Background: an optimization exercise with open tools, aiming at small area. Do not read the settings as production practice.
RTL that was checked went through simulation tests only; none was proved equivalent to the original.
The series may have gaps, and a smaller design here may also do less where the tests do not look.
The RTL of run 13 was laid out without a check of its function.

--- flow/config.mk ---
export PLATFORM = sky130hd
export DESIGN_NAME = FIR_filter
export DESIGN_NICKNAME = FIR_filter
export VERILOG_FILES = /design/flow/design.v
export SDC_FILE = /design/flow/constraint.sdc
export NUM_CORES = 4
export LEC_CHECK = 0
export CAP_MARGIN = 20
export CORE_MARGIN = 2
export CORE_UTILIZATION = 40
export SLEW_MARGIN = 20
--- flow/constraint.sdc ---
create_clock -name core_clock -period 8.0 [get_ports {CLK}]
set_input_delay 1.6000 -clock core_clock [delete_from_list [all_inputs] [get_ports {CLK}]]
set_output_delay 1.6000 -clock core_clock [all_outputs]
set_load 0.01 [all_outputs]
--- flow/design.v ---
module FIR_filter(data_in,data_out,reset,CLK,music);
input wire signed [15:0] data_in;
output wire signed [31:0] data_out;
input reset;
input music;
input CLK;
reg [15:0] r0;
reg [15:0] r1;
reg [15:0] r2;
reg [15:0] r3;
reg [15:0] r4;
reg [15:0] r5;
reg [15:0] r6;
reg [15:0] r7;
reg [15:0] r8;
reg [15:0] r9;
reg [15:0] r10;
reg [15:0] r11;
reg [15:0] r12;
reg [15:0] r13;
reg [15:0] r14;
reg [15:0] r15;
reg [15:0] r16;
reg [15:0] r17;
reg [15:0] r18;
always @(posedge CLK or negedge reset)
  if (!reset) begin
    r0 <= 16'd0;
    r1 <= 16'd0;
    r2 <= 16'd0;
    r3 <= 16'd0;
    r4 <= 16'd0;
    r5 <= 16'd0;
    r6 <= 16'd0;
    r7 <= 16'd0;
    r8 <= 16'd0;
    r9 <= 16'd0;
    r10 <= 16'd0;
    r11 <= 16'd0;
    r12 <= 16'd0;
    r13 <= 16'd0;
    r14 <= 16'd0;
    r15 <= 16'd0;
    r16 <= 16'd0;
    r17 <= 16'd0;
    r18 <= 16'd0;
  end else begin
    r0 <= data_in;
    r1 <= r0;
    r2 <= r1;
    r3 <= r2;
    r4 <= r3;
    r5 <= r4;
    r6 <= r5;
    r7 <= r6;
    r8 <= r7;
    r9 <= r8;
    r10 <= r9;
    r11 <= r10;
    r12 <= r11;
    r13 <= r12;
    r14 <= r13;
    r15 <= r14;
    r16 <= r15;
    r17 <= r16;
    r18 <= r17;
  end
wire s1 = r3[0] ^ r18[0];
wire c2 = r3[0] & r18[0];
wire s3 = r3[1] ^ r18[1] ^ c2;
wire c4 = (r3[1] & r18[1]) | (r3[1] & c2) | (r18[1] & c2);
wire s5 = r3[2] ^ r18[2] ^ c4;
wire c6 = (r3[2] & r18[2]) | (r3[2] & c4) | (r18[2] & c4);
wire s7 = r3[3] ^ r18[3] ^ c6;
wire c8 = (r3[3] & r18[3]) | (r3[3] & c6) | (r18[3] & c6);
wire s9 = r3[4] ^ r18[4] ^ c8;
wire c10 = (r3[4] & r18[4]) | (r3[4] & c8) | (r18[4] & c8);
wire s11 = r3[5] ^ r18[5] ^ c10;
wire c12 = (r3[5] & r18[5]) | (r3[5] & c10) | (r18[5] & c10);
wire s13 = r3[6] ^ r18[6] ^ c12;
wire c14 = (r3[6] & r18[6]) | (r3[6] & c12) | (r18[6] & c12);
wire s15 = r3[7] ^ r18[7] ^ c14;
wire c16 = (r3[7] & r18[7]) | (r3[7] & c14) | (r18[7] & c14);
wire s17 = r3[8] ^ r18[8];
wire c18 = r3[8] & r18[8];
wire s19 = r3[9] ^ r18[9] ^ c18;
wire c20 = (r3[9] & r18[9]) | (r3[9] & c18) | (r18[9] & c18);
wire s21 = r3[10] ^ r18[10] ^ c20;
wire c22 = (r3[10] & r18[10]) | (r3[10] & c20) | (r18[10] & c20);
wire s23 = r3[11] ^ r18[11] ^ c22;
wire c24 = (r3[11] & r18[11]) | (r3[11] & c22) | (r18[11] & c22);
wire s25 = r3[12] ^ r18[12] ^ c24;
wire c26 = (r3[12] & r18[12]) | (r3[12] & c24) | (r18[12] & c24);
wire s27 = r3[13] ^ r18[13] ^ c26;
wire c28 = (r3[13] & r18[13]) | (r3[13] & c26) | (r18[13] & c26);
wire s29 = r3[14] ^ r18[14] ^ c28;
wire c30 = (r3[14] & r18[14]) | (r3[14] & c28) | (r18[14] & c28);
wire s31 = ~r3[15] ^ ~r18[15] ^ c30;
wire c32 = (~r3[15] & ~r18[15]) | (~r3[15] & c30) | (~r18[15] & c30);
wire s33 = r4[0] ^ r17[0];
wire c34 = r4[0] & r17[0];
wire s35 = r4[1] ^ r17[1] ^ c34;
wire c36 = (r4[1] & r17[1]) | (r4[1] & c34) | (r17[1] & c34);
wire s37 = r4[2] ^ r17[2] ^ c36;
wire c38 = (r4[2] & r17[2]) | (r4[2] & c36) | (r17[2] & c36);
wire s39 = r4[3] ^ r17[3] ^ c38;
wire c40 = (r4[3] & r17[3]) | (r4[3] & c38) | (r17[3] & c38);
wire s41 = r4[4] ^ r17[4] ^ c40;
wire c42 = (r4[4] & r17[4]) | (r4[4] & c40) | (r17[4] & c40);
wire s43 = r4[5] ^ r17[5] ^ c42;
wire c44 = (r4[5] & r17[5]) | (r4[5] & c42) | (r17[5] & c42);
wire s45 = r4[6] ^ r17[6] ^ c44;
wire c46 = (r4[6] & r17[6]) | (r4[6] & c44) | (r17[6] & c44);
wire s47 = r4[7] ^ r17[7] ^ c46;
wire c48 = (r4[7] & r17[7]) | (r4[7] & c46) | (r17[7] & c46);
wire s49 = r4[8] ^ r17[8];
wire c50 = r4[8] & r17[8];
wire s51 = r4[9] ^ r17[9] ^ c50;
wire c52 = (r4[9] & r17[9]) | (r4[9] & c50) | (r17[9] & c50);
wire s53 = r4[10] ^ r17[10] ^ c52;
wire c54 = (r4[10] & r17[10]) | (r4[10] & c52) | (r17[10] & c52);
wire s55 = r4[11] ^ r17[11] ^ c54;
wire c56 = (r4[11] & r17[11]) | (r4[11] & c54) | (r17[11] & c54);
wire s57 = r4[12] ^ r17[12] ^ c56;
wire c58 = (r4[12] & r17[12]) | (r4[12] & c56) | (r17[12] & c56);
wire s59 = r4[13] ^ r17[13] ^ c58;
wire c60 = (r4[13] & r17[13]) | (r4[13] & c58) | (r17[13] & c58);
wire s61 = r4[14] ^ r17[14] ^ c60;
wire c62 = (r4[14] & r17[14]) | (r4[14] & c60) | (r17[14] & c60);
wire s63 = ~r4[15] ^ ~r17[15] ^ c62;
wire c64 = (~r4[15] & ~r17[15]) | (~r4[15] & c62) | (~r17[15] & c62);
wire s65 = r5[0] ^ r16[0];
wire c66 = r5[0] & r16[0];
wire s67 = r5[1] ^ r16[1] ^ c66;
wire c68 = (r5[1] & r16[1]) | (r5[1] & c66) | (r16[1] & c66);
wire s69 = r5[2] ^ r16[2] ^ c68;
wire c70 = (r5[2] & r16[2]) | (r5[2] & c68) | (r16[2] & c68);
wire s71 = r5[3] ^ r16[3] ^ c70;
wire c72 = (r5[3] & r16[3]) | (r5[3] & c70) | (r16[3] & c70);
wire s73 = r5[4] ^ r16[4] ^ c72;
wire c74 = (r5[4] & r16[4]) | (r5[4] & c72) | (r16[4] & c72);
wire s75 = r5[5] ^ r16[5] ^ c74;
wire c76 = (r5[5] & r16[5]) | (r5[5] & c74) | (r16[5] & c74);
wire s77 = r5[6] ^ r16[6] ^ c76;
wire c78 = (r5[6] & r16[6]) | (r5[6] & c76) | (r16[6] & c76);
wire s79 = r5[7] ^ r16[7] ^ c78;
wire c80 = (r5[7] & r16[7]) | (r5[7] & c78) | (r16[7] & c78);
wire s81 = r5[8] ^ r16[8];
wire c82 = r5[8] & r16[8];
wire s83 = r5[9] ^ r16[9] ^ c82;
wire c84 = (r5[9] & r16[9]) | (r5[9] & c82) | (r16[9] & c82);
wire s85 = r5[10] ^ r16[10] ^ c84;
wire c86 = (r5[10] & r16[10]) | (r5[10] & c84) | (r16[10] & c84);
wire s87 = r5[11] ^ r16[11] ^ c86;
wire c88 = (r5[11] & r16[11]) | (r5[11] & c86) | (r16[11] & c86);
wire s89 = r5[12] ^ r16[12] ^ c88;
wire c90 = (r5[12] & r16[12]) | (r5[12] & c88) | (r16[12] & c88);
wire s91 = r5[13] ^ r16[13] ^ c90;
wire c92 = (r5[13] & r16[13]) | (r5[13] & c90) | (r16[13] & c90);
wire s93 = r5[14] ^ r16[14] ^ c92;
wire c94 = (r5[14] & r16[14]) | (r5[14] & c92) | (r16[14] & c92);
wire s95 = ~r5[15] ^ ~r16[15] ^ c94;
wire c96 = (~r5[15] & ~r16[15]) | (~r5[15] & c94) | (~r16[15] & c94);
wire s97 = r6[0] ^ r15[0];
wire c98 = r6[0] & r15[0];
wire s99 = r6[1] ^ r15[1] ^ c98;
wire c100 = (r6[1] & r15[1]) | (r6[1] & c98) | (r15[1] & c98);
wire s101 = r6[2] ^ r15[2] ^ c100;
wire c102 = (r6[2] & r15[2]) | (r6[2] & c100) | (r15[2] & c100);
wire s103 = r6[3] ^ r15[3] ^ c102;
wire c104 = (r6[3] & r15[3]) | (r6[3] & c102) | (r15[3] & c102);
wire s105 = r6[4] ^ r15[4] ^ c104;
wire c106 = (r6[4] & r15[4]) | (r6[4] & c104) | (r15[4] & c104);
wire s107 = r6[5] ^ r15[5] ^ c106;
wire c108 = (r6[5] & r15[5]) | (r6[5] & c106) | (r15[5] & c106);
wire s109 = r6[6] ^ r15[6] ^ c108;
wire c110 = (r6[6] & r15[6]) | (r6[6] & c108) | (r15[6] & c108);
wire s111 = r6[7] ^ r15[7] ^ c110;
wire c112 = (r6[7] & r15[7]) | (r6[7] & c110) | (r15[7] & c110);
wire s113 = r6[8] ^ r15[8];
wire c114 = r6[8] & r15[8];
wire s115 = r6[9] ^ r15[9] ^ c114;
wire c116 = (r6[9] & r15[9]) | (r6[9] & c114) | (r15[9] & c114);
wire s117 = r6[10] ^ r15[10] ^ c116;
wire c118 = (r6[10] & r15[10]) | (r6[10] & c116) | (r15[10] & c116);
wire s119 = r6[11] ^ r15[11] ^ c118;
wire c120 = (r6[11] & r15[11]) | (r6[11] & c118) | (r15[11] & c118);
wire s121 = r6[12] ^ r15[12] ^ c120;
wire c122 = (r6[12] & r15[12]) | (r6[12] & c120) | (r15[12] & c120);
wire s123 = r6[13] ^ r15[13] ^ c122;
wire c124 = (r6[13] & r15[13]) | (r6[13] & c122) | (r15[13] & c122);
wire s125 = r6[14] ^ r15[14] ^ c124;
wire c126 = (r6[14] & r15[14]) | (r6[14] & c124) | (r15[14] & c124);
wire s127 = ~r6[15] ^ ~r15[15] ^ c126;
wire c128 = (~r6[15] & ~r15[15]) | (~r6[15] & c126) | (~r15[15] & c126);
wire s129 = r7[0] ^ r14[0];
wire c130 = r7[0] & r14[0];
wire s131 = r7[1] ^ r14[1] ^ c130;
wire c132 = (r7[1] & r14[1]) | (r7[1] & c130) | (r14[1] & c130);
wire s133 = r7[2] ^ r14[2] ^ c132;
wire c134 = (r7[2] & r14[2]) | (r7[2] & c132) | (r14[2] & c132);
wire s135 = r7[3] ^ r14[3] ^ c134;
wire c136 = (r7[3] & r14[3]) | (r7[3] & c134) | (r14[3] & c134);
wire s137 = r7[4] ^ r14[4] ^ c136;
wire c138 = (r7[4] & r14[4]) | (r7[4] & c136) | (r14[4] & c136);
wire s139 = r7[5] ^ r14[5] ^ c138;
wire c140 = (r7[5] & r14[5]) | (r7[5] & c138) | (r14[5] & c138);
wire s141 = r7[6] ^ r14[6] ^ c140;
wire c142 = (r7[6] & r14[6]) | (r7[6] & c140) | (r14[6] & c140);
wire s143 = r7[7] ^ r14[7] ^ c142;
wire c144 = (r7[7] & r14[7]) | (r7[7] & c142) | (r14[7] & c142);
wire s145 = r7[8] ^ r14[8];
wire c146 = r7[8] & r14[8];
wire s147 = r7[9] ^ r14[9] ^ c146;
wire c148 = (r7[9] & r14[9]) | (r7[9] & c146) | (r14[9] & c146);
wire s149 = r7[10] ^ r14[10] ^ c148;
wire c150 = (r7[10] & r14[10]) | (r7[10] & c148) | (r14[10] & c148);
wire s151 = r7[11] ^ r14[11] ^ c150;
wire c152 = (r7[11] & r14[11]) | (r7[11] & c150) | (r14[11] & c150);
wire s153 = r7[12] ^ r14[12] ^ c152;
wire c154 = (r7[12] & r14[12]) | (r7[12] & c152) | (r14[12] & c152);
wire s155 = r7[13] ^ r14[13] ^ c154;
wire c156 = (r7[13] & r14[13]) | (r7[13] & c154) | (r14[13] & c154);
wire s157 = r7[14] ^ r14[14] ^ c156;
wire c158 = (r7[14] & r14[14]) | (r7[14] & c156) | (r14[14] & c156);
wire s159 = ~r7[15] ^ ~r14[15] ^ c158;
wire c160 = (~r7[15] & ~r14[15]) | (~r7[15] & c158) | (~r14[15] & c158);
wire s161 = r8[0] ^ r13[0];
wire c162 = r8[0] & r13[0];
wire s163 = r8[1] ^ r13[1] ^ c162;
wire c164 = (r8[1] & r13[1]) | (r8[1] & c162) | (r13[1] & c162);
wire s165 = r8[2] ^ r13[2] ^ c164;
wire c166 = (r8[2] & r13[2]) | (r8[2] & c164) | (r13[2] & c164);
wire s167 = r8[3] ^ r13[3] ^ c166;
wire c168 = (r8[3] & r13[3]) | (r8[3] & c166) | (r13[3] & c166);
wire s169 = r8[4] ^ r13[4] ^ c168;
wire c170 = (r8[4] & r13[4]) | (r8[4] & c168) | (r13[4] & c168);
wire s171 = r8[5] ^ r13[5] ^ c170;
wire c172 = (r8[5] & r13[5]) | (r8[5] & c170) | (r13[5] & c170);
wire s173 = r8[6] ^ r13[6] ^ c172;
wire c174 = (r8[6] & r13[6]) | (r8[6] & c172) | (r13[6] & c172);
wire s175 = r8[7] ^ r13[7] ^ c174;
wire c176 = (r8[7] & r13[7]) | (r8[7] & c174) | (r13[7] & c174);
wire s177 = r8[8] ^ r13[8];
wire c178 = r8[8] & r13[8];
wire s179 = r8[9] ^ r13[9] ^ c178;
wire c180 = (r8[9] & r13[9]) | (r8[9] & c178) | (r13[9] & c178);
wire s181 = r8[10] ^ r13[10] ^ c180;
wire c182 = (r8[10] & r13[10]) | (r8[10] & c180) | (r13[10] & c180);
wire s183 = r8[11] ^ r13[11] ^ c182;
wire c184 = (r8[11] & r13[11]) | (r8[11] & c182) | (r13[11] & c182);
wire s185 = r8[12] ^ r13[12] ^ c184;
wire c186 = (r8[12] & r13[12]) | (r8[12] & c184) | (r13[12] & c184);
wire s187 = r8[13] ^ r13[13] ^ c186;
wire c188 = (r8[13] & r13[13]) | (r8[13] & c186) | (r13[13] & c186);
wire s189 = r8[14] ^ r13[14] ^ c188;
wire c190 = (r8[14] & r13[14]) | (r8[14] & c188) | (r13[14] & c188);
wire s191 = ~r8[15] ^ ~r13[15] ^ c190;
wire c192 = (~r8[15] & ~r13[15]) | (~r8[15] & c190) | (~r13[15] & c190);
wire s193 = r9[0] ^ r12[0];
wire c194 = r9[0] & r12[0];
wire s195 = r9[1] ^ r12[1] ^ c194;
wire c196 = (r9[1] & r12[1]) | (r9[1] & c194) | (r12[1] & c194);
wire s197 = r9[2] ^ r12[2] ^ c196;
wire c198 = (r9[2] & r12[2]) | (r9[2] & c196) | (r12[2] & c196);
wire s199 = r9[3] ^ r12[3] ^ c198;
wire c200 = (r9[3] & r12[3]) | (r9[3] & c198) | (r12[3] & c198);
wire s201 = r9[4] ^ r12[4] ^ c200;
wire c202 = (r9[4] & r12[4]) | (r9[4] & c200) | (r12[4] & c200);
wire s203 = r9[5] ^ r12[5] ^ c202;
wire c204 = (r9[5] & r12[5]) | (r9[5] & c202) | (r12[5] & c202);
wire s205 = r9[6] ^ r12[6] ^ c204;
wire c206 = (r9[6] & r12[6]) | (r9[6] & c204) | (r12[6] & c204);
wire s207 = r9[7] ^ r12[7] ^ c206;
wire c208 = (r9[7] & r12[7]) | (r9[7] & c206) | (r12[7] & c206);
wire s209 = r9[8] ^ r12[8];
wire c210 = r9[8] & r12[8];
wire s211 = r9[9] ^ r12[9] ^ c210;
wire c212 = (r9[9] & r12[9]) | (r9[9] & c210) | (r12[9] & c210);
wire s213 = r9[10] ^ r12[10] ^ c212;
wire c214 = (r9[10] & r12[10]) | (r9[10] & c212) | (r12[10] & c212);
wire s215 = r9[11] ^ r12[11] ^ c214;
wire c216 = (r9[11] & r12[11]) | (r9[11] & c214) | (r12[11] & c214);
wire s217 = r9[12] ^ r12[12] ^ c216;
wire c218 = (r9[12] & r12[12]) | (r9[12] & c216) | (r12[12] & c216);
wire s219 = r9[13] ^ r12[13] ^ c218;
wire c220 = (r9[13] & r12[13]) | (r9[13] & c218) | (r12[13] & c218);
wire s221 = r9[14] ^ r12[14] ^ c220;
wire c222 = (r9[14] & r12[14]) | (r9[14] & c220) | (r12[14] & c220);
wire s223 = ~r9[15] ^ ~r12[15] ^ c222;
wire c224 = (~r9[15] & ~r12[15]) | (~r9[15] & c222) | (~r12[15] & c222);
wire s225 = r10[0] ^ r11[0];
wire c226 = r10[0] & r11[0];
wire s227 = r10[1] ^ r11[1] ^ c226;
wire c228 = (r10[1] & r11[1]) | (r10[1] & c226) | (r11[1] & c226);
wire s229 = r10[2] ^ r11[2] ^ c228;
wire c230 = (r10[2] & r11[2]) | (r10[2] & c228) | (r11[2] & c228);
wire s231 = r10[3] ^ r11[3] ^ c230;
wire c232 = (r10[3] & r11[3]) | (r10[3] & c230) | (r11[3] & c230);
wire s233 = r10[4] ^ r11[4] ^ c232;
wire c234 = (r10[4] & r11[4]) | (r10[4] & c232) | (r11[4] & c232);
wire s235 = r10[5] ^ r11[5] ^ c234;
wire c236 = (r10[5] & r11[5]) | (r10[5] & c234) | (r11[5] & c234);
wire s237 = r10[6] ^ r11[6] ^ c236;
wire c238 = (r10[6] & r11[6]) | (r10[6] & c236) | (r11[6] & c236);
wire s239 = r10[7] ^ r11[7] ^ c238;
wire c240 = (r10[7] & r11[7]) | (r10[7] & c238) | (r11[7] & c238);
wire s241 = r10[8] ^ r11[8];
wire c242 = r10[8] & r11[8];
wire s243 = r10[9] ^ r11[9] ^ c242;
wire c244 = (r10[9] & r11[9]) | (r10[9] & c242) | (r11[9] & c242);
wire s245 = r10[10] ^ r11[10] ^ c244;
wire c246 = (r10[10] & r11[10]) | (r10[10] & c244) | (r11[10] & c244);
wire s247 = r10[11] ^ r11[11] ^ c246;
wire c248 = (r10[11] & r11[11]) | (r10[11] & c246) | (r11[11] & c246);
wire s249 = r10[12] ^ r11[12] ^ c248;
wire c250 = (r10[12] & r11[12]) | (r10[12] & c248) | (r11[12] & c248);
wire s251 = r10[13] ^ r11[13] ^ c250;
wire c252 = (r10[13] & r11[13]) | (r10[13] & c250) | (r11[13] & c250);
wire s253 = r10[14] ^ r11[14] ^ c252;
wire c254 = (r10[14] & r11[14]) | (r10[14] & c252) | (r11[14] & c252);
wire s255 = ~r10[15] ^ ~r11[15] ^ c254;
wire c256 = (~r10[15] & ~r11[15]) | (~r10[15] & c254) | (~r11[15] & c254);
wire n257 = ~s1;
wire n258 = ~s3;
wire n259 = ~s5;
wire n260 = ~s7;
wire n261 = ~s9;
wire n262 = ~s11;
wire n263 = ~s13;
wire n264 = ~s15;
wire n265 = ~c16;
wire n266 = ~s17;
wire n267 = ~s19;
wire n268 = ~s21;
wire n269 = ~s23;
wire n270 = ~s25;
wire n271 = ~s27;
wire n272 = ~s29;
wire n273 = ~s31;
wire n274 = ~c32;
wire n275 = ~s33;
wire n276 = ~s35;
wire n277 = ~s37;
wire n278 = ~s39;
wire n279 = ~s41;
wire n280 = ~s43;
wire n281 = ~s45;
wire n282 = ~s47;
wire n283 = ~c48;
wire n284 = ~s49;
wire n285 = ~s51;
wire n286 = ~s53;
wire n287 = ~s55;
wire n288 = ~s57;
wire n289 = ~s59;
wire n290 = ~s61;
wire n291 = ~s63;
wire n292 = ~c64;
wire n293 = ~s65;
wire n294 = ~s67;
wire n295 = ~s69;
wire n296 = ~s71;
wire n297 = ~s73;
wire n298 = ~s75;
wire n299 = ~s77;
wire n300 = ~s79;
wire n301 = ~c80;
wire n302 = ~s81;
wire n303 = ~s83;
wire n304 = ~s85;
wire n305 = ~s87;
wire n306 = ~s89;
wire n307 = ~s91;
wire n308 = ~s93;
wire n309 = ~s95;
wire n310 = ~c96;
wire n311 = ~s97;
wire n312 = ~s99;
wire n313 = ~s101;
wire n314 = ~s103;
wire n315 = ~s105;
wire n316 = ~s107;
wire n317 = ~s109;
wire n318 = ~s111;
wire n319 = ~c112;
wire n320 = ~s113;
wire n321 = ~s115;
wire n322 = ~s117;
wire n323 = ~s119;
wire n324 = ~s121;
wire n325 = ~s123;
wire n326 = ~s125;
wire n327 = ~s127;
wire n328 = ~c128;
wire n329 = ~s129;
wire n330 = ~s131;
wire n331 = ~s133;
wire n332 = ~s135;
wire n333 = ~s137;
wire n334 = ~s139;
wire n335 = ~s141;
wire n336 = ~s143;
wire n337 = ~c144;
wire n338 = ~s145;
wire n339 = ~s147;
wire n340 = ~s149;
wire n341 = ~s151;
wire n342 = ~s153;
wire n343 = ~s155;
wire n344 = ~s157;
wire n345 = ~s159;
wire n346 = ~c160;
wire n347 = ~s161;
wire n348 = ~s163;
wire n349 = ~s165;
wire n350 = ~s167;
wire n351 = ~s169;
wire n352 = ~s171;
wire n353 = ~s173;
wire n354 = ~s175;
wire n355 = ~c176;
wire n356 = ~s177;
wire n357 = ~s179;
wire n358 = ~s181;
wire n359 = ~s183;
wire n360 = ~s185;
wire n361 = ~s187;
wire n362 = ~s189;
wire n363 = ~s191;
wire n364 = ~c192;
wire n365 = ~s225;
wire n366 = ~s227;
wire n367 = ~s229;
wire n368 = ~s231;
wire n369 = ~s233;
wire n370 = ~s235;
wire n371 = ~s237;
wire n372 = ~s239;
wire n373 = ~c240;
wire n374 = ~s241;
wire n375 = ~s243;
wire n376 = ~s245;
wire n377 = ~s247;
wire n378 = ~s249;
wire n379 = ~s251;
wire n380 = ~s253;
wire n381 = ~s255;
wire n382 = ~c256;
wire s383 = s65 ^ s129 ^ s161;
wire c384 = (s65 & s129) | (s65 & s161) | (s129 & s161);
wire s385 = s193 ^ s225 ^ n275;
wire c386 = (s193 & s225) | (s193 & n275) | (s225 & n275);
wire s387 = n257 ^ s67 ^ s131;
wire c388 = (n257 & s67) | (n257 & s131) | (s67 & s131);
wire s389 = s163 ^ s195 ^ s227;
wire c390 = (s163 & s195) | (s163 & s227) | (s195 & s227);
wire s391 = c384 ^ n276 ^ n312;
wire c392 = (c384 & n276) | (c384 & n312) | (n276 & n312);
wire s393 = c386 ^ s387 ^ s389;
wire c394 = (c386 & s387) | (c386 & s389) | (s387 & s389);
wire s395 = s193 ^ n365 ^ n258;
wire c396 = (s193 & n365) | (s193 & n258) | (n365 & n258);
wire s397 = s69 ^ s133 ^ s165;
wire c398 = (s69 & s133) | (s69 & s165) | (s133 & s165);
wire s399 = s197 ^ s229 ^ c388;
wire c400 = (s197 & s229) | (s197 & c388) | (s229 & c388);
wire s401 = c390 ^ n277 ^ n313;
wire c402 = (c390 & n277) | (c390 & n313) | (n277 & n313);
wire s403 = c392 ^ s395 ^ c394;
wire c404 = (c392 & s395) | (c392 & c394) | (s395 & c394);
wire s405 = s397 ^ s399 ^ s401;
wire c406 = (s397 & s399) | (s397 & s401) | (s399 & s401);
wire s407 = s1 ^ n293 ^ s195;
wire c408 = (s1 & n293) | (s1 & s195) | (n293 & s195);
wire s409 = n366 ^ s407 ^ n259;
wire c410 = (n366 & s407) | (n366 & n259) | (s407 & n259);
wire s411 = c396 ^ s71 ^ s135;
wire c412 = (c396 & s71) | (c396 & s135) | (s71 & s135);
wire s413 = s167 ^ s199 ^ s231;
wire c414 = (s167 & s199) | (s167 & s231) | (s199 & s231);
wire s415 = c398 ^ c400 ^ n278;
wire c416 = (c398 & c400) | (c398 & n278) | (c400 & n278);
wire s417 = n314 ^ c402 ^ s409;
wire c418 = (n314 & c402) | (n314 & s409) | (c402 & s409);
wire s419 = c404 ^ s411 ^ s413;
wire c420 = (c404 & s411) | (c404 & s413) | (s411 & s413);
wire s421 = c406 ^ s415 ^ s417;
wire c422 = (c406 & s415) | (c406 & s417) | (s415 & s417);
wire s423 = 1'b1 ^ s33 ^ s193;
wire c424 = (1'b1 & s33) | (1'b1 & s193) | (s33 & s193);
wire s425 = n329 ^ n347 ^ s3;
wire c426 = (n329 & n347) | (n329 & s3) | (n347 & s3);
wire s427 = n294 ^ s423 ^ s197;
wire c428 = (n294 & s423) | (n294 & s197) | (s423 & s197);
wire s429 = c408 ^ s425 ^ n367;
wire c430 = (c408 & s425) | (c408 & n367) | (s425 & n367);
wire s431 = s427 ^ n260 ^ c410;
wire c432 = (s427 & n260) | (s427 & c410) | (n260 & c410);
wire s433 = s429 ^ s73 ^ s137;
wire c434 = (s429 & s73) | (s429 & s137) | (s73 & s137);
wire s435 = s169 ^ s201 ^ s233;
wire c436 = (s169 & s201) | (s169 & s233) | (s201 & s233);
wire s437 = c412 ^ c414 ^ n279;
wire c438 = (c412 & c414) | (c412 & n279) | (c414 & n279);
wire s439 = n315 ^ c416 ^ c418;
wire c440 = (n315 & c416) | (n315 & c418) | (c416 & c418);
wire s441 = s431 ^ c420 ^ s433;
wire c442 = (s431 & c420) | (s431 & s433) | (c420 & s433);
wire s443 = s435 ^ s437 ^ c422;
wire c444 = (s435 & s437) | (s435 & c422) | (s437 & c422);
wire s445 = 1'b1 ^ n293 ^ n311;
wire c446 = (1'b1 & n293) | (1'b1 & n311) | (n293 & n311);
wire s447 = s35 ^ s195 ^ c424;
wire c448 = (s35 & s195) | (s35 & c424) | (s195 & c424);
wire s449 = n330 ^ n348 ^ s445;
wire c450 = (n330 & n348) | (n330 & s445) | (n348 & s445);
wire s451 = s5 ^ c426 ^ n295;
wire c452 = (s5 & c426) | (s5 & n295) | (c426 & n295);
wire s453 = s447 ^ s449 ^ s199;
wire c454 = (s447 & s449) | (s447 & s199) | (s449 & s199);
wire s455 = c428 ^ n368 ^ c430;
wire c456 = (c428 & n368) | (c428 & c430) | (n368 & c430);
wire s457 = s451 ^ s453 ^ n261;
wire c458 = (s451 & s453) | (s451 & n261) | (s453 & n261);
wire s459 = c432 ^ s455 ^ s75;
wire c460 = (c432 & s455) | (c432 & s75) | (s455 & s75);
wire s461 = s139 ^ s171 ^ s203;
wire c462 = (s139 & s171) | (s139 & s203) | (s171 & s203);
wire s463 = s235 ^ c434 ^ c436;
wire c464 = (s235 & c434) | (s235 & c436) | (c434 & c436);
wire s465 = n280 ^ n316 ^ c438;
wire c466 = (n280 & n316) | (n280 & c438) | (n316 & c438);
wire s467 = c440 ^ s457 ^ c442;
wire c468 = (c440 & s457) | (c440 & c442) | (s457 & c442);
wire s469 = s459 ^ s461 ^ s463;
wire c470 = (s459 & s461) | (s459 & s463) | (s461 & s463);
wire s471 = s465 ^ c444 ^ s467;
wire c472 = (s465 & c444) | (s465 & s467) | (c444 & s467);
wire s473 = s193 ^ s225 ^ n257;
wire c474 = (s193 & s225) | (s193 & n257) | (s225 & n257);
wire s475 = n294 ^ n312 ^ c446;
wire c476 = (n294 & n312) | (n294 & c446) | (n312 & c446);
wire s477 = s473 ^ s37 ^ s197;
wire c478 = (s473 & s37) | (s473 & s197) | (s37 & s197);
wire s479 = c448 ^ n331 ^ n349;
wire c480 = (c448 & n331) | (c448 & n349) | (n331 & n349);
wire s481 = c450 ^ s475 ^ s7;
wire c482 = (c450 & s475) | (c450 & s7) | (s475 & s7);
wire s483 = s477 ^ n296 ^ c452;
wire c484 = (s477 & n296) | (s477 & c452) | (n296 & c452);
wire s485 = s479 ^ s201 ^ c454;
wire c486 = (s479 & s201) | (s479 & c454) | (s201 & c454);
wire s487 = s481 ^ n369 ^ c456;
wire c488 = (s481 & n369) | (s481 & c456) | (n369 & c456);
wire s489 = s483 ^ s485 ^ n262;
wire c490 = (s483 & s485) | (s483 & n262) | (s485 & n262);
wire s491 = c458 ^ s487 ^ s77;
wire c492 = (c458 & s487) | (c458 & s77) | (s487 & s77);
wire s493 = s141 ^ s173 ^ s205;
wire c494 = (s141 & s173) | (s141 & s205) | (s173 & s205);
wire s495 = s237 ^ c460 ^ c462;
wire c496 = (s237 & c460) | (s237 & c462) | (c460 & c462);
wire s497 = c464 ^ n281 ^ n317;
wire c498 = (c464 & n281) | (c464 & n317) | (n281 & n317);
wire s499 = c466 ^ s489 ^ c468;
wire c500 = (c466 & s489) | (c466 & c468) | (s489 & c468);
wire s501 = c470 ^ s491 ^ s493;
wire c502 = (c470 & s491) | (c470 & s493) | (s491 & s493);
wire s503 = s495 ^ s497 ^ c472;
wire c504 = (s495 & s497) | (s495 & c472) | (s497 & c472);
wire s505 = 1'b1 ^ s65 ^ s161;
wire c506 = (1'b1 & s65) | (1'b1 & s161) | (s65 & s161);
wire s507 = s195 ^ s227 ^ n258;
wire c508 = (s195 & s227) | (s195 & n258) | (s227 & n258);
wire s509 = s505 ^ c474 ^ n295;
wire c510 = (s505 & c474) | (s505 & n295) | (c474 & n295);
wire s511 = n313 ^ c476 ^ s507;
wire c512 = (n313 & c476) | (n313 & s507) | (c476 & s507);
wire s513 = s39 ^ s199 ^ c478;
wire c514 = (s39 & s199) | (s39 & c478) | (s199 & c478);
wire s515 = n332 ^ n350 ^ c480;
wire c516 = (n332 & n350) | (n332 & c480) | (n350 & c480);
wire s517 = s509 ^ s511 ^ s9;
wire c518 = (s509 & s511) | (s509 & s9) | (s511 & s9);
wire s519 = c482 ^ s513 ^ n297;
wire c520 = (c482 & s513) | (c482 & n297) | (s513 & n297);
wire s521 = c484 ^ s515 ^ s203;
wire c522 = (c484 & s515) | (c484 & s203) | (s515 & s203);
wire s523 = c486 ^ s517 ^ n370;
wire c524 = (c486 & s517) | (c486 & n370) | (s517 & n370);
wire s525 = c488 ^ s519 ^ s521;
wire c526 = (c488 & s519) | (c488 & s521) | (s519 & s521);
wire s527 = n263 ^ c490 ^ s523;
wire c528 = (n263 & c490) | (n263 & s523) | (c490 & s523);
wire s529 = s79 ^ s143 ^ s175;
wire c530 = (s79 & s143) | (s79 & s175) | (s143 & s175);
wire s531 = s207 ^ s239 ^ c492;
wire c532 = (s207 & s239) | (s207 & c492) | (s239 & c492);
wire s533 = c494 ^ c496 ^ n282;
wire c534 = (c494 & c496) | (c494 & n282) | (c496 & n282);
wire s535 = n318 ^ c498 ^ s525;
wire c536 = (n318 & c498) | (n318 & s525) | (c498 & s525);
wire s537 = s527 ^ c500 ^ c502;
wire c538 = (s527 & c500) | (s527 & c502) | (c500 & c502);
wire s539 = s529 ^ s531 ^ s533;
wire c540 = (s529 & s531) | (s529 & s533) | (s531 & s533);
wire s541 = s535 ^ c504 ^ s537;
wire c542 = (s535 & c504) | (s535 & s537) | (c504 & s537);
wire s543 = s81 ^ s97 ^ s145;
wire c544 = (s81 & s97) | (s81 & s145) | (s97 & s145);
wire s545 = s129 ^ s177 ^ s209;
wire c546 = (s129 & s177) | (s129 & s209) | (s177 & s209);
wire s547 = s241 ^ s225 ^ n284;
wire c548 = (s241 & s225) | (s241 & n284) | (s225 & n284);
wire s549 = n320 ^ s67 ^ s163;
wire c550 = (n320 & s67) | (n320 & s163) | (s67 & s163);
wire s551 = c506 ^ s543 ^ s545;
wire c552 = (c506 & s543) | (c506 & s545) | (s543 & s545);
wire s553 = s547 ^ s197 ^ s229;
wire c554 = (s547 & s197) | (s547 & s229) | (s197 & s229);
wire s555 = s549 ^ n259 ^ c508;
wire c556 = (s549 & n259) | (s549 & c508) | (n259 & c508);
wire s557 = s551 ^ s553 ^ n296;
wire c558 = (s551 & s553) | (s551 & n296) | (s553 & n296);
wire s559 = n314 ^ c510 ^ c512;
wire c560 = (n314 & c510) | (n314 & c512) | (c510 & c512);
wire s561 = s555 ^ s41 ^ s201;
wire c562 = (s555 & s41) | (s555 & s201) | (s41 & s201);
wire s563 = c514 ^ n333 ^ n351;
wire c564 = (c514 & n333) | (c514 & n351) | (n333 & n351);
wire s565 = c516 ^ s557 ^ s559;
wire c566 = (c516 & s557) | (c516 & s559) | (s557 & s559);
wire s567 = s11 ^ c518 ^ s561;
wire c568 = (s11 & c518) | (s11 & s561) | (c518 & s561);
wire s569 = n298 ^ c520 ^ s563;
wire c570 = (n298 & c520) | (n298 & s563) | (c520 & s563);
wire s571 = s565 ^ s205 ^ c522;
wire c572 = (s565 & s205) | (s565 & c522) | (s205 & c522);
wire s573 = n371 ^ c524 ^ s567;
wire c574 = (n371 & c524) | (n371 & s567) | (c524 & s567);
wire s575 = s569 ^ c80 ^ c144;
wire c576 = (s569 & c80) | (s569 & c144) | (c80 & c144);
wire s577 = c176 ^ c208 ^ c240;
wire c578 = (c176 & c208) | (c176 & c240) | (c208 & c240);
wire s579 = n283 ^ n319 ^ c526;
wire c580 = (n283 & n319) | (n283 & c526) | (n319 & c526);
wire s581 = s571 ^ n264 ^ c528;
wire c582 = (s571 & n264) | (s571 & c528) | (n264 & c528);
wire s583 = s573 ^ c530 ^ c532;
wire c584 = (s573 & c530) | (s573 & c532) | (c530 & c532);
wire s585 = s575 ^ s577 ^ c534;
wire c586 = (s575 & s577) | (s575 & c534) | (s577 & c534);
wire s587 = c536 ^ s579 ^ s581;
wire c588 = (c536 & s579) | (c536 & s581) | (s579 & s581);
wire s589 = s583 ^ c538 ^ c540;
wire c590 = (s583 & c538) | (s583 & c540) | (c538 & c540);
wire s591 = s585 ^ s587 ^ c542;
wire c592 = (s585 & s587) | (s585 & c542) | (s587 & c542);
wire s593 = 1'b1 ^ s65 ^ n266;
wire c594 = (1'b1 & s65) | (1'b1 & n266) | (s65 & n266);
wire s595 = n347 ^ s83 ^ s99;
wire c596 = (n347 & s83) | (n347 & s99) | (s83 & s99);
wire s597 = s147 ^ s131 ^ s179;
wire c598 = (s147 & s131) | (s147 & s179) | (s131 & s179);
wire s599 = s211 ^ s243 ^ s227;
wire c600 = (s211 & s243) | (s211 & s227) | (s243 & s227);
wire s601 = c544 ^ c546 ^ n285;
wire c602 = (c544 & c546) | (c544 & n285) | (c546 & n285);
wire s603 = n321 ^ c548 ^ s593;
wire c604 = (n321 & c548) | (n321 & s593) | (c548 & s593);
wire s605 = s69 ^ s165 ^ c550;
wire c606 = (s69 & s165) | (s69 & c550) | (s165 & c550);
wire s607 = s595 ^ s597 ^ s599;
wire c608 = (s595 & s597) | (s595 & s599) | (s597 & s599);
wire s609 = c552 ^ s601 ^ s603;
wire c610 = (c552 & s601) | (c552 & s603) | (s601 & s603);
wire s611 = s199 ^ s231 ^ c554;
wire c612 = (s199 & s231) | (s199 & c554) | (s231 & c554);
wire s613 = s605 ^ n260 ^ c556;
wire c614 = (s605 & n260) | (s605 & c556) | (n260 & c556);
wire s615 = s607 ^ s609 ^ s611;
wire c616 = (s607 & s609) | (s607 & s611) | (s609 & s611);
wire s617 = n297 ^ n315 ^ c558;
wire c618 = (n297 & n315) | (n297 & c558) | (n315 & c558);
wire s619 = c560 ^ s613 ^ s43;
wire c620 = (c560 & s613) | (c560 & s43) | (s613 & s43);
wire s621 = s203 ^ c562 ^ n334;
wire c622 = (s203 & c562) | (s203 & n334) | (c562 & n334);
wire s623 = n352 ^ c564 ^ s615;
wire c624 = (n352 & c564) | (n352 & s615) | (c564 & s615);
wire s625 = s617 ^ c566 ^ s13;
wire c626 = (s617 & c566) | (s617 & s13) | (c566 & s13);
wire s627 = c568 ^ s619 ^ n299;
wire c628 = (c568 & s619) | (c568 & n299) | (s619 & n299);
wire s629 = c570 ^ s621 ^ s623;
wire c630 = (c570 & s621) | (c570 & s623) | (s621 & s623);
wire s631 = s207 ^ c572 ^ n265;
wire c632 = (s207 & c572) | (s207 & n265) | (c572 & n265);
wire s633 = s625 ^ n372 ^ c574;
wire c634 = (s625 & n372) | (s625 & c574) | (n372 & c574);
wire s635 = s627 ^ s629 ^ c576;
wire c636 = (s627 & s629) | (s627 & c576) | (s629 & c576);
wire s637 = c578 ^ c580 ^ s631;
wire c638 = (c578 & c580) | (c578 & s631) | (c580 & s631);
wire s639 = c582 ^ s633 ^ c584;
wire c640 = (c582 & s633) | (c582 & c584) | (s633 & c584);
wire s641 = s635 ^ c586 ^ s637;
wire c642 = (s635 & c586) | (s635 & s637) | (c586 & s637);
wire s643 = c588 ^ s639 ^ c590;
wire c644 = (c588 & s639) | (c588 & c590) | (s639 & c590);
wire s645 = s129 ^ s209 ^ n374;
wire c646 = (s129 & s209) | (s129 & n374) | (s209 & n374);
wire s647 = s67 ^ n267 ^ n348;
wire c648 = (s67 & n267) | (s67 & n348) | (n267 & n348);
wire s649 = c594 ^ s645 ^ s85;
wire c650 = (c594 & s645) | (c594 & s85) | (s645 & s85);
wire s651 = s101 ^ s149 ^ s133;
wire c652 = (s101 & s149) | (s101 & s133) | (s149 & s133);
wire s653 = s181 ^ s213 ^ s245;
wire c654 = (s181 & s213) | (s181 & s245) | (s213 & s245);
wire s655 = s229 ^ c596 ^ c598;
wire c656 = (s229 & c596) | (s229 & c598) | (c596 & c598);
wire s657 = c600 ^ n286 ^ n322;
wire c658 = (c600 & n286) | (c600 & n322) | (n286 & n322);
wire s659 = c602 ^ s647 ^ c604;
wire c660 = (c602 & s647) | (c602 & c604) | (s647 & c604);
wire s661 = s71 ^ s167 ^ c606;
wire c662 = (s71 & s167) | (s71 & c606) | (s167 & c606);
wire s663 = c608 ^ s649 ^ s651;
wire c664 = (c608 & s649) | (c608 & s651) | (s649 & s651);
wire s665 = s653 ^ s655 ^ s657;
wire c666 = (s653 & s655) | (s653 & s657) | (s655 & s657);
wire s667 = c610 ^ s659 ^ s201;
wire c668 = (c610 & s659) | (c610 & s201) | (s659 & s201);
wire s669 = s233 ^ c612 ^ s661;
wire c670 = (s233 & c612) | (s233 & s661) | (c612 & s661);
wire s671 = n261 ^ c614 ^ s663;
wire c672 = (n261 & c614) | (n261 & s663) | (c614 & s663);
wire s673 = s665 ^ c616 ^ s667;
wire c674 = (s665 & c616) | (s665 & s667) | (c616 & s667);
wire s675 = n298 ^ n316 ^ c618;
wire c676 = (n298 & n316) | (n298 & c618) | (n316 & c618);
wire s677 = s669 ^ s671 ^ s45;
wire c678 = (s669 & s671) | (s669 & s45) | (s671 & s45);
wire s679 = s205 ^ c620 ^ n335;
wire c680 = (s205 & c620) | (s205 & n335) | (c620 & n335);
wire s681 = n353 ^ c622 ^ c624;
wire c682 = (n353 & c622) | (n353 & c624) | (c622 & c624);
wire s683 = s673 ^ s675 ^ c208;
wire c684 = (s673 & s675) | (s673 & c208) | (s675 & c208);
wire s685 = s15 ^ c626 ^ n373;
wire c686 = (s15 & c626) | (s15 & n373) | (c626 & n373);
wire s687 = s677 ^ n300 ^ c628;
wire c688 = (s677 & n300) | (s677 & c628) | (n300 & c628);
wire s689 = s679 ^ c630 ^ s681;
wire c690 = (s679 & c630) | (s679 & s681) | (c630 & s681);
wire s691 = s683 ^ c632 ^ s685;
wire c692 = (s683 & c632) | (s683 & s685) | (c632 & s685);
wire s693 = c634 ^ s687 ^ s689;
wire c694 = (c634 & s687) | (c634 & s689) | (s687 & s689);
wire s695 = c636 ^ c638 ^ s691;
wire c696 = (c636 & c638) | (c636 & s691) | (c638 & s691);
wire s697 = s693 ^ c640 ^ c642;
wire c698 = (s693 & c640) | (s693 & c642) | (c640 & c642);
wire s699 = 1'b1 ^ s17 ^ s193;
wire c700 = (1'b1 & s17) | (1'b1 & s193) | (s17 & s193);
wire s701 = s225 ^ n302 ^ n347;
wire c702 = (s225 & n302) | (s225 & n347) | (n302 & n347);
wire s703 = s131 ^ s211 ^ n375;
wire c704 = (s131 & s211) | (s131 & n375) | (s211 & n375);
wire s705 = s699 ^ c646 ^ s701;
wire c706 = (s699 & c646) | (s699 & s701) | (c646 & s701);
wire s707 = s69 ^ n268 ^ n349;
wire c708 = (s69 & n268) | (s69 & n349) | (n268 & n349);
wire s709 = c648 ^ s703 ^ s705;
wire c710 = (c648 & s703) | (c648 & s705) | (s703 & s705);
wire s711 = s87 ^ s103 ^ s151;
wire c712 = (s87 & s103) | (s87 & s151) | (s103 & s151);
wire s713 = s135 ^ s183 ^ s215;
wire c714 = (s135 & s183) | (s135 & s215) | (s183 & s215);
wire s715 = s247 ^ s231 ^ c650;
wire c716 = (s247 & s231) | (s247 & c650) | (s231 & c650);
wire s717 = c652 ^ c654 ^ c656;
wire c718 = (c652 & c654) | (c652 & c656) | (c654 & c656);
wire s719 = n287 ^ n323 ^ c658;
wire c720 = (n287 & n323) | (n287 & c658) | (n323 & c658);
wire s721 = s707 ^ c660 ^ s709;
wire c722 = (s707 & c660) | (s707 & s709) | (c660 & s709);
wire s723 = s73 ^ s169 ^ c662;
wire c724 = (s73 & s169) | (s73 & c662) | (s169 & c662);
wire s725 = c664 ^ s711 ^ s713;
wire c726 = (c664 & s711) | (c664 & s713) | (s711 & s713);
wire s727 = s715 ^ s717 ^ c666;
wire c728 = (s715 & s717) | (s715 & c666) | (s717 & c666);
wire s729 = s719 ^ s721 ^ s203;
wire c730 = (s719 & s721) | (s719 & s203) | (s721 & s203);
wire s731 = s235 ^ c668 ^ c670;
wire c732 = (s235 & c668) | (s235 & c670) | (c668 & c670);
wire s733 = s723 ^ n262 ^ c672;
wire c734 = (s723 & n262) | (s723 & c672) | (n262 & c672);
wire s735 = s725 ^ s727 ^ c674;
wire c736 = (s725 & s727) | (s725 & c674) | (s727 & c674);
wire s737 = s729 ^ n299 ^ n317;
wire c738 = (s729 & n299) | (s729 & n317) | (n299 & n317);
wire s739 = c676 ^ s731 ^ s733;
wire c740 = (c676 & s731) | (c676 & s733) | (s731 & s733);
wire s741 = c16 ^ s47 ^ s207;
wire c742 = (c16 & s47) | (c16 & s207) | (s47 & s207);
wire s743 = c678 ^ n301 ^ n336;
wire c744 = (c678 & n301) | (c678 & n336) | (n301 & n336);
wire s745 = n354 ^ c680 ^ c682;
wire c746 = (n354 & c680) | (n354 & c682) | (c680 & c682);
wire s747 = s735 ^ s737 ^ s739;
wire c748 = (s735 & s737) | (s735 & s739) | (s737 & s739);
wire s749 = c684 ^ c686 ^ s741;
wire c750 = (c684 & c686) | (c684 & s741) | (c686 & s741);
wire s751 = c688 ^ s743 ^ c690;
wire c752 = (c688 & s743) | (c688 & c690) | (s743 & c690);
wire s753 = s745 ^ s747 ^ c692;
wire c754 = (s745 & s747) | (s745 & c692) | (s747 & c692);
wire s755 = s749 ^ c694 ^ s751;
wire c756 = (s749 & c694) | (s749 & s751) | (c694 & s751);
wire s757 = c696 ^ s753 ^ s755;
wire c758 = (c696 & s753) | (c696 & s755) | (s753 & s755);
wire s759 = s49 ^ s209 ^ n338;
wire c760 = (s49 & s209) | (s49 & n338) | (s209 & n338);
wire s761 = n329 ^ n356 ^ s19;
wire c762 = (n329 & n356) | (n329 & s19) | (n356 & s19);
wire s763 = s195 ^ s227 ^ c700;
wire c764 = (s195 & s227) | (s195 & c700) | (s227 & c700);
wire s765 = n303 ^ n348 ^ c702;
wire c766 = (n303 & n348) | (n303 & c702) | (n348 & c702);
wire s767 = s759 ^ s133 ^ s213;
wire c768 = (s759 & s133) | (s759 & s213) | (s133 & s213);
wire s769 = s761 ^ n376 ^ s763;
wire c770 = (s761 & n376) | (s761 & s763) | (n376 & s763);
wire s771 = c704 ^ c706 ^ s765;
wire c772 = (c704 & c706) | (c704 & s765) | (c706 & s765);
wire s773 = s71 ^ s767 ^ n269;
wire c774 = (s71 & s767) | (s71 & n269) | (s767 & n269);
wire s775 = n350 ^ c708 ^ s769;
wire c776 = (n350 & c708) | (n350 & s769) | (c708 & s769);
wire s777 = c710 ^ s771 ^ s89;
wire c778 = (c710 & s771) | (c710 & s89) | (s771 & s89);
wire s779 = s105 ^ s153 ^ s137;
wire c780 = (s105 & s153) | (s105 & s137) | (s153 & s137);
wire s781 = s185 ^ s217 ^ s249;
wire c782 = (s185 & s217) | (s185 & s249) | (s217 & s249);
wire s783 = s233 ^ c712 ^ c714;
wire c784 = (s233 & c712) | (s233 & c714) | (c712 & c714);
wire s785 = c716 ^ c718 ^ n288;
wire c786 = (c716 & c718) | (c716 & n288) | (c718 & n288);
wire s787 = n324 ^ c720 ^ s773;
wire c788 = (n324 & c720) | (n324 & s773) | (c720 & s773);
wire s789 = s775 ^ c722 ^ s75;
wire c790 = (s775 & c722) | (s775 & s75) | (c722 & s75);
wire s791 = s171 ^ c724 ^ c726;
wire c792 = (s171 & c724) | (s171 & c726) | (c724 & c726);
wire s793 = s777 ^ s779 ^ s781;
wire c794 = (s777 & s779) | (s777 & s781) | (s779 & s781);
wire s795 = s783 ^ c728 ^ s785;
wire c796 = (s783 & c728) | (s783 & s785) | (c728 & s785);
wire s797 = s787 ^ s205 ^ s237;
wire c798 = (s787 & s205) | (s787 & s237) | (s205 & s237);
wire s799 = c730 ^ c732 ^ s789;
wire c800 = (c730 & c732) | (c730 & s789) | (c732 & s789);
wire s801 = n263 ^ c734 ^ s791;
wire c802 = (n263 & c734) | (n263 & s791) | (c734 & s791);
wire s803 = s793 ^ s795 ^ c48;
wire c804 = (s793 & s795) | (s793 & c48) | (s795 & c48);
wire s805 = c208 ^ n337 ^ n355;
wire c806 = (c208 & n337) | (c208 & n355) | (n337 & n355);
wire s807 = c736 ^ s797 ^ n300;
wire c808 = (c736 & s797) | (c736 & n300) | (s797 & n300);
wire s809 = n318 ^ c738 ^ s799;
wire c810 = (n318 & c738) | (n318 & s799) | (c738 & s799);
wire s811 = c740 ^ s801 ^ c742;
wire c812 = (c740 & s801) | (c740 & c742) | (s801 & c742);
wire s813 = s803 ^ c744 ^ s805;
wire c814 = (s803 & c744) | (s803 & s805) | (c744 & s805);
wire s815 = c746 ^ s807 ^ s809;
wire c816 = (c746 & s807) | (c746 & s809) | (s807 & s809);
wire s817 = c748 ^ s811 ^ c750;
wire c818 = (c748 & s811) | (c748 & c750) | (s811 & c750);
wire s819 = s813 ^ c752 ^ s815;
wire c820 = (s813 & c752) | (s813 & s815) | (c752 & s815);
wire s821 = c754 ^ s817 ^ c756;
wire c822 = (c754 & s817) | (c754 & c756) | (s817 & c756);
wire s823 = s193 ^ n302 ^ n320;
wire c824 = (s193 & n302) | (s193 & n320) | (n302 & n320);
wire s825 = n365 ^ s51 ^ s211;
wire c826 = (n365 & s51) | (n365 & s211) | (s51 & s211);
wire s827 = n339 ^ n330 ^ n357;
wire c828 = (n339 & n330) | (n339 & n357) | (n330 & n357);
wire s829 = c760 ^ s823 ^ s21;
wire c830 = (c760 & s823) | (c760 & s21) | (s823 & s21);
wire s831 = s197 ^ s229 ^ c762;
wire c832 = (s197 & s229) | (s197 & c762) | (s229 & c762);
wire s833 = c764 ^ s825 ^ n304;
wire c834 = (c764 & s825) | (c764 & n304) | (s825 & n304);
wire s835 = n349 ^ c766 ^ s827;
wire c836 = (n349 & c766) | (n349 & s827) | (c766 & s827);
wire s837 = s135 ^ s215 ^ c768;
wire c838 = (s135 & s215) | (s135 & c768) | (s215 & c768);
wire s839 = s829 ^ s831 ^ n377;
wire c840 = (s829 & s831) | (s829 & n377) | (s831 & n377);
wire s841 = c770 ^ s833 ^ c772;
wire c842 = (c770 & s833) | (c770 & c772) | (s833 & c772);
wire s843 = s835 ^ s73 ^ s837;
wire c844 = (s835 & s73) | (s835 & s837) | (s73 & s837);
wire s845 = n270 ^ n351 ^ c774;
wire c846 = (n270 & n351) | (n270 & c774) | (n351 & c774);
wire s847 = c776 ^ s839 ^ s841;
wire c848 = (c776 & s839) | (c776 & s841) | (s839 & s841);
wire s849 = s91 ^ s107 ^ s155;
wire c850 = (s91 & s107) | (s91 & s155) | (s107 & s155);
wire s851 = s139 ^ s187 ^ s219;
wire c852 = (s139 & s187) | (s139 & s219) | (s187 & s219);
wire s853 = s251 ^ s235 ^ c778;
wire c854 = (s251 & s235) | (s251 & c778) | (s235 & c778);
wire s855 = c780 ^ c782 ^ c784;
wire c856 = (c780 & c782) | (c780 & c784) | (c782 & c784);
wire s857 = n289 ^ n325 ^ c786;
wire c858 = (n289 & n325) | (n289 & c786) | (n325 & c786);
wire s859 = s843 ^ c788 ^ s845;
wire c860 = (s843 & c788) | (s843 & s845) | (c788 & s845);
wire s861 = s847 ^ s77 ^ s173;
wire c862 = (s847 & s77) | (s847 & s173) | (s77 & s173);
wire s863 = c790 ^ c792 ^ c794;
wire c864 = (c790 & c792) | (c790 & c794) | (c792 & c794);
wire s865 = s849 ^ s851 ^ s853;
wire c866 = (s849 & s851) | (s849 & s853) | (s851 & s853);
wire s867 = s855 ^ c796 ^ s857;
wire c868 = (s855 & c796) | (s855 & s857) | (c796 & s857);
wire s869 = s859 ^ s207 ^ s239;
wire c870 = (s859 & s207) | (s859 & s239) | (s207 & s239);
wire s871 = c798 ^ n301 ^ n319;
wire c872 = (c798 & n301) | (c798 & n319) | (n301 & n319);
wire s873 = c800 ^ s861 ^ n264;
wire c874 = (c800 & s861) | (c800 & n264) | (s861 & n264);
wire s875 = c802 ^ s863 ^ s865;
wire c876 = (c802 & s863) | (c802 & s865) | (s863 & s865);
wire s877 = s867 ^ c804 ^ c806;
wire c878 = (s867 & c804) | (s867 & c806) | (c804 & c806);
wire s879 = s869 ^ c808 ^ s871;
wire c880 = (s869 & c808) | (s869 & s871) | (c808 & s871);
wire s881 = c810 ^ s873 ^ s875;
wire c882 = (c810 & s873) | (c810 & s875) | (s873 & s875);
wire s883 = c812 ^ s877 ^ c814;
wire c884 = (c812 & s877) | (c812 & c814) | (s877 & c814);
wire s885 = s879 ^ c816 ^ s881;
wire c886 = (s879 & c816) | (s879 & s881) | (c816 & s881);
wire s887 = c818 ^ s883 ^ c820;
wire c888 = (c818 & s883) | (c818 & c820) | (s883 & c820);
wire s889 = s209 ^ s241 ^ n266;
wire c890 = (s209 & s241) | (s209 & n266) | (s241 & n266);
wire s891 = s195 ^ n303 ^ n321;
wire c892 = (s195 & n303) | (s195 & n321) | (n303 & n321);
wire s893 = n366 ^ c824 ^ s889;
wire c894 = (n366 & c824) | (n366 & s889) | (c824 & s889);
wire s895 = s53 ^ s213 ^ c826;
wire c896 = (s53 & s213) | (s53 & c826) | (s213 & c826);
wire s897 = n340 ^ n331 ^ n358;
wire c898 = (n340 & n331) | (n340 & n358) | (n331 & n358);
wire s899 = c828 ^ s891 ^ s893;
wire c900 = (c828 & s891) | (c828 & s893) | (s891 & s893);
wire s901 = s23 ^ s199 ^ s231;
wire c902 = (s23 & s199) | (s23 & s231) | (s199 & s231);
wire s903 = c830 ^ c832 ^ s895;
wire c904 = (c830 & c832) | (c830 & s895) | (c832 & s895);
wire s905 = n305 ^ n350 ^ c834;
wire c906 = (n305 & n350) | (n305 & c834) | (n350 & c834);
wire s907 = c836 ^ s897 ^ s899;
wire c908 = (c836 & s897) | (c836 & s899) | (s897 & s899);
wire s909 = s137 ^ s217 ^ c838;
wire c910 = (s137 & s217) | (s137 & c838) | (s217 & c838);
wire s911 = s901 ^ n378 ^ c840;
wire c912 = (s901 & n378) | (s901 & c840) | (n378 & c840);
wire s913 = s903 ^ s905 ^ c842;
wire c914 = (s903 & s905) | (s903 & c842) | (s905 & c842);
wire s915 = s907 ^ s75 ^ c844;
wire c916 = (s907 & s75) | (s907 & c844) | (s75 & c844);
wire s917 = s909 ^ n271 ^ n352;
wire c918 = (s909 & n271) | (s909 & n352) | (n271 & n352);
wire s919 = c846 ^ s911 ^ c848;
wire c920 = (c846 & s911) | (c846 & c848) | (s911 & c848);
wire s921 = s913 ^ s93 ^ s109;
wire c922 = (s913 & s93) | (s913 & s109) | (s93 & s109);
wire s923 = s157 ^ s141 ^ s189;
wire c924 = (s157 & s141) | (s157 & s189) | (s141 & s189);
wire s925 = s221 ^ s253 ^ s237;
wire c926 = (s221 & s253) | (s221 & s237) | (s253 & s237);
wire s927 = c850 ^ c852 ^ c854;
wire c928 = (c850 & c852) | (c850 & c854) | (c852 & c854);
wire s929 = c856 ^ n290 ^ n326;
wire c930 = (c856 & n290) | (c856 & n326) | (n290 & n326);
wire s931 = c858 ^ s915 ^ c860;
wire c932 = (c858 & s915) | (c858 & c860) | (s915 & c860);
wire s933 = s917 ^ s919 ^ c208;
wire c934 = (s917 & s919) | (s917 & c208) | (s919 & c208);
wire s935 = c240 ^ s79 ^ s175;
wire c936 = (c240 & s79) | (c240 & s175) | (s79 & s175);
wire s937 = c862 ^ n265 ^ c864;
wire c938 = (c862 & n265) | (c862 & c864) | (n265 & c864);
wire s939 = c866 ^ s921 ^ s923;
wire c940 = (c866 & s921) | (c866 & s923) | (s921 & s923);
wire s941 = s925 ^ s927 ^ c868;
wire c942 = (s925 & s927) | (s925 & c868) | (s927 & c868);
wire s943 = s929 ^ s931 ^ c870;
wire c944 = (s929 & s931) | (s929 & c870) | (s931 & c870);
wire s945 = s933 ^ c872 ^ s935;
wire c946 = (s933 & c872) | (s933 & s935) | (c872 & s935);
wire s947 = c874 ^ c876 ^ s937;
wire c948 = (c874 & c876) | (c874 & s937) | (c876 & s937);
wire s949 = s939 ^ s941 ^ c878;
wire c950 = (s939 & s941) | (s939 & c878) | (s941 & c878);
wire s951 = s943 ^ c880 ^ s945;
wire c952 = (s943 & c880) | (s943 & s945) | (c880 & s945);
wire s953 = s947 ^ c882 ^ s949;
wire c954 = (s947 & c882) | (s947 & s949) | (c882 & s949);
wire s955 = c884 ^ s951 ^ c886;
wire c956 = (c884 & s951) | (c884 & c886) | (s951 & c886);
wire s957 = 1'b1 ^ s81 ^ s177;
wire c958 = (1'b1 & s81) | (1'b1 & s177) | (s81 & s177);
wire s959 = s225 ^ s211 ^ s243;
wire c960 = (s225 & s211) | (s225 & s243) | (s211 & s243);
wire s961 = n267 ^ s957 ^ c890;
wire c962 = (n267 & s957) | (n267 & c890) | (s957 & c890);
wire s963 = s197 ^ s959 ^ n304;
wire c964 = (s197 & s959) | (s197 & n304) | (s959 & n304);
wire s965 = n322 ^ n367 ^ c892;
wire c966 = (n322 & n367) | (n322 & c892) | (n367 & c892);
wire s967 = c894 ^ s961 ^ s55;
wire c968 = (c894 & s961) | (c894 & s55) | (s961 & s55);
wire s969 = s215 ^ c896 ^ n341;
wire c970 = (s215 & c896) | (s215 & n341) | (c896 & n341);
wire s971 = n332 ^ n359 ^ c898;
wire c972 = (n332 & n359) | (n332 & c898) | (n359 & c898);
wire s973 = s963 ^ s965 ^ c900;
wire c974 = (s963 & s965) | (s963 & c900) | (s965 & c900);
wire s975 = s25 ^ s201 ^ s233;
wire c976 = (s25 & s201) | (s25 & s233) | (s201 & s233);
wire s977 = c902 ^ s967 ^ c904;
wire c978 = (c902 & s967) | (c902 & c904) | (s967 & c904);
wire s979 = n306 ^ n351 ^ c906;
wire c980 = (n306 & n351) | (n306 & c906) | (n351 & c906);
wire s981 = s969 ^ s971 ^ c908;
wire c982 = (s969 & s971) | (s969 & c908) | (s971 & c908);
wire s983 = s973 ^ s139 ^ s219;
wire c984 = (s973 & s139) | (s973 & s219) | (s139 & s219);
wire s985 = c910 ^ s975 ^ n379;
wire c986 = (c910 & s975) | (c910 & n379) | (s975 & n379);
wire s987 = c912 ^ s977 ^ s979;
wire c988 = (c912 & s977) | (c912 & s979) | (s977 & s979);
wire s989 = c914 ^ s981 ^ s77;
wire c990 = (c914 & s981) | (c914 & s77) | (s981 & s77);
wire s991 = c916 ^ s983 ^ n272;
wire c992 = (c916 & s983) | (c916 & n272) | (s983 & n272);
wire s993 = n353 ^ c918 ^ s985;
wire c994 = (n353 & c918) | (n353 & s985) | (c918 & s985);
wire s995 = s987 ^ c920 ^ c80;
wire c996 = (s987 & c920) | (s987 & c80) | (c920 & c80);
wire s997 = c176 ^ s95 ^ s111;
wire c998 = (c176 & s95) | (c176 & s111) | (s95 & s111);
wire s999 = s159 ^ s143 ^ s191;
wire c1000 = (s159 & s143) | (s159 & s191) | (s143 & s191);
wire s1001 = s223 ^ s255 ^ s239;
wire c1002 = (s223 & s255) | (s223 & s239) | (s255 & s239);
wire s1003 = c922 ^ c924 ^ c926;
wire c1004 = (c922 & c924) | (c922 & c926) | (c924 & c926);
wire s1005 = c928 ^ s989 ^ n291;
wire c1006 = (c928 & s989) | (c928 & n291) | (s989 & n291);
wire s1007 = n327 ^ c930 ^ c932;
wire c1008 = (n327 & c930) | (n327 & c932) | (c930 & c932);
wire s1009 = s991 ^ s993 ^ c934;
wire c1010 = (s991 & s993) | (s991 & c934) | (s993 & c934);
wire s1011 = c936 ^ s995 ^ c938;
wire c1012 = (c936 & s995) | (c936 & c938) | (s995 & c938);
wire s1013 = c940 ^ s997 ^ s999;
wire c1014 = (c940 & s997) | (c940 & s999) | (s997 & s999);
wire s1015 = s1001 ^ s1003 ^ c942;
wire c1016 = (s1001 & s1003) | (s1001 & c942) | (s1003 & c942);
wire s1017 = s1005 ^ s1007 ^ c944;
wire c1018 = (s1005 & s1007) | (s1005 & c944) | (s1007 & c944);
wire s1019 = s1009 ^ c946 ^ c948;
wire c1020 = (s1009 & c946) | (s1009 & c948) | (c946 & c948);
wire s1021 = s1011 ^ s1013 ^ s1015;
wire c1022 = (s1011 & s1013) | (s1011 & s1015) | (s1013 & s1015);
wire s1023 = c950 ^ s1017 ^ c952;
wire c1024 = (c950 & s1017) | (c950 & c952) | (s1017 & c952);
wire s1025 = s1019 ^ s1021 ^ c954;
wire c1026 = (s1019 & s1021) | (s1019 & c954) | (s1021 & c954);
wire s1027 = s113 ^ s145 ^ s241;
wire c1028 = (s113 & s145) | (s113 & s241) | (s145 & s241);
wire s1029 = s83 ^ s179 ^ s227;
wire c1030 = (s83 & s179) | (s83 & s227) | (s179 & s227);
wire s1031 = c958 ^ s1027 ^ s213;
wire c1032 = (c958 & s1027) | (c958 & s213) | (s1027 & s213);
wire s1033 = s245 ^ c960 ^ s1029;
wire c1034 = (s245 & c960) | (s245 & s1029) | (c960 & s1029);
wire s1035 = n268 ^ c962 ^ s199;
wire c1036 = (n268 & c962) | (n268 & s199) | (c962 & s199);
wire s1037 = s1031 ^ n305 ^ n323;
wire c1038 = (s1031 & n305) | (s1031 & n323) | (n305 & n323);
wire s1039 = n368 ^ c964 ^ c966;
wire c1040 = (n368 & c964) | (n368 & c966) | (c964 & c966);
wire s1041 = s1033 ^ s57 ^ s217;
wire c1042 = (s1033 & s57) | (s1033 & s217) | (s57 & s217);
wire s1043 = c968 ^ s1035 ^ n342;
wire c1044 = (c968 & s1035) | (c968 & n342) | (s1035 & n342);
wire s1045 = n333 ^ n360 ^ c970;
wire c1046 = (n333 & n360) | (n333 & c970) | (n360 & c970);
wire s1047 = c972 ^ s1037 ^ s1039;
wire c1048 = (c972 & s1037) | (c972 & s1039) | (s1037 & s1039);
wire s1049 = c974 ^ s27 ^ s203;
wire c1050 = (c974 & s27) | (c974 & s203) | (s27 & s203);
wire s1051 = s235 ^ c976 ^ c978;
wire c1052 = (s235 & c976) | (s235 & c978) | (c976 & c978);
wire s1053 = s1041 ^ n307 ^ n352;
wire c1054 = (s1041 & n307) | (s1041 & n352) | (n307 & n352);
wire s1055 = c980 ^ s1043 ^ s1045;
wire c1056 = (c980 & s1043) | (c980 & s1045) | (s1043 & s1045);
wire s1057 = s1047 ^ c982 ^ s141;
wire c1058 = (s1047 & c982) | (s1047 & s141) | (c982 & s141);
wire s1059 = s221 ^ c984 ^ s1049;
wire c1060 = (s221 & c984) | (s221 & s1049) | (c984 & s1049);
wire s1061 = n380 ^ c986 ^ s1051;
wire c1062 = (n380 & c986) | (n380 & s1051) | (c986 & s1051);
wire s1063 = c988 ^ s1053 ^ s1055;
wire c1064 = (c988 & s1053) | (c988 & s1055) | (s1053 & s1055);
wire s1065 = c96 ^ c112 ^ c160;
wire c1066 = (c96 & c112) | (c96 & c160) | (c112 & c160);
wire s1067 = c144 ^ c192 ^ c224;
wire c1068 = (c144 & c192) | (c144 & c224) | (c192 & c224);
wire s1069 = c256 ^ c240 ^ s79;
wire c1070 = (c256 & c240) | (c256 & s79) | (c240 & s79);
wire s1071 = c990 ^ n292 ^ n328;
wire c1072 = (c990 & n292) | (c990 & n328) | (n292 & n328);
wire s1073 = s1057 ^ n273 ^ n354;
wire c1074 = (s1057 & n273) | (s1057 & n354) | (n273 & n354);
wire s1075 = c992 ^ s1059 ^ c994;
wire c1076 = (c992 & s1059) | (c992 & c994) | (s1059 & c994);
wire s1077 = s1061 ^ s1063 ^ c996;
wire c1078 = (s1061 & s1063) | (s1061 & c996) | (s1063 & c996);
wire s1079 = c998 ^ c1000 ^ c1002;
wire c1080 = (c998 & c1000) | (c998 & c1002) | (c1000 & c1002);
wire s1081 = c1004 ^ s1065 ^ s1067;
wire c1082 = (c1004 & s1065) | (c1004 & s1067) | (s1065 & s1067);
wire s1083 = s1069 ^ c1006 ^ s1071;
wire c1084 = (s1069 & c1006) | (s1069 & s1071) | (c1006 & s1071);
wire s1085 = c1008 ^ s1073 ^ s1075;
wire c1086 = (c1008 & s1073) | (c1008 & s1075) | (s1073 & s1075);
wire s1087 = c1010 ^ s1077 ^ s1079;
wire c1088 = (c1010 & s1077) | (c1010 & s1079) | (s1077 & s1079);
wire s1089 = s1081 ^ c1012 ^ c1014;
wire c1090 = (s1081 & c1012) | (s1081 & c1014) | (c1012 & c1014);
wire s1091 = c1016 ^ s1083 ^ s1085;
wire c1092 = (c1016 & s1083) | (c1016 & s1085) | (s1083 & s1085);
wire s1093 = c1018 ^ s1087 ^ c1020;
wire c1094 = (c1018 & s1087) | (c1018 & c1020) | (s1087 & c1020);
wire s1095 = s1089 ^ c1022 ^ s1091;
wire c1096 = (s1089 & c1022) | (s1089 & s1091) | (c1022 & s1091);
wire s1097 = c1024 ^ s1093 ^ s1095;
wire c1098 = (c1024 & s1093) | (c1024 & s1095) | (s1093 & s1095);
wire s1099 = s81 ^ n356 ^ s115;
wire c1100 = (s81 & n356) | (s81 & s115) | (n356 & s115);
wire s1101 = s147 ^ s243 ^ c1028;
wire c1102 = (s147 & s243) | (s147 & c1028) | (s243 & c1028);
wire s1103 = s85 ^ s181 ^ s229;
wire c1104 = (s85 & s181) | (s85 & s229) | (s181 & s229);
wire s1105 = c1030 ^ s1099 ^ s1101;
wire c1106 = (c1030 & s1099) | (c1030 & s1101) | (s1099 & s1101);
wire s1107 = s215 ^ s247 ^ c1032;
wire c1108 = (s215 & s247) | (s215 & c1032) | (s247 & c1032);
wire s1109 = c1034 ^ s1103 ^ n269;
wire c1110 = (c1034 & s1103) | (c1034 & n269) | (s1103 & n269);
wire s1111 = s1105 ^ s201 ^ c1036;
wire c1112 = (s1105 & s201) | (s1105 & c1036) | (s201 & c1036);
wire s1113 = s1107 ^ n306 ^ n324;
wire c1114 = (s1107 & n306) | (s1107 & n324) | (n306 & n324);
wire s1115 = n369 ^ c1038 ^ c1040;
wire c1116 = (n369 & c1038) | (n369 & c1040) | (c1038 & c1040);
wire s1117 = s1109 ^ s59 ^ s219;
wire c1118 = (s1109 & s59) | (s1109 & s219) | (s59 & s219);
wire s1119 = c1042 ^ s1111 ^ n343;
wire c1120 = (c1042 & s1111) | (c1042 & n343) | (s1111 & n343);
wire s1121 = n334 ^ n361 ^ c1044;
wire c1122 = (n334 & n361) | (n334 & c1044) | (n361 & c1044);
wire s1123 = c1046 ^ c1048 ^ s1113;
wire c1124 = (c1046 & c1048) | (c1046 & s1113) | (c1048 & s1113);
wire s1125 = s1115 ^ s29 ^ s205;
wire c1126 = (s1115 & s29) | (s1115 & s205) | (s29 & s205);
wire s1127 = s237 ^ c1050 ^ c1052;
wire c1128 = (s237 & c1050) | (s237 & c1052) | (c1050 & c1052);
wire s1129 = s1117 ^ n308 ^ n353;
wire c1130 = (s1117 & n308) | (s1117 & n353) | (n308 & n353);
wire s1131 = c1054 ^ c1056 ^ s1119;
wire c1132 = (c1054 & c1056) | (c1054 & s1119) | (c1056 & s1119);
wire s1133 = s1121 ^ s1123 ^ c80;
wire c1134 = (s1121 & s1123) | (s1121 & c80) | (s1123 & c80);
wire s1135 = s143 ^ s223 ^ c1058;
wire c1136 = (s143 & s223) | (s143 & c1058) | (s223 & c1058);
wire s1137 = n274 ^ n355 ^ c1060;
wire c1138 = (n274 & n355) | (n274 & c1060) | (n355 & c1060);
wire s1139 = s1125 ^ n381 ^ c1062;
wire c1140 = (s1125 & n381) | (s1125 & c1062) | (n381 & c1062);
wire s1141 = s1127 ^ s1129 ^ c1064;
wire c1142 = (s1127 & s1129) | (s1127 & c1064) | (s1129 & c1064);
wire s1143 = s1131 ^ c1066 ^ c1068;
wire c1144 = (s1131 & c1066) | (s1131 & c1068) | (c1066 & c1068);
wire s1145 = c1070 ^ s1133 ^ c1072;
wire c1146 = (c1070 & s1133) | (c1070 & c1072) | (s1133 & c1072);
wire s1147 = s1135 ^ c1074 ^ s1137;
wire c1148 = (s1135 & c1074) | (s1135 & s1137) | (c1074 & s1137);
wire s1149 = c1076 ^ s1139 ^ s1141;
wire c1150 = (c1076 & s1139) | (c1076 & s1141) | (s1139 & s1141);
wire s1151 = c1078 ^ c1080 ^ c1082;
wire c1152 = (c1078 & c1080) | (c1078 & c1082) | (c1080 & c1082);
wire s1153 = s1143 ^ s1145 ^ c1084;
wire c1154 = (s1143 & s1145) | (s1143 & c1084) | (s1145 & c1084);
wire s1155 = s1147 ^ c1086 ^ s1149;
wire c1156 = (s1147 & c1086) | (s1147 & s1149) | (c1086 & s1149);
wire s1157 = c1088 ^ s1151 ^ c1090;
wire c1158 = (c1088 & s1151) | (c1088 & c1090) | (s1151 & c1090);
wire s1159 = s1153 ^ c1092 ^ s1155;
wire c1160 = (s1153 & c1092) | (s1153 & s1155) | (c1092 & s1155);
wire s1161 = c1094 ^ s1157 ^ c1096;
wire c1162 = (c1094 & s1157) | (c1094 & c1096) | (s1157 & c1096);
wire s1163 = 1'b1 ^ s145 ^ s83;
wire c1164 = (1'b1 & s145) | (1'b1 & s83) | (s145 & s83);
wire s1165 = n357 ^ s117 ^ s149;
wire c1166 = (n357 & s117) | (n357 & s149) | (s117 & s149);
wire s1167 = s245 ^ c1100 ^ c1102;
wire c1168 = (s245 & c1100) | (s245 & c1102) | (c1100 & c1102);
wire s1169 = s1163 ^ s87 ^ s183;
wire c1170 = (s1163 & s87) | (s1163 & s183) | (s87 & s183);
wire s1171 = s231 ^ c1104 ^ s1165;
wire c1172 = (s231 & c1104) | (s231 & s1165) | (c1104 & s1165);
wire s1173 = s1167 ^ c1106 ^ s217;
wire c1174 = (s1167 & c1106) | (s1167 & s217) | (c1106 & s217);
wire s1175 = s249 ^ c1108 ^ s1169;
wire c1176 = (s249 & c1108) | (s249 & s1169) | (c1108 & s1169);
wire s1177 = n270 ^ c1110 ^ s1171;
wire c1178 = (n270 & c1110) | (n270 & s1171) | (c1110 & s1171);
wire s1179 = s203 ^ c1112 ^ s1173;
wire c1180 = (s203 & c1112) | (s203 & s1173) | (c1112 & s1173);
wire s1181 = n307 ^ n325 ^ n370;
wire c1182 = (n307 & n325) | (n307 & n370) | (n325 & n370);
wire s1183 = c1114 ^ c1116 ^ s1175;
wire c1184 = (c1114 & c1116) | (c1114 & s1175) | (c1116 & s1175);
wire s1185 = s1177 ^ s61 ^ s221;
wire c1186 = (s1177 & s61) | (s1177 & s221) | (s61 & s221);
wire s1187 = c1118 ^ n344 ^ n335;
wire c1188 = (c1118 & n344) | (c1118 & n335) | (n344 & n335);
wire s1189 = n362 ^ c1120 ^ c1122;
wire c1190 = (n362 & c1120) | (n362 & c1122) | (c1120 & c1122);
wire s1191 = s1179 ^ c1124 ^ s1181;
wire c1192 = (s1179 & c1124) | (s1179 & s1181) | (c1124 & s1181);
wire s1193 = s1183 ^ c144 ^ c224;
wire c1194 = (s1183 & c144) | (s1183 & c224) | (c144 & c224);
wire s1195 = s31 ^ s207 ^ s239;
wire c1196 = (s31 & s207) | (s31 & s239) | (s207 & s239);
wire s1197 = c1126 ^ n382 ^ c1128;
wire c1198 = (c1126 & n382) | (c1126 & c1128) | (n382 & c1128);
wire s1199 = s1185 ^ n309 ^ n354;
wire c1200 = (s1185 & n309) | (s1185 & n354) | (n309 & n354);
wire s1201 = c1130 ^ c1132 ^ s1187;
wire c1202 = (c1130 & c1132) | (c1130 & s1187) | (c1132 & s1187);
wire s1203 = s1189 ^ s1191 ^ c1134;
wire c1204 = (s1189 & s1191) | (s1189 & c1134) | (s1191 & c1134);
wire s1205 = c1136 ^ s1193 ^ c1138;
wire c1206 = (c1136 & s1193) | (c1136 & c1138) | (s1193 & c1138);
wire s1207 = s1195 ^ c1140 ^ s1197;
wire c1208 = (s1195 & c1140) | (s1195 & s1197) | (c1140 & s1197);
wire s1209 = s1199 ^ c1142 ^ s1201;
wire c1210 = (s1199 & c1142) | (s1199 & s1201) | (c1142 & s1201);
wire s1211 = c1144 ^ s1203 ^ c1146;
wire c1212 = (c1144 & s1203) | (c1144 & c1146) | (s1203 & c1146);
wire s1213 = c1148 ^ s1205 ^ s1207;
wire c1214 = (c1148 & s1205) | (c1148 & s1207) | (s1205 & s1207);
wire s1215 = c1150 ^ s1209 ^ c1152;
wire c1216 = (c1150 & s1209) | (c1150 & c1152) | (s1209 & c1152);
wire s1217 = s1211 ^ c1154 ^ s1213;
wire c1218 = (s1211 & c1154) | (s1211 & s1213) | (c1154 & s1213);
wire s1219 = c1156 ^ s1215 ^ c1158;
wire c1220 = (c1156 & s1215) | (c1156 & c1158) | (s1215 & c1158);
wire s1221 = s1217 ^ c1160 ^ s1219;
wire c1222 = (s1217 & c1160) | (s1217 & s1219) | (c1160 & s1219);
wire s1223 = s209 ^ s241 ^ n356;
wire c1224 = (s209 & s241) | (s209 & n356) | (s241 & n356);
wire s1225 = s147 ^ s1223 ^ s85;
wire c1226 = (s147 & s1223) | (s147 & s85) | (s1223 & s85);
wire s1227 = c1164 ^ n358 ^ s119;
wire c1228 = (c1164 & n358) | (c1164 & s119) | (n358 & s119);
wire s1229 = s151 ^ s247 ^ c1166;
wire c1230 = (s151 & s247) | (s151 & c1166) | (s247 & c1166);
wire s1231 = c1168 ^ s1225 ^ s89;
wire c1232 = (c1168 & s1225) | (c1168 & s89) | (s1225 & s89);
wire s1233 = s185 ^ s233 ^ c1170;
wire c1234 = (s185 & s233) | (s185 & c1170) | (s233 & c1170);
wire s1235 = c1172 ^ s1227 ^ s1229;
wire c1236 = (c1172 & s1227) | (c1172 & s1229) | (s1227 & s1229);
wire s1237 = s219 ^ s251 ^ c1174;
wire c1238 = (s219 & s251) | (s219 & c1174) | (s251 & c1174);
wire s1239 = c1176 ^ s1231 ^ s1233;
wire c1240 = (c1176 & s1231) | (c1176 & s1233) | (s1231 & s1233);
wire s1241 = n271 ^ c1178 ^ s1235;
wire c1242 = (n271 & c1178) | (n271 & s1235) | (c1178 & s1235);
wire s1243 = s205 ^ c1180 ^ s1237;
wire c1244 = (s205 & c1180) | (s205 & s1237) | (c1180 & s1237);
wire s1245 = n308 ^ n326 ^ n371;
wire c1246 = (n308 & n326) | (n308 & n371) | (n326 & n371);
wire s1247 = c1182 ^ c1184 ^ s1239;
wire c1248 = (c1182 & c1184) | (c1182 & s1239) | (c1184 & s1239);
wire s1249 = s1241 ^ c32 ^ c208;
wire c1250 = (s1241 & c32) | (s1241 & c208) | (c32 & c208);
wire s1251 = c240 ^ s63 ^ s223;
wire c1252 = (c240 & s63) | (c240 & s223) | (s63 & s223);
wire s1253 = c1186 ^ n310 ^ n355;
wire c1254 = (c1186 & n310) | (c1186 & n355) | (n310 & n355);
wire s1255 = n345 ^ n336 ^ n363;
wire c1256 = (n345 & n336) | (n345 & n363) | (n336 & n363);
wire s1257 = c1188 ^ c1190 ^ s1243;
wire c1258 = (c1188 & c1190) | (c1188 & s1243) | (c1190 & s1243);
wire s1259 = c1192 ^ s1245 ^ s1247;
wire c1260 = (c1192 & s1245) | (c1192 & s1247) | (s1245 & s1247);
wire s1261 = c1194 ^ c1196 ^ s1249;
wire c1262 = (c1194 & c1196) | (c1194 & s1249) | (c1196 & s1249);
wire s1263 = c1198 ^ s1251 ^ c1200;
wire c1264 = (c1198 & s1251) | (c1198 & c1200) | (s1251 & c1200);
wire s1265 = s1253 ^ c1202 ^ s1255;
wire c1266 = (s1253 & c1202) | (s1253 & s1255) | (c1202 & s1255);
wire s1267 = s1257 ^ s1259 ^ c1204;
wire c1268 = (s1257 & s1259) | (s1257 & c1204) | (s1259 & c1204);
wire s1269 = s1261 ^ c1206 ^ c1208;
wire c1270 = (s1261 & c1206) | (s1261 & c1208) | (c1206 & c1208);
wire s1271 = s1263 ^ s1265 ^ c1210;
wire c1272 = (s1263 & s1265) | (s1263 & c1210) | (s1265 & c1210);
wire s1273 = s1267 ^ c1212 ^ c1214;
wire c1274 = (s1267 & c1212) | (s1267 & c1214) | (c1212 & c1214);
wire s1275 = s1269 ^ s1271 ^ c1216;
wire c1276 = (s1269 & s1271) | (s1269 & c1216) | (s1271 & c1216);
wire s1277 = c1218 ^ s1273 ^ s1275;
wire c1278 = (c1218 & s1273) | (c1218 & s1275) | (s1273 & s1275);
wire s1279 = n338 ^ s211 ^ s243;
wire c1280 = (n338 & s211) | (n338 & s243) | (s211 & s243);
wire s1281 = n357 ^ c1224 ^ s149;
wire c1282 = (n357 & c1224) | (n357 & s149) | (c1224 & s149);
wire s1283 = s1279 ^ s87 ^ c1226;
wire c1284 = (s1279 & s87) | (s1279 & c1226) | (s87 & c1226);
wire s1285 = s1281 ^ n359 ^ s121;
wire c1286 = (s1281 & n359) | (s1281 & s121) | (n359 & s121);
wire s1287 = s153 ^ s249 ^ c1228;
wire c1288 = (s153 & s249) | (s153 & c1228) | (s249 & c1228);
wire s1289 = c1230 ^ s1283 ^ s91;
wire c1290 = (c1230 & s1283) | (c1230 & s91) | (s1283 & s91);
wire s1291 = s187 ^ s235 ^ c1232;
wire c1292 = (s187 & s235) | (s187 & c1232) | (s235 & c1232);
wire s1293 = c1234 ^ c1236 ^ s1285;
wire c1294 = (c1234 & c1236) | (c1234 & s1285) | (c1236 & s1285);
wire s1295 = s1287 ^ s221 ^ s253;
wire c1296 = (s1287 & s221) | (s1287 & s253) | (s221 & s253);
wire s1297 = c1238 ^ c1240 ^ s1289;
wire c1298 = (c1238 & c1240) | (c1238 & s1289) | (c1240 & s1289);
wire s1299 = s1291 ^ n272 ^ c1242;
wire c1300 = (s1291 & n272) | (s1291 & c1242) | (n272 & c1242);
wire s1301 = s1293 ^ c64 ^ c224;
wire c1302 = (s1293 & c64) | (s1293 & c224) | (c64 & c224);
wire s1303 = s207 ^ n346 ^ n337;
wire c1304 = (s207 & n346) | (s207 & n337) | (n346 & n337);
wire s1305 = n364 ^ c1244 ^ s1295;
wire c1306 = (n364 & c1244) | (n364 & s1295) | (c1244 & s1295);
wire s1307 = n309 ^ n327 ^ n372;
wire c1308 = (n309 & n327) | (n309 & n372) | (n327 & n372);
wire s1309 = c1246 ^ c1248 ^ s1297;
wire c1310 = (c1246 & c1248) | (c1246 & s1297) | (c1248 & s1297);
wire s1311 = s1299 ^ c1250 ^ c1252;
wire c1312 = (s1299 & c1250) | (s1299 & c1252) | (c1250 & c1252);
wire s1313 = s1301 ^ c1254 ^ c1256;
wire c1314 = (s1301 & c1254) | (s1301 & c1256) | (c1254 & c1256);
wire s1315 = s1303 ^ c1258 ^ s1305;
wire c1316 = (s1303 & c1258) | (s1303 & s1305) | (c1258 & s1305);
wire s1317 = s1307 ^ c1260 ^ s1309;
wire c1318 = (s1307 & c1260) | (s1307 & s1309) | (c1260 & s1309);
wire s1319 = c1262 ^ s1311 ^ c1264;
wire c1320 = (c1262 & s1311) | (c1262 & c1264) | (s1311 & c1264);
wire s1321 = c1266 ^ s1313 ^ s1315;
wire c1322 = (c1266 & s1313) | (c1266 & s1315) | (s1313 & s1315);
wire s1323 = s1317 ^ c1268 ^ c1270;
wire c1324 = (s1317 & c1268) | (s1317 & c1270) | (c1268 & c1270);
wire s1325 = s1319 ^ c1272 ^ s1321;
wire c1326 = (s1319 & c1272) | (s1319 & s1321) | (c1272 & s1321);
wire s1327 = c1274 ^ s1323 ^ s1325;
wire c1328 = (c1274 & s1323) | (c1274 & s1325) | (s1323 & s1325);
wire s1329 = 1'b1 ^ s209 ^ n374;
wire c1330 = (1'b1 & s209) | (1'b1 & n374) | (s209 & n374);
wire s1331 = n339 ^ s1329 ^ s213;
wire c1332 = (n339 & s1329) | (n339 & s213) | (s1329 & s213);
wire s1333 = s245 ^ c1280 ^ n358;
wire c1334 = (s245 & c1280) | (s245 & n358) | (c1280 & n358);
wire s1335 = s151 ^ c1282 ^ s1331;
wire c1336 = (s151 & c1282) | (s151 & s1331) | (c1282 & s1331);
wire s1337 = s1333 ^ s89 ^ c1284;
wire c1338 = (s1333 & s89) | (s1333 & c1284) | (s89 & c1284);
wire s1339 = n360 ^ s1335 ^ s123;
wire c1340 = (n360 & s1335) | (n360 & s123) | (s1335 & s123);
wire s1341 = s155 ^ s251 ^ c1286;
wire c1342 = (s155 & s251) | (s155 & c1286) | (s251 & c1286);
wire s1343 = c1288 ^ s1337 ^ s93;
wire c1344 = (c1288 & s1337) | (c1288 & s93) | (s1337 & s93);
wire s1345 = s189 ^ s237 ^ c1290;
wire c1346 = (s189 & s237) | (s189 & c1290) | (s237 & c1290);
wire s1347 = c1292 ^ c1294 ^ s1339;
wire c1348 = (c1292 & c1294) | (c1292 & s1339) | (c1294 & s1339);
wire s1349 = s1341 ^ c208 ^ s223;
wire c1350 = (s1341 & c208) | (s1341 & s223) | (c208 & s223);
wire s1351 = s255 ^ c1296 ^ n310;
wire c1352 = (s255 & c1296) | (s255 & n310) | (c1296 & n310);
wire s1353 = n328 ^ n373 ^ c1298;
wire c1354 = (n328 & n373) | (n328 & c1298) | (n373 & c1298);
wire s1355 = s1343 ^ s1345 ^ n273;
wire c1356 = (s1343 & s1345) | (s1343 & n273) | (s1345 & n273);
wire s1357 = c1300 ^ s1347 ^ c1302;
wire c1358 = (c1300 & s1347) | (c1300 & c1302) | (s1347 & c1302);
wire s1359 = c1304 ^ c1306 ^ s1349;
wire c1360 = (c1304 & c1306) | (c1304 & s1349) | (c1306 & s1349);
wire s1361 = c1308 ^ s1351 ^ c1310;
wire c1362 = (c1308 & s1351) | (c1308 & c1310) | (s1351 & c1310);
wire s1363 = s1353 ^ s1355 ^ c1312;
wire c1364 = (s1353 & s1355) | (s1353 & c1312) | (s1355 & c1312);
wire s1365 = s1357 ^ c1314 ^ c1316;
wire c1366 = (s1357 & c1314) | (s1357 & c1316) | (c1314 & c1316);
wire s1367 = s1359 ^ s1361 ^ c1318;
wire c1368 = (s1359 & s1361) | (s1359 & c1318) | (s1361 & c1318);
wire s1369 = s1363 ^ c1320 ^ c1322;
wire c1370 = (s1363 & c1320) | (s1363 & c1322) | (c1320 & c1322);
wire s1371 = s1365 ^ s1367 ^ c1324;
wire c1372 = (s1365 & s1367) | (s1365 & c1324) | (s1367 & c1324);
wire s1373 = c1326 ^ s1369 ^ s1371;
wire c1374 = (c1326 & s1369) | (c1326 & s1371) | (s1369 & s1371);
wire s1375 = 1'b1 ^ s211 ^ n375;
wire c1376 = (1'b1 & s211) | (1'b1 & n375) | (s211 & n375);
wire s1377 = c1330 ^ n340 ^ s1375;
wire c1378 = (c1330 & n340) | (c1330 & s1375) | (n340 & s1375);
wire s1379 = s215 ^ s247 ^ c1332;
wire c1380 = (s215 & s247) | (s215 & c1332) | (s247 & c1332);
wire s1381 = n359 ^ c1334 ^ s1377;
wire c1382 = (n359 & c1334) | (n359 & s1377) | (c1334 & s1377);
wire s1383 = s153 ^ c1336 ^ s1379;
wire c1384 = (s153 & c1336) | (s153 & s1379) | (c1336 & s1379);
wire s1385 = s1381 ^ s91 ^ c1338;
wire c1386 = (s1381 & s91) | (s1381 & c1338) | (s91 & c1338);
wire s1387 = n361 ^ s1383 ^ s125;
wire c1388 = (n361 & s1383) | (n361 & s125) | (s1383 & s125);
wire s1389 = s157 ^ s253 ^ c1340;
wire c1390 = (s157 & s253) | (s157 & c1340) | (s253 & c1340);
wire s1391 = c1342 ^ s1385 ^ c224;
wire c1392 = (c1342 & s1385) | (c1342 & c224) | (s1385 & c224);
wire s1393 = c256 ^ s95 ^ s191;
wire c1394 = (c256 & s95) | (c256 & s191) | (s95 & s191);
wire s1395 = s239 ^ c1344 ^ c1346;
wire c1396 = (s239 & c1344) | (s239 & c1346) | (c1344 & c1346);
wire s1397 = n274 ^ c1348 ^ s1387;
wire c1398 = (n274 & c1348) | (n274 & s1387) | (c1348 & s1387);
wire s1399 = s1389 ^ c1350 ^ s1391;
wire c1400 = (s1389 & c1350) | (s1389 & s1391) | (c1350 & s1391);
wire s1401 = c1352 ^ c1354 ^ s1393;
wire c1402 = (c1352 & c1354) | (c1352 & s1393) | (c1354 & s1393);
wire s1403 = s1395 ^ c1356 ^ s1397;
wire c1404 = (s1395 & c1356) | (s1395 & s1397) | (c1356 & s1397);
wire s1405 = c1358 ^ s1399 ^ c1360;
wire c1406 = (c1358 & s1399) | (c1358 & c1360) | (s1399 & c1360);
wire s1407 = c1362 ^ s1401 ^ s1403;
wire c1408 = (c1362 & s1401) | (c1362 & s1403) | (s1401 & s1403);
wire s1409 = c1364 ^ c1366 ^ s1405;
wire c1410 = (c1364 & c1366) | (c1364 & s1405) | (c1366 & s1405);
wire s1411 = c1368 ^ s1407 ^ c1370;
wire c1412 = (c1368 & s1407) | (c1368 & c1370) | (s1407 & c1370);
wire s1413 = s1409 ^ c1372 ^ s1411;
wire c1414 = (s1409 & c1372) | (s1409 & s1411) | (c1372 & s1411);
wire s1415 = s241 ^ s213 ^ n376;
wire c1416 = (s241 & s213) | (s241 & n376) | (s213 & n376);
wire s1417 = c1376 ^ n341 ^ c1378;
wire c1418 = (c1376 & n341) | (c1376 & c1378) | (n341 & c1378);
wire s1419 = s1415 ^ s217 ^ s249;
wire c1420 = (s1415 & s217) | (s1415 & s249) | (s217 & s249);
wire s1421 = c1380 ^ n360 ^ c1382;
wire c1422 = (c1380 & n360) | (c1380 & c1382) | (n360 & c1382);
wire s1423 = s1417 ^ s155 ^ c1384;
wire c1424 = (s1417 & s155) | (s1417 & c1384) | (s155 & c1384);
wire s1425 = s1419 ^ s1421 ^ s93;
wire c1426 = (s1419 & s1421) | (s1419 & s93) | (s1421 & s93);
wire s1427 = c1386 ^ n362 ^ s1423;
wire c1428 = (c1386 & n362) | (c1386 & s1423) | (n362 & s1423);
wire s1429 = c96 ^ c192 ^ c240;
wire c1430 = (c96 & c192) | (c96 & c240) | (c192 & c240);
wire s1431 = s127 ^ s159 ^ s255;
wire c1432 = (s127 & s159) | (s127 & s255) | (s159 & s255);
wire s1433 = c1388 ^ c1390 ^ s1425;
wire c1434 = (c1388 & c1390) | (c1388 & s1425) | (c1390 & s1425);
wire s1435 = s1427 ^ c1392 ^ c1394;
wire c1436 = (s1427 & c1392) | (s1427 & c1394) | (c1392 & c1394);
wire s1437 = c1396 ^ s1429 ^ c1398;
wire c1438 = (c1396 & s1429) | (c1396 & c1398) | (s1429 & c1398);
wire s1439 = s1431 ^ s1433 ^ c1400;
wire c1440 = (s1431 & s1433) | (s1431 & c1400) | (s1433 & c1400);
wire s1441 = s1435 ^ c1402 ^ c1404;
wire c1442 = (s1435 & c1402) | (s1435 & c1404) | (c1402 & c1404);
wire s1443 = s1437 ^ s1439 ^ c1406;
wire c1444 = (s1437 & s1439) | (s1437 & c1406) | (s1439 & c1406);
wire s1445 = c1408 ^ s1441 ^ c1410;
wire c1446 = (c1408 & s1441) | (c1408 & c1410) | (s1441 & c1410);
wire s1447 = s1443 ^ c1412 ^ s1445;
wire c1448 = (s1443 & c1412) | (s1443 & s1445) | (c1412 & s1445);
wire s1449 = s243 ^ s215 ^ n377;
wire c1450 = (s243 & s215) | (s243 & n377) | (s215 & n377);
wire s1451 = c1416 ^ n342 ^ c1418;
wire c1452 = (c1416 & n342) | (c1416 & c1418) | (n342 & c1418);
wire s1453 = s1449 ^ s219 ^ s251;
wire c1454 = (s1449 & s219) | (s1449 & s251) | (s219 & s251);
wire s1455 = c1420 ^ n361 ^ c1422;
wire c1456 = (c1420 & n361) | (c1420 & c1422) | (n361 & c1422);
wire s1457 = s1451 ^ s157 ^ c1424;
wire c1458 = (s1451 & s157) | (s1451 & c1424) | (s157 & c1424);
wire s1459 = s1453 ^ s1455 ^ c128;
wire c1460 = (s1453 & s1455) | (s1453 & c128) | (s1455 & c128);
wire s1461 = c160 ^ c256 ^ s95;
wire c1462 = (c160 & c256) | (c160 & s95) | (c256 & s95);
wire s1463 = c1426 ^ n363 ^ c1428;
wire c1464 = (c1426 & n363) | (c1426 & c1428) | (n363 & c1428);
wire s1465 = s1457 ^ c1430 ^ c1432;
wire c1466 = (s1457 & c1430) | (s1457 & c1432) | (c1430 & c1432);
wire s1467 = s1459 ^ c1434 ^ s1461;
wire c1468 = (s1459 & c1434) | (s1459 & s1461) | (c1434 & s1461);
wire s1469 = s1463 ^ c1436 ^ s1465;
wire c1470 = (s1463 & c1436) | (s1463 & s1465) | (c1436 & s1465);
wire s1471 = c1438 ^ s1467 ^ c1440;
wire c1472 = (c1438 & s1467) | (c1438 & c1440) | (s1467 & c1440);
wire s1473 = s1469 ^ c1442 ^ s1471;
wire c1474 = (s1469 & c1442) | (s1469 & s1471) | (c1442 & s1471);
wire s1475 = c1444 ^ s1473 ^ c1446;
wire c1476 = (c1444 & s1473) | (c1444 & c1446) | (s1473 & c1446);
wire s1477 = 1'b1 ^ s245 ^ s217;
wire c1478 = (1'b1 & s245) | (1'b1 & s217) | (s245 & s217);
wire s1479 = n378 ^ c1450 ^ s1477;
wire c1480 = (n378 & c1450) | (n378 & s1477) | (c1450 & s1477);
wire s1481 = n343 ^ c1452 ^ s221;
wire c1482 = (n343 & c1452) | (n343 & s221) | (c1452 & s221);
wire s1483 = s253 ^ c1454 ^ n362;
wire c1484 = (s253 & c1454) | (s253 & n362) | (c1454 & n362);
wire s1485 = s1479 ^ c1456 ^ c96;
wire c1486 = (s1479 & c1456) | (s1479 & c96) | (c1456 & c96);
wire s1487 = s159 ^ n364 ^ c1458;
wire c1488 = (s159 & n364) | (s159 & c1458) | (n364 & c1458);
wire s1489 = s1481 ^ s1483 ^ c1460;
wire c1490 = (s1481 & s1483) | (s1481 & c1460) | (s1483 & c1460);
wire s1491 = c1462 ^ s1485 ^ c1464;
wire c1492 = (c1462 & s1485) | (c1462 & c1464) | (s1485 & c1464);
wire s1493 = s1487 ^ c1466 ^ s1489;
wire c1494 = (s1487 & c1466) | (s1487 & s1489) | (c1466 & s1489);
wire s1495 = c1468 ^ s1491 ^ c1470;
wire c1496 = (c1468 & s1491) | (c1468 & c1470) | (s1491 & c1470);
wire s1497 = s1493 ^ c1472 ^ s1495;
wire c1498 = (s1493 & c1472) | (s1493 & s1495) | (c1472 & s1495);
wire s1499 = s247 ^ s219 ^ c1478;
wire c1500 = (s247 & s219) | (s247 & c1478) | (s219 & c1478);
wire s1501 = n379 ^ c1480 ^ s1499;
wire c1502 = (n379 & c1480) | (n379 & s1499) | (c1480 & s1499);
wire s1503 = n344 ^ c160 ^ s223;
wire c1504 = (n344 & c160) | (n344 & s223) | (c160 & s223);
wire s1505 = s255 ^ c1482 ^ n363;
wire c1506 = (s255 & c1482) | (s255 & n363) | (c1482 & n363);
wire s1507 = c1484 ^ s1501 ^ c1486;
wire c1508 = (c1484 & s1501) | (c1484 & c1486) | (s1501 & c1486);
wire s1509 = c1488 ^ s1503 ^ s1505;
wire c1510 = (c1488 & s1503) | (c1488 & s1505) | (s1503 & s1505);
wire s1511 = c1490 ^ s1507 ^ c1492;
wire c1512 = (c1490 & s1507) | (c1490 & c1492) | (s1507 & c1492);
wire s1513 = s1509 ^ c1494 ^ s1511;
wire c1514 = (s1509 & c1494) | (s1509 & s1511) | (c1494 & s1511);
wire s1515 = 1'b1 ^ s249 ^ s221;
wire c1516 = (1'b1 & s249) | (1'b1 & s221) | (s249 & s221);
wire s1517 = c1500 ^ n380 ^ c224;
wire c1518 = (c1500 & n380) | (c1500 & c224) | (n380 & c224);
wire s1519 = c256 ^ n364 ^ c1502;
wire c1520 = (c256 & n364) | (c256 & c1502) | (n364 & c1502);
wire s1521 = s1515 ^ n345 ^ c1504;
wire c1522 = (s1515 & n345) | (s1515 & c1504) | (n345 & c1504);
wire s1523 = s1517 ^ c1506 ^ s1519;
wire c1524 = (s1517 & c1506) | (s1517 & s1519) | (c1506 & s1519);
wire s1525 = c1508 ^ s1521 ^ c1510;
wire c1526 = (c1508 & s1521) | (c1508 & c1510) | (s1521 & c1510);
wire s1527 = s1523 ^ c1512 ^ s1525;
wire c1528 = (s1523 & c1512) | (s1523 & s1525) | (c1512 & s1525);
wire s1529 = s251 ^ s223 ^ c1516;
wire c1530 = (s251 & s223) | (s251 & c1516) | (s223 & c1516);
wire s1531 = n346 ^ n381 ^ c1518;
wire c1532 = (n346 & n381) | (n346 & c1518) | (n381 & c1518);
wire s1533 = c1520 ^ s1529 ^ c1522;
wire c1534 = (c1520 & s1529) | (c1520 & c1522) | (s1529 & c1522);
wire s1535 = s1531 ^ c1524 ^ s1533;
wire c1536 = (s1531 & c1524) | (s1531 & s1533) | (c1524 & s1533);
wire s1537 = s253 ^ c224 ^ n382;
wire c1538 = (s253 & c224) | (s253 & n382) | (c224 & n382);
wire s1539 = c1530 ^ s1537 ^ c1532;
wire c1540 = (c1530 & s1537) | (c1530 & c1532) | (s1537 & c1532);
wire s1541 = n311 ^ s383 ^ s385;
wire c1542 = (n311 & s383) | (n311 & s385) | (s383 & s385);
wire s1543 = s391 ^ s393 ^ c1542;
wire c1544 = (s391 & s393) | (s391 & c1542) | (s393 & c1542);
wire s1545 = s403 ^ s405 ^ c1544;
wire c1546 = (s403 & s405) | (s403 & c1544) | (s405 & c1544);
wire s1547 = s419 ^ s421 ^ c1546;
wire c1548 = (s419 & s421) | (s419 & c1546) | (s421 & c1546);
wire s1549 = s439 ^ s441 ^ s443;
wire c1550 = (s439 & s441) | (s439 & s443) | (s441 & s443);
wire s1551 = s1549 ^ c1548;
wire c1552 = s1549 & c1548;
wire s1553 = s469 ^ c1550 ^ s471;
wire c1554 = (s469 & c1550) | (s469 & s471) | (c1550 & s471);
wire s1555 = s1553 ^ c1552;
wire c1556 = s1553 & c1552;
wire s1557 = s499 ^ s501 ^ s503;
wire c1558 = (s499 & s501) | (s499 & s503) | (s501 & s503);
wire s1559 = s1557 ^ c1554 ^ c1556;
wire c1560 = (s1557 & c1554) | (s1557 & c1556) | (c1554 & c1556);
wire s1561 = s539 ^ s541 ^ c1558;
wire c1562 = (s539 & s541) | (s539 & c1558) | (s541 & c1558);
wire s1563 = s1561 ^ c1560;
wire c1564 = s1561 & c1560;
wire s1565 = s589 ^ s591 ^ c1562;
wire c1566 = (s589 & s591) | (s589 & c1562) | (s591 & c1562);
wire s1567 = s1565 ^ c1564;
wire c1568 = s1565 & c1564;
wire s1569 = s641 ^ c592 ^ s643;
wire c1570 = (s641 & c592) | (s641 & s643) | (c592 & s643);
wire s1571 = s1569 ^ c1566 ^ c1568;
wire c1572 = (s1569 & c1566) | (s1569 & c1568) | (c1566 & c1568);
wire s1573 = s695 ^ c644 ^ s697;
wire c1574 = (s695 & c644) | (s695 & s697) | (c644 & s697);
wire s1575 = s1573 ^ c1570 ^ c1572;
wire c1576 = (s1573 & c1570) | (s1573 & c1572) | (c1570 & c1572);
wire s1577 = c698 ^ s757 ^ c1574;
wire c1578 = (c698 & s757) | (c698 & c1574) | (s757 & c1574);
wire s1579 = s1577 ^ c1576;
wire c1580 = s1577 & c1576;
reg [64:0] cs;
always @(posedge CLK or negedge reset)
  if (!reset) cs <= 65'd0;
  else cs <= {c256,c1540,c1538,s255,s1539,c1536,c1534,s1535,c1528,c1526,s1527,c1514,s1513,c1498,c1496,s1497,c1476,c1474,s1475,c1448,s1447,c1414,s1413,c1374,s1373,c1328,s1327,c1278,c1276,s1277,c1222,c1220,s1221,c1162,s1161,c1098,s1159,s1097,c1026,s1025,c956,s1023,s955,c888,s953,s887,c822,s885,c1580,c1578,s821,c758,s819,s1579,s1575,s1571,s1567,s1563,s1559,s1555,s1551,s1547,s1545,s1543,s1541};
wire s1581 = cs[12] ^ cs[13] ^ cs[14];
wire c1582 = (cs[12] & cs[13]) | (cs[12] & cs[14]) | (cs[13] & cs[14]);
wire s1583 = cs[15] ^ cs[16] ^ s1581;
wire c1584 = (cs[15] & cs[16]) | (cs[15] & s1581) | (cs[16] & s1581);
wire s1585 = cs[17] ^ cs[18] ^ cs[19];
wire c1586 = (cs[17] & cs[18]) | (cs[17] & cs[19]) | (cs[18] & cs[19]);
wire s1587 = c1582 ^ s1585 ^ c1584;
wire c1588 = (c1582 & s1585) | (c1582 & c1584) | (s1585 & c1584);
wire s1589 = cs[20] ^ cs[21] ^ cs[22];
wire c1590 = (cs[20] & cs[21]) | (cs[20] & cs[22]) | (cs[21] & cs[22]);
wire s1591 = c1586 ^ s1589 ^ c1588;
wire c1592 = (c1586 & s1589) | (c1586 & c1588) | (s1589 & c1588);
wire s1593 = cs[23] ^ cs[24] ^ cs[25];
wire c1594 = (cs[23] & cs[24]) | (cs[23] & cs[25]) | (cs[24] & cs[25]);
wire s1595 = c1590 ^ s1593 ^ c1592;
wire c1596 = (c1590 & s1593) | (c1590 & c1592) | (s1593 & c1592);
wire s1597 = cs[26] ^ cs[27] ^ c1594;
wire c1598 = (cs[26] & cs[27]) | (cs[26] & c1594) | (cs[27] & c1594);
wire s1599 = cs[28] ^ cs[29] ^ cs[30];
wire c1600 = (cs[28] & cs[29]) | (cs[28] & cs[30]) | (cs[29] & cs[30]);
wire s1601 = cs[31] ^ cs[32] ^ c1600;
wire c1602 = (cs[31] & cs[32]) | (cs[31] & c1600) | (cs[32] & c1600);
wire s1603 = cs[33] ^ cs[34] ^ cs[35];
wire c1604 = (cs[33] & cs[34]) | (cs[33] & cs[35]) | (cs[34] & cs[35]);
wire s1605 = cs[36] ^ cs[37] ^ cs[38];
wire c1606 = (cs[36] & cs[37]) | (cs[36] & cs[38]) | (cs[37] & cs[38]);
wire s1607 = cs[39] ^ cs[40] ^ c1606;
wire c1608 = (cs[39] & cs[40]) | (cs[39] & c1606) | (cs[40] & c1606);
wire s1609 = cs[41] ^ cs[42] ^ c1608;
wire c1610 = (cs[41] & cs[42]) | (cs[41] & c1608) | (cs[42] & c1608);
wire s1611 = cs[43] ^ cs[44] ^ c1610;
wire c1612 = (cs[43] & cs[44]) | (cs[43] & c1610) | (cs[44] & c1610);
wire s1613 = cs[45] ^ cs[46] ^ c1612;
wire c1614 = (cs[45] & cs[46]) | (cs[45] & c1612) | (cs[46] & c1612);
wire s1615 = cs[47] ^ cs[48] ^ cs[49];
wire c1616 = (cs[47] & cs[48]) | (cs[47] & cs[49]) | (cs[48] & cs[49]);
wire s1617 = cs[50] ^ cs[51] ^ cs[52];
wire c1618 = (cs[50] & cs[51]) | (cs[50] & cs[52]) | (cs[51] & cs[52]);
wire s1619 = cs[53] ^ cs[54] ^ c1618;
wire c1620 = (cs[53] & cs[54]) | (cs[53] & c1618) | (cs[54] & c1618);
wire s1621 = cs[55] ^ cs[56] ^ cs[57];
wire c1622 = (cs[55] & cs[56]) | (cs[55] & cs[57]) | (cs[56] & cs[57]);
wire s1623 = cs[58] ^ cs[59] ^ cs[60];
wire c1624 = (cs[58] & cs[59]) | (cs[58] & cs[60]) | (cs[59] & cs[60]);
wire s1625 = cs[61] ^ cs[62] ^ cs[63];
wire c1626 = (cs[61] & cs[62]) | (cs[61] & cs[63]) | (cs[62] & cs[63]);
wire s1627 = c1596 ^ s1597;
wire c1628 = c1596 & s1597;
wire s1629 = c1598 ^ s1599 ^ c1628;
wire c1630 = (c1598 & s1599) | (c1598 & c1628) | (s1599 & c1628);
wire s1631 = s1601 ^ c1630;
wire c1632 = s1601 & c1630;
wire s1633 = c1602 ^ s1603 ^ c1632;
wire c1634 = (c1602 & s1603) | (c1602 & c1632) | (s1603 & c1632);
wire s1635 = c1604 ^ s1605;
wire c1636 = c1604 & s1605;
wire s1637 = s1607 ^ c1636;
wire c1638 = s1607 & c1636;
wire s1639 = s1609 ^ c1638;
wire c1640 = s1609 & c1638;
wire s1641 = s1611 ^ c1640;
wire c1642 = s1611 & c1640;
wire s1643 = s1613 ^ c1642;
wire c1644 = s1613 & c1642;
wire s1645 = c1614 ^ s1615 ^ c1644;
wire c1646 = (c1614 & s1615) | (c1614 & c1644) | (s1615 & c1644);
wire y1647 = s1635 ^ c1634;
wire t1648 = c1634 & s1635;
wire y1649 = s1637 ^ t1648;
wire p1650 = s1635 & s1637;
wire t1651 = c1634 & p1650;
wire y1652 = s1639 ^ t1651;
wire p1653 = p1650 & s1639;
wire t1654 = c1634 & p1653;
wire y1655 = s1641 ^ t1654;
wire p1656 = p1653 & s1641;
wire t1657 = c1634 & p1656;
wire y1658 = s1643 ^ t1657;
wire p1659 = p1656 & s1643;
wire t1660 = c1634 & p1659;
wire y1661 = s1645 ^ t1660;
wire p1662 = p1659 & s1645;
wire k1663 = c1646 | (c1634 & p1662);
wire s1664 = c1616 ^ s1617;
wire c1665 = c1616 & s1617;
wire s1666 = s1619 ^ c1665;
wire c1667 = s1619 & c1665;
wire s1668 = c1620 ^ s1621 ^ c1667;
wire c1669 = (c1620 & s1621) | (c1620 & c1667) | (s1621 & c1667);
wire s1670 = c1622 ^ s1623 ^ c1669;
wire c1671 = (c1622 & s1623) | (c1622 & c1669) | (s1623 & c1669);
wire s1672 = c1624 ^ s1625 ^ c1671;
wire c1673 = (c1624 & s1625) | (c1624 & c1671) | (s1625 & c1671);
wire s1674 = cs[64] ^ c1626 ^ c1673;
wire c1675 = (cs[64] & c1626) | (cs[64] & c1673) | (c1626 & c1673);
wire y1676 = s1664 ^ k1663;
wire t1677 = k1663 & s1664;
wire y1678 = s1666 ^ t1677;
wire p1679 = s1664 & s1666;
wire t1680 = k1663 & p1679;
wire y1681 = s1668 ^ t1680;
wire p1682 = p1679 & s1668;
wire t1683 = k1663 & p1682;
wire y1684 = s1670 ^ t1683;
wire p1685 = p1682 & s1670;
wire t1686 = k1663 & p1685;
wire y1687 = s1672 ^ t1686;
wire p1688 = p1685 & s1672;
wire t1689 = k1663 & p1688;
wire y1690 = s1674 ^ t1689;
wire p1691 = p1688 & s1674;
assign data_out = {y1690,y1687,y1684,y1681,y1678,y1676,y1661,y1658,y1655,y1652,y1649,y1647,s1633,s1631,s1629,s1627,s1595,s1591,s1587,s1583,cs[11],cs[10],cs[9],cs[8],cs[7],cs[6],cs[5],cs[4],cs[3],cs[2],cs[1],cs[0]};
endmodule
--- flow/run.sh ---
#!/bin/bash
# synth_recipe.tcl (not shown) runs the flow's synth.tcl, then flattens the netlist and writes it again
# the make line also repeats each setting of config.mk as NAME=value (left out here)
make -C /OpenROAD-flow-scripts/flow DESIGN_CONFIG=/design/flow/config.mk WORK_HOME=/design/flow/orfs CLKGATE_MAP_FILE= SYNTH_SCRIPT=/design/flow/synth_recipe.tcl finish
**Run 1: routing congestion map**

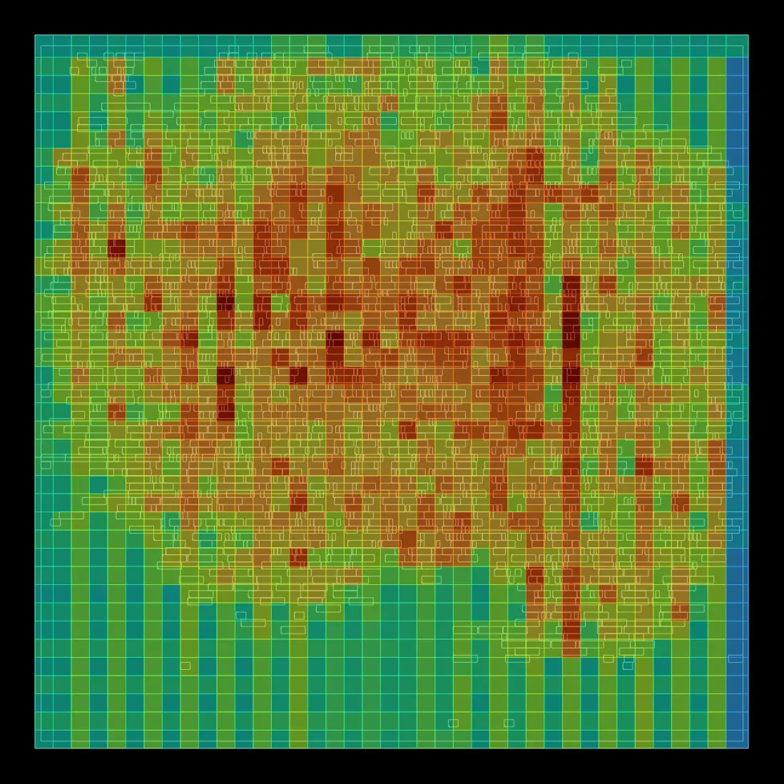
Total GRT Usage: 19.0%
WL/cell: 19.4 um
GRT met3 Usage: 2.48%
busiest grt layer: met2
final core occ: 44.8%

**Run 1: port wiring**

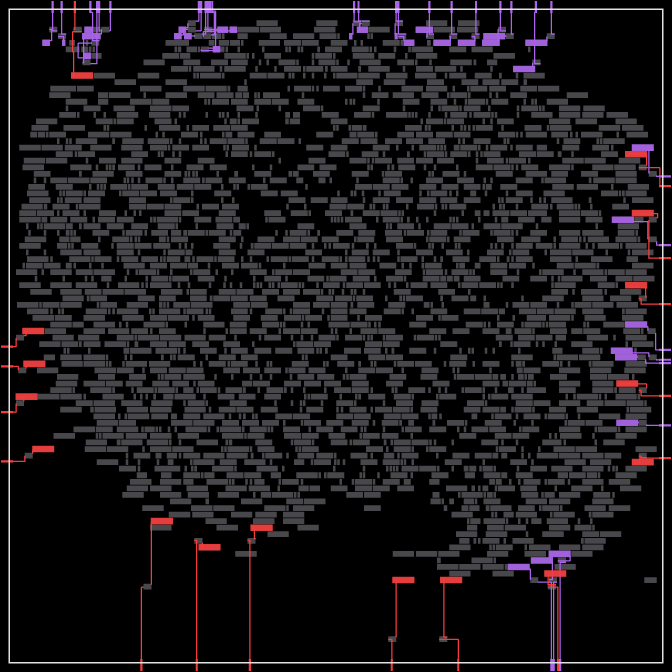
legend:
  red:
    port: data_in
    bits: 16
    direction: input
    edge: 6 bottom, 5 right, 4 left, 1 top
    end_cells: 16
    buffers: 16
    wire: 476 um
  purple:
    port: data_out
    bits: 32
    direction: output
    edge: 23 top, 6 right, 3 bottom
    end_cells: 32
    buffers: 32
    wire: 603 um
buffers added on ports: 49
I/O pin cnt: 51

==> flow_summary.json, run 1 <==
{
  "status": "finished clean",
  "setup.worst_path.class": "reg -> reg",
  "synth_most_common_cell": "inv_1",
  "synth_top_area_share_pct": 50.0,
  "async_reset_ff_share_pct": 100,
  "topRoutingLayerUsed": "met4",
  "finalNonFillerCells": 3248,
  "ctsResizeCount": 0,
  "antenna_found_initial": 0,
  "nets": 3065,
  "drt_iter0_markers": 760,
  "multi_input_area_mm2": 0.0154,
  "filler_cell_count": 6423,
  "drive_above_1_share_pct": 5.07,
  "netlist_top_cells_area": "fa_1 (50%), dfrtp_1 (32%), inv_1 (13%)",
  "antenna_cells": 0,
  "cts_htree_levels": 2,
  "cp-startpoint": "r12[0]",
  "crit_fanout": 2,
  "fmax_ghz": 0.130,
  "hold_violations": 0,
  "required_ns": 8.43,
  "yosys.area_share.simple_pct": 0.453,
  "layout_commonest_cell": "inv_1",
  "area_dominant_class": "multi-input gates",
  "cp_slowest_cell": "fa_1",
  "clk_pin_slew_ns": 0.06,
  "finalMaxSlewViolations": 0,
  "synth_common_cells": "inv_1 (950), fa_1 (711), dfrtp_1 (369)",
  "clk_latency_ns": 0.56,
  "final_cell_mix": "inv_1 (950), fa_1 (705), dfrtp_1 (369), ha_1 (55), clkdlybuf4s50_1 (48)",
  "whs_endpoint": "r2[10]",
  "post_cts_buffers": 0,
  "max_stage_delay_ns": 0.53,
  "synth_area_per_cell_um2": 13.0,
  "grt_use_met2_pct": 33.7,
  "gp_congestion": 0.902,
  "hp-start": "r1[10]",
  "place_hpwl_mm": 54.7,
  "reg2reg_to": "cs[11]",
  "cts_tree": "yes",
  "syn_nets": 2966,
  "grt_remaining_overflow": 0,
  "final.min_clock_period_ns": 7.71,
  "rsz0062_at_grt": "false",
  "cts.path.max_buffers": 3,
  "period_share_pct": 96.4,
  "die_w_um": 271,
  "placed_area_mm2": 0.0302,
  "whs_path_depth": 0,
  "multi_input_area_share_pct": 49.0,
  "synthMuxAreaShare_pct": 0
}
**Run 1: placement by cell class**

Scale bar: 100 um. Fill, decap, tap and diode cells in gray.
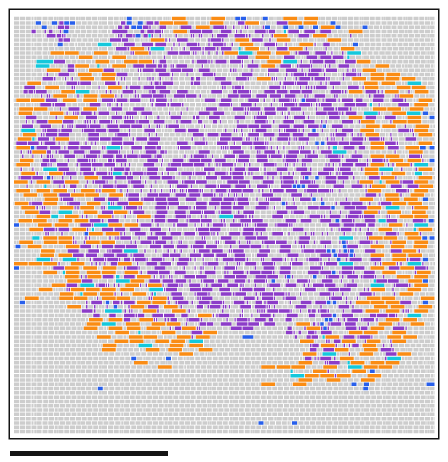
legend:
  blue:
    class: other buffers and delay cells
    cells: 91
    share_of_their_area: 2.7%
  cyan:
    class: clock drivers and dummy loads
    cells: 69
    share_of_their_area: 4.1%
  purple:
    class: combinational and other logic
    cells: 1,779
    share_of_their_area: 63%
  orange:
    class: flops
    cells: 369
    share_of_their_area: 30%
Core Area: 0.0703 mm2
# rows: 97

**Run 1: cells by drive strength**

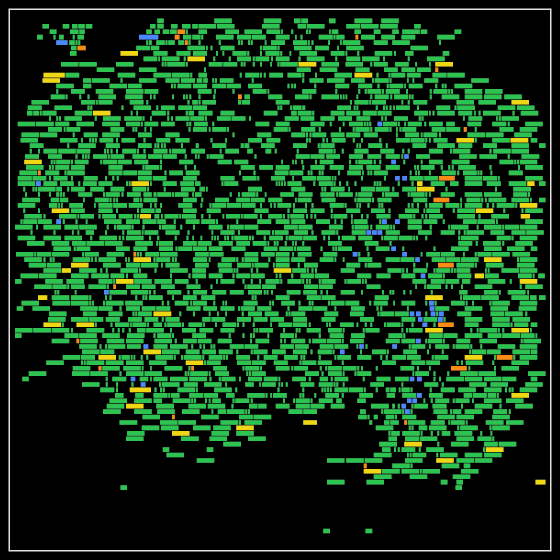
legend:
  yellow:
    size: _6 and larger
    cells: 51
  blue:
    size: _3 and _4 cells
    cells: 43
  orange:
    size: _2 cells
    cells: 23
  green:
    size: _0 and _1 cells
    cells: 2,191
Non-clk bufs: 91
setup ws final: 0.288 ns
synthesis-to-layout area growth: 10.6%

**Run 1: the metal 2 layer**

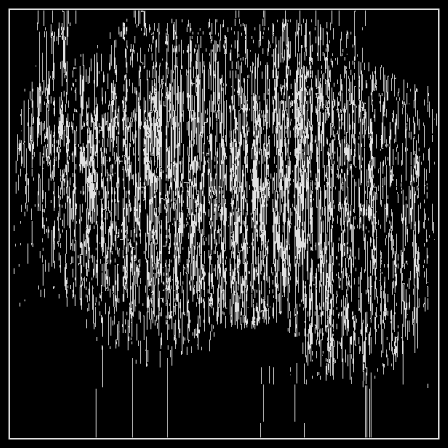

==> inputs of run 2 (changes only) <==
==> flow/flow/run.sh (new file) <==
#!/bin/bash
# Standard ORFS synthesis, then a netlist pass that re-chooses the polarity
# of the full-adder cells (a full adder is self-dual) to drop the inverters
# Yosys' extract_fa leaves between adders, then the standard layout.
set -euo pipefail
W=$(pwd)
R=$W/orfs/results/$FLOW_PLATFORM/FIR_filter/base
bash standard.sh synth > $W/synth.log 2>&1
cp $R/1_2_yosys.v $W/1_2_yosys.std.v
python3 $W/flow/polar.py $W/1_2_yosys.std.v $W/1_2_yosys.pol.v > $W/polar.log 2>&1
cp $W/1_2_yosys.pol.v $R/1_2_yosys.v
rm -f $R/1_synth.odb $R/1_synth.sdc
bash standard.sh finish > $W/layout.log 2>&1
==> flow/flow/polar.py (new file) <==
#!/usr/bin/env python3
"""Re-choose the polarity of full-adder cells in a flat Yosys netlist.

A full adder is self-dual: FA(~a,~b,~c) = (~sum, ~cout).  Yosys' extract_fa
picks each adder's polarity locally, which leaves many inverters between
adders.  This script flips adders (inverting all three inputs and both
outputs) to minimise the number of inverters needed, then rewrites the
netlist with one shared inverter per signal that needs its complement.
The logic function of every net that is used by a non-adder cell, a
register or a port is unchanged.

usage: polar.py in.v out.v
"""
import re, sys, random

INV_TYPES = ('sky130_fd_sc_hd__inv_', 'sky130_fd_sc_hd__clkinv_')
FA_TYPE = 'sky130_fd_sc_hd__fa_'
OUT_PINS = {'X', 'Y', 'Q', 'Q_N', 'SUM', 'COUT', 'HI', 'LO'}

src = open(sys.argv[1]).read()
cell_re = re.compile(r'^(\s*)(sky130_fd_sc_hd__\w+)\s+(\\\S+\s|\S+)\s*\((.*?)\);\n', re.S | re.M)
pin_re = re.compile(r'\.(\w+)\(\s*(\\\S+\s|[^()\s]+)\s*\)')


def norm(n):
    return n.strip()


cells = []   # dict(type,name,pins{pin:net}, span)
for m in cell_re.finditer(src):
    pins = {p: norm(n) for p, n in pin_re.findall(m.group(4))}
    cells.append(dict(type=m.group(2), name=m.group(3).strip(), pins=pins, span=m.span(), indent=m.group(1)))

# ports
ports = set()
mod = re.search(r'module\s+\w+\s*\((.*?)\);', src, re.S)
decl = {}
for kind, rng, names in re.findall(r'^\s*(input|output)\s*(\[[^\]]*\])?\s*([^;]+);', src, re.M):
    for nm in names.split(','):
        nm = nm.strip()
        if rng:
            hi, lo = [int(x) for x in rng[1:-1].split(':')]
            for i in range(min(hi, lo), max(hi, lo) + 1):
                ports.add('%s[%d]' % (nm, i))
        ports.add(nm)

driver = {}
for c in cells:
    for p, n in c['pins'].items():
        if p in OUT_PINS:
            driver[n] = c

is_inv = lambda c: c['type'].startswith(INV_TYPES)
is_fa = lambda c: c['type'].startswith(FA_TYPE)


def root(n):
    par = 0
    seen = 0
    while n in driver and is_inv(driver[n]) and n not in ports:
        n = driver[n]['pins']['A']
        par ^= 1
        seen += 1
        if seen > 50: raise Exception('loop')
    return n, par


# inverters whose output is a port stay as they are (treated as ordinary cells)
removable = [c for c in cells if is_inv(c) and c['pins']['Y'] not in ports]
keep_cells = [c for c in cells if not (is_inv(c) and c['pins']['Y'] not in ports)]

fas = [c for c in keep_cells if is_fa(c)]
fa_idx = {id(c): i for i, c in enumerate(fas)}
# fixed FAs: drive a port directly
fixed = set()
for i, c in enumerate(fas):
    if c['pins']['SUM'] in ports or c['pins']['COUT'] in ports:
        fixed.add(i)

# consumers: (root, parity_needed_relative_to_root_value, fa_index or None, cell, pin)
uses = {}   # root -> list of (fa or -1, parity)
consumers = []
for c in keep_cells:
    for p, n in c['pins'].items():
        if p in OUT_PINS: continue
        if p == 'CLK' or p == 'RESET_B' or p == 'SET_B':
            r, par = root(n)
            consumers.append((c, p, r, par, -1))
            uses.setdefault(r, []).append((-1, par))
            continue
        r, par = root(n)
        f = fa_idx.get(id(c), -1)
        consumers.append((c, p, r, par, f))
        uses.setdefault(r, []).append((f, par))

drv_fa = {}
for i, c in enumerate(fas):
    drv_fa[c['pins']['SUM']] = i
    drv_fa[c['pins']['COUT']] = i

flip = [0] * len(fas)


def root_cost(r):
    d = drv_fa.get(r, -1)
    av = flip[d] if d >= 0 else 0
    for f, par in uses.get(r, []):
        need = par ^ (flip[f] if f >= 0 else 0)
        if need != av:
            return 1
    return 0


fa_roots = []
for i, c in enumerate(fas):
    rs = set()
    rs.add(c['pins']['SUM']); rs.add(c['pins']['COUT'])
    for p in ('A', 'B', 'CIN'):
        rs.add(root(c['pins'][p])[0])
    fa_roots.append(rs)


def total():
    return sum(root_cost(r) for r in uses)


before_inv = len(removable)
best = total()
improved = True
it = 0
while improved and it < 100:
    improved = False
    it += 1
    order = list(range(len(fas)))
    random.Random(it).shuffle(order)
    for i in order:
        if i in fixed: continue
        rs = fa_roots[i]
        c0 = sum(root_cost(r) for r in rs)
        flip[i] ^= 1
        c1 = sum(root_cost(r) for r in rs)
        if c1 < c0:
            improved = True
        elif c1 == c0 and random.Random(i * 7 + it).random() < 0.3:
            pass
        else:
            flip[i] ^= 1
after = total()

# rewrite
inv_net = {}
new_cells = []
ninv = 0


def inv_of(r):
    global ninv
    if r not in inv_net:
        ninv += 1
        nm = 'pol_n%d' % ninv
        inv_net[r] = nm
        new_cells.append('  sky130_fd_sc_hd__inv_1 pol_i%d (\n    .A(%s),\n    .Y(%s)\n  );\n' % (ninv, esc(r), nm))
    return inv_net[r]


def esc(n):
    return n + ' ' if n.startswith('\\') else n


newpins = {}
for (c, p, r, par, f) in consumers:
    d = drv_fa.get(r, -1)
    av = flip[d] if d >= 0 else 0
    need = par ^ (flip[f] if f >= 0 else 0)
    newpins[(id(c), p)] = r if need == av else inv_of(r)

out = []
pos = 0
for c in cells:
    s, e = c['span']
    out.append(src[pos:s])
    pos = e
    if is_inv(c) and c['pins']['Y'] not in ports:
        continue
    pins = []
    for p, n in c['pins'].items():
        if (id(c), p) in newpins:
            n = newpins[(id(c), p)]
        pins.append('    .%s(%s)' % (p, esc(n)))
    out.append('%s%s %s (\n%s\n  );\n' % (c['indent'], c['type'], esc(c['name']), ',\n'.join(pins)))
tail = src[pos:]
i = tail.rfind('endmodule')
decls = ''.join('  wire %s;\n' % nm for nm in inv_net.values())
out.append(tail[:i] + decls + ''.join(new_cells) + tail[i:])
open(sys.argv[2], 'w').write(''.join(out))
print('fa %d fixed %d; inverters %d -> %d (model %d -> %d)' % (len(fas), len(fixed), before_inv, ninv, best, after))
==> flow/standard.sh (new file) <==
#!/bin/bash
# synth_recipe.tcl (not shown) runs the flow's synth.tcl, then flattens the netlist and writes it again
# the make line also repeats each setting of config.mk as NAME=value (left out here)
make -C /OpenROAD-flow-scripts/flow DESIGN_CONFIG=/design/flow/config.mk WORK_HOME=/design/flow/orfs CLKGATE_MAP_FILE= SYNTH_SCRIPT=/design/flow/synth_recipe.tcl "${@:-finish}"
removed: flow/run.sh
**Run 2: the metal 2 layer**

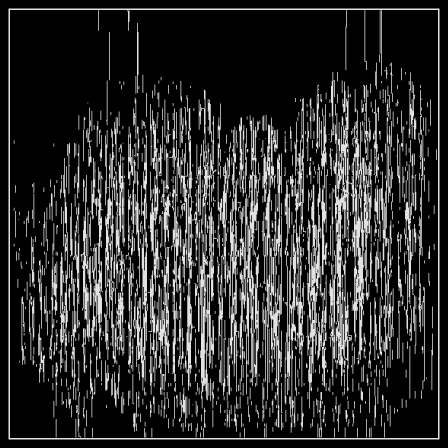
main direction: vertical
nets with wire on the layer: 2,216
share of all routed wire: 51%
met2 capacity usage during global routing: 31.5%
final wirelength: 59.0 mm
vias: 11,500

**Run 2: routing congestion map**

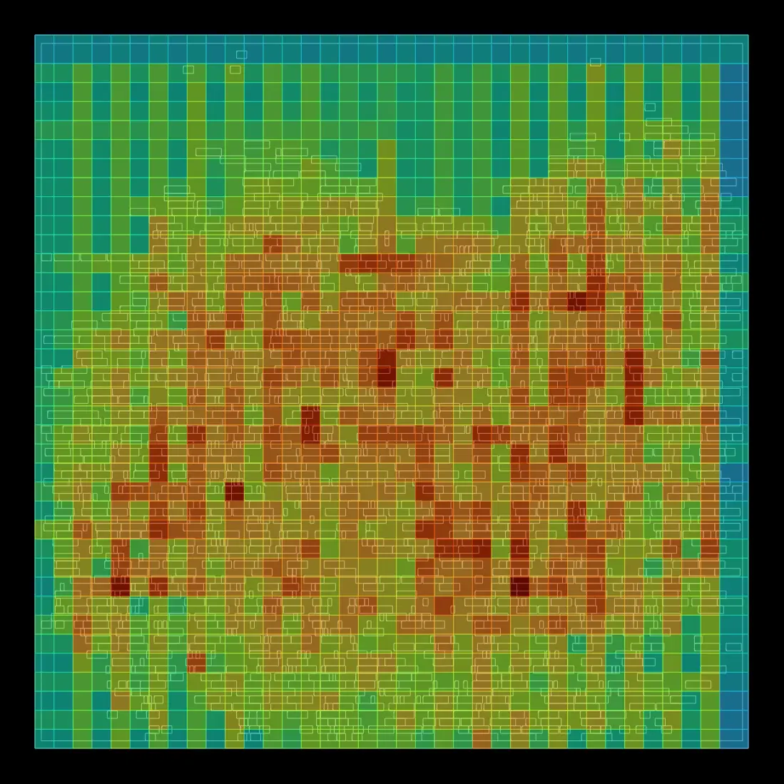
final core occ: 45.3%
WL/cell: 23.5 um
Total GRT Usage: 19.1%
met1 Usage GRT: 26.8%

**Run 2: cells by drive strength**

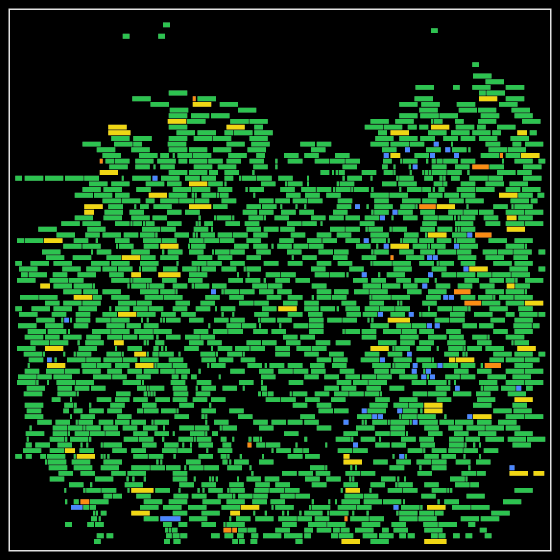
legend:
  orange:
    size: _2 cells
    cells: 15
  blue:
    size: _3 and _4 cells
    cells: 53
  green:
    size: _0 and _1 cells
    cells: 1,527
  yellow:
    size: _6 and larger
    cells: 63
setup ws final: 0.232 ns
Non-clk bufs: 98
design area: 0.0291 mm2
synthesis-to-layout area growth: 12.2%

==> flow_summary.json, run 2 <==
{
  "filler_cell_count": 5581,
  "topRoutingLayerUsed": "met4",
  "nets": 2412,
  "cp_slowest_cell": "fa_2",
  "period_share_pct": 97.1,
  "gr-usage-met3_pct": 3.21,
  "antenna_cells": 0,
  "fmax_ghz": 0.129,
  "clk_pin_slew_ns": 0.06,
  "final.min_clock_period_ns": 7.77,
  "whs_path_depth": 0,
  "core_area_mm2": 0.0643,
  "drive_above_1_share_pct": 7.90,
  "antenna_found_initial": 0,
  "hold_violations": 0,
  "die_w_um": 259,
  "area_dominant_class": "multi-input gates",
  "status": "finished clean",
  "cts_htree_levels": 2,
  "whs_endpoint": "r2[13]",
  "gp_congestion": 0.887,
  "cts.path.max_buffers": 3,
  "top_usage_layer": "met2",
  "cp-startpoint": "r7[0]",
  "hp-start": "r1[13]",
  "syn_nets": 2305,
  "synth_area_per_cell_um2": 17.1,
  "multi_input_area_mm2": 0.0154,
  "rows": 93,
  "rsz0062_at_grt": "false",
  "crit_fanout": 2,
  "place_hpwl_mm": 51.5,
  "layout_commonest_cell": "fa_1",
  "placed_area_mm2": 0.0277,
  "setup.worst_path.class": "reg -> reg",
  "ios": 51,
  "clk_latency_ns": 0.57
}
**Run 2: placement by cell class**

Scale bar: 100 um. Fill, decap, tap and diode cells in gray.
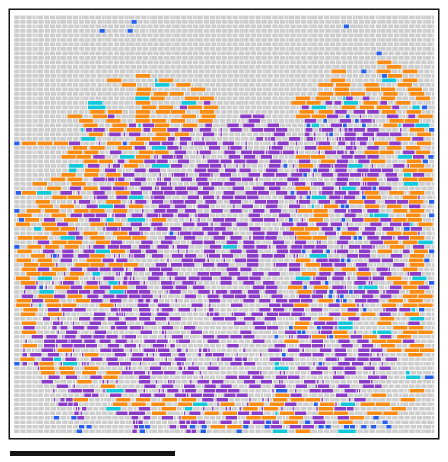

==> inputs of run 3 (changes only) <==
--- a/flow/flow/polar.py
+++ b/flow/flow/polar.py
@@ -12,5 +12,5 @@
 usage: polar.py in.v out.v
 """
-import re, sys, random
+import re, sys, random, os
 
 INV_TYPES = ('sky130_fd_sc_hd__inv_', 'sky130_fd_sc_hd__clkinv_')
@@ -127,23 +127,38 @@
 before_inv = len(removable)
 best = total()
+import math
+rng = random.Random(12345)
+cur = best
+best_flip = flip[:]
+free = [i for i in range(len(fas)) if i not in fixed]
+NIT = int(os.environ.get('POLAR_ITERS', '400000'))
+T0 = 1.0
+for it in range(NIT):
+    T = T0 * (1 - it / NIT) + 0.01
+    i = free[rng.randrange(len(free))]
+    rs = fa_roots[i]
+    c0 = sum(root_cost(r) for r in rs)
+    flip[i] ^= 1
+    c1 = sum(root_cost(r) for r in rs)
+    d = c1 - c0
+    if d <= 0 or rng.random() < math.exp(-d / T):
+        cur += d
+        if cur < best:
+            best = cur
+            best_flip = flip[:]
+    else:
+        flip[i] ^= 1
+flip[:] = best_flip
+# final greedy polish
 improved = True
-it = 0
-while improved and it < 100:
+while improved:
     improved = False
-    it += 1
-    order = list(range(len(fas)))
-    random.Random(it).shuffle(order)
-    for i in order:
-        if i in fixed: continue
+    for i in free:
         rs = fa_roots[i]
         c0 = sum(root_cost(r) for r in rs)
         flip[i] ^= 1
         c1 = sum(root_cost(r) for r in rs)
-        if c1 < c0:
-            improved = True
-        elif c1 == c0 and random.Random(i * 7 + it).random() < 0.3:
-            pass
-        else:
-            flip[i] ^= 1
+        if c1 < c0: improved = True
+        else: flip[i] ^= 1
 after = total()
 
--- a/flow/config.mk
+++ b/flow/config.mk
@@ -9,3 +9,4 @@
 export CORE_MARGIN = 2
 export CORE_UTILIZATION = 40
+export CTS_BUF_LIST = sky130_fd_sc_hd__clkbuf_4
 export SLEW_MARGIN = 20
**Run 3: placement by cell class**

Scale bar: 100 um. Fill, decap, tap and diode cells in gray.
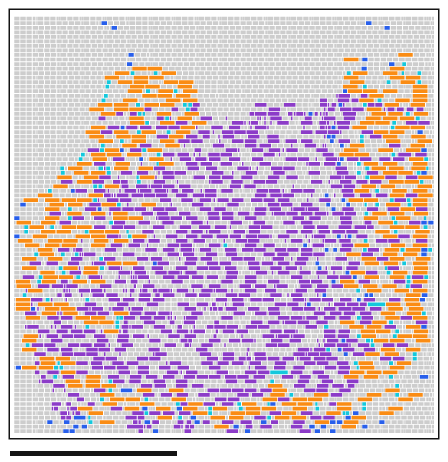
legend:
  blue:
    class: other buffers and delay cells
    cells: 92
    share_of_their_area: 3.1%
  cyan:
    class: clock drivers and dummy loads
    cells: 163
    share_of_their_area: 4.4%
  orange:
    class: flops
    cells: 369
    share_of_their_area: 34%
  purple:
    class: combinational and other logic
    cells: 1,014
    share_of_their_area: 59%
sequential cell area share: 32.4%
# rows: 92
final core occ: 45.1%

**Run 3: routing congestion map**

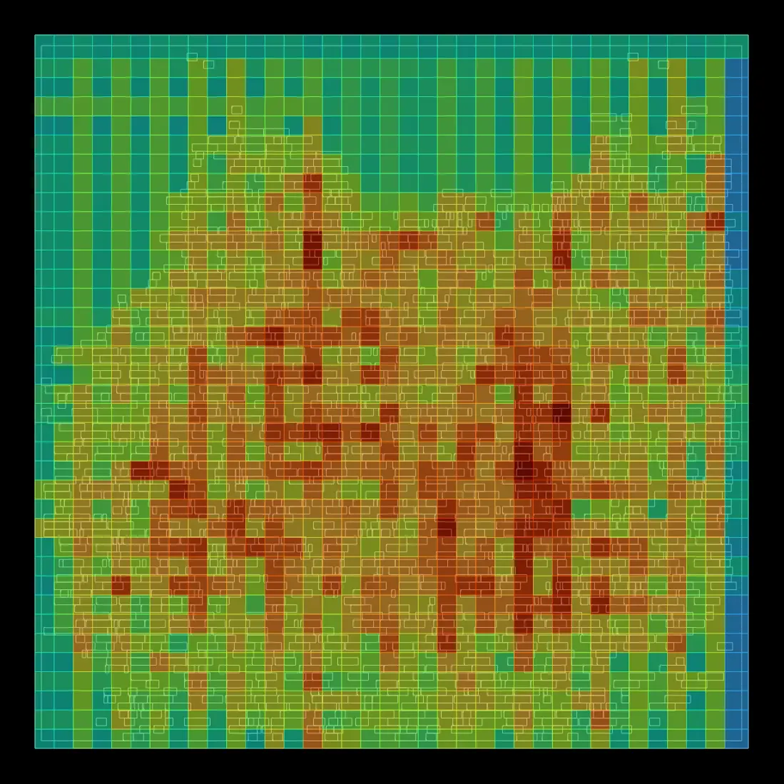
met2 capacity usage during global routing: 31.8%
WL/cell: 23.6 um
GRT met3 Usage: 5.25%

**Run 3: cells by drive strength**

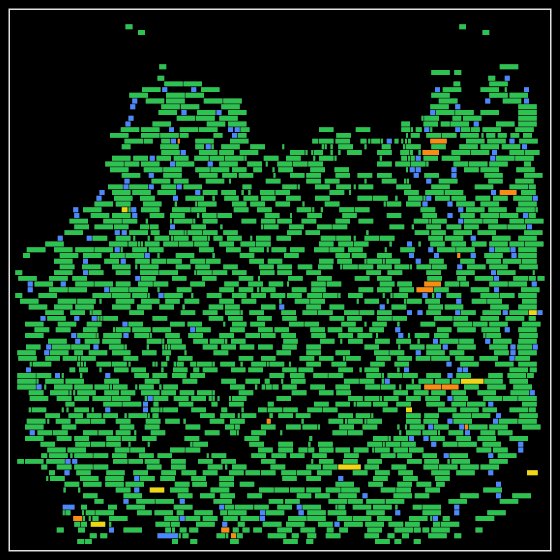
legend:
  orange:
    size: _2 cells
    cells: 14
  yellow:
    size: _6 and larger
    cells: 8
  blue:
    size: _3 and _4 cells
    cells: 184
  green:
    size: _0 and _1 cells
    cells: 1,432
design area: 0.0285 mm2
synthesis-to-layout area growth: 11.3%
setup ws final: 0.283 ns
Non-clk bufs: 92

==> flow_summary.json, run 3 <==
{
  "status": "finished clean",
  "nets": 2357,
  "cp-startpoint": "r5[0]",
  "grtUsageTotal_pct": 19.5,
  "placed_area_mm2": 0.0272,
  "synth_area_per_cell_um2": 18.1,
  "crit_fanout": 2,
  "setup.worst_path.class": "reg -> reg",
  "top_usage_layer": "met2",
  "finalNonFillerCells": 2485,
  "cts.path.max_buffers": 3,
  "grt_use_met1_pct": 25.7,
  "layout_commonest_cell": "fa_1",
  "cp_slowest_cell": "fa_2",
  "port-buffer-count": 49,
  "cts_htree_levels": 3,
  "grt_remaining_overflow": 0,
  "area_dominant_class": "multi-input gates",
  "topRoutingLayerUsed": "met4",
  "max_stage_delay_ns": 0.59,
  "syn_nets": 2201,
  "drt_iter0_markers": 628,
  "period_share_pct": 96.5,
  "whs_endpoint": "r3[12]",
  "ctsResizeCount": 3,
  "drive_above_1_share_pct": 12.6,
  "finalWirelength_mm": 58.7,
  "multi_input_area_share_pct": 54.2,
  "fmax_ghz": 0.130,
  "rsz0062_at_grt": "false",
  "multi_input_area_mm2": 0.0154,
  "place_hpwl_mm": 51.1,
  "dr_total_vias": 11700
}
**Run 3: the metal 2 layer**

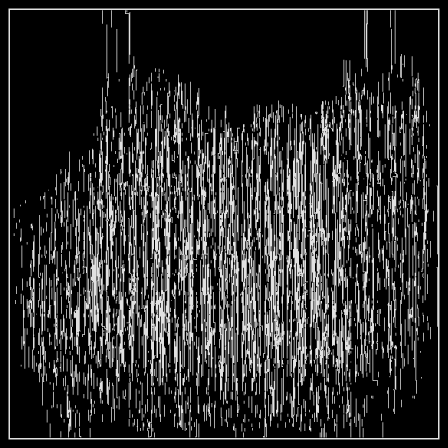

==> inputs of run 4 (changes only) <==
--- a/flow/config.mk
+++ b/flow/config.mk
@@ -9,4 +9,4 @@
 export CORE_MARGIN = 2
 export CORE_UTILIZATION = 40
-export CTS_BUF_LIST = sky130_fd_sc_hd__clkbuf_4
+export CTS_BUF_LIST = sky130_fd_sc_hd__clkbuf_8
 export SLEW_MARGIN = 20
**Run 4: the metal 2 layer**

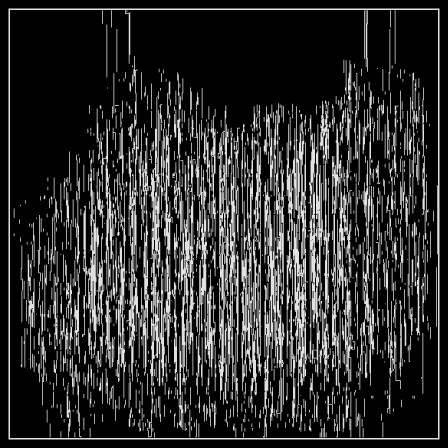
longest straight run: 71.7 um
nets with wire on the layer: 2,204
main direction: vertical
share of all routed wire: 52%
wire length on this layer: 30.2 mm
vias: 11,300
final wirelength: 58.4 mm
met2 capacity usage during global routing: 31.7%

**Run 4: routing congestion map**

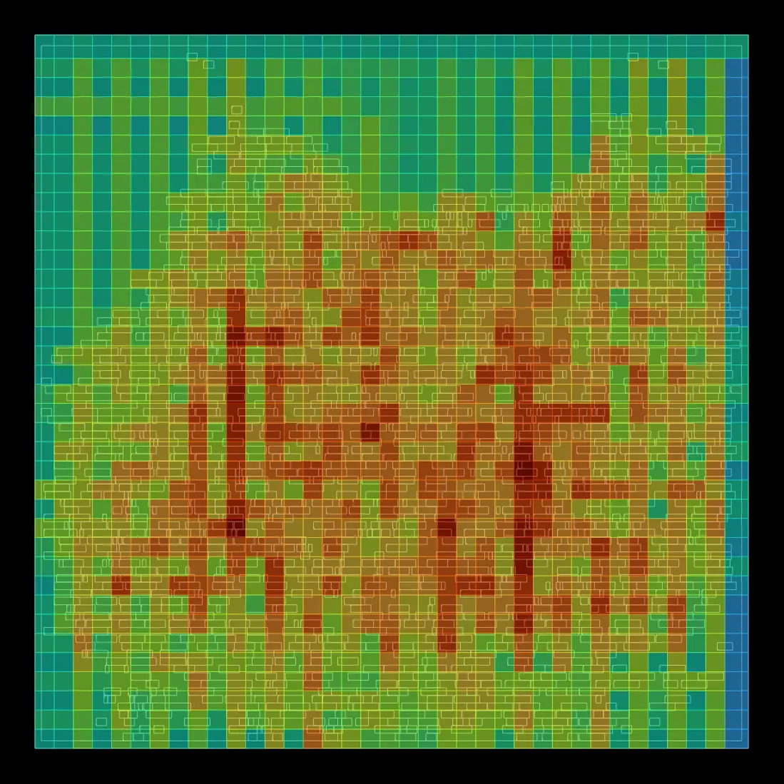
WL/cell: 24.1 um
Total GRT Usage: 19.2%

**Run 4: placement by cell class**

Scale bar: 100 um. Fill, decap, tap and diode cells in gray.
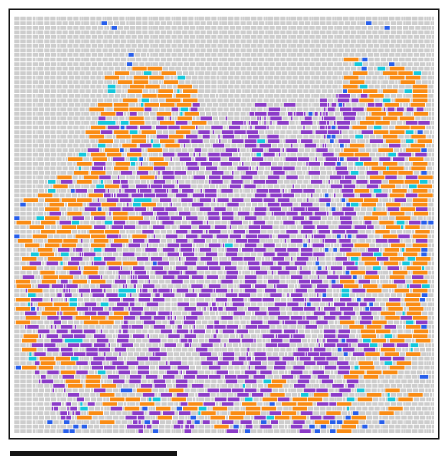
legend:
  cyan:
    class: clock drivers and dummy loads
    cells: 106
    share_of_their_area: 4.7%
  orange:
    class: flops
    cells: 369
    share_of_their_area: 34%
  purple:
    class: combinational and other logic
    cells: 1,014
    share_of_their_area: 59%
  blue:
    class: other buffers and delay cells
    cells: 91
    share_of_their_area: 3.0%
design area: 0.0285 mm2
sequential cell area share: 32.4%

==> flow_summary.json, run 4 <==
{
  "whs_path_depth": 0,
  "maxSlewHeadroom_pct": 38.0,
  "hp-start": "r2[12]",
  "cp-startpoint": "r9[0]",
  "ios": 51,
  "rows": 92,
  "setup.worst_path.class": "reg -> reg",
  "filler_cell_count": 5624,
  "drive_above_1_share_pct": 9.43,
  "buffers": 91,
  "nMultiInputCombCells": 829,
  "syn_nets": 2201,
  "grt_use_met1_pct": 26.0,
  "gp_congestion": 0.874,
  "r2r_setup_slack_ns": 0.27,
  "core_area_mm2": 0.0631,
  "fin_util_pct": 45.2,
  "bufAreaShareNonClock_pct": 2.90,
  "clk_pin_slew_ns": 0.06,
  "fin_ws_ns": 0.271,
  "multi_input_area_share_pct": 54.1,
  "multi_input_area_mm2": 0.0154,
  "cts_tree": "yes",
  "cts_htree_levels": 2,
  "ctsResizeCount": 2,
  "required_ns": 8.52,
  "synth_area_per_cell_um2": 18.1,
  "antenna_found_initial": 1,
  "cp_slowest_cell": "fa_1",
  "status": "finished clean",
  "layout_commonest_cell": "fa_1",
  "crit_fanout": 2,
  "antenna_cells": 1,
  "drt_iter0_markers": 783,
  "max_stage_delay_ns": 0.56,
  "place_hpwl_mm": 51.1,
  "placed_area_mm2": 0.0272,
  "gr-usage-met3_pct": 4.48,
  "nets": 2321,
  "finalMaxSlewViolations": 0,
  "period_share_pct": 96.6,
  "reg2reg_to": "cs[11]",
  "finalNonFillerCells": 2427,
  "post_cts_buffers": 0,
  "area_delta_synth_final_pct": 11.5,
  "topRoutingLayerUsed": "met4",
  "final_cell_mix": "fa_1 (703), dfrtp_1 (369), inv_1 (199), clkbuf_8 (75), ha_1 (55)",
  "clk_latency_ns": 0.68,
  "cts.path.max_buffers": 3,
  "fmax_ghz": 0.129,
  "port-buffer-count": 49,
  "final.min_clock_period_ns": 7.73
}
**Run 4: cells by drive strength**

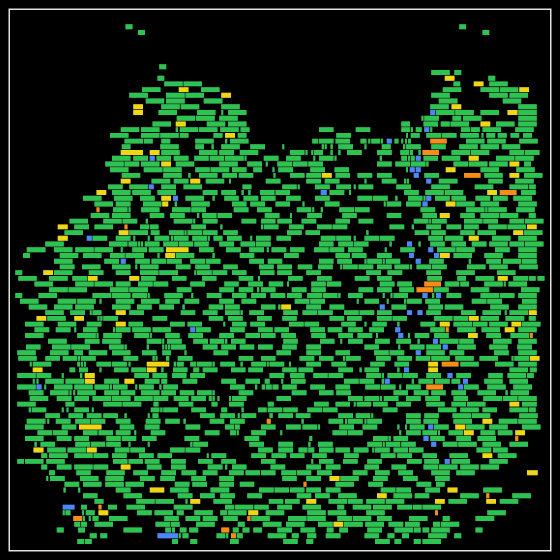

--- run 5: outline of the changes from run 4 ---
flow/design.v: 1764 -> 1758 lines; modules unchanged: 0
  FIR_filter: edited, 1764 -> 1758 lines
--- a/flow/config.mk
+++ b/flow/config.mk
@@ -9,4 +9,6 @@
 export CORE_MARGIN = 2
 export CORE_UTILIZATION = 40
-export CTS_BUF_LIST = sky130_fd_sc_hd__clkbuf_8
+export CTS_BUF_LIST = sky130_fd_sc_hd__clkbuf_16
+export CTS_CLUSTER_DIAMETER = 60
+export CTS_CLUSTER_SIZE = 25
 export SLEW_MARGIN = 20
**Run 5: cells by drive strength**

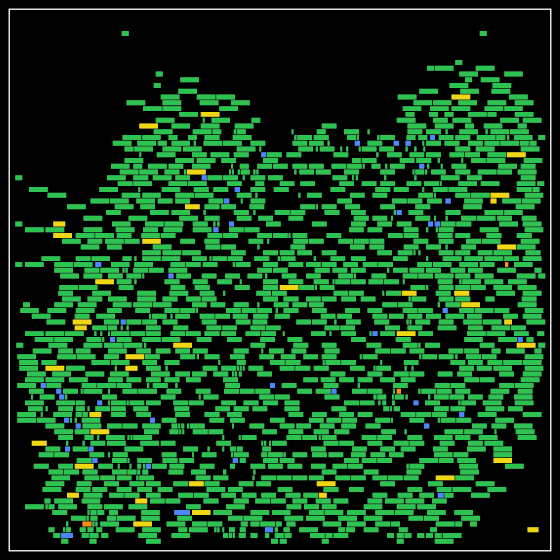
legend:
  blue:
    size: _3 and _4 cells
    cells: 43
  orange:
    size: _2 cells
    cells: 3
  yellow:
    size: _6 and larger
    cells: 40
  green:
    size: _0 and _1 cells
    cells: 1,399
design area: 0.0276 mm2
Non-clk bufs: 87
synthesis-to-layout area growth: 9.86%
setup ws final: 0.276 ns

**Run 5: port wiring**

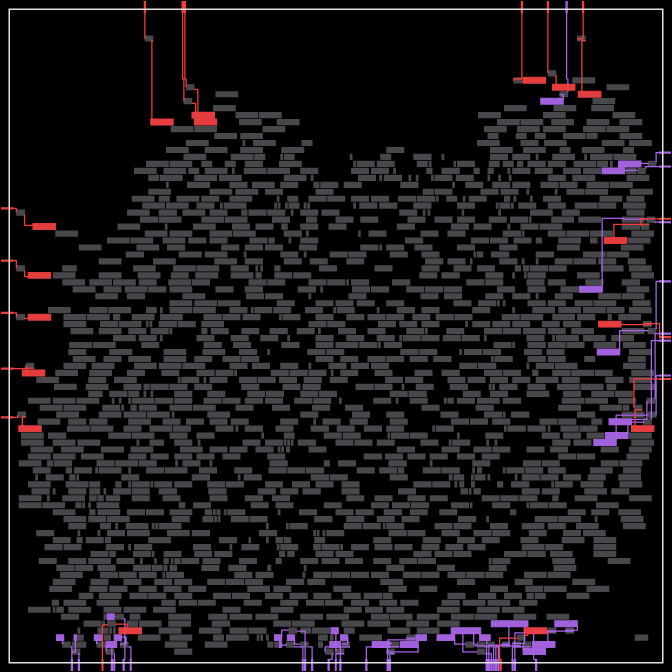
legend:
  purple:
    port: data_out
    bits: 32
    direction: output
    edge: 24 bottom, 7 right, 1 top
    end_cells: 32
    buffers: 32
    wire: 690 um
  red:
    port: data_in
    bits: 16
    direction: input
    edge: 6 top, 5 left, 3 right, 2 bottom
    end_cells: 16
    buffers: 16
    wire: 418 um

==> flow_summary.json, run 5 <==
{
  "fmax_ghz": 0.129,
  "ios": 51,
  "bufAreaShareNonClock_pct": 2.89,
  "rsz0062_at_grt": "false",
  "post_cts_buffers": 0,
  "status": "finished clean",
  "r2r_setup_slack_ns": 0.28,
  "crit_fanout": 6,
  "period_share_pct": 96.5,
  "multi_input_area_mm2": 0.0153,
  "clk_latency_ns": 0.60,
  "whs_endpoint": "r3[6]",
  "topRoutingLayerUsed": "met4",
  "place_hpwl_mm": 52.6,
  "finalNonFillerCells": 2322,
  "required_ns": 8.45,
  "fin_util_pct": 44.5,
  "cts_htree_levels": 1,
  "whs_path_depth": 0,
  "top_usage_layer": "met2",
  "final_cell_mix": "fa_1 (716), dfrtp_1 (354), inv_1 (184), ha_1 (50), clkdlybuf4s50_1 (48)",
  "antenna_found_initial": 0,
  "post_drt_wl_per_cell_um": 25.3,
  "cp_slowest_cell": "fa_1",
  "cp-startpoint": "r10[0]",
  "drive_above_1_share_pct": 5.79,
  "finalMaxSlewViolations": 0,
  "filler_cell_count": 5472,
  "nMultiInputCombCells": 816,
  "core_area_mm2": 0.0619,
  "area_dominant_class": "multi-input gates",
  "setup.worst_path.class": "reg -> reg",
  "drt_iter0_markers": 647,
  "die_w_um": 255,
  "hold_violations": 0,
  "clk_pin_slew_ns": 0.09,
  "multi_input_area_share_pct": 55.6,
  "placed_area_mm2": 0.0267,
  "max_stage_delay_ns": 0.97,
  "finalWirelength_mm": 58.9,
  "maxSlewHeadroom_pct": 39.6,
  "layout_commonest_cell": "fa_1",
  "ctsResizeCount": 0,
  "reg2reg_to": "cs[28]",
  "antenna_cells": 0,
  "cts.path.max_buffers": 3,
  "sh_seq_area_pct": 32.1
}
**Run 5: routing congestion map**

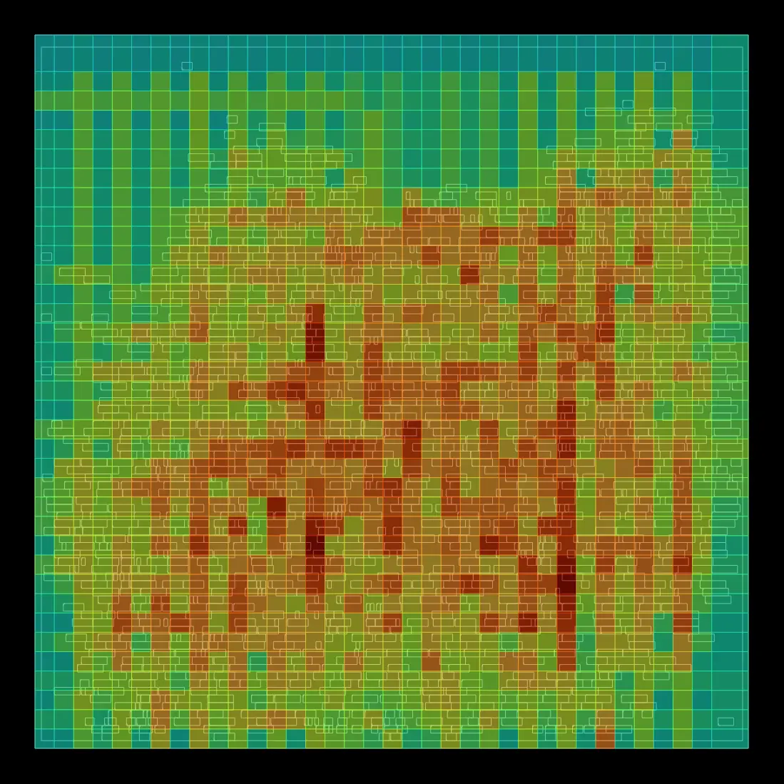
met1 Usage GRT: 27.5%
Total GRT Usage: 19.6%
met2 capacity usage during global routing: 32.6%
GRT met3 Usage: 3.51%

**Run 5: placement by cell class**

Scale bar: 100 um. Fill, decap, tap and diode cells in gray.
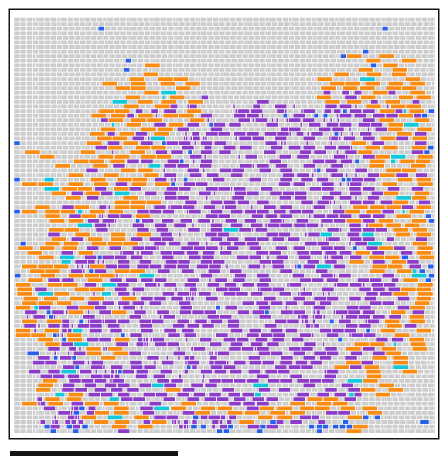

==> inputs of run 6 (changes only) <==
--- a/flow/flow/run.sh
+++ b/flow/flow/run.sh
@@ -11,3 +11,4 @@
 cp $W/1_2_yosys.pol.v $R/1_2_yosys.v
 rm -f $R/1_synth.odb $R/1_synth.sdc
+export BUFFER_PORTS_ARGS="-buffer_cell sky130_fd_sc_hd__buf_1"
 bash standard.sh finish > $W/layout.log 2>&1
--- a/flow/config.mk
+++ b/flow/config.mk
@@ -9,6 +9,6 @@
 export CORE_MARGIN = 2
 export CORE_UTILIZATION = 40
-export CTS_BUF_LIST = sky130_fd_sc_hd__clkbuf_16
-export CTS_CLUSTER_DIAMETER = 60
-export CTS_CLUSTER_SIZE = 25
+export CTS_BUF_LIST = sky130_fd_sc_hd__clkbuf_8
+export CTS_CLUSTER_DIAMETER = 50
+export CTS_CLUSTER_SIZE = 18
 export SLEW_MARGIN = 20
**Run 6: placement by cell class**

Scale bar: 100 um. Fill, decap, tap and diode cells in gray.
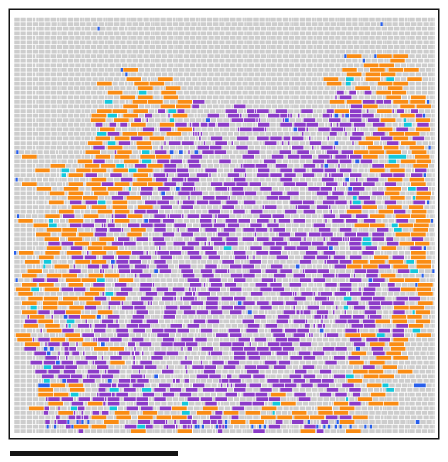
legend:
  cyan:
    class: clock drivers and dummy loads
    cells: 64
    share_of_their_area: 3.0%
  purple:
    class: combinational and other logic
    cells: 998
    share_of_their_area: 61%
  orange:
    class: flops
    cells: 354
    share_of_their_area: 34%
  blue:
    class: other buffers and delay cells
    cells: 86
    share_of_their_area: 1.9%
final core occ: 43.9%
sequential cell area share: 32.6%
# rows: 91
Core Area: 0.0619 mm2

**Run 6: port wiring**

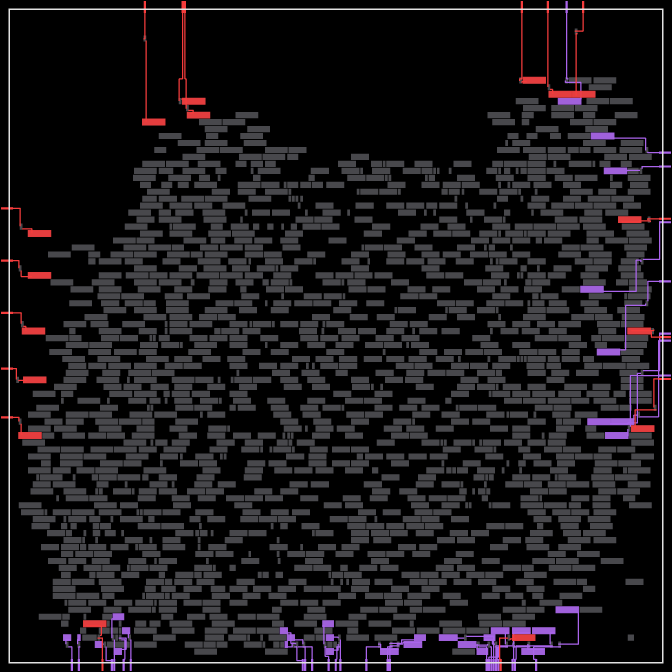
legend:
  purple:
    port: data_out
    bits: 32
    direction: output
    edge: 24 bottom, 7 right, 1 top
    end_cells: 32
    buffers: 32
    wire: 695 um
  red:
    port: data_in
    bits: 16
    direction: input
    edge: 6 top, 5 left, 3 right, 2 bottom
    end_cells: 16
    buffers: 16
    wire: 380 um

==> flow_summary.json, run 6 <==
{
  "required_ns": 8.48,
  "filler_cell_count": 5517,
  "fmax_ghz": 0.131,
  "maxSlewHeadroom_pct": 36.5,
  "crit_fanout": 6,
  "cp_slowest_cell": "fa_1",
  "topRoutingLayerUsed": "met4",
  "m1WireLength_mm": 25.5,
  "hold_violations": 0,
  "area_dominant_class": "multi-input gates",
  "crit_family": "adder cells",
  "hp-start": "r1[9]",
  "antenna_cells": 1,
  "gr-usage-met3_pct": 3.19,
  "post_cts_buffers": 0,
  "layout_commonest_cell": "fa_1",
  "ctsResizeCount": 0,
  "final.min_clock_period_ns": 7.61,
  "clk_pin_slew_ns": 0.10,
  "r2r_setup_slack_ns": 0.39,
  "clockBufferCount": 37,
  "finalMaxSlewViolations": 0,
  "whs_path_depth": 0,
  "gp_congestion": 0.920,
  "reg2reg_to": "cs[28]",
  "multi_input_area_share_pct": 56.4,
  "syn_nets": 2170,
  "finalNonFillerCells": 2340,
  "grtUsageTotal_pct": 20.0,
  "cp-startpoint": "r10[0]",
  "grt_use_met1_pct": 28.3,
  "nMultiInputCombCells": 816,
  "clk_latency_ns": 0.62,
  "synth_area_per_cell_um2": 18.1,
  "crit_cells": 15,
  "bufAreaShareNonClock_pct": 1.80,
  "multi_input_area_mm2": 0.0153,
  "final_cell_mix": "fa_1 (716), dfrtp_1 (354), inv_1 (185), ha_1 (50), buf_1 (48)",
  "nets": 2261,
  "buffers": 86,
  "die_w_um": 255,
  "status": "finished clean",
  "finalInstanceArea_mm2": 0.0272,
  "grt_remaining_overflow": 0,
  "cts_htree_levels": 2,
  "max_stage_delay_ns": 0.94,
  "drt_iter0_markers": 730,
  "port-buffer-count": 49,
  "setup.worst_path.class": "reg -> reg",
  "placed_area_mm2": 0.0264,
  "cts.path.max_buffers": 3,
  "top_usage_layer": "met2",
  "period_share_pct": 95.1,
  "worstMarginPinSlew_ns": 0.952
}
**Run 6: the metal 2 layer**

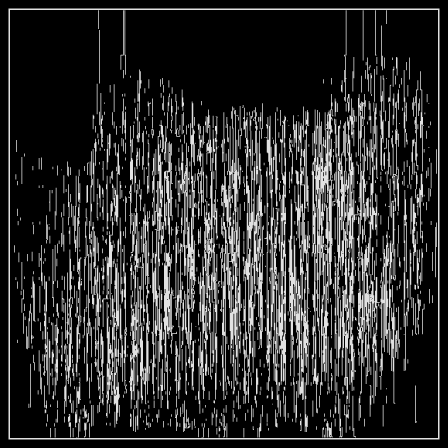
longest straight run: 83.3 um
main direction: vertical
nets with wire on the layer: 2,115
share of all routed wire: 51%
final wirelength: 59.4 mm
met2 capacity usage during global routing: 33.0%
vias: 11,000

**Run 6: cells by drive strength**

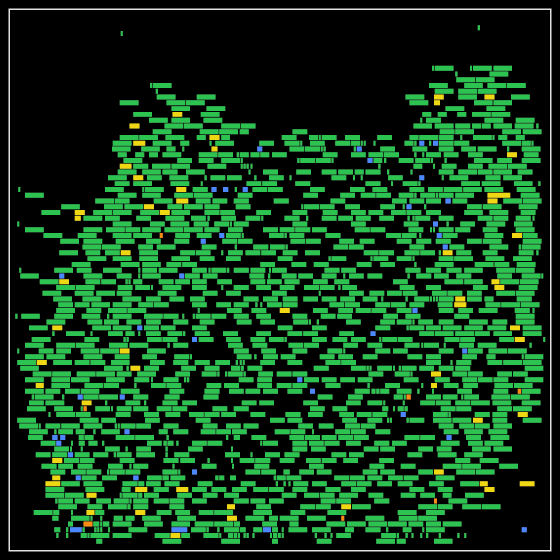

==> inputs of run 7 (changes only) <==
--- a/flow/config.mk
+++ b/flow/config.mk
@@ -12,3 +12,4 @@
 export CTS_CLUSTER_DIAMETER = 50
 export CTS_CLUSTER_SIZE = 18
+export GPL_TIMING_DRIVEN = 0
 export SLEW_MARGIN = 20
**Run 7: cells by drive strength**

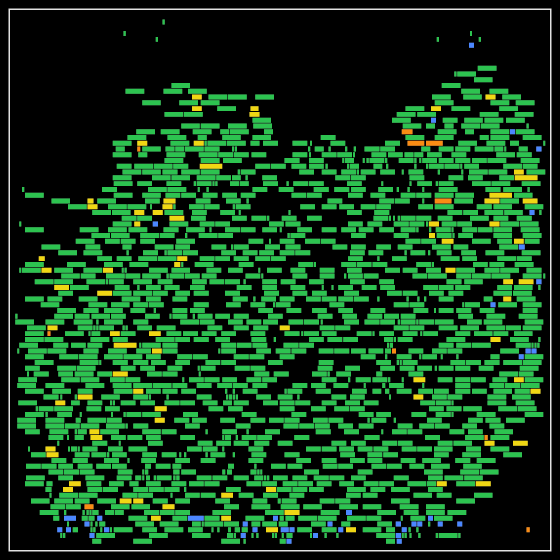
legend:
  yellow:
    size: _6 and larger
    cells: 75
  green:
    size: _0 and _1 cells
    cells: 1,392
  blue:
    size: _3 and _4 cells
    cells: 40
  orange:
    size: _2 cells
    cells: 10
synthesis-to-layout area growth: 9.83%
design area: 0.0276 mm2
Non-clk bufs: 93
setup ws final: 0.290 ns

**Run 7: placement by cell class**

Scale bar: 100 um. Fill, decap, tap and diode cells in gray.
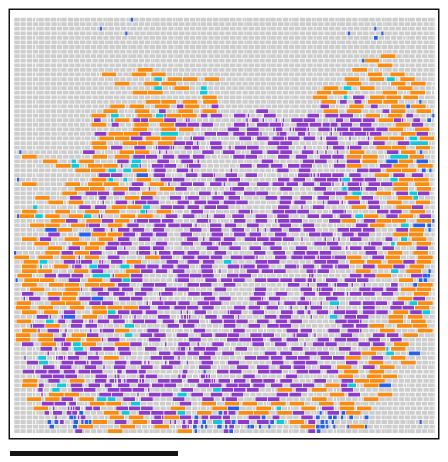
legend:
  orange:
    class: flops
    cells: 354
    share_of_their_area: 33%
  cyan:
    class: clock drivers and dummy loads
    cells: 72
    share_of_their_area: 3.8%
  blue:
    class: other buffers and delay cells
    cells: 93
    share_of_their_area: 2.4%
  purple:
    class: combinational and other logic
    cells: 998
    share_of_their_area: 60%
final core occ: 44.5%
sequential cell area share: 32.1%

==> flow_summary.json, run 7 <==
{
  "final.min_clock_period_ns": 7.71,
  "hold_violations": 0,
  "clk_latency_ns": 0.66,
  "clockBufferCount": 41,
  "cp_slowest_cell": "fa_1",
  "maxSlewHeadroom_pct": 51.4,
  "nets": 2271,
  "nMultiInputCombCells": 816,
  "status": "finished clean",
  "cts.path.max_buffers": 3,
  "die_w_um": 255,
  "worstMarginPinSlew_ns": 0.726,
  "max_stage_delay_ns": 0.86,
  "grtUsageTotal_pct": 19.8,
  "multi_input_area_mm2": 0.0153,
  "gp_congestion": 0.885,
  "filler_cell_count": 5512,
  "rows": 91,
  "cts_tree": "yes",
  "antenna_found_initial": 1,
  "finalMaxSlewViolations": 0,
  "dr_total_vias": 11000,
  "port-buffer-count": 49,
  "layout_commonest_cell": "fa_1",
  "reg2reg_to": "cs[22]",
  "cts_htree_levels": 2,
  "fmax_ghz": 0.130,
  "multi_input_area_share_pct": 55.6,
  "post_drt_wl_per_cell_um": 24.8,
  "grt_use_met2_pct": 32.9,
  "topRoutingLayerUsed": "met4",
  "setup.worst_path.class": "reg -> reg",
  "final_cell_mix": "fa_1 (713), dfrtp_1 (354), inv_1 (182), ha_1 (49), buf_1 (48)",
  "crit_cells": 15,
  "grt_use_met1_pct": 27.5,
  "whs_path_depth": 0,
  "m1WireLength_mm": 23.7,
  "ctsResizeCount": 0,
  "gr-usage-met3_pct": 3.69,
  "placed_area_mm2": 0.0266,
  "grt_remaining_overflow": 0
}
**Run 7: port wiring**

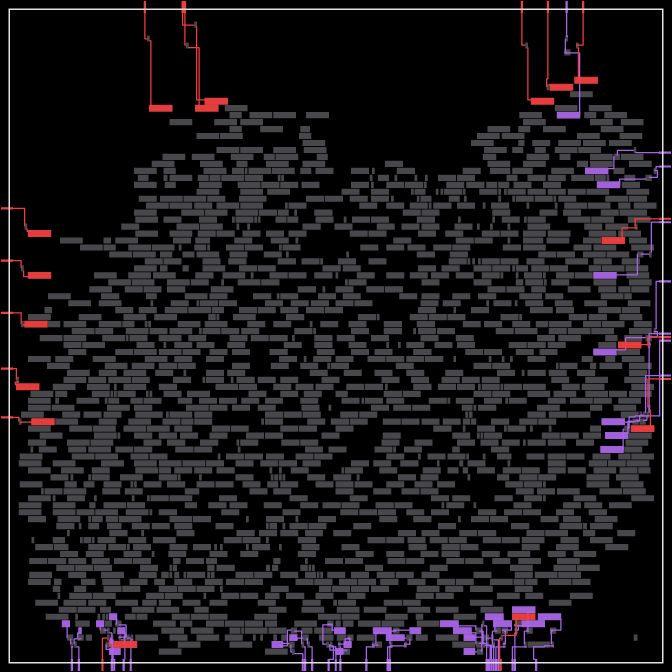
legend:
  purple:
    port: data_out
    bits: 32
    direction: output
    edge: 24 bottom, 7 right, 1 top
    end_cells: 32
    buffers: 64
    wire: 793 um
  red:
    port: data_in
    bits: 16
    direction: input
    edge: 6 top, 5 left, 3 right, 2 bottom
    end_cells: 16
    buffers: 16
    wire: 401 um

**Run 7: the metal 2 layer**

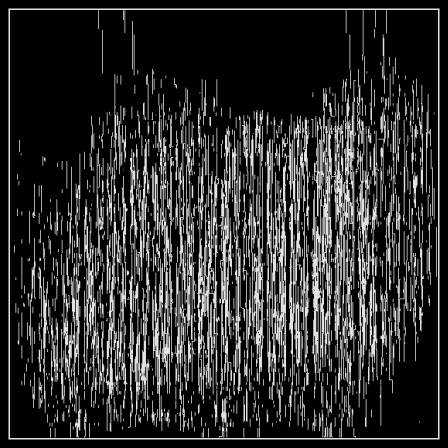

==> inputs of run 8 (changes only) <==
--- a/flow/flow/run.sh
+++ b/flow/flow/run.sh
@@ -11,4 +11,3 @@
 cp $W/1_2_yosys.pol.v $R/1_2_yosys.v
 rm -f $R/1_synth.odb $R/1_synth.sdc
-export BUFFER_PORTS_ARGS="-buffer_cell sky130_fd_sc_hd__buf_1"
 bash standard.sh finish > $W/layout.log 2>&1
--- a/flow/config.mk
+++ b/flow/config.mk
@@ -12,4 +12,3 @@
 export CTS_CLUSTER_DIAMETER = 50
 export CTS_CLUSTER_SIZE = 18
-export GPL_TIMING_DRIVEN = 0
 export SLEW_MARGIN = 20
**Run 8: the metal 2 layer**

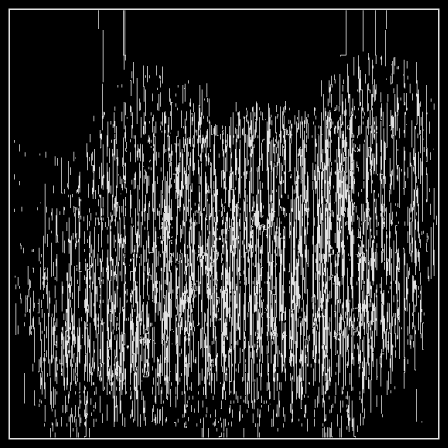
main direction: vertical
share of all routed wire: 51%
nets with wire on the layer: 2,122
longest straight run: 75.1 um
wire length on this layer: 29.9 mm
vias: 11,100
met2 capacity usage during global routing: 32.5%
final wirelength: 59.2 mm

**Run 8: cells by drive strength**

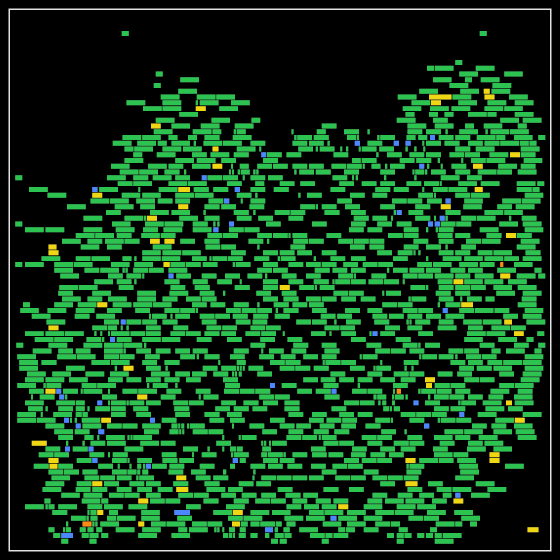
legend:
  yellow:
    size: _6 and larger
    cells: 56
  orange:
    size: _2 cells
    cells: 3
  green:
    size: _0 and _1 cells
    cells: 1,400
  blue:
    size: _3 and _4 cells
    cells: 44
synthesis-to-layout area growth: 9.47%
design area: 0.0275 mm2
setup ws final: 0.283 ns
Non-clk bufs: 87

**Run 8: port wiring**

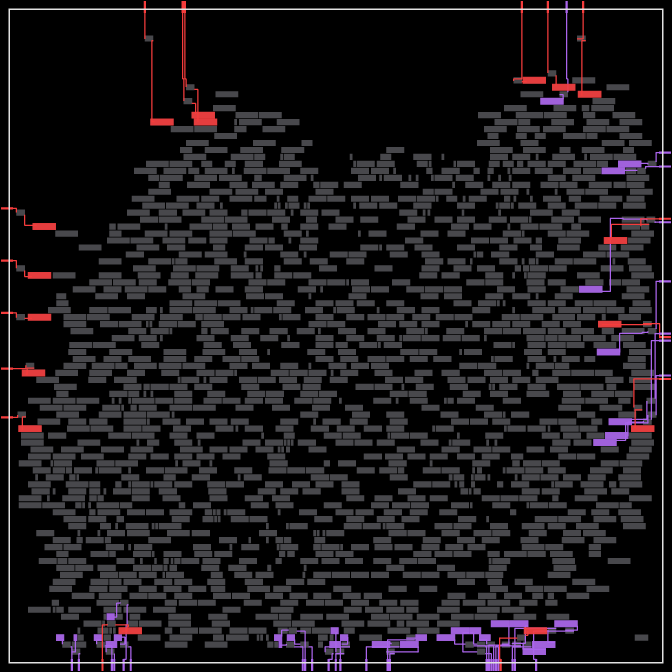
legend:
  purple:
    port: data_out
    bits: 32
    direction: output
    edge: 24 bottom, 7 right, 1 top
    end_cells: 32
    buffers: 32
    wire: 706 um
  red:
    port: data_in
    bits: 16
    direction: input
    edge: 6 top, 5 left, 3 right, 2 bottom
    end_cells: 16
    buffers: 16
    wire: 419 um

==> flow_summary.json, run 8 <==
{
  "ios": 51,
  "syn_nets": 2170,
  "m1WireLength_mm": 25.2,
  "r2r_setup_slack_ns": 0.28,
  "clockBufferCount": 37,
  "status": "finished clean",
  "finalMaxSlewViolations": 0,
  "maxSlewHeadroom_pct": 40.5,
  "layout_commonest_cell": "fa_1",
  "period_share_pct": 96.5,
  "cp_slowest_cell": "fa_1",
  "grt_remaining_overflow": 0,
  "gp_congestion": 0.903,
  "bufAreaShareNonClock_pct": 2.90,
  "drive_above_1_share_pct": 6.85,
  "antenna_found_initial": 1,
  "grtUsageTotal_pct": 19.8,
  "final.min_clock_period_ns": 7.72,
  "gr-usage-met3_pct": 3.75,
  "core_area_mm2": 0.0619,
  "sh_seq_area_pct": 32.2,
  "nMultiInputCombCells": 816,
  "antenna_cells": 1,
  "multi_input_area_share_pct": 55.8,
  "setup.worst_path.class": "reg -> reg",
  "port-buffer-count": 49,
  "fin_util_pct": 44.4,
  "place_hpwl_mm": 52.6,
  "multi_input_area_mm2": 0.0153,
  "rows": 91,
  "rsz0062_at_grt": "false",
  "nets": 2262,
  "die_w_um": 255
}
**Run 8: routing congestion map**

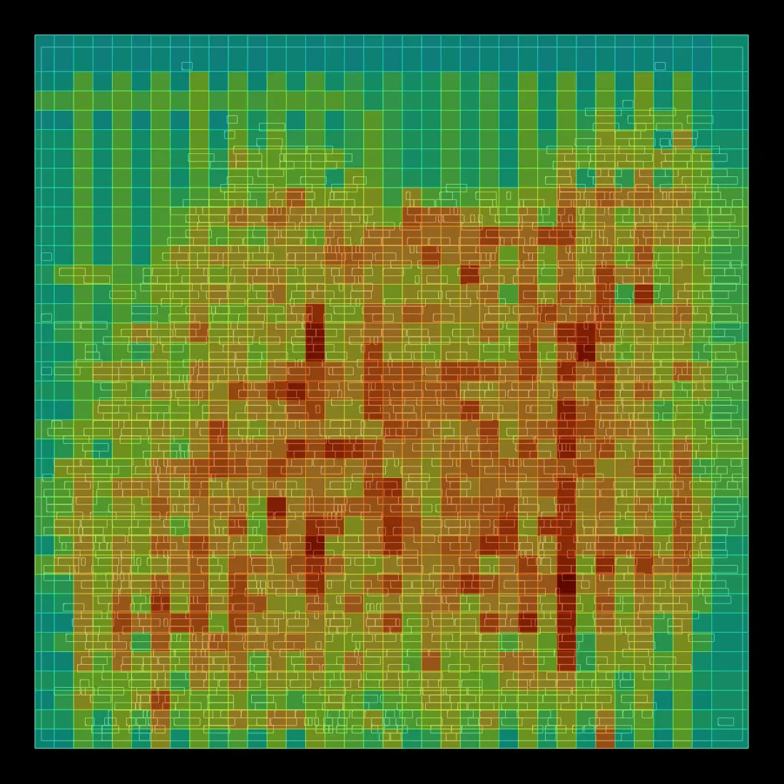

==> inputs of run 9 (changes only) <==
--- a/flow/config.mk
+++ b/flow/config.mk
@@ -8,5 +8,5 @@
 export CAP_MARGIN = 20
 export CORE_MARGIN = 2
-export CORE_UTILIZATION = 40
+export CORE_UTILIZATION = 65
 export CTS_BUF_LIST = sky130_fd_sc_hd__clkbuf_8
 export CTS_CLUSTER_DIAMETER = 50
**Run 9: routing congestion map**

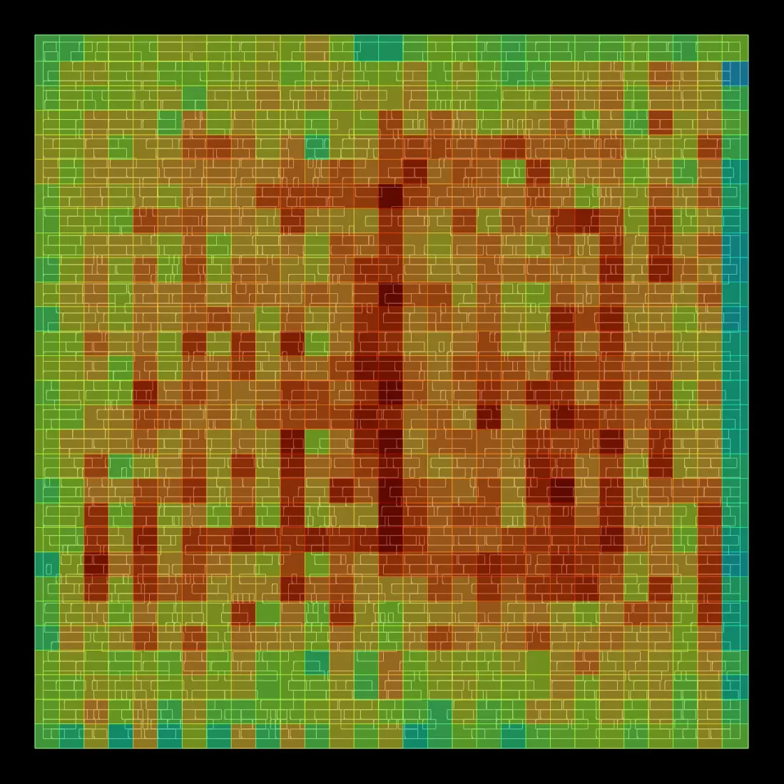
GRT met3 Usage: 7.03%
Total GRT Usage: 31.0%
WL/cell: 28.1 um
final core occ: 70.4%
met2 capacity usage during global routing: 50.7%

**Run 9: port wiring**

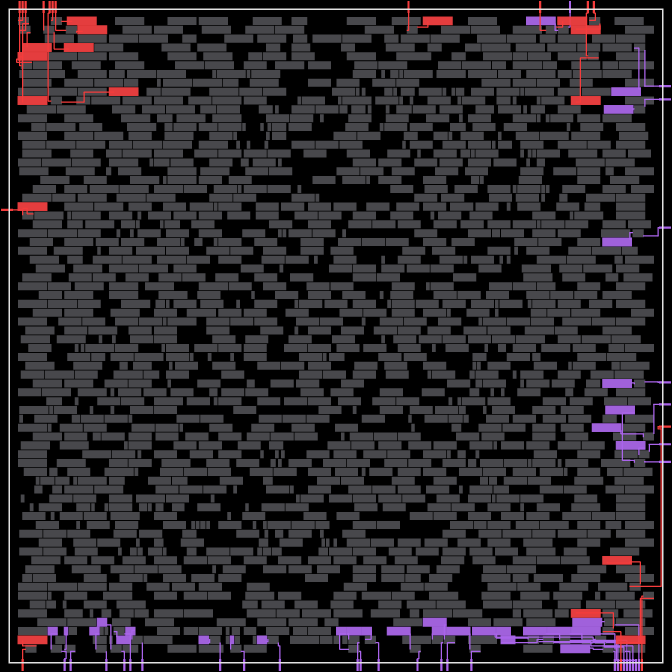
legend:
  red:
    port: data_in
    bits: 16
    direction: input
    edge: 11 top, 3 bottom, 1 left, 1 right
    end_cells: 16
    buffers: 16
    wire: 396 um
  purple:
    port: data_out
    bits: 32
    direction: output
    edge: 24 bottom, 7 right, 1 top
    end_cells: 32
    buffers: 32
    wire: 502 um

**Run 9: cells by drive strength**

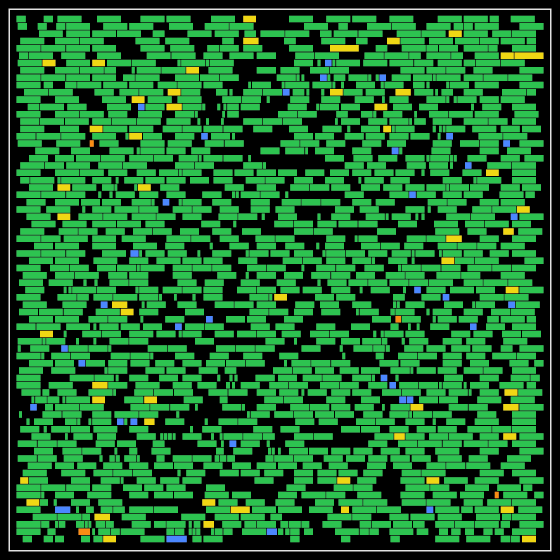
legend:
  green:
    size: _0 and _1 cells
    cells: 1,397
  blue:
    size: _3 and _4 cells
    cells: 35
  yellow:
    size: _6 and larger
    cells: 53
  orange:
    size: _2 cells
    cells: 4
design area: 0.0270 mm2
synthesis-to-layout area growth: 7.60%

==> flow_summary.json, run 9 <==
{
  "cp_slowest_cell": "fa_1",
  "core_area_mm2": 0.0384,
  "max_stage_delay_ns": 0.97,
  "top_usage_layer": "met2",
  "port-buffer-count": 49,
  "post_cts_buffers": 0,
  "buffers": 78,
  "maxSlewHeadroom_pct": 35.5,
  "final.min_clock_period_ns": 7.75,
  "status": "finished clean",
  "cts.path.max_buffers": 3,
  "cts_tree": "yes",
  "setup.worst_path.class": "reg -> reg",
  "fmax_ghz": 0.129,
  "ctsResizeCount": 0,
  "antenna_found_initial": 0,
  "grt_remaining_overflow": 0,
  "synth_area_per_cell_um2": 18.1,
  "worstMarginPinSlew_ns": 0.967,
  "crit_family": "adder cells",
  "cts_htree_levels": 2,
  "rows": 72,
  "m1WireLength_mm": 21.6,
  "rsz0062_at_grt": "false",
  "place_hpwl_mm": 49.8,
  "filler_cell_count": 2542,
  "final_cell_mix": "fa_1 (716), dfrtp_1 (354), inv_1 (184), ha_1 (50), clkdlybuf4s50_1 (48)",
  "area_dominant_class": "multi-input gates",
  "clk_latency_ns": 0.63,
  "finalNonFillerCells": 2007,
  "placed_area_mm2": 0.0262,
  "bufAreaShareNonClock_pct": 2.70,
  "required_ns": 8.56,
  "crit_fanout": 6,
  "finalMaxSlewViolations": 0,
  "r2r_setup_slack_ns": 0.25,
  "crit_cells": 15,
  "clockBufferCount": 34,
  "whs_path_depth": 0,
  "cp-startpoint": "r11[0]",
  "ios": 51
}
**Run 9: the metal 2 layer**

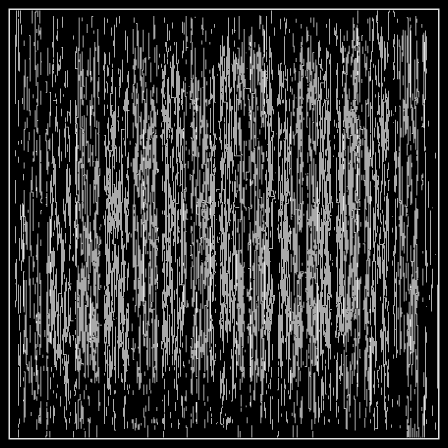

==> inputs of run 10 (changes only) <==
--- a/flow/flow/run.sh
+++ b/flow/flow/run.sh
@@ -11,3 +11,5 @@
 cp $W/1_2_yosys.pol.v $R/1_2_yosys.v
 rm -f $R/1_synth.odb $R/1_synth.sdc
+export BUFFER_PORTS_ARGS="-buffer_cell sky130_fd_sc_hd__buf_1"
+export CTS_ARGS="-sink_clustering_enable -repair_clock_nets -dont_use_dummy_load -buf_list sky130_fd_sc_hd__clkbuf_8 -sink_clustering_size 18 -sink_clustering_max_diameter 50"
 bash standard.sh finish > $W/layout.log 2>&1
**Run 10: the metal 2 layer**

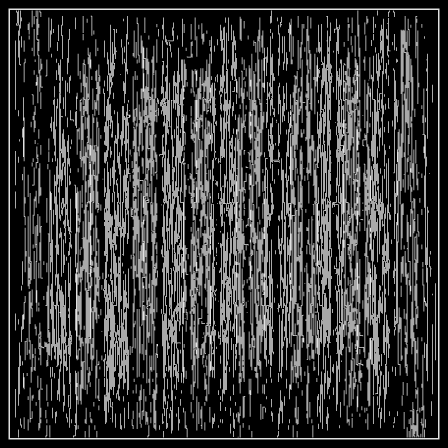
share of all routed wire: 52%
main direction: vertical
nets with wire on the layer: 2,101
vias: 11,100
met2 capacity usage during global routing: 50.3%
final wirelength: 56.5 mm

**Run 10: cells by drive strength**

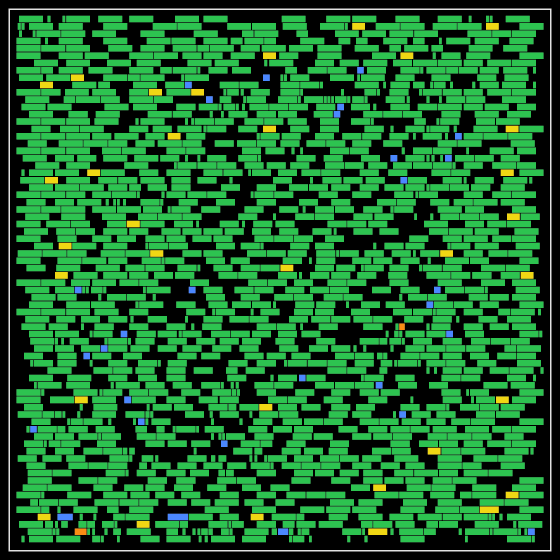
legend:
  yellow:
    size: _6 and larger
    cells: 33
  green:
    size: _0 and _1 cells
    cells: 1,395
  blue:
    size: _3 and _4 cells
    cells: 29
  orange:
    size: _2 cells
    cells: 2
synthesis-to-layout area growth: 4.96%
design area: 0.0264 mm2
Non-clk bufs: 76

**Run 10: placement by cell class**

Scale bar: 50 um. Fill, decap, tap and diode cells in gray.
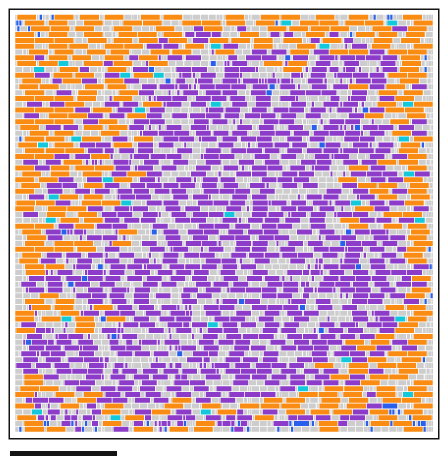
legend:
  blue:
    class: other buffers and delay cells
    cells: 76
    share_of_their_area: 1.6%
  purple:
    class: combinational and other logic
    cells: 998
    share_of_their_area: 62%
  cyan:
    class: clock drivers
    cells: 31
    share_of_their_area: 1.7%
  orange:
    class: flops
    cells: 354
    share_of_their_area: 34%
final core occ: 68.7%
Core Area: 0.0384 mm2

==> flow_summary.json, run 10 <==
{
  "required_ns": 8.48,
  "antenna_cells": 0,
  "crit_family": "adder cells",
  "seq_cells": 354,
  "whs_path_depth": 0,
  "worstMarginPinSlew_ns": 1.01,
  "multi_input_area_share_pct": 58.1,
  "place_hpwl_mm": 50.3,
  "synth_area_per_cell_um2": 18.1,
  "ios": 51,
  "cts_htree_levels": 1,
  "grt_use_met1_pct": 44.5,
  "maxSlewHeadroom_pct": 32.9,
  "port-buffer-count": 49,
  "rows": 72,
  "drt_iter0_markers": 824,
  "antenna_found_initial": 0,
  "fin_ws_ns": 0.149,
  "m1WireLength_mm": 22.0,
  "crit_cells": 15,
  "clockBufferCount": 31,
  "setup.worst_path.class": "reg -> reg",
  "crit_fanout": 6,
  "final_cell_mix": "fa_1 (716), dfrtp_1 (354), inv_1 (182), ha_1 (50), buf_1 (48)",
  "layout_commonest_cell": "fa_1",
  "finalMaxSlewViolations": 0,
  "nets": 2246,
  "finalNonFillerCells": 1977,
  "cts.path.max_buffers": 3,
  "reg2reg_to": "cs[28]",
  "placed_area_mm2": 0.0259,
  "clk_pin_slew_ns": 0.09,
  "cts_tree": "yes",
  "hp-start": "r11[0]",
  "gp_congestion": 0.967,
  "nMultiInputCombCells": 816,
  "post_drt_wl_per_cell_um": 28.6,
  "grtUsageTotal_pct": 30.8,
  "post_cts_buffers": 0,
  "grt_remaining_overflow": 0,
  "period_share_pct": 98.1,
  "die_w_um": 201,
  "rsz0062_at_grt": "false",
  "area_dominant_class": "multi-input gates",
  "final.min_clock_period_ns": 7.85,
  "ctsResizeCount": 0,
  "filler_cell_count": 2631,
  "cp-startpoint": "r10[0]",
  "topRoutingLayerUsed": "met4",
  "fmax_ghz": 0.127,
  "sh_seq_area_pct": 33.6,
  "status": "finished clean",
  "gr-usage-met3_pct": 4.94,
  "hold_violations": 0,
  "cp_slowest_cell": "fa_1"
}
**Run 10: port wiring**

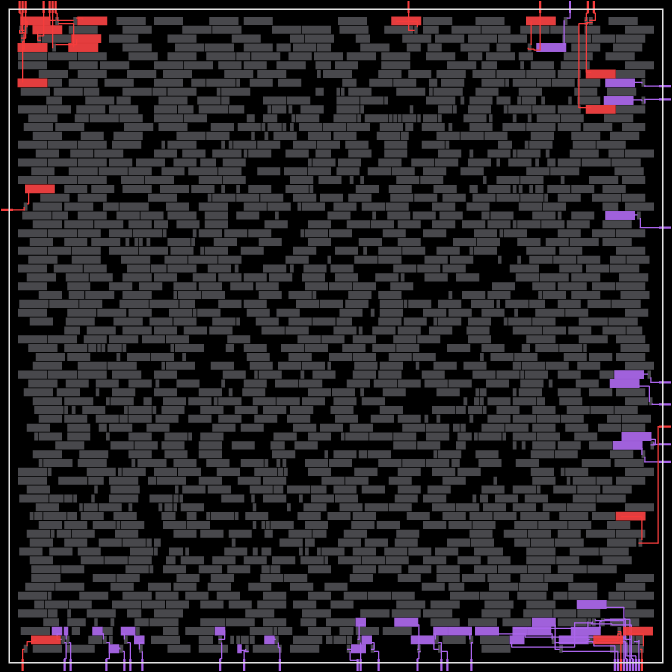

==> inputs of run 11 (changes only) <==
--- a/flow/config.mk
+++ b/flow/config.mk
@@ -8,5 +8,5 @@
 export CAP_MARGIN = 20
 export CORE_MARGIN = 2
-export CORE_UTILIZATION = 65
+export CORE_UTILIZATION = 40
 export CTS_BUF_LIST = sky130_fd_sc_hd__clkbuf_8
 export CTS_CLUSTER_DIAMETER = 50
**Run 11: port wiring**

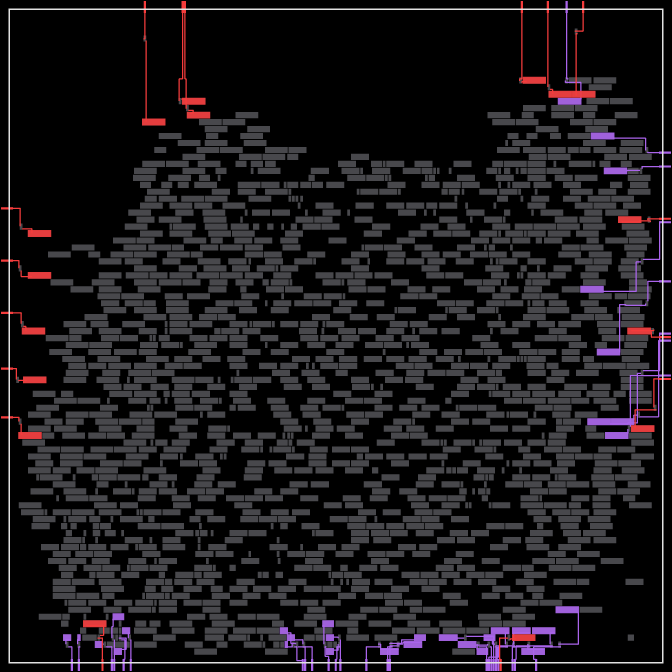
legend:
  purple:
    port: data_out
    bits: 32
    direction: output
    edge: 24 bottom, 7 right, 1 top
    end_cells: 32
    buffers: 32
    wire: 694 um
  red:
    port: data_in
    bits: 16
    direction: input
    edge: 6 top, 5 left, 3 right, 2 bottom
    end_cells: 16
    buffers: 16
    wire: 382 um

**Run 11: routing congestion map**

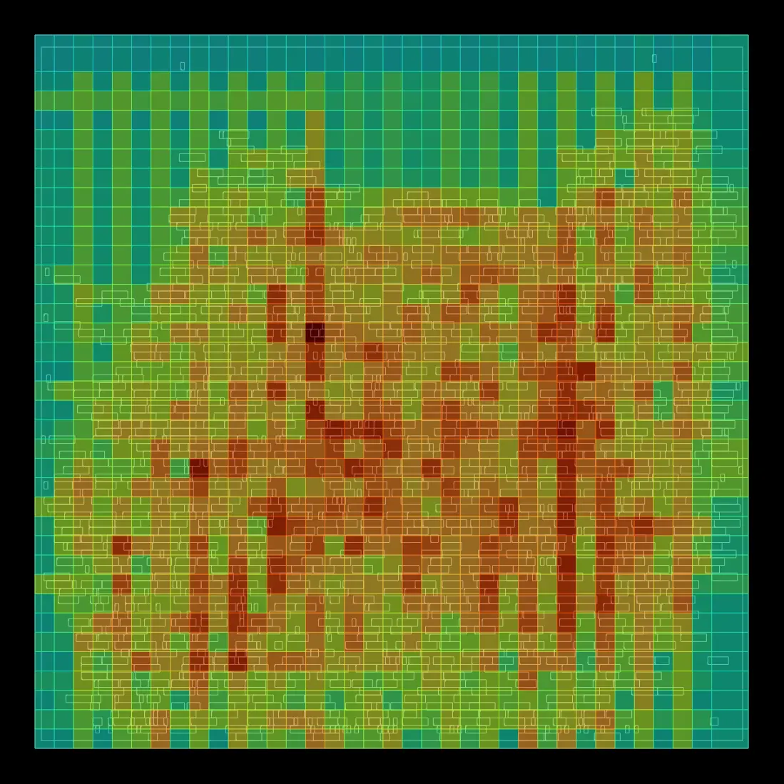
met1 Usage GRT: 28.2%
final core occ: 43.4%

**Run 11: placement by cell class**

Scale bar: 100 um. Fill, decap, tap and diode cells in gray.
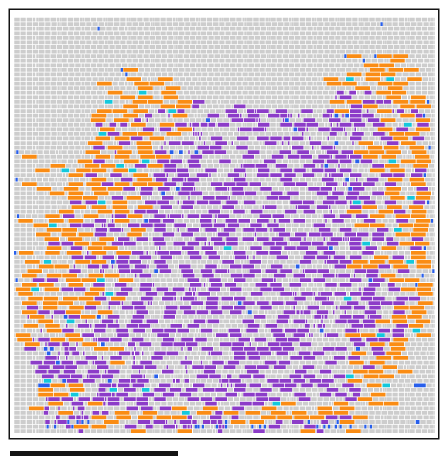
legend:
  orange:
    class: flops
    cells: 354
    share_of_their_area: 34%
  blue:
    class: other buffers and delay cells
    cells: 86
    share_of_their_area: 1.9%
  purple:
    class: combinational and other logic
    cells: 998
    share_of_their_area: 62%
  cyan:
    class: clock drivers
    cells: 36
    share_of_their_area: 1.9%
design area: 0.0269 mm2
sequential cell area share: 32.9%
Core Area: 0.0619 mm2

==> flow_summary.json, run 11 <==
{
  "whs_endpoint": "r2[9]",
  "gr-usage-met3_pct": 3.15,
  "antenna_found_initial": 1,
  "post_cts_buffers": 0,
  "worstMarginPinSlew_ns": 0.934,
  "seq_cells": 354,
  "clockBufferCount": 36,
  "reg2reg_to": "cs[24]",
  "required_ns": 8.44,
  "post_drt_wl_per_cell_um": 25.6,
  "ctsResizeCount": 0,
  "status": "finished clean",
  "cp-startpoint": "r7[7]",
  "buffers": 86,
  "rsz0062_at_grt": "false",
  "r2r_setup_slack_ns": 0.33,
  "port-buffer-count": 49,
  "placed_area_mm2": 0.0264,
  "cp_slowest_cell": "fa_1",
  "antenna_cells": 1,
  "multi_input_area_share_pct": 57.0,
  "clk_latency_ns": 0.63,
  "nMultiInputCombCells": 816,
  "fmax_ghz": 0.130,
  "crit_fanout": 3,
  "crit_cells": 16,
  "clk_pin_slew_ns": 0.10,
  "cts.path.max_buffers": 3,
  "layout_commonest_cell": "fa_1",
  "cts_htree_levels": 2,
  "drive_above_1_share_pct": 5.36,
  "period_share_pct": 95.8,
  "whs_path_depth": 0,
  "bufAreaShareNonClock_pct": 1.82,
  "fin_ws_ns": 0.333,
  "gp_congestion": 0.920,
  "die_w_um": 255,
  "m1WireLength_mm": 25.7,
  "finalNonFillerCells": 2312,
  "finalMaxSlewViolations": 0,
  "synth_area_per_cell_um2": 18.1,
  "cts_tree": "yes",
  "grtUsageTotal_pct": 19.9,
  "topRoutingLayerUsed": "met4",
  "hold_violations": 0
}
==> inputs of run 12 (changes only) <==
==> flow/config.mk (replaced) <==
export PLATFORM = sky130hd
export DESIGN_NAME = FIR_filter
export DESIGN_NICKNAME = FIR_filter
export VERILOG_FILES = /design/flow/design.v
export SDC_FILE = /design/flow/constraint.sdc
export NUM_CORES = 4
export LEC_CHECK = 0
export CAP_MARGIN = 5
export CORE_MARGIN = 2
export CORE_UTILIZATION = 65
export SLEW_MARGIN = 5
**Run 12: routing congestion map**

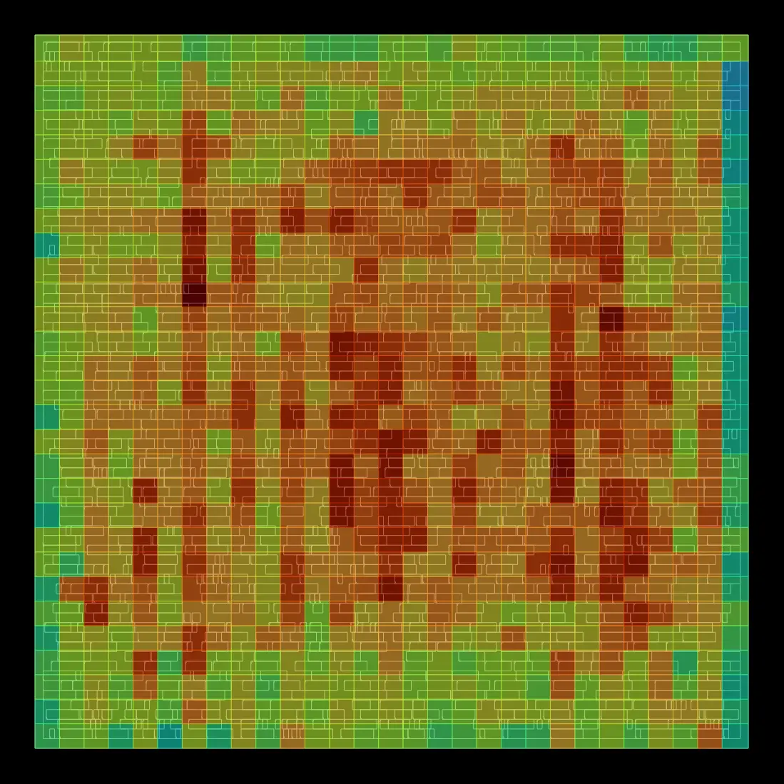
GRT met3 Usage: 4.94%
met1 Usage GRT: 44.5%
WL/cell: 28.6 um

==> flow_summary.json, run 12 <==
{
  "crit_fanout": 6,
  "clk_latency_ns": 0.68,
  "crit_cells": 15,
  "fmax_ghz": 0.127,
  "final.min_clock_period_ns": 7.85,
  "cts_tree": "yes",
  "fin_util_pct": 68.7,
  "nMultiInputCombCells": 816,
  "filler_cell_count": 2631,
  "maxSlewHeadroom_pct": 32.9,
  "status": "finished clean",
  "whs_path_depth": 0,
  "cts_htree_levels": 1,
  "bufAreaShareNonClock_pct": 1.58,
  "area_delta_synth_final_pct": 4.96,
  "place_hpwl_mm": 50.3,
  "multi_input_area_mm2": 0.0153,
  "fin_ws_ns": 0.149,
  "cp_slowest_cell": "fa_1",
  "nets": 2246,
  "drt_iter0_markers": 824,
  "grt_remaining_overflow": 0,
  "cts.path.max_buffers": 3,
  "port-buffer-count": 49,
  "max_stage_delay_ns": 1.01,
  "rows": 72,
  "core_area_mm2": 0.0384,
  "reg2reg_to": "cs[28]",
  "layout_commonest_cell": "fa_1",
  "finalInstanceArea_mm2": 0.0264,
  "top_usage_layer": "met2",
  "area_dominant_class": "multi-input gates",
  "synth_area_per_cell_um2": 18.1
}
## Run 13: files that changed since run 12, shown whole
removed: flow/flow/run.sh
removed: flow/flow/polar.py
removed: flow/standard.sh
==> flow/design.v <==
`timescale 1ns / 1ps
module FIR_filter(data_in,data_out,reset,CLK,music);
input wire signed [15:0]data_in;
output reg signed [31:0]data_out;
input reset;
input music;
input CLK;
parameter word_width = 16;
parameter      order =15;
wire signed [15:0] coef [0:15];
reg signed [15:0] delay_pipeline[0:15];          
          assign coef[0]=-58;
          assign coef[1]=15;
          assign coef[2]=601;
          assign coef[3]=223;
          assign coef[4]=-2831;
          assign coef[5]=-2447;
          assign coef[6]=10325;
          assign coef[7]=26941;
          assign coef[8]=26941;
          assign coef[9]=10325;
          assign coef[10]=-2447;
          assign coef[11]=-2831;
          assign coef[12]=223;
          assign coef[13]=601;
          assign coef[14]=15;
          assign coef[15]=-58;
reg signed [31:0]product[0:15];
reg signed [31:0]sum;
reg signed [15:0]data_in_buf;
always@(posedge CLK or negedge reset)
begin 
  if (!reset)
   begin
    data_in_buf<=0;
   end
  else begin
    data_in_buf<=data_in;
   end
end
always@(posedge CLK or negedge reset)
  begin 
    if(!reset) begin
        delay_pipeline[0]<=0;
        delay_pipeline[1]<=0;
        delay_pipeline[2]<=0;
        delay_pipeline[3]<=0;
        delay_pipeline[4]<=0;
        delay_pipeline[5]<=0;
        delay_pipeline[6]<=0;
        delay_pipeline[7]<=0;
        delay_pipeline[8]<=0;
        delay_pipeline[9]<=0;
        delay_pipeline[10]<=0;
        delay_pipeline[11]<=0;
        delay_pipeline[12]<=0;
        delay_pipeline[13]<=0;
        delay_pipeline[14]<=0;
        delay_pipeline[15]<=0;
      end
      else begin
      delay_pipeline[0]<=data_in_buf;
      delay_pipeline[1]<=delay_pipeline[0];
      delay_pipeline[2]<=delay_pipeline[1];
      delay_pipeline[3]<=delay_pipeline[2];
      delay_pipeline[4]<=delay_pipeline[3];
      delay_pipeline[5]<=delay_pipeline[4];
      delay_pipeline[6]<=delay_pipeline[5];
      delay_pipeline[7]<=delay_pipeline[6];
      delay_pipeline[8]<=delay_pipeline[7];
      delay_pipeline[9]<=delay_pipeline[8];
      delay_pipeline[10]<=delay_pipeline[9];
      delay_pipeline[11]<=delay_pipeline[10];
      delay_pipeline[12]<=delay_pipeline[11];
      delay_pipeline[13]<=delay_pipeline[12];
      delay_pipeline[14]<=delay_pipeline[13];
      delay_pipeline[15]<=delay_pipeline[14];
      end 
    end 
always@(posedge CLK or negedge reset)
begin
  if (!reset)begin
  product[0]<=0;
  product[1]<=0;
  product[2]<=0;
  product[3]<=0;
  product[4]<=0;
  product[5]<=0;
  product[6]<=0;
  product[7]<=0;
  product[8]<=0;
  product[9]<=0;
  product[10]<=0;
  product[11]<=0;
  product[12]<=0;
  product[13]<=0;
  product[14]<=0;
  product[15]<=0;
  end
  else begin
  product[0]<=coef[0]*delay_pipeline[0];
  product[1]<=coef[1]*delay_pipeline[1];
  product[2]<=coef[2]*delay_pipeline[2];
  product[3]<=coef[3]*delay_pipeline[3];
  product[4]<=coef[4]*delay_pipeline[4];
  product[5]<=coef[5]*delay_pipeline[5];
  product[6]<=coef[6]*delay_pipeline[6];
  product[7]<=coef[7]*delay_pipeline[7];
  product[8]<=coef[8]*delay_pipeline[8];
  product[9]<=coef[9]*delay_pipeline[9];
  product[10]<=coef[10]*delay_pipeline[10];
  product[11]<=coef[11]*delay_pipeline[11];
  product[12]<=coef[12]*delay_pipeline[12];
  product[13]<=coef[13]*delay_pipeline[13];
  product[14]<=coef[14]*delay_pipeline[14];
  product[15]<=coef[15]*delay_pipeline[15];
  end
end
always@(posedge CLK or negedge reset)
begin
  if(!reset)
  begin
  sum<=0;
  end
  else begin
  sum<=product[0]+product[1]+product[2]+product[3]+product[4]+product[5]+product[6]+product[7]+product[8]+product[9]+product[10]+product[11]+product[12]+product[13]+product[14]+product[15];
  end
end
always@(posedge CLK or negedge reset)
begin
  if(!reset)
  begin
  data_out<=0;
  end
  else begin
  data_out <= sum;
  end
end
endmodule
==> flow/run.sh <==
#!/bin/bash
# synth_recipe.tcl (not shown) runs the flow's synth.tcl, then flattens the netlist and writes it again
# the make line also repeats each setting of config.mk as NAME=value (left out here)
make -C /OpenROAD-flow-scripts/flow DESIGN_CONFIG=/design/flow/config.mk WORK_HOME=/design/flow/orfs CLKGATE_MAP_FILE= SYNTH_SCRIPT=/design/flow/synth_recipe.tcl finish
==> flow/config.mk <==
export PLATFORM = sky130hd
export DESIGN_NAME = FIR_filter
export DESIGN_NICKNAME = FIR_filter
export VERILOG_FILES = /design/flow/design.v
export SDC_FILE = /design/flow/constraint.sdc
export NUM_CORES = 4
export LEC_CHECK = 0
export CAP_MARGIN = 20
export CORE_MARGIN = 2
export CORE_UTILIZATION = 40
export SLEW_MARGIN = 20
**Run 13: routing congestion map**

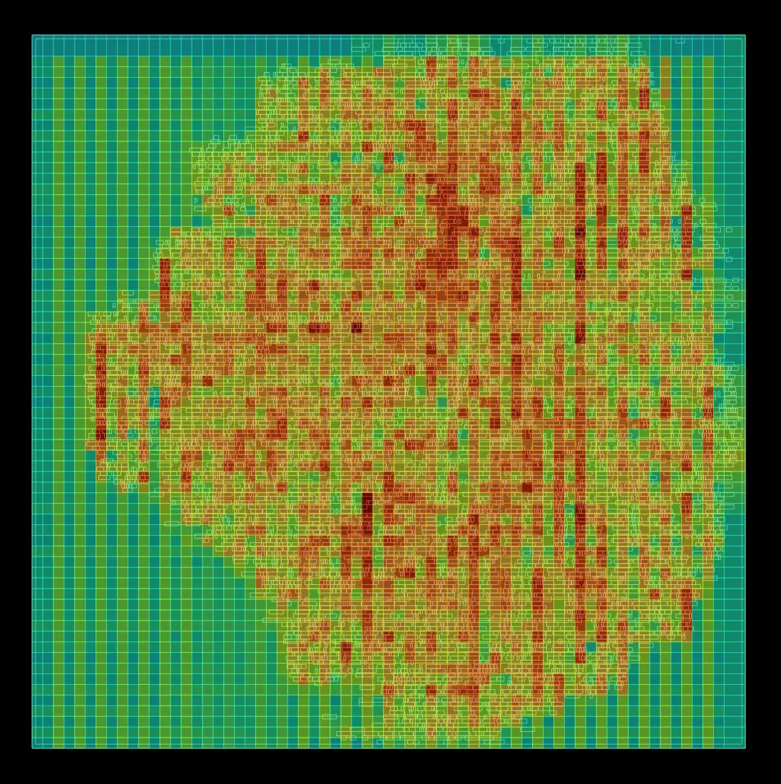
GRT met3 Usage: 1.63%
WL/cell: 18.4 um
final core occ: 43.6%

**Run 13: port wiring**

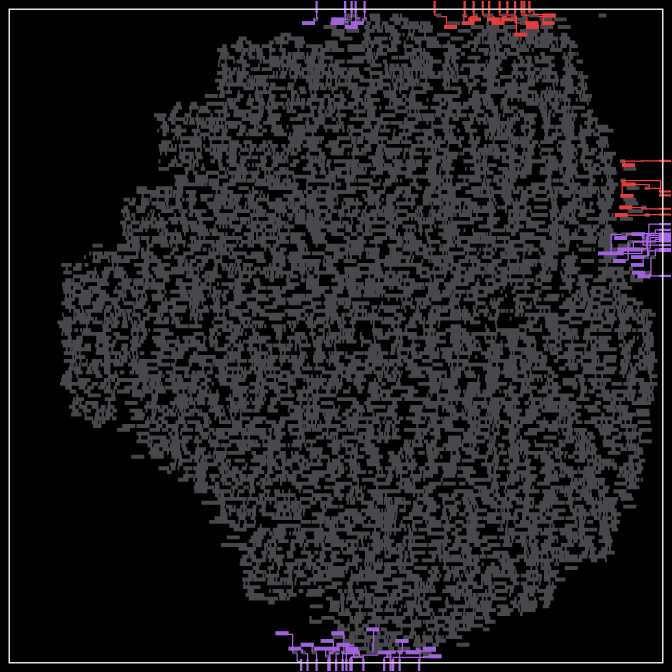
legend:
  purple:
    port: data_out
    bits: 32
    direction: output
    edge: 16 bottom, 11 right, 5 top
    end_cells: 32
    buffers: 32
    wire: 670 um
  red:
    port: data_in
    bits: 16
    direction: input
    edge: 11 top, 5 right
    end_cells: 16
    buffers: 16
    wire: 320 um

==> flow_summary.json, run 13 <==
{
  "synth_common_cells": "inv_1 (2,369), ha_1 (1,469), fa_1 (1,276)",
  "final.min_clock_period_ns": 7.17,
  "grt_remaining_overflow": 0,
  "port-buffer-count": 49,
  "max_stage_delay_ns": 0.66,
  "hp-start": "data_in_buf[10]",
  "clk_latency_ns": 0.72,
  "multi_input_area_mm2": 0.0567,
  "finalWirelength_mm": 199,
  "crit_fanout": 7,
  "yosys.area_share.simple_pct": 3.84,
  "die_w_um": 462,
  "final_cell_mix": "inv_1 (2,369), ha_1 (1,469), fa_1 (1,276), dfrtp_1 (733), xnor2_1 (336)",
  "ctsResizeCount": 0,
  "r2r_setup_slack_ns": 0.83,
  "finalMaxSlewViolations": 0,
  "status": "finished clean",
  "drive_above_1_share_pct": 2.86,
  "core_area_mm2": 0.209,
  "async_reset_ff_share_pct": 100,
  "area_delta_synth_final_pct": 8.64,
  "seq_cells": 733,
  "period_share_pct": 89.6,
  "synth_area_per_cell_um2": 10.7,
  "synth_top_area_share_pct": 30.4,
  "cts.path.max_buffers": 3,
  "antenna_cells": 7,
  "synthMuxAreaShare_pct": 0.568,
  "crit_cells": 20,
  "reg2reg_to": "sum[31]",
  "cp-startpoint": "delay_pipeline[11][2]",
  "fin_ws_ns": 0.831,
  "multi_input_area_share_pct": 62.1
}
**Run 13: register map, names as in the netlist**

Other sequential cells in the stronger gray, the rest of the logic in the fainter gray.
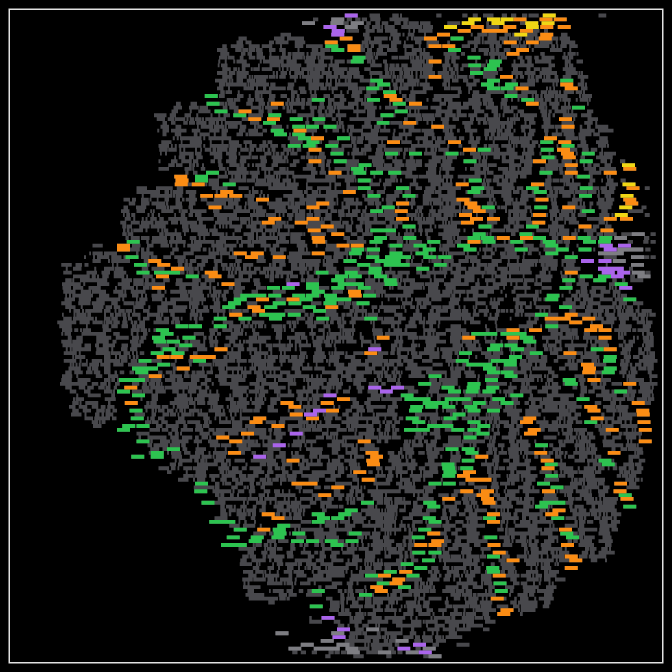
legend:
  green:
    signal: product
    placed_flops: 397
  purple:
    signal: sum
    placed_flops: 32
  yellow:
    signal: data_in_buf
    placed_flops: 16
  orange:
    signal: delay_pipeline
    placed_flops: 256
register area: 0.0183 mm2

**Run 13: placement by cell class**

Scale bar: 100 um. Fill, decap, tap and diode cells in gray.
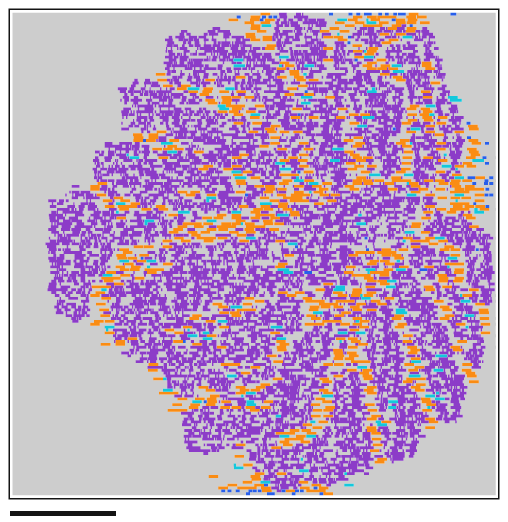

--- run 14: outline of the changes from run 13 ---
flow/design.v: 139 -> 1590 lines; modules unchanged: 0
  FIR_filter: edited, 138 -> 1590 lines
==> flow/flow/run.sh (new file) <==
#!/bin/bash
# Standard ORFS synthesis, then a netlist pass that re-chooses the polarity
# of the full-adder cells (a full adder is self-dual) to drop the inverters
# Yosys' extract_fa leaves between adders, then the standard layout.
set -euo pipefail
W=$(pwd)
R=$W/orfs/results/$FLOW_PLATFORM/FIR_filter/base
bash standard.sh synth > $W/synth.log 2>&1
cp $R/1_2_yosys.v $W/1_2_yosys.std.v
python3 $W/flow/polar.py $W/1_2_yosys.std.v $W/1_2_yosys.pol.v > $W/polar.log 2>&1
cp $W/1_2_yosys.pol.v $R/1_2_yosys.v
rm -f $R/1_synth.odb $R/1_synth.sdc
export BUFFER_PORTS_ARGS="-buffer_cell sky130_fd_sc_hd__buf_1"
export CTS_ARGS="-sink_clustering_enable -repair_clock_nets -dont_use_dummy_load -buf_list sky130_fd_sc_hd__clkbuf_8 -sink_clustering_size 18 -sink_clustering_max_diameter 50"
bash standard.sh finish > $W/layout.log 2>&1
==> flow/flow/polar.py (new file) <==
#!/usr/bin/env python3
"""Re-choose the polarity of full-adder cells in a flat Yosys netlist.

A full adder is self-dual: FA(~a,~b,~c) = (~sum, ~cout).  Yosys' extract_fa
picks each adder's polarity locally, which leaves many inverters between
adders.  This script flips adders (inverting all three inputs and both
outputs) to minimise the number of inverters needed, then rewrites the
netlist with one shared inverter per signal that needs its complement.
The logic function of every net that is used by a non-adder cell, a
register or a port is unchanged.

usage: polar.py in.v out.v
"""
import re, sys, random, os

INV_TYPES = ('sky130_fd_sc_hd__inv_', 'sky130_fd_sc_hd__clkinv_')
FA_TYPE = 'sky130_fd_sc_hd__fa_'
OUT_PINS = {'X', 'Y', 'Q', 'Q_N', 'SUM', 'COUT', 'HI', 'LO'}

src = open(sys.argv[1]).read()
cell_re = re.compile(r'^(\s*)(sky130_fd_sc_hd__\w+)\s+(\\\S+\s|\S+)\s*\((.*?)\);\n', re.S | re.M)
pin_re = re.compile(r'\.(\w+)\(\s*(\\\S+\s|[^()\s]+)\s*\)')


def norm(n):
    return n.strip()


cells = []   # dict(type,name,pins{pin:net}, span)
for m in cell_re.finditer(src):
    pins = {p: norm(n) for p, n in pin_re.findall(m.group(4))}
    cells.append(dict(type=m.group(2), name=m.group(3).strip(), pins=pins, span=m.span(), indent=m.group(1)))

# ports
ports = set()
mod = re.search(r'module\s+\w+\s*\((.*?)\);', src, re.S)
decl = {}
for kind, rng, names in re.findall(r'^\s*(input|output)\s*(\[[^\]]*\])?\s*([^;]+);', src, re.M):
    for nm in names.split(','):
        nm = nm.strip()
        if rng:
            hi, lo = [int(x) for x in rng[1:-1].split(':')]
            for i in range(min(hi, lo), max(hi, lo) + 1):
                ports.add('%s[%d]' % (nm, i))
        ports.add(nm)

driver = {}
for c in cells:
    for p, n in c['pins'].items():
        if p in OUT_PINS:
            driver[n] = c

is_inv = lambda c: c['type'].startswith(INV_TYPES)
is_fa = lambda c: c['type'].startswith(FA_TYPE)


def root(n):
    par = 0
    seen = 0
    while n in driver and is_inv(driver[n]) and n not in ports:
        n = driver[n]['pins']['A']
        par ^= 1
        seen += 1
        if seen > 50: raise Exception('loop')
    return n, par


# inverters whose output is a port stay as they are (treated as ordinary cells)
removable = [c for c in cells if is_inv(c) and c['pins']['Y'] not in ports]
keep_cells = [c for c in cells if not (is_inv(c) and c['pins']['Y'] not in ports)]

fas = [c for c in keep_cells if is_fa(c)]
fa_idx = {id(c): i for i, c in enumerate(fas)}
# fixed FAs: drive a port directly
fixed = set()
for i, c in enumerate(fas):
    if c['pins']['SUM'] in ports or c['pins']['COUT'] in ports:
        fixed.add(i)

# consumers: (root, parity_needed_relative_to_root_value, fa_index or None, cell, pin)
uses = {}   # root -> list of (fa or -1, parity)
consumers = []
for c in keep_cells:
    for p, n in c['pins'].items():
        if p in OUT_PINS: continue
        if p == 'CLK' or p == 'RESET_B' or p == 'SET_B':
            r, par = root(n)
            consumers.append((c, p, r, par, -1))
            uses.setdefault(r, []).append((-1, par))
            continue
        r, par = root(n)
        f = fa_idx.get(id(c), -1)
        consumers.append((c, p, r, par, f))
        uses.setdefault(r, []).append((f, par))

drv_fa = {}
for i, c in enumerate(fas):
    drv_fa[c['pins']['SUM']] = i
    drv_fa[c['pins']['COUT']] = i

flip = [0] * len(fas)


def root_cost(r):
    d = drv_fa.get(r, -1)
    av = flip[d] if d >= 0 else 0
    for f, par in uses.get(r, []):
        need = par ^ (flip[f] if f >= 0 else 0)
        if need != av:
            return 1
    return 0


fa_roots = []
for i, c in enumerate(fas):
    rs = set()
    rs.add(c['pins']['SUM']); rs.add(c['pins']['COUT'])
    for p in ('A', 'B', 'CIN'):
        rs.add(root(c['pins'][p])[0])
    fa_roots.append(rs)


def total():
    return sum(root_cost(r) for r in uses)


before_inv = len(removable)
best = total()
import math
rng = random.Random(12345)
cur = best
best_flip = flip[:]
free = [i for i in range(len(fas)) if i not in fixed]
NIT = int(os.environ.get('POLAR_ITERS', '400000'))
T0 = 1.0
for it in range(NIT):
    T = T0 * (1 - it / NIT) + 0.01
    i = free[rng.randrange(len(free))]
    rs = fa_roots[i]
    c0 = sum(root_cost(r) for r in rs)
    flip[i] ^= 1
    c1 = sum(root_cost(r) for r in rs)
    d = c1 - c0
    if d <= 0 or rng.random() < math.exp(-d / T):
        cur += d
        if cur < best:
            best = cur
            best_flip = flip[:]
    else:
        flip[i] ^= 1
flip[:] = best_flip
# final greedy polish
improved = True
while improved:
    improved = False
    for i in free:
        rs = fa_roots[i]
        c0 = sum(root_cost(r) for r in rs)
        flip[i] ^= 1
        c1 = sum(root_cost(r) for r in rs)
        if c1 < c0: improved = True
        else: flip[i] ^= 1
after = total()

# rewrite
inv_net = {}
new_cells = []
ninv = 0


def inv_of(r):
    global ninv
    if r not in inv_net:
        ninv += 1
        nm = 'pol_n%d' % ninv
        inv_net[r] = nm
        new_cells.append('  sky130_fd_sc_hd__inv_1 pol_i%d (\n    .A(%s),\n    .Y(%s)\n  );\n' % (ninv, esc(r), nm))
    return inv_net[r]


def esc(n):
    return n + ' ' if n.startswith('\\') else n


newpins = {}
for (c, p, r, par, f) in consumers:
    d = drv_fa.get(r, -1)
    av = flip[d] if d >= 0 else 0
    need = par ^ (flip[f] if f >= 0 else 0)
    newpins[(id(c), p)] = r if need == av else inv_of(r)

out = []
pos = 0
for c in cells:
    s, e = c['span']
    out.append(src[pos:s])
    pos = e
    if is_inv(c) and c['pins']['Y'] not in ports:
        continue
    pins = []
    for p, n in c['pins'].items():
        if (id(c), p) in newpins:
            n = newpins[(id(c), p)]
        pins.append('    .%s(%s)' % (p, esc(n)))
    out.append('%s%s %s (\n%s\n  );\n' % (c['indent'], c['type'], esc(c['name']), ',\n'.join(pins)))
tail = src[pos:]
i = tail.rfind('endmodule')
decls = ''.join('  wire %s;\n' % nm for nm in inv_net.values())
out.append(tail[:i] + decls + ''.join(new_cells) + tail[i:])
open(sys.argv[2], 'w').write(''.join(out))
print('fa %d fixed %d; inverters %d -> %d (model %d -> %d)' % (len(fas), len(fixed), before_inv, ninv, best, after))
==> flow/standard.sh (new file) <==
#!/bin/bash
# synth_recipe.tcl (not shown) runs the flow's synth.tcl, then flattens the netlist and writes it again
# the make line also repeats each setting of config.mk as NAME=value (left out here)
make -C /OpenROAD-flow-scripts/flow DESIGN_CONFIG=/design/flow/config.mk WORK_HOME=/design/flow/orfs CLKGATE_MAP_FILE= SYNTH_SCRIPT=/design/flow/synth_recipe.tcl "${@:-finish}"
removed: flow/run.sh
**Run 14: placement by cell class**

Scale bar: 50 um. Fill, decap, tap and diode cells in gray.
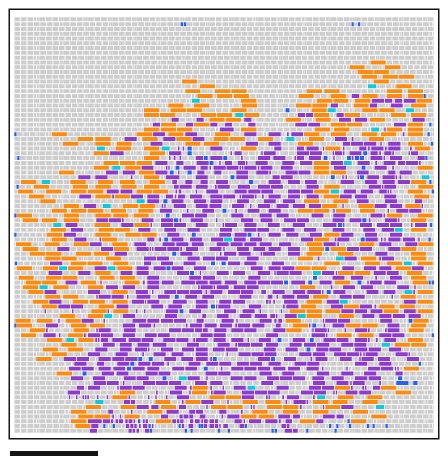
legend:
  orange:
    class: flops
    cells: 352
    share_of_their_area: 37%
  blue:
    class: other buffers and delay cells
    cells: 108
    share_of_their_area: 2.7%
  cyan:
    class: clock drivers
    cells: 36
    share_of_their_area: 2.1%
  purple:
    class: combinational and other logic
    cells: 928
    share_of_their_area: 58%
Core Area: 0.0565 mm2
sequential cell area share: 35.5%
design area: 0.0248 mm2
# rows: 87
final core occ: 43.9%

**Run 14: the metal 2 layer**

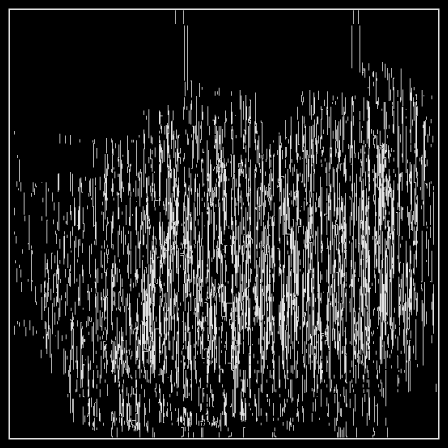
nets with wire on the layer: 1,939
wire length on this layer: 24.2 mm
main direction: vertical
share of all routed wire: 50%
met2 capacity usage during global routing: 28.4%
vias: 10,100

==> flow_summary.json, run 14 <==
{
  "cts.path.max_buffers": 3,
  "placed_area_mm2": 0.0242,
  "maxSlewHeadroom_pct": 34.0,
  "r2r_setup_slack_ns": 0.21,
  "bufAreaShareNonClock_pct": 2.59,
  "drive_above_1_share_pct": 8.22,
  "top_usage_layer": "met2",
  "grt_remaining_overflow": 0,
  "max_stage_delay_ns": 0.68,
  "crit_family": "adder cells",
  "ctsResizeCount": 3,
  "finalNonFillerCells": 2180,
  "layout_commonest_cell": "fa_1",
  "cts_tree": "yes",
  "required_ns": 8.45,
  "hp-start": "r17[2]",
  "clk_latency_ns": 0.62,
  "gp_congestion": 0.870,
  "crit_cells": 18,
  "ios": 51,
  "fmax_ghz": 0.128,
  "port-buffer-count": 49,
  "status": "finished clean",
  "finalMaxSlewViolations": 0,
  "cp-startpoint": "r10[0]",
  "filler_cell_count": 5011,
  "whs_endpoint": "r18[2]",
  "period_share_pct": 97.4,
  "cp_slowest_cell": "fa_2",
  "clockBufferCount": 36,
  "antenna_found_initial": 0,
  "die_w_um": 243,
  "seqCellArea_mm2": 0.00881,
  "post_drt_wl_per_cell_um": 22.1,
  "final.min_clock_period_ns": 7.79,
  "drt_iter0_markers": 550,
  "post_cts_buffers": 0,
  "finalWirelength_mm": 48.2,
  "synth_area_per_cell_um2": 17.4,
  "hold_violations": 0,
  "nets": 2100,
  "gr-usage-met3_pct": 3.28,
  "worstMarginPinSlew_ns": 0.980,
  "final_cell_mix": "fa_1 (573), dfrtp_1 (352), inv_1 (209), ha_1 (65), buf_4 (58)",
  "seq_cells": 352,
  "m1WireLength_mm": 20.8,
  "setup.worst_path.class": "reg -> reg",
  "syn_nets": 1987,
  "crit_fanout": 3,
  "clk_pin_slew_ns": 0.10,
  "rsz0062_at_grt": "false",
  "area_dominant_class": "multi-input gates",
  "whs_path_depth": 0,
  "grt_use_met1_pct": 25.5
}
**Run 14: cells by drive strength**

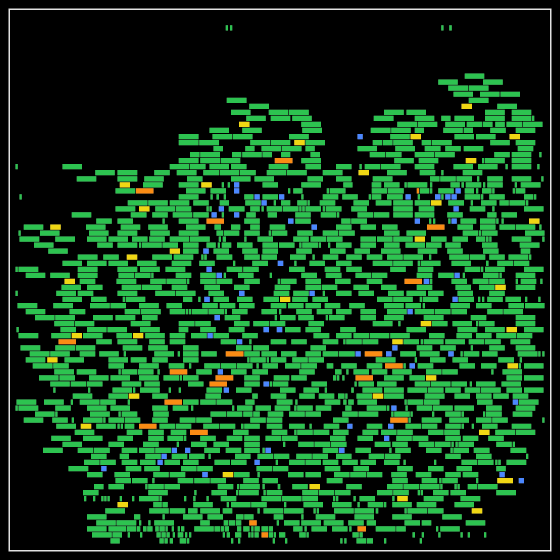
legend:
  blue:
    size: _3 and _4 cells
    cells: 59
  orange:
    size: _2 cells
    cells: 21
  green:
    size: _0 and _1 cells
    cells: 1,307
  yellow:
    size: _6 and larger
    cells: 37
synthesis-to-layout area growth: 8.22%
Non-clk bufs: 108
setup ws final: 0.211 ns

**Run 14: routing congestion map**

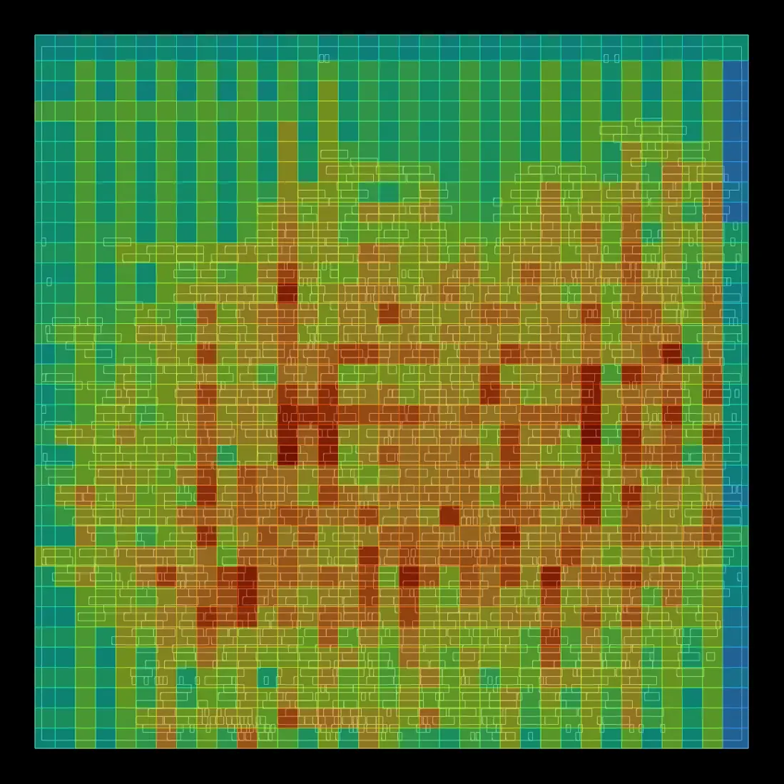

==> inputs of run 15 (changes only) <==
--- a/flow/config.mk
+++ b/flow/config.mk
@@ -8,4 +8,7 @@
 export CAP_MARGIN = 20
 export CORE_MARGIN = 2
-export CORE_UTILIZATION = 40
+export CORE_UTILIZATION = 65
+export CTS_BUF_LIST = sky130_fd_sc_hd__clkbuf_8
+export CTS_CLUSTER_DIAMETER = 50
+export CTS_CLUSTER_SIZE = 18
 export SLEW_MARGIN = 20
**Run 15: routing congestion map**

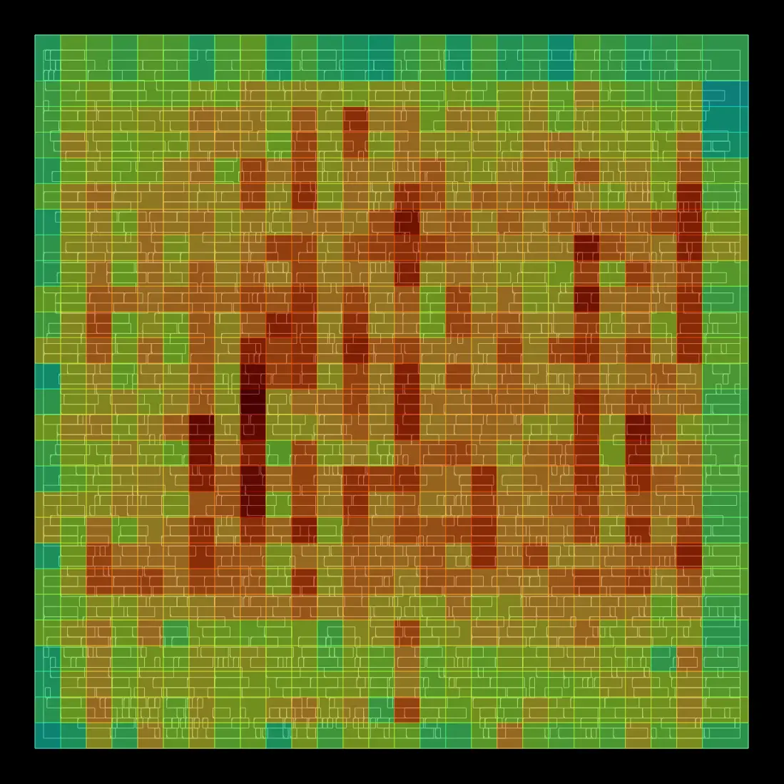
met1 Usage GRT: 40.3%
final core occ: 70.2%
met2 capacity usage during global routing: 47.0%
WL/cell: 24.7 um

**Run 15: cells by drive strength**

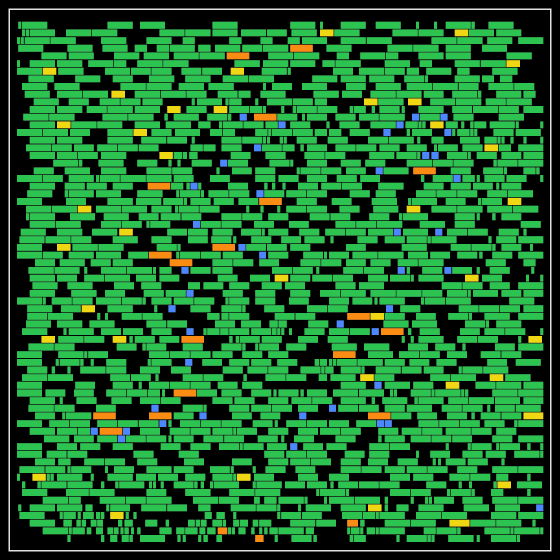
legend:
  yellow:
    size: _6 and larger
    cells: 37
  green:
    size: _0 and _1 cells
    cells: 1,307
  blue:
    size: _3 and _4 cells
    cells: 43
  orange:
    size: _2 cells
    cells: 21
synthesis-to-layout area growth: 6.09%
Non-clk bufs: 93
design area: 0.0243 mm2
setup ws final: 0.211 ns

**Run 15: placement by cell class**

Scale bar: 50 um. Fill, decap, tap and diode cells in gray.
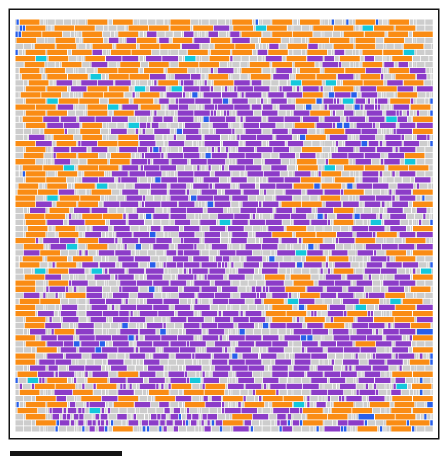
legend:
  cyan:
    class: clock drivers
    cells: 35
    share_of_their_area: 2.0%
  blue:
    class: other buffers and delay cells
    cells: 93
    share_of_their_area: 2.3%
  orange:
    class: flops
    cells: 352
    share_of_their_area: 37%
  purple:
    class: combinational and other logic
    cells: 928
    share_of_their_area: 59%
Core Area: 0.0346 mm2
# rows: 68
sequential cell area share: 36.2%

==> flow_summary.json, run 15 <==
{
  "drt_iter0_markers": 634,
  "rsz0062_at_grt": "false",
  "antenna_found_initial": 0,
  "crit_family": "adder cells",
  "gr-usage-met3_pct": 4.22,
  "r2r_setup_slack_ns": 0.21,
  "die_w_um": 192,
  "finalMaxSlewViolations": 0,
  "fmax_ghz": 0.128,
  "whs_endpoint": "r11[7]",
  "drive_above_1_share_pct": 7.17,
  "multi_input_area_share_pct": 54.0,
  "dr_total_vias": 10100,
  "hold_violations": 0,
  "reg2reg_to": "cs[33]",
  "seq_cells": 352,
  "placed_area_mm2": 0.0238,
  "synth_area_per_cell_um2": 17.4,
  "top_usage_layer": "met2",
  "multi_input_area_mm2": 0.0131,
  "seqCellArea_mm2": 0.00881,
  "ios": 51,
  "post_cts_buffers": 0,
  "required_ns": 8.45,
  "cp_slowest_cell": "fa_2",
  "antenna_cells": 0,
  "status": "finished clean",
  "nMultiInputCombCells": 718,
  "port-buffer-count": 49,
  "maxSlewHeadroom_pct": 31.4,
  "crit_cells": 17,
  "syn_nets": 1987,
  "topRoutingLayerUsed": "met4",
  "crit_fanout": 3,
  "filler_cell_count": 2286,
  "final.min_clock_period_ns": 7.79,
  "grt_remaining_overflow": 0,
  "layout_commonest_cell": "fa_1",
  "clk_pin_slew_ns": 0.10,
  "grtUsageTotal_pct": 28.3,
  "hp-start": "r10[7]",
  "nets": 2084,
  "area_dominant_class": "multi-input gates",
  "cts_tree": "yes",
  "worstMarginPinSlew_ns": 1.02,
  "bufAreaShareNonClock_pct": 2.23,
  "setup.worst_path.class": "reg -> reg",
  "cts.path.max_buffers": 3
}
**Run 15: port wiring**

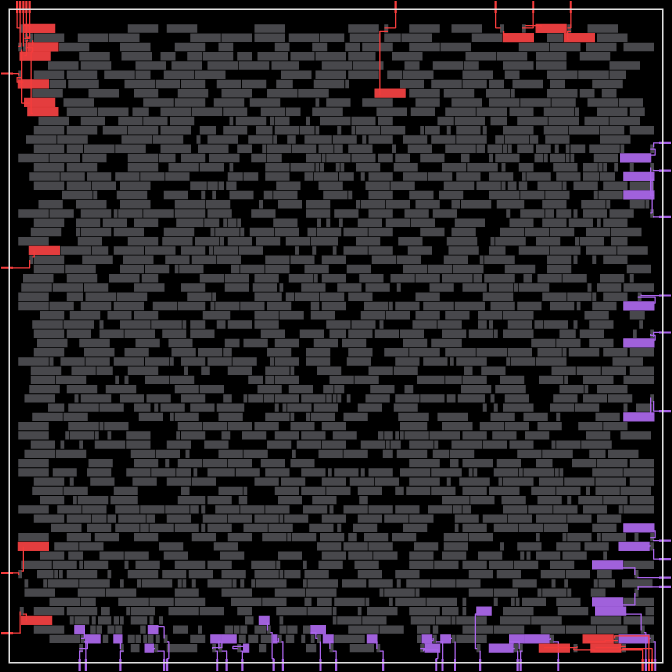

## Run 16: large edit since run 15, in outline
flow/design.v: 1590 -> 1550 lines; modules unchanged: 0
  FIR_filter: edited, 1590 -> 1550 lines
**Run 16: port wiring**

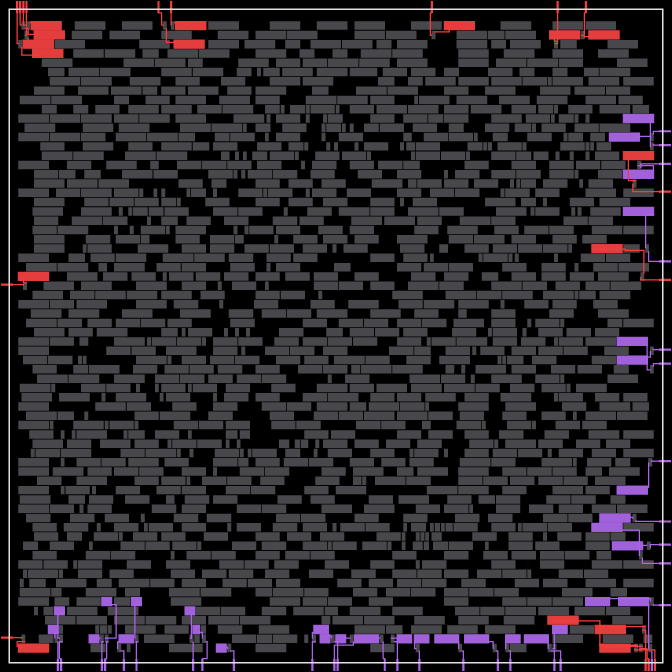
legend:
  purple:
    port: data_out
    bits: 32
    direction: output
    edge: 21 bottom, 11 right
    end_cells: 32
    buffers: 32
    wire: 330 um
  red:
    port: data_in
    bits: 16
    direction: input
    edge: 9 top, 3 bottom, 2 left, 2 right
    end_cells: 16
    buffers: 16
    wire: 247 um

**Run 16: cells by drive strength**

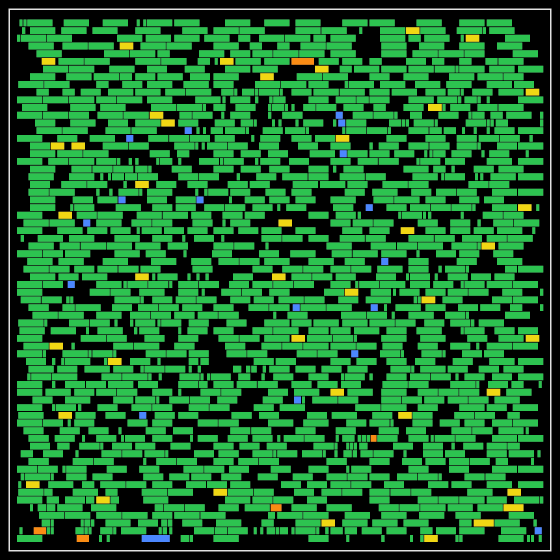
legend:
  blue:
    size: _3 and _4 cells
    cells: 18
  green:
    size: _0 and _1 cells
    cells: 1,273
  orange:
    size: _2 cells
    cells: 5
  yellow:
    size: _6 and larger
    cells: 40
setup ws final: 0.238 ns
design area: 0.0239 mm2
Non-clk bufs: 67
synthesis-to-layout area growth: 5.30%

==> flow_summary.json, run 16 <==
{
  "status": "finished clean",
  "place_hpwl_mm": 38.5,
  "ios": 51,
  "rows": 68,
  "m1WireLength_mm": 18.0,
  "setup.worst_path.class": "reg -> reg",
  "required_ns": 8.51,
  "port-buffer-count": 49,
  "antenna_cells": 0,
  "cp_slowest_cell": "fa_1",
  "cts_tree": "yes",
  "synth_area_per_cell_um2": 18.0,
  "reg2reg_to": "cs[10]",
  "hold_violations": 0,
  "bufAreaShareNonClock_pct": 1.46,
  "drive_above_1_share_pct": 4.72,
  "rsz0062_at_grt": "false",
  "topRoutingLayerUsed": "met4",
  "final_cell_mix": "fa_1 (591), dfrtp_1 (352), inv_1 (187), ha_1 (65), buf_1 (48)",
  "cts.path.max_buffers": 3,
  "ctsResizeCount": 0,
  "nets": 2014,
  "layout_commonest_cell": "fa_1",
  "post_cts_buffers": 0,
  "finalNonFillerCells": 1791,
  "clockBufferCount": 38,
  "seq_cells": 352,
  "crit_cells": 16,
  "max_stage_delay_ns": 0.68,
  "whs_endpoint": "r2[15]",
  "maxSlewHeadroom_pct": 32.8,
  "grt_use_met1_pct": 39.6,
  "gp_congestion": 0.900,
  "post_drt_wl_per_cell_um": 24.7,
  "grt_remaining_overflow": 0,
  "whs_path_depth": 0,
  "dr_total_vias": 9625,
  "gr-usage-met3_pct": 5.10,
  "crit_fanout": 3,
  "grt_use_met2_pct": 44.6,
  "hp-start": "r1[15]",
  "r2r_setup_slack_ns": 0.24,
  "clk_pin_slew_ns": 0.08,
  "cp-startpoint": "r5[0]",
  "seqCellArea_mm2": 0.00881,
  "worstMarginPinSlew_ns": 1.01
}
**Run 16: placement by cell class**

Scale bar: 50 um. Fill, decap, tap and diode cells in gray.
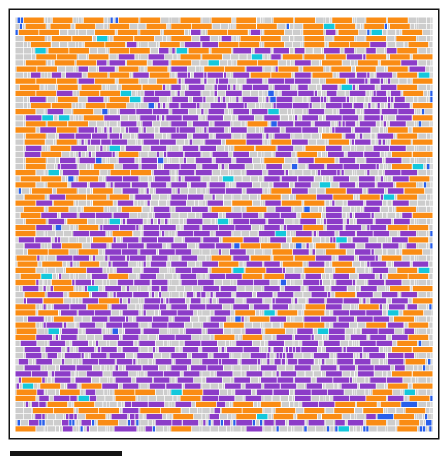
legend:
  blue:
    class: other buffers and delay cells
    cells: 67
    share_of_their_area: 1.5%
  purple:
    class: combinational and other logic
    cells: 879
    share_of_their_area: 59%
  orange:
    class: flops
    cells: 352
    share_of_their_area: 38%
  cyan:
    class: clock drivers
    cells: 38
    share_of_their_area: 2.2%
sequential cell area share: 36.8%
final core occ: 69.4%
Core Area: 0.0345 mm2

**Run 16: routing congestion map**

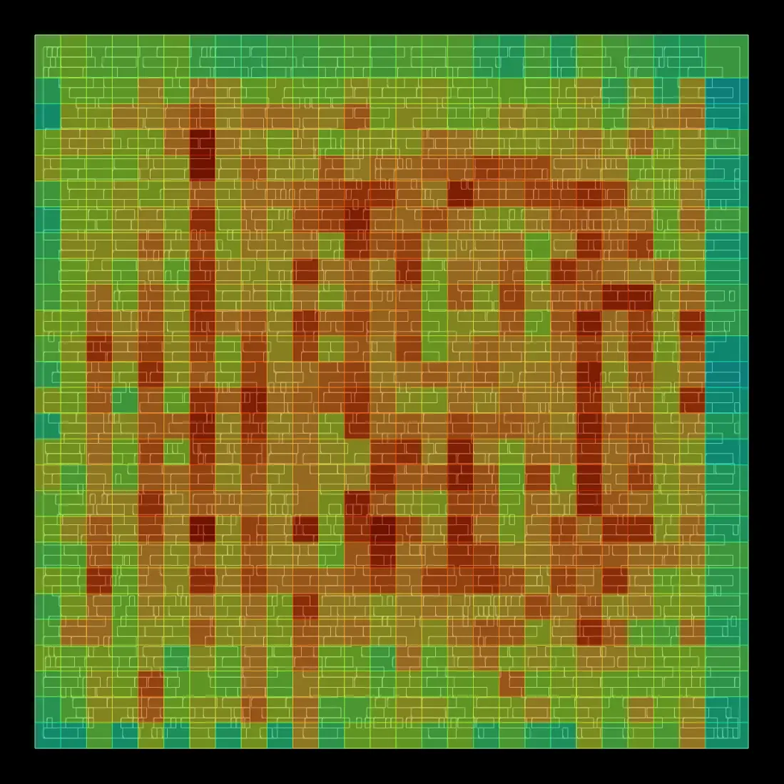

==> inputs of run 17 (changes only) <==
--- a/flow/flow/run.sh
+++ b/flow/flow/run.sh
@@ -12,4 +12,4 @@
 rm -f $R/1_synth.odb $R/1_synth.sdc
 export BUFFER_PORTS_ARGS="-buffer_cell sky130_fd_sc_hd__buf_1"
-export CTS_ARGS="-sink_clustering_enable -repair_clock_nets -dont_use_dummy_load -buf_list sky130_fd_sc_hd__clkbuf_8 -sink_clustering_size 18 -sink_clustering_max_diameter 50"
+export CTS_ARGS="-sink_clustering_enable -repair_clock_nets -dont_use_dummy_load -buf_list sky130_fd_sc_hd__clkbuf_16 -sink_clustering_size 30 -sink_clustering_max_diameter 50"
 bash standard.sh finish > $W/layout.log 2>&1
**Run 17: routing congestion map**

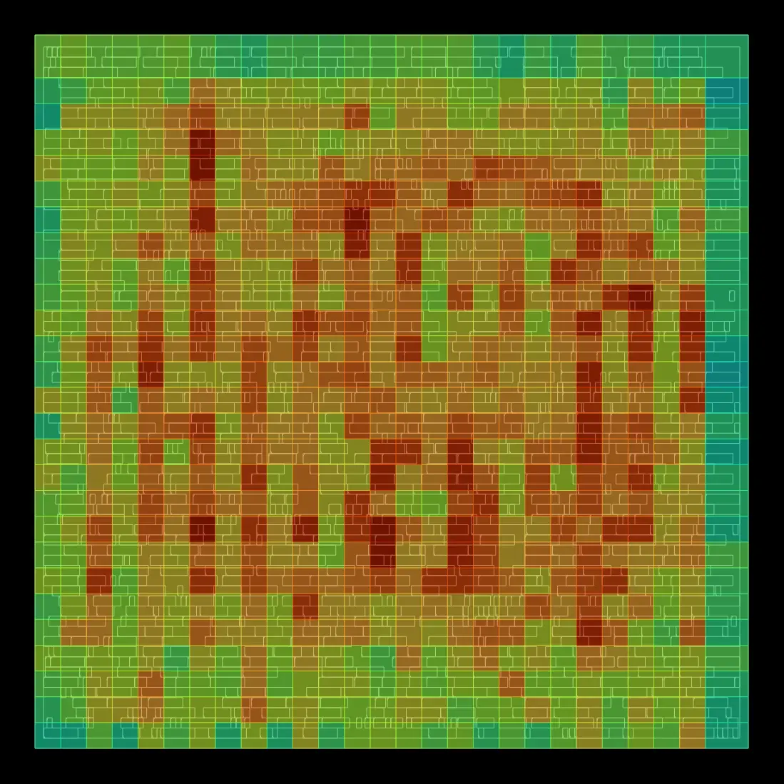
met1 Usage GRT: 40.0%
Total GRT Usage: 27.8%
GRT met3 Usage: 4.93%
WL/cell: 24.8 um
met2 capacity usage during global routing: 45.1%

**Run 17: cells by drive strength**

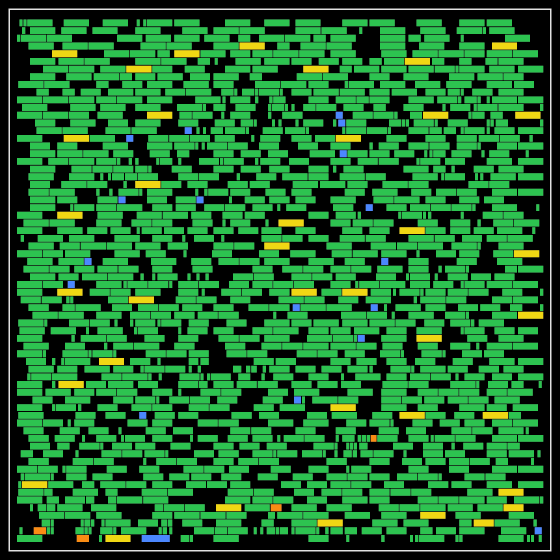
legend:
  green:
    size: _0 and _1 cells
    cells: 1,274
  blue:
    size: _3 and _4 cells
    cells: 18
  orange:
    size: _2 cells
    cells: 4
  yellow:
    size: _6 and larger
    cells: 37
setup ws final: 0.196 ns
synthesis-to-layout area growth: 6.84%
design area: 0.0243 mm2

==> flow_summary.json, run 17 <==
{
  "max_stage_delay_ns": 0.71,
  "m1WireLength_mm": 17.8,
  "fin_util_pct": 70.4,
  "cts.path.max_buffers": 3,
  "clk_pin_slew_ns": 0.08,
  "place_hpwl_mm": 38.5,
  "core_area_mm2": 0.0345,
  "setup.worst_path.class": "reg -> reg",
  "period_share_pct": 97.6,
  "topRoutingLayerUsed": "met4",
  "reg2reg_to": "cs[10]",
  "multi_input_area_mm2": 0.0130,
  "layout_commonest_cell": "fa_1",
  "crit_fanout": 3,
  "rsz0062_at_grt": "false",
  "dr_total_vias": 9701,
  "port-buffer-count": 49,
  "final.min_clock_period_ns": 7.80,
  "cts_htree_levels": 2,
  "area_dominant_class": "multi-input gates",
  "finalWirelength_mm": 44.4,
  "drt_iter0_markers": 549,
  "drive_above_1_share_pct": 4.43,
  "whs_endpoint": "r2[15]",
  "whs_path_depth": 0,
  "cts_tree": "yes",
  "finalMaxSlewViolations": 0,
  "crit_cells": 16,
  "clk_latency_ns": 0.56,
  "antenna_cells": 0,
  "seqCellArea_mm2": 0.00881,
  "crit_family": "adder cells",
  "clockBufferCount": 35,
  "finalNonFillerCells": 1788,
  "syn_nets": 1939,
  "maxSlewHeadroom_pct": 32.6,
  "ios": 51,
  "ctsResizeCount": 0,
  "nMultiInputCombCells": 692,
  "filler_cell_count": 2322,
  "sh_seq_area_pct": 36.3,
  "bufAreaShareNonClock_pct": 1.43,
  "grt_remaining_overflow": 0,
  "rows": 68,
  "post_cts_buffers": 0,
  "worstMarginPinSlew_ns": 1.01,
  "multi_input_area_share_pct": 53.4,
  "die_w_um": 191,
  "status": "finished clean",
  "final_cell_mix": "fa_1 (592), dfrtp_1 (352), inv_1 (187), ha_1 (65), buf_1 (48)",
  "gp_congestion": 0.900,
  "required_ns": 8.43,
  "nets": 2011,
  "hold_violations": 0
}
**Run 17: port wiring**

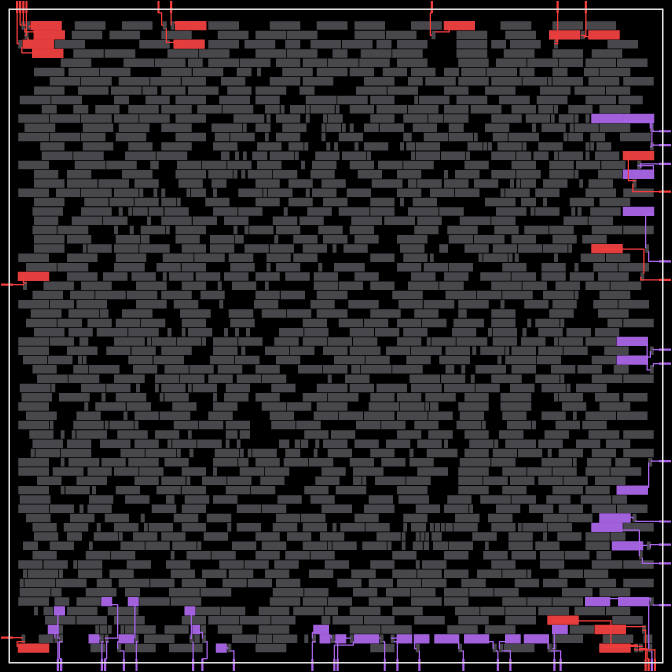
legend:
  purple:
    port: data_out
    bits: 32
    direction: output
    edge: 21 bottom, 11 right
    end_cells: 32
    buffers: 32
    wire: 340 um
  red:
    port: data_in
    bits: 16
    direction: input
    edge: 9 top, 3 bottom, 2 left, 2 right
    end_cells: 16
    buffers: 16
    wire: 245 um

**Run 17: placement by cell class**

Scale bar: 50 um. Fill, decap, tap and diode cells in gray.
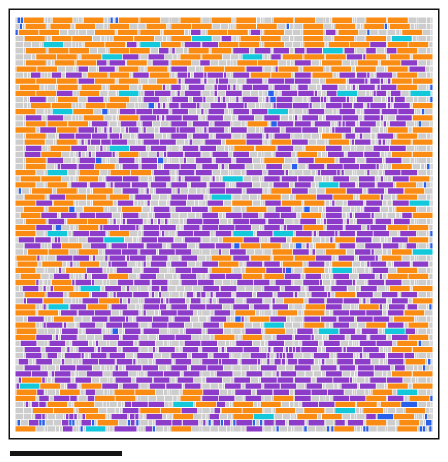

==> inputs of run 18 (changes only) <==
--- a/flow/flow/run.sh
+++ b/flow/flow/run.sh
@@ -12,4 +12,4 @@
 rm -f $R/1_synth.odb $R/1_synth.sdc
 export BUFFER_PORTS_ARGS="-buffer_cell sky130_fd_sc_hd__buf_1"
-export CTS_ARGS="-sink_clustering_enable -repair_clock_nets -dont_use_dummy_load -buf_list sky130_fd_sc_hd__clkbuf_16 -sink_clustering_size 30 -sink_clustering_max_diameter 50"
+export CTS_ARGS="-sink_clustering_enable -repair_clock_nets -dont_use_dummy_load -buf_list {sky130_fd_sc_hd__clkbuf_4 sky130_fd_sc_hd__clkbuf_8} -sink_clustering_size 12 -sink_clustering_max_diameter 40"
 bash standard.sh finish > $W/layout.log 2>&1
**Run 18: placement by cell class**

Scale bar: 50 um. Fill, decap, tap and diode cells in gray.
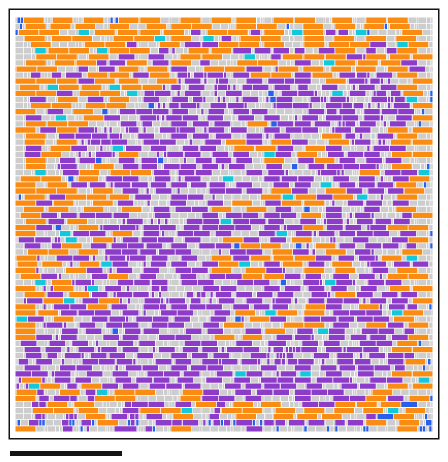
legend:
  blue:
    class: other buffers and delay cells
    cells: 67
    share_of_their_area: 1.5%
  orange:
    class: flops
    cells: 352
    share_of_their_area: 38%
  purple:
    class: combinational and other logic
    cells: 879
    share_of_their_area: 58%
  cyan:
    class: clock drivers
    cells: 46
    share_of_their_area: 2.7%
final core occ: 69.7%
design area: 0.0240 mm2

**Run 18: the metal 2 layer**

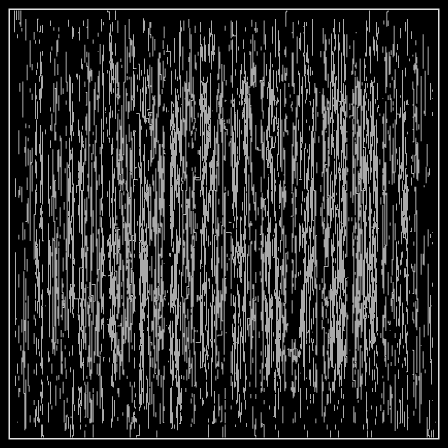
longest straight run: 74.8 um
main direction: vertical
nets with wire on the layer: 1,896
final wirelength: 44.3 mm
vias: 9,688

==> flow_summary.json, run 18 <==
{
  "status": "finished clean",
  "ctsResizeCount": 0,
  "finalNonFillerCells": 1799,
  "grt_use_met2_pct": 45.0,
  "whs_path_depth": 0,
  "required_ns": 8.48,
  "topRoutingLayerUsed": "met4",
  "clockBufferCount": 46,
  "multi_input_area_mm2": 0.0130,
  "buffers": 67,
  "clk_pin_slew_ns": 0.07,
  "whs_endpoint": "r2[14]",
  "placed_area_mm2": 0.0234,
  "syn_nets": 1939,
  "grt_remaining_overflow": 0,
  "r2r_setup_slack_ns": 0.22,
  "seq_cells": 352,
  "layout_commonest_cell": "fa_1",
  "gr-usage-met3_pct": 4.91,
  "nets": 2022,
  "crit_cells": 16,
  "bufAreaShareNonClock_pct": 1.45,
  "rows": 68,
  "cp-startpoint": "r16[0]",
  "post_cts_buffers": 0,
  "die_w_um": 191,
  "finalMaxSlewViolations": 0,
  "m1WireLength_mm": 18.0,
  "filler_cell_count": 2353,
  "synth_area_per_cell_um2": 18.0,
  "period_share_pct": 97.3,
  "grtUsageTotal_pct": 27.7,
  "gp_congestion": 0.900,
  "worstMarginPinSlew_ns": 0.997
}
**Run 18: cells by drive strength**

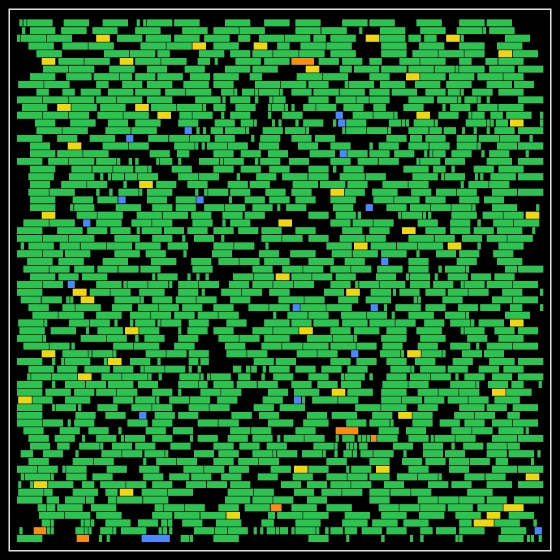
legend:
  yellow:
    size: _6 and larger
    cells: 48
  green:
    size: _0 and _1 cells
    cells: 1,272
  orange:
    size: _2 cells
    cells: 6
  blue:
    size: _3 and _4 cells
    cells: 18
synthesis-to-layout area growth: 5.79%
setup ws final: 0.219 ns

**Run 18: routing congestion map**

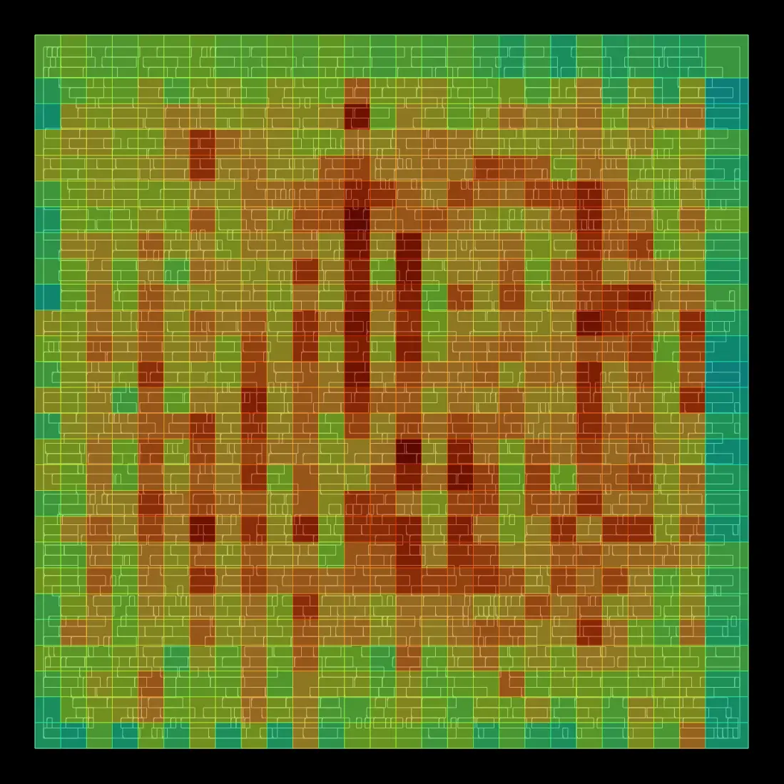

==> inputs of run 19 (changes only) <==
--- a/flow/flow/run.sh
+++ b/flow/flow/run.sh
@@ -12,4 +12,4 @@
 rm -f $R/1_synth.odb $R/1_synth.sdc
 export BUFFER_PORTS_ARGS="-buffer_cell sky130_fd_sc_hd__buf_1"
-export CTS_ARGS="-sink_clustering_enable -repair_clock_nets -dont_use_dummy_load -buf_list {sky130_fd_sc_hd__clkbuf_4 sky130_fd_sc_hd__clkbuf_8} -sink_clustering_size 12 -sink_clustering_max_diameter 40"
+export CTS_ARGS="-sink_clustering_enable -repair_clock_nets -dont_use_dummy_load -buf_list sky130_fd_sc_hd__clkbuf_8 -sink_clustering_size 18 -sink_clustering_max_diameter 80"
 bash standard.sh finish > $W/layout.log 2>&1
**Run 19: routing congestion map**

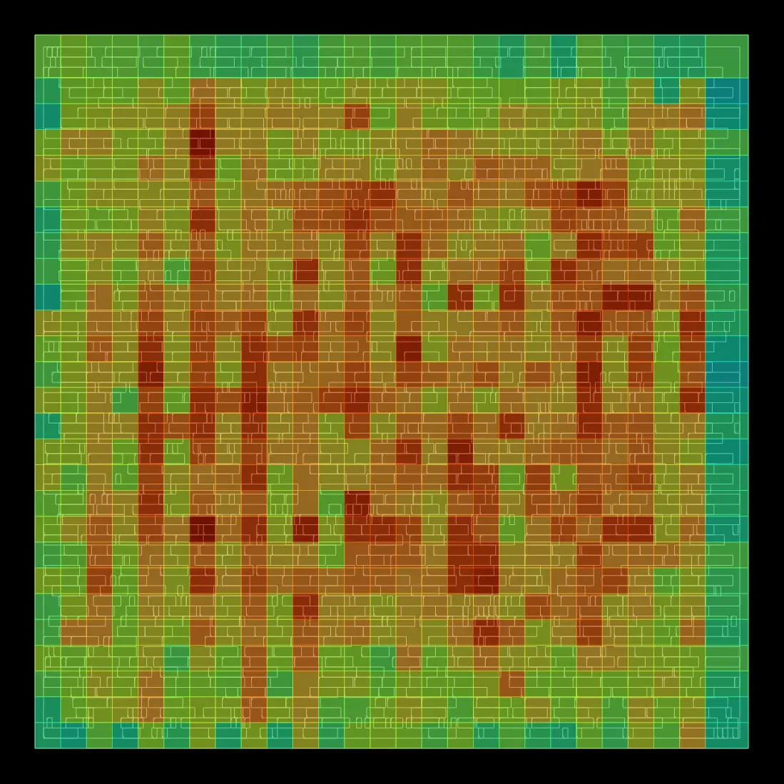
final core occ: 68.8%
Total GRT Usage: 27.1%
met2 capacity usage during global routing: 44.7%

**Run 19: cells by drive strength**

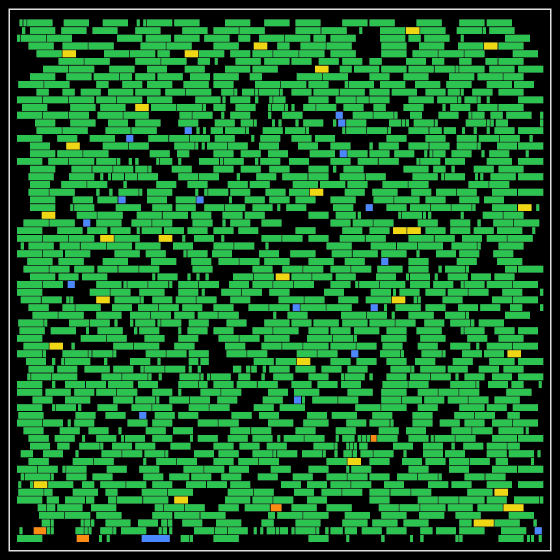
legend:
  blue:
    size: _3 and _4 cells
    cells: 18
  yellow:
    size: _6 and larger
    cells: 27
  green:
    size: _0 and _1 cells
    cells: 1,274
  orange:
    size: _2 cells
    cells: 4
setup ws final: 0.218 ns
design area: 0.0237 mm2
synthesis-to-layout area growth: 4.50%

==> flow_summary.json, run 19 <==
{
  "rsz0062_at_grt": "false",
  "cts.path.max_buffers": 3,
  "drive_above_1_share_pct": 3.70,
  "dr_total_vias": 9559,
  "status": "finished clean",
  "die_w_um": 191,
  "antenna_cells": 0,
  "clk_latency_ns": 0.63,
  "worstMarginPinSlew_ns": 1.02,
  "synth_area_per_cell_um2": 18.0,
  "m1WireLength_mm": 17.9,
  "topRoutingLayerUsed": "met4",
  "max_stage_delay_ns": 0.68,
  "gr-usage-met3_pct": 3.31,
  "whs_path_depth": 0,
  "hold_violations": 0,
  "cp_slowest_cell": "fa_1",
  "layout_commonest_cell": "fa_1",
  "port-buffer-count": 49,
  "final_cell_mix": "fa_1 (592), dfrtp_1 (352), inv_1 (187), ha_1 (65), buf_1 (48)",
  "r2r_setup_slack_ns": 0.22,
  "area_dominant_class": "multi-input gates",
  "setup.worst_path.class": "reg -> reg",
  "post_cts_buffers": 0,
  "clockBufferCount": 25,
  "placed_area_mm2": 0.0234,
  "finalNonFillerCells": 1778,
  "fmax_ghz": 0.128,
  "gp_congestion": 0.900,
  "maxSlewHeadroom_pct": 32.2,
  "seqCellArea_mm2": 0.00881,
  "top_usage_layer": "met2",
  "multi_input_area_share_pct": 54.6,
  "bufAreaShareNonClock_pct": 1.47,
  "crit_fanout": 3,
  "cts_htree_levels": 1,
  "finalWirelength_mm": 43.8,
  "hp-start": "r2[15]",
  "rows": 68,
  "nMultiInputCombCells": 692,
  "filler_cell_count": 2371,
  "syn_nets": 1939,
  "buffers": 67,
  "ctsResizeCount": 0,
  "multi_input_area_mm2": 0.0130,
  "ios": 51,
  "final.min_clock_period_ns": 7.78,
  "cp-startpoint": "r5[0]",
  "core_area_mm2": 0.0345,
  "grt_remaining_overflow": 0,
  "grt_use_met1_pct": 39.9
}
**Run 19: placement by cell class**

Scale bar: 50 um. Fill, decap, tap and diode cells in gray.
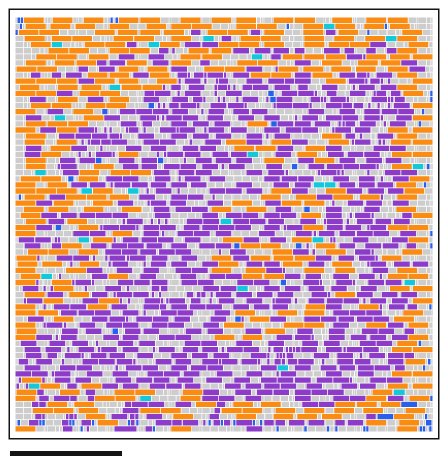
legend:
  orange:
    class: flops
    cells: 352
    share_of_their_area: 38%
  purple:
    class: combinational and other logic
    cells: 879
    share_of_their_area: 59%
  cyan:
    class: clock drivers
    cells: 25
    share_of_their_area: 1.5%
  blue:
    class: other buffers and delay cells
    cells: 67
    share_of_their_area: 1.5%
sequential cell area share: 37.1%


==> notes/layouts.md <==
Pictures saved along the way, in no particular order.

The metal 2 layer.
(a)
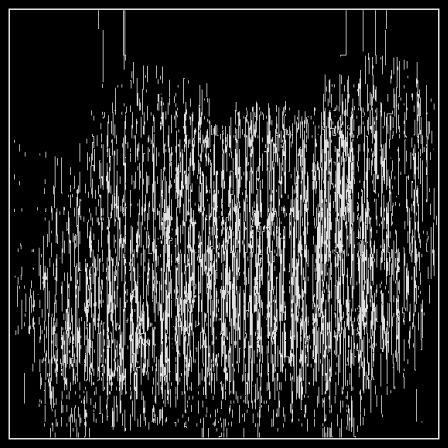
(b)
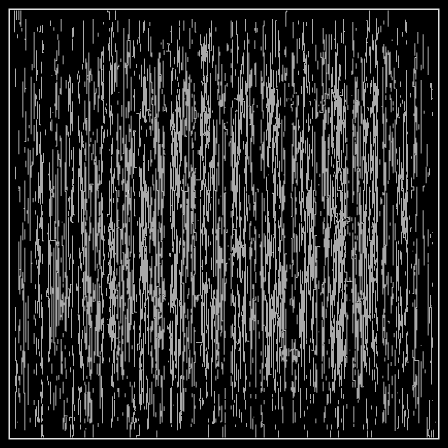
(a) -> run 5
(b) -> run 17

Key to (b):
wire length on this layer: 23.2 mm
nets with wire on the layer: 1,888
share of all routed wire: 52%


==> notes/layouts.md <==
Pictures saved along the way, in no particular order.

Port wiring.
shot_01.png
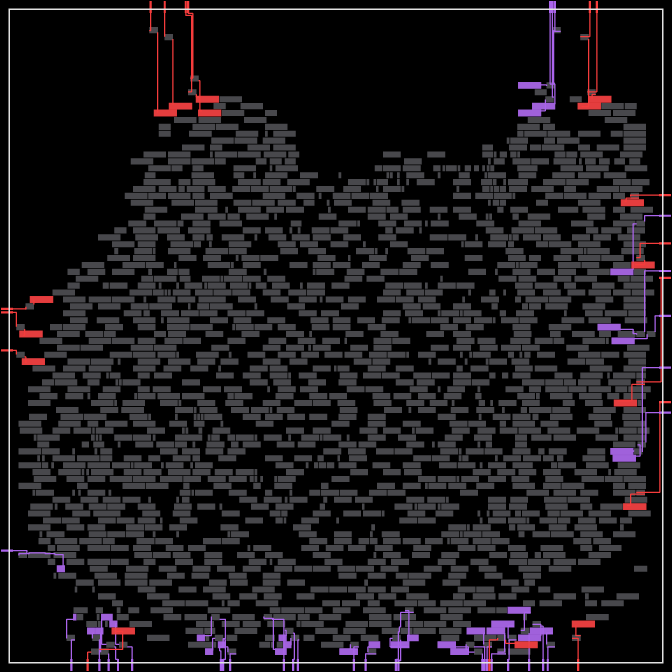
shot_02.png
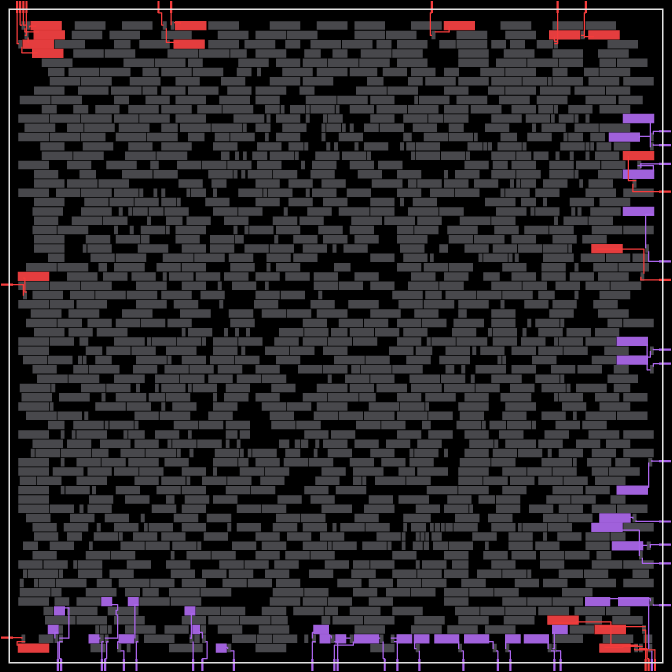
shot_02.png is run 18.
shot_01.png is run 4.
- most cells: shot_01.png

Key to shot_01.png:
legend:
  red:
    port: data_in
    bits: 16
    direction: input
    edge: 6 top, 4 right, 3 left, 3 bottom
    end_cells: 16
    buffers: 16
    wire: 488 um
  purple:
    port: data_out
    bits: 32
    direction: output
    edge: 23 bottom, 5 right, 3 top, 1 left
    end_cells: 32
    buffers: 32
    wire: 707 um

-- separate check: timing with driven ports --
The flow's constraints put no driver on any port. The routed layouts listed below were extracted and timed again, unchanged, in two steps.
Step 1 sets driving cells, clkbuf_16 on the clock port and buf_2 on the other inputs (assumed; they add their load-dependent delay and slew).
Step 2 adds t to the input delays and takes it off the output delays; t is the mean of the earliest and latest rising clock arrival at the registers after step 1. Input paths then give back, and output paths get back, about the clock's delay inside the block.
a / b / c = no drivers / after step 1 / after step 2; a / b = the first two.
run | t (ns) | setup slack, ns | worst setup path at the end
run 1 | 0.613 | 0.288 / 0.288 / 0.288 | register to register
run 2 | 0.621 | 0.232 / 0.232 / 0.232 | register to register
run 3 | 0.879 | 0.283 / 0.283 / 0.283 | register to register
run 4 | 0.706 | 0.271 / 0.271 / 0.271 | register to register
run 5 | 0.637 | 0.276 / 0.276 / 0.276 | register to register
run 6 | 0.658 | 0.391 / 0.391 / 0.391 | register to register
run 7 | 0.681 | 0.290 / 0.290 / 0.290 | register to register
run 8 | 0.664 | 0.283 / 0.283 / 0.283 | register to register
run 9 | 0.665 | 0.254 / 0.254 / 0.254 | register to register
run 10 | 0.688 | 0.149 / 0.149 / 0.149 | register to register
run 11 | 0.639 | 0.333 / 0.333 / 0.333 | register to register
run 12 | 0.688 | 0.149 / 0.149 / 0.149 | register to register
run 13 | 0.792 | 0.831 / 0.831 / 0.831 | register to register
run 14 | 0.639 | 0.211 / 0.211 / 0.211 | register to register
run 15 | 0.616 | 0.211 / 0.211 / 0.211 | register to register
run 16 | 0.645 | 0.238 / 0.238 / 0.238 | register to register
run 17 | 0.582 | 0.196 / 0.196 / 0.196 | register to register
run 18 | 0.641 | 0.219 / 0.219 / 0.219 | register to register
run 19 | 0.659 | 0.218 / 0.218 / 0.218 | register to register
After both steps setup and hold are still met in every run listed.
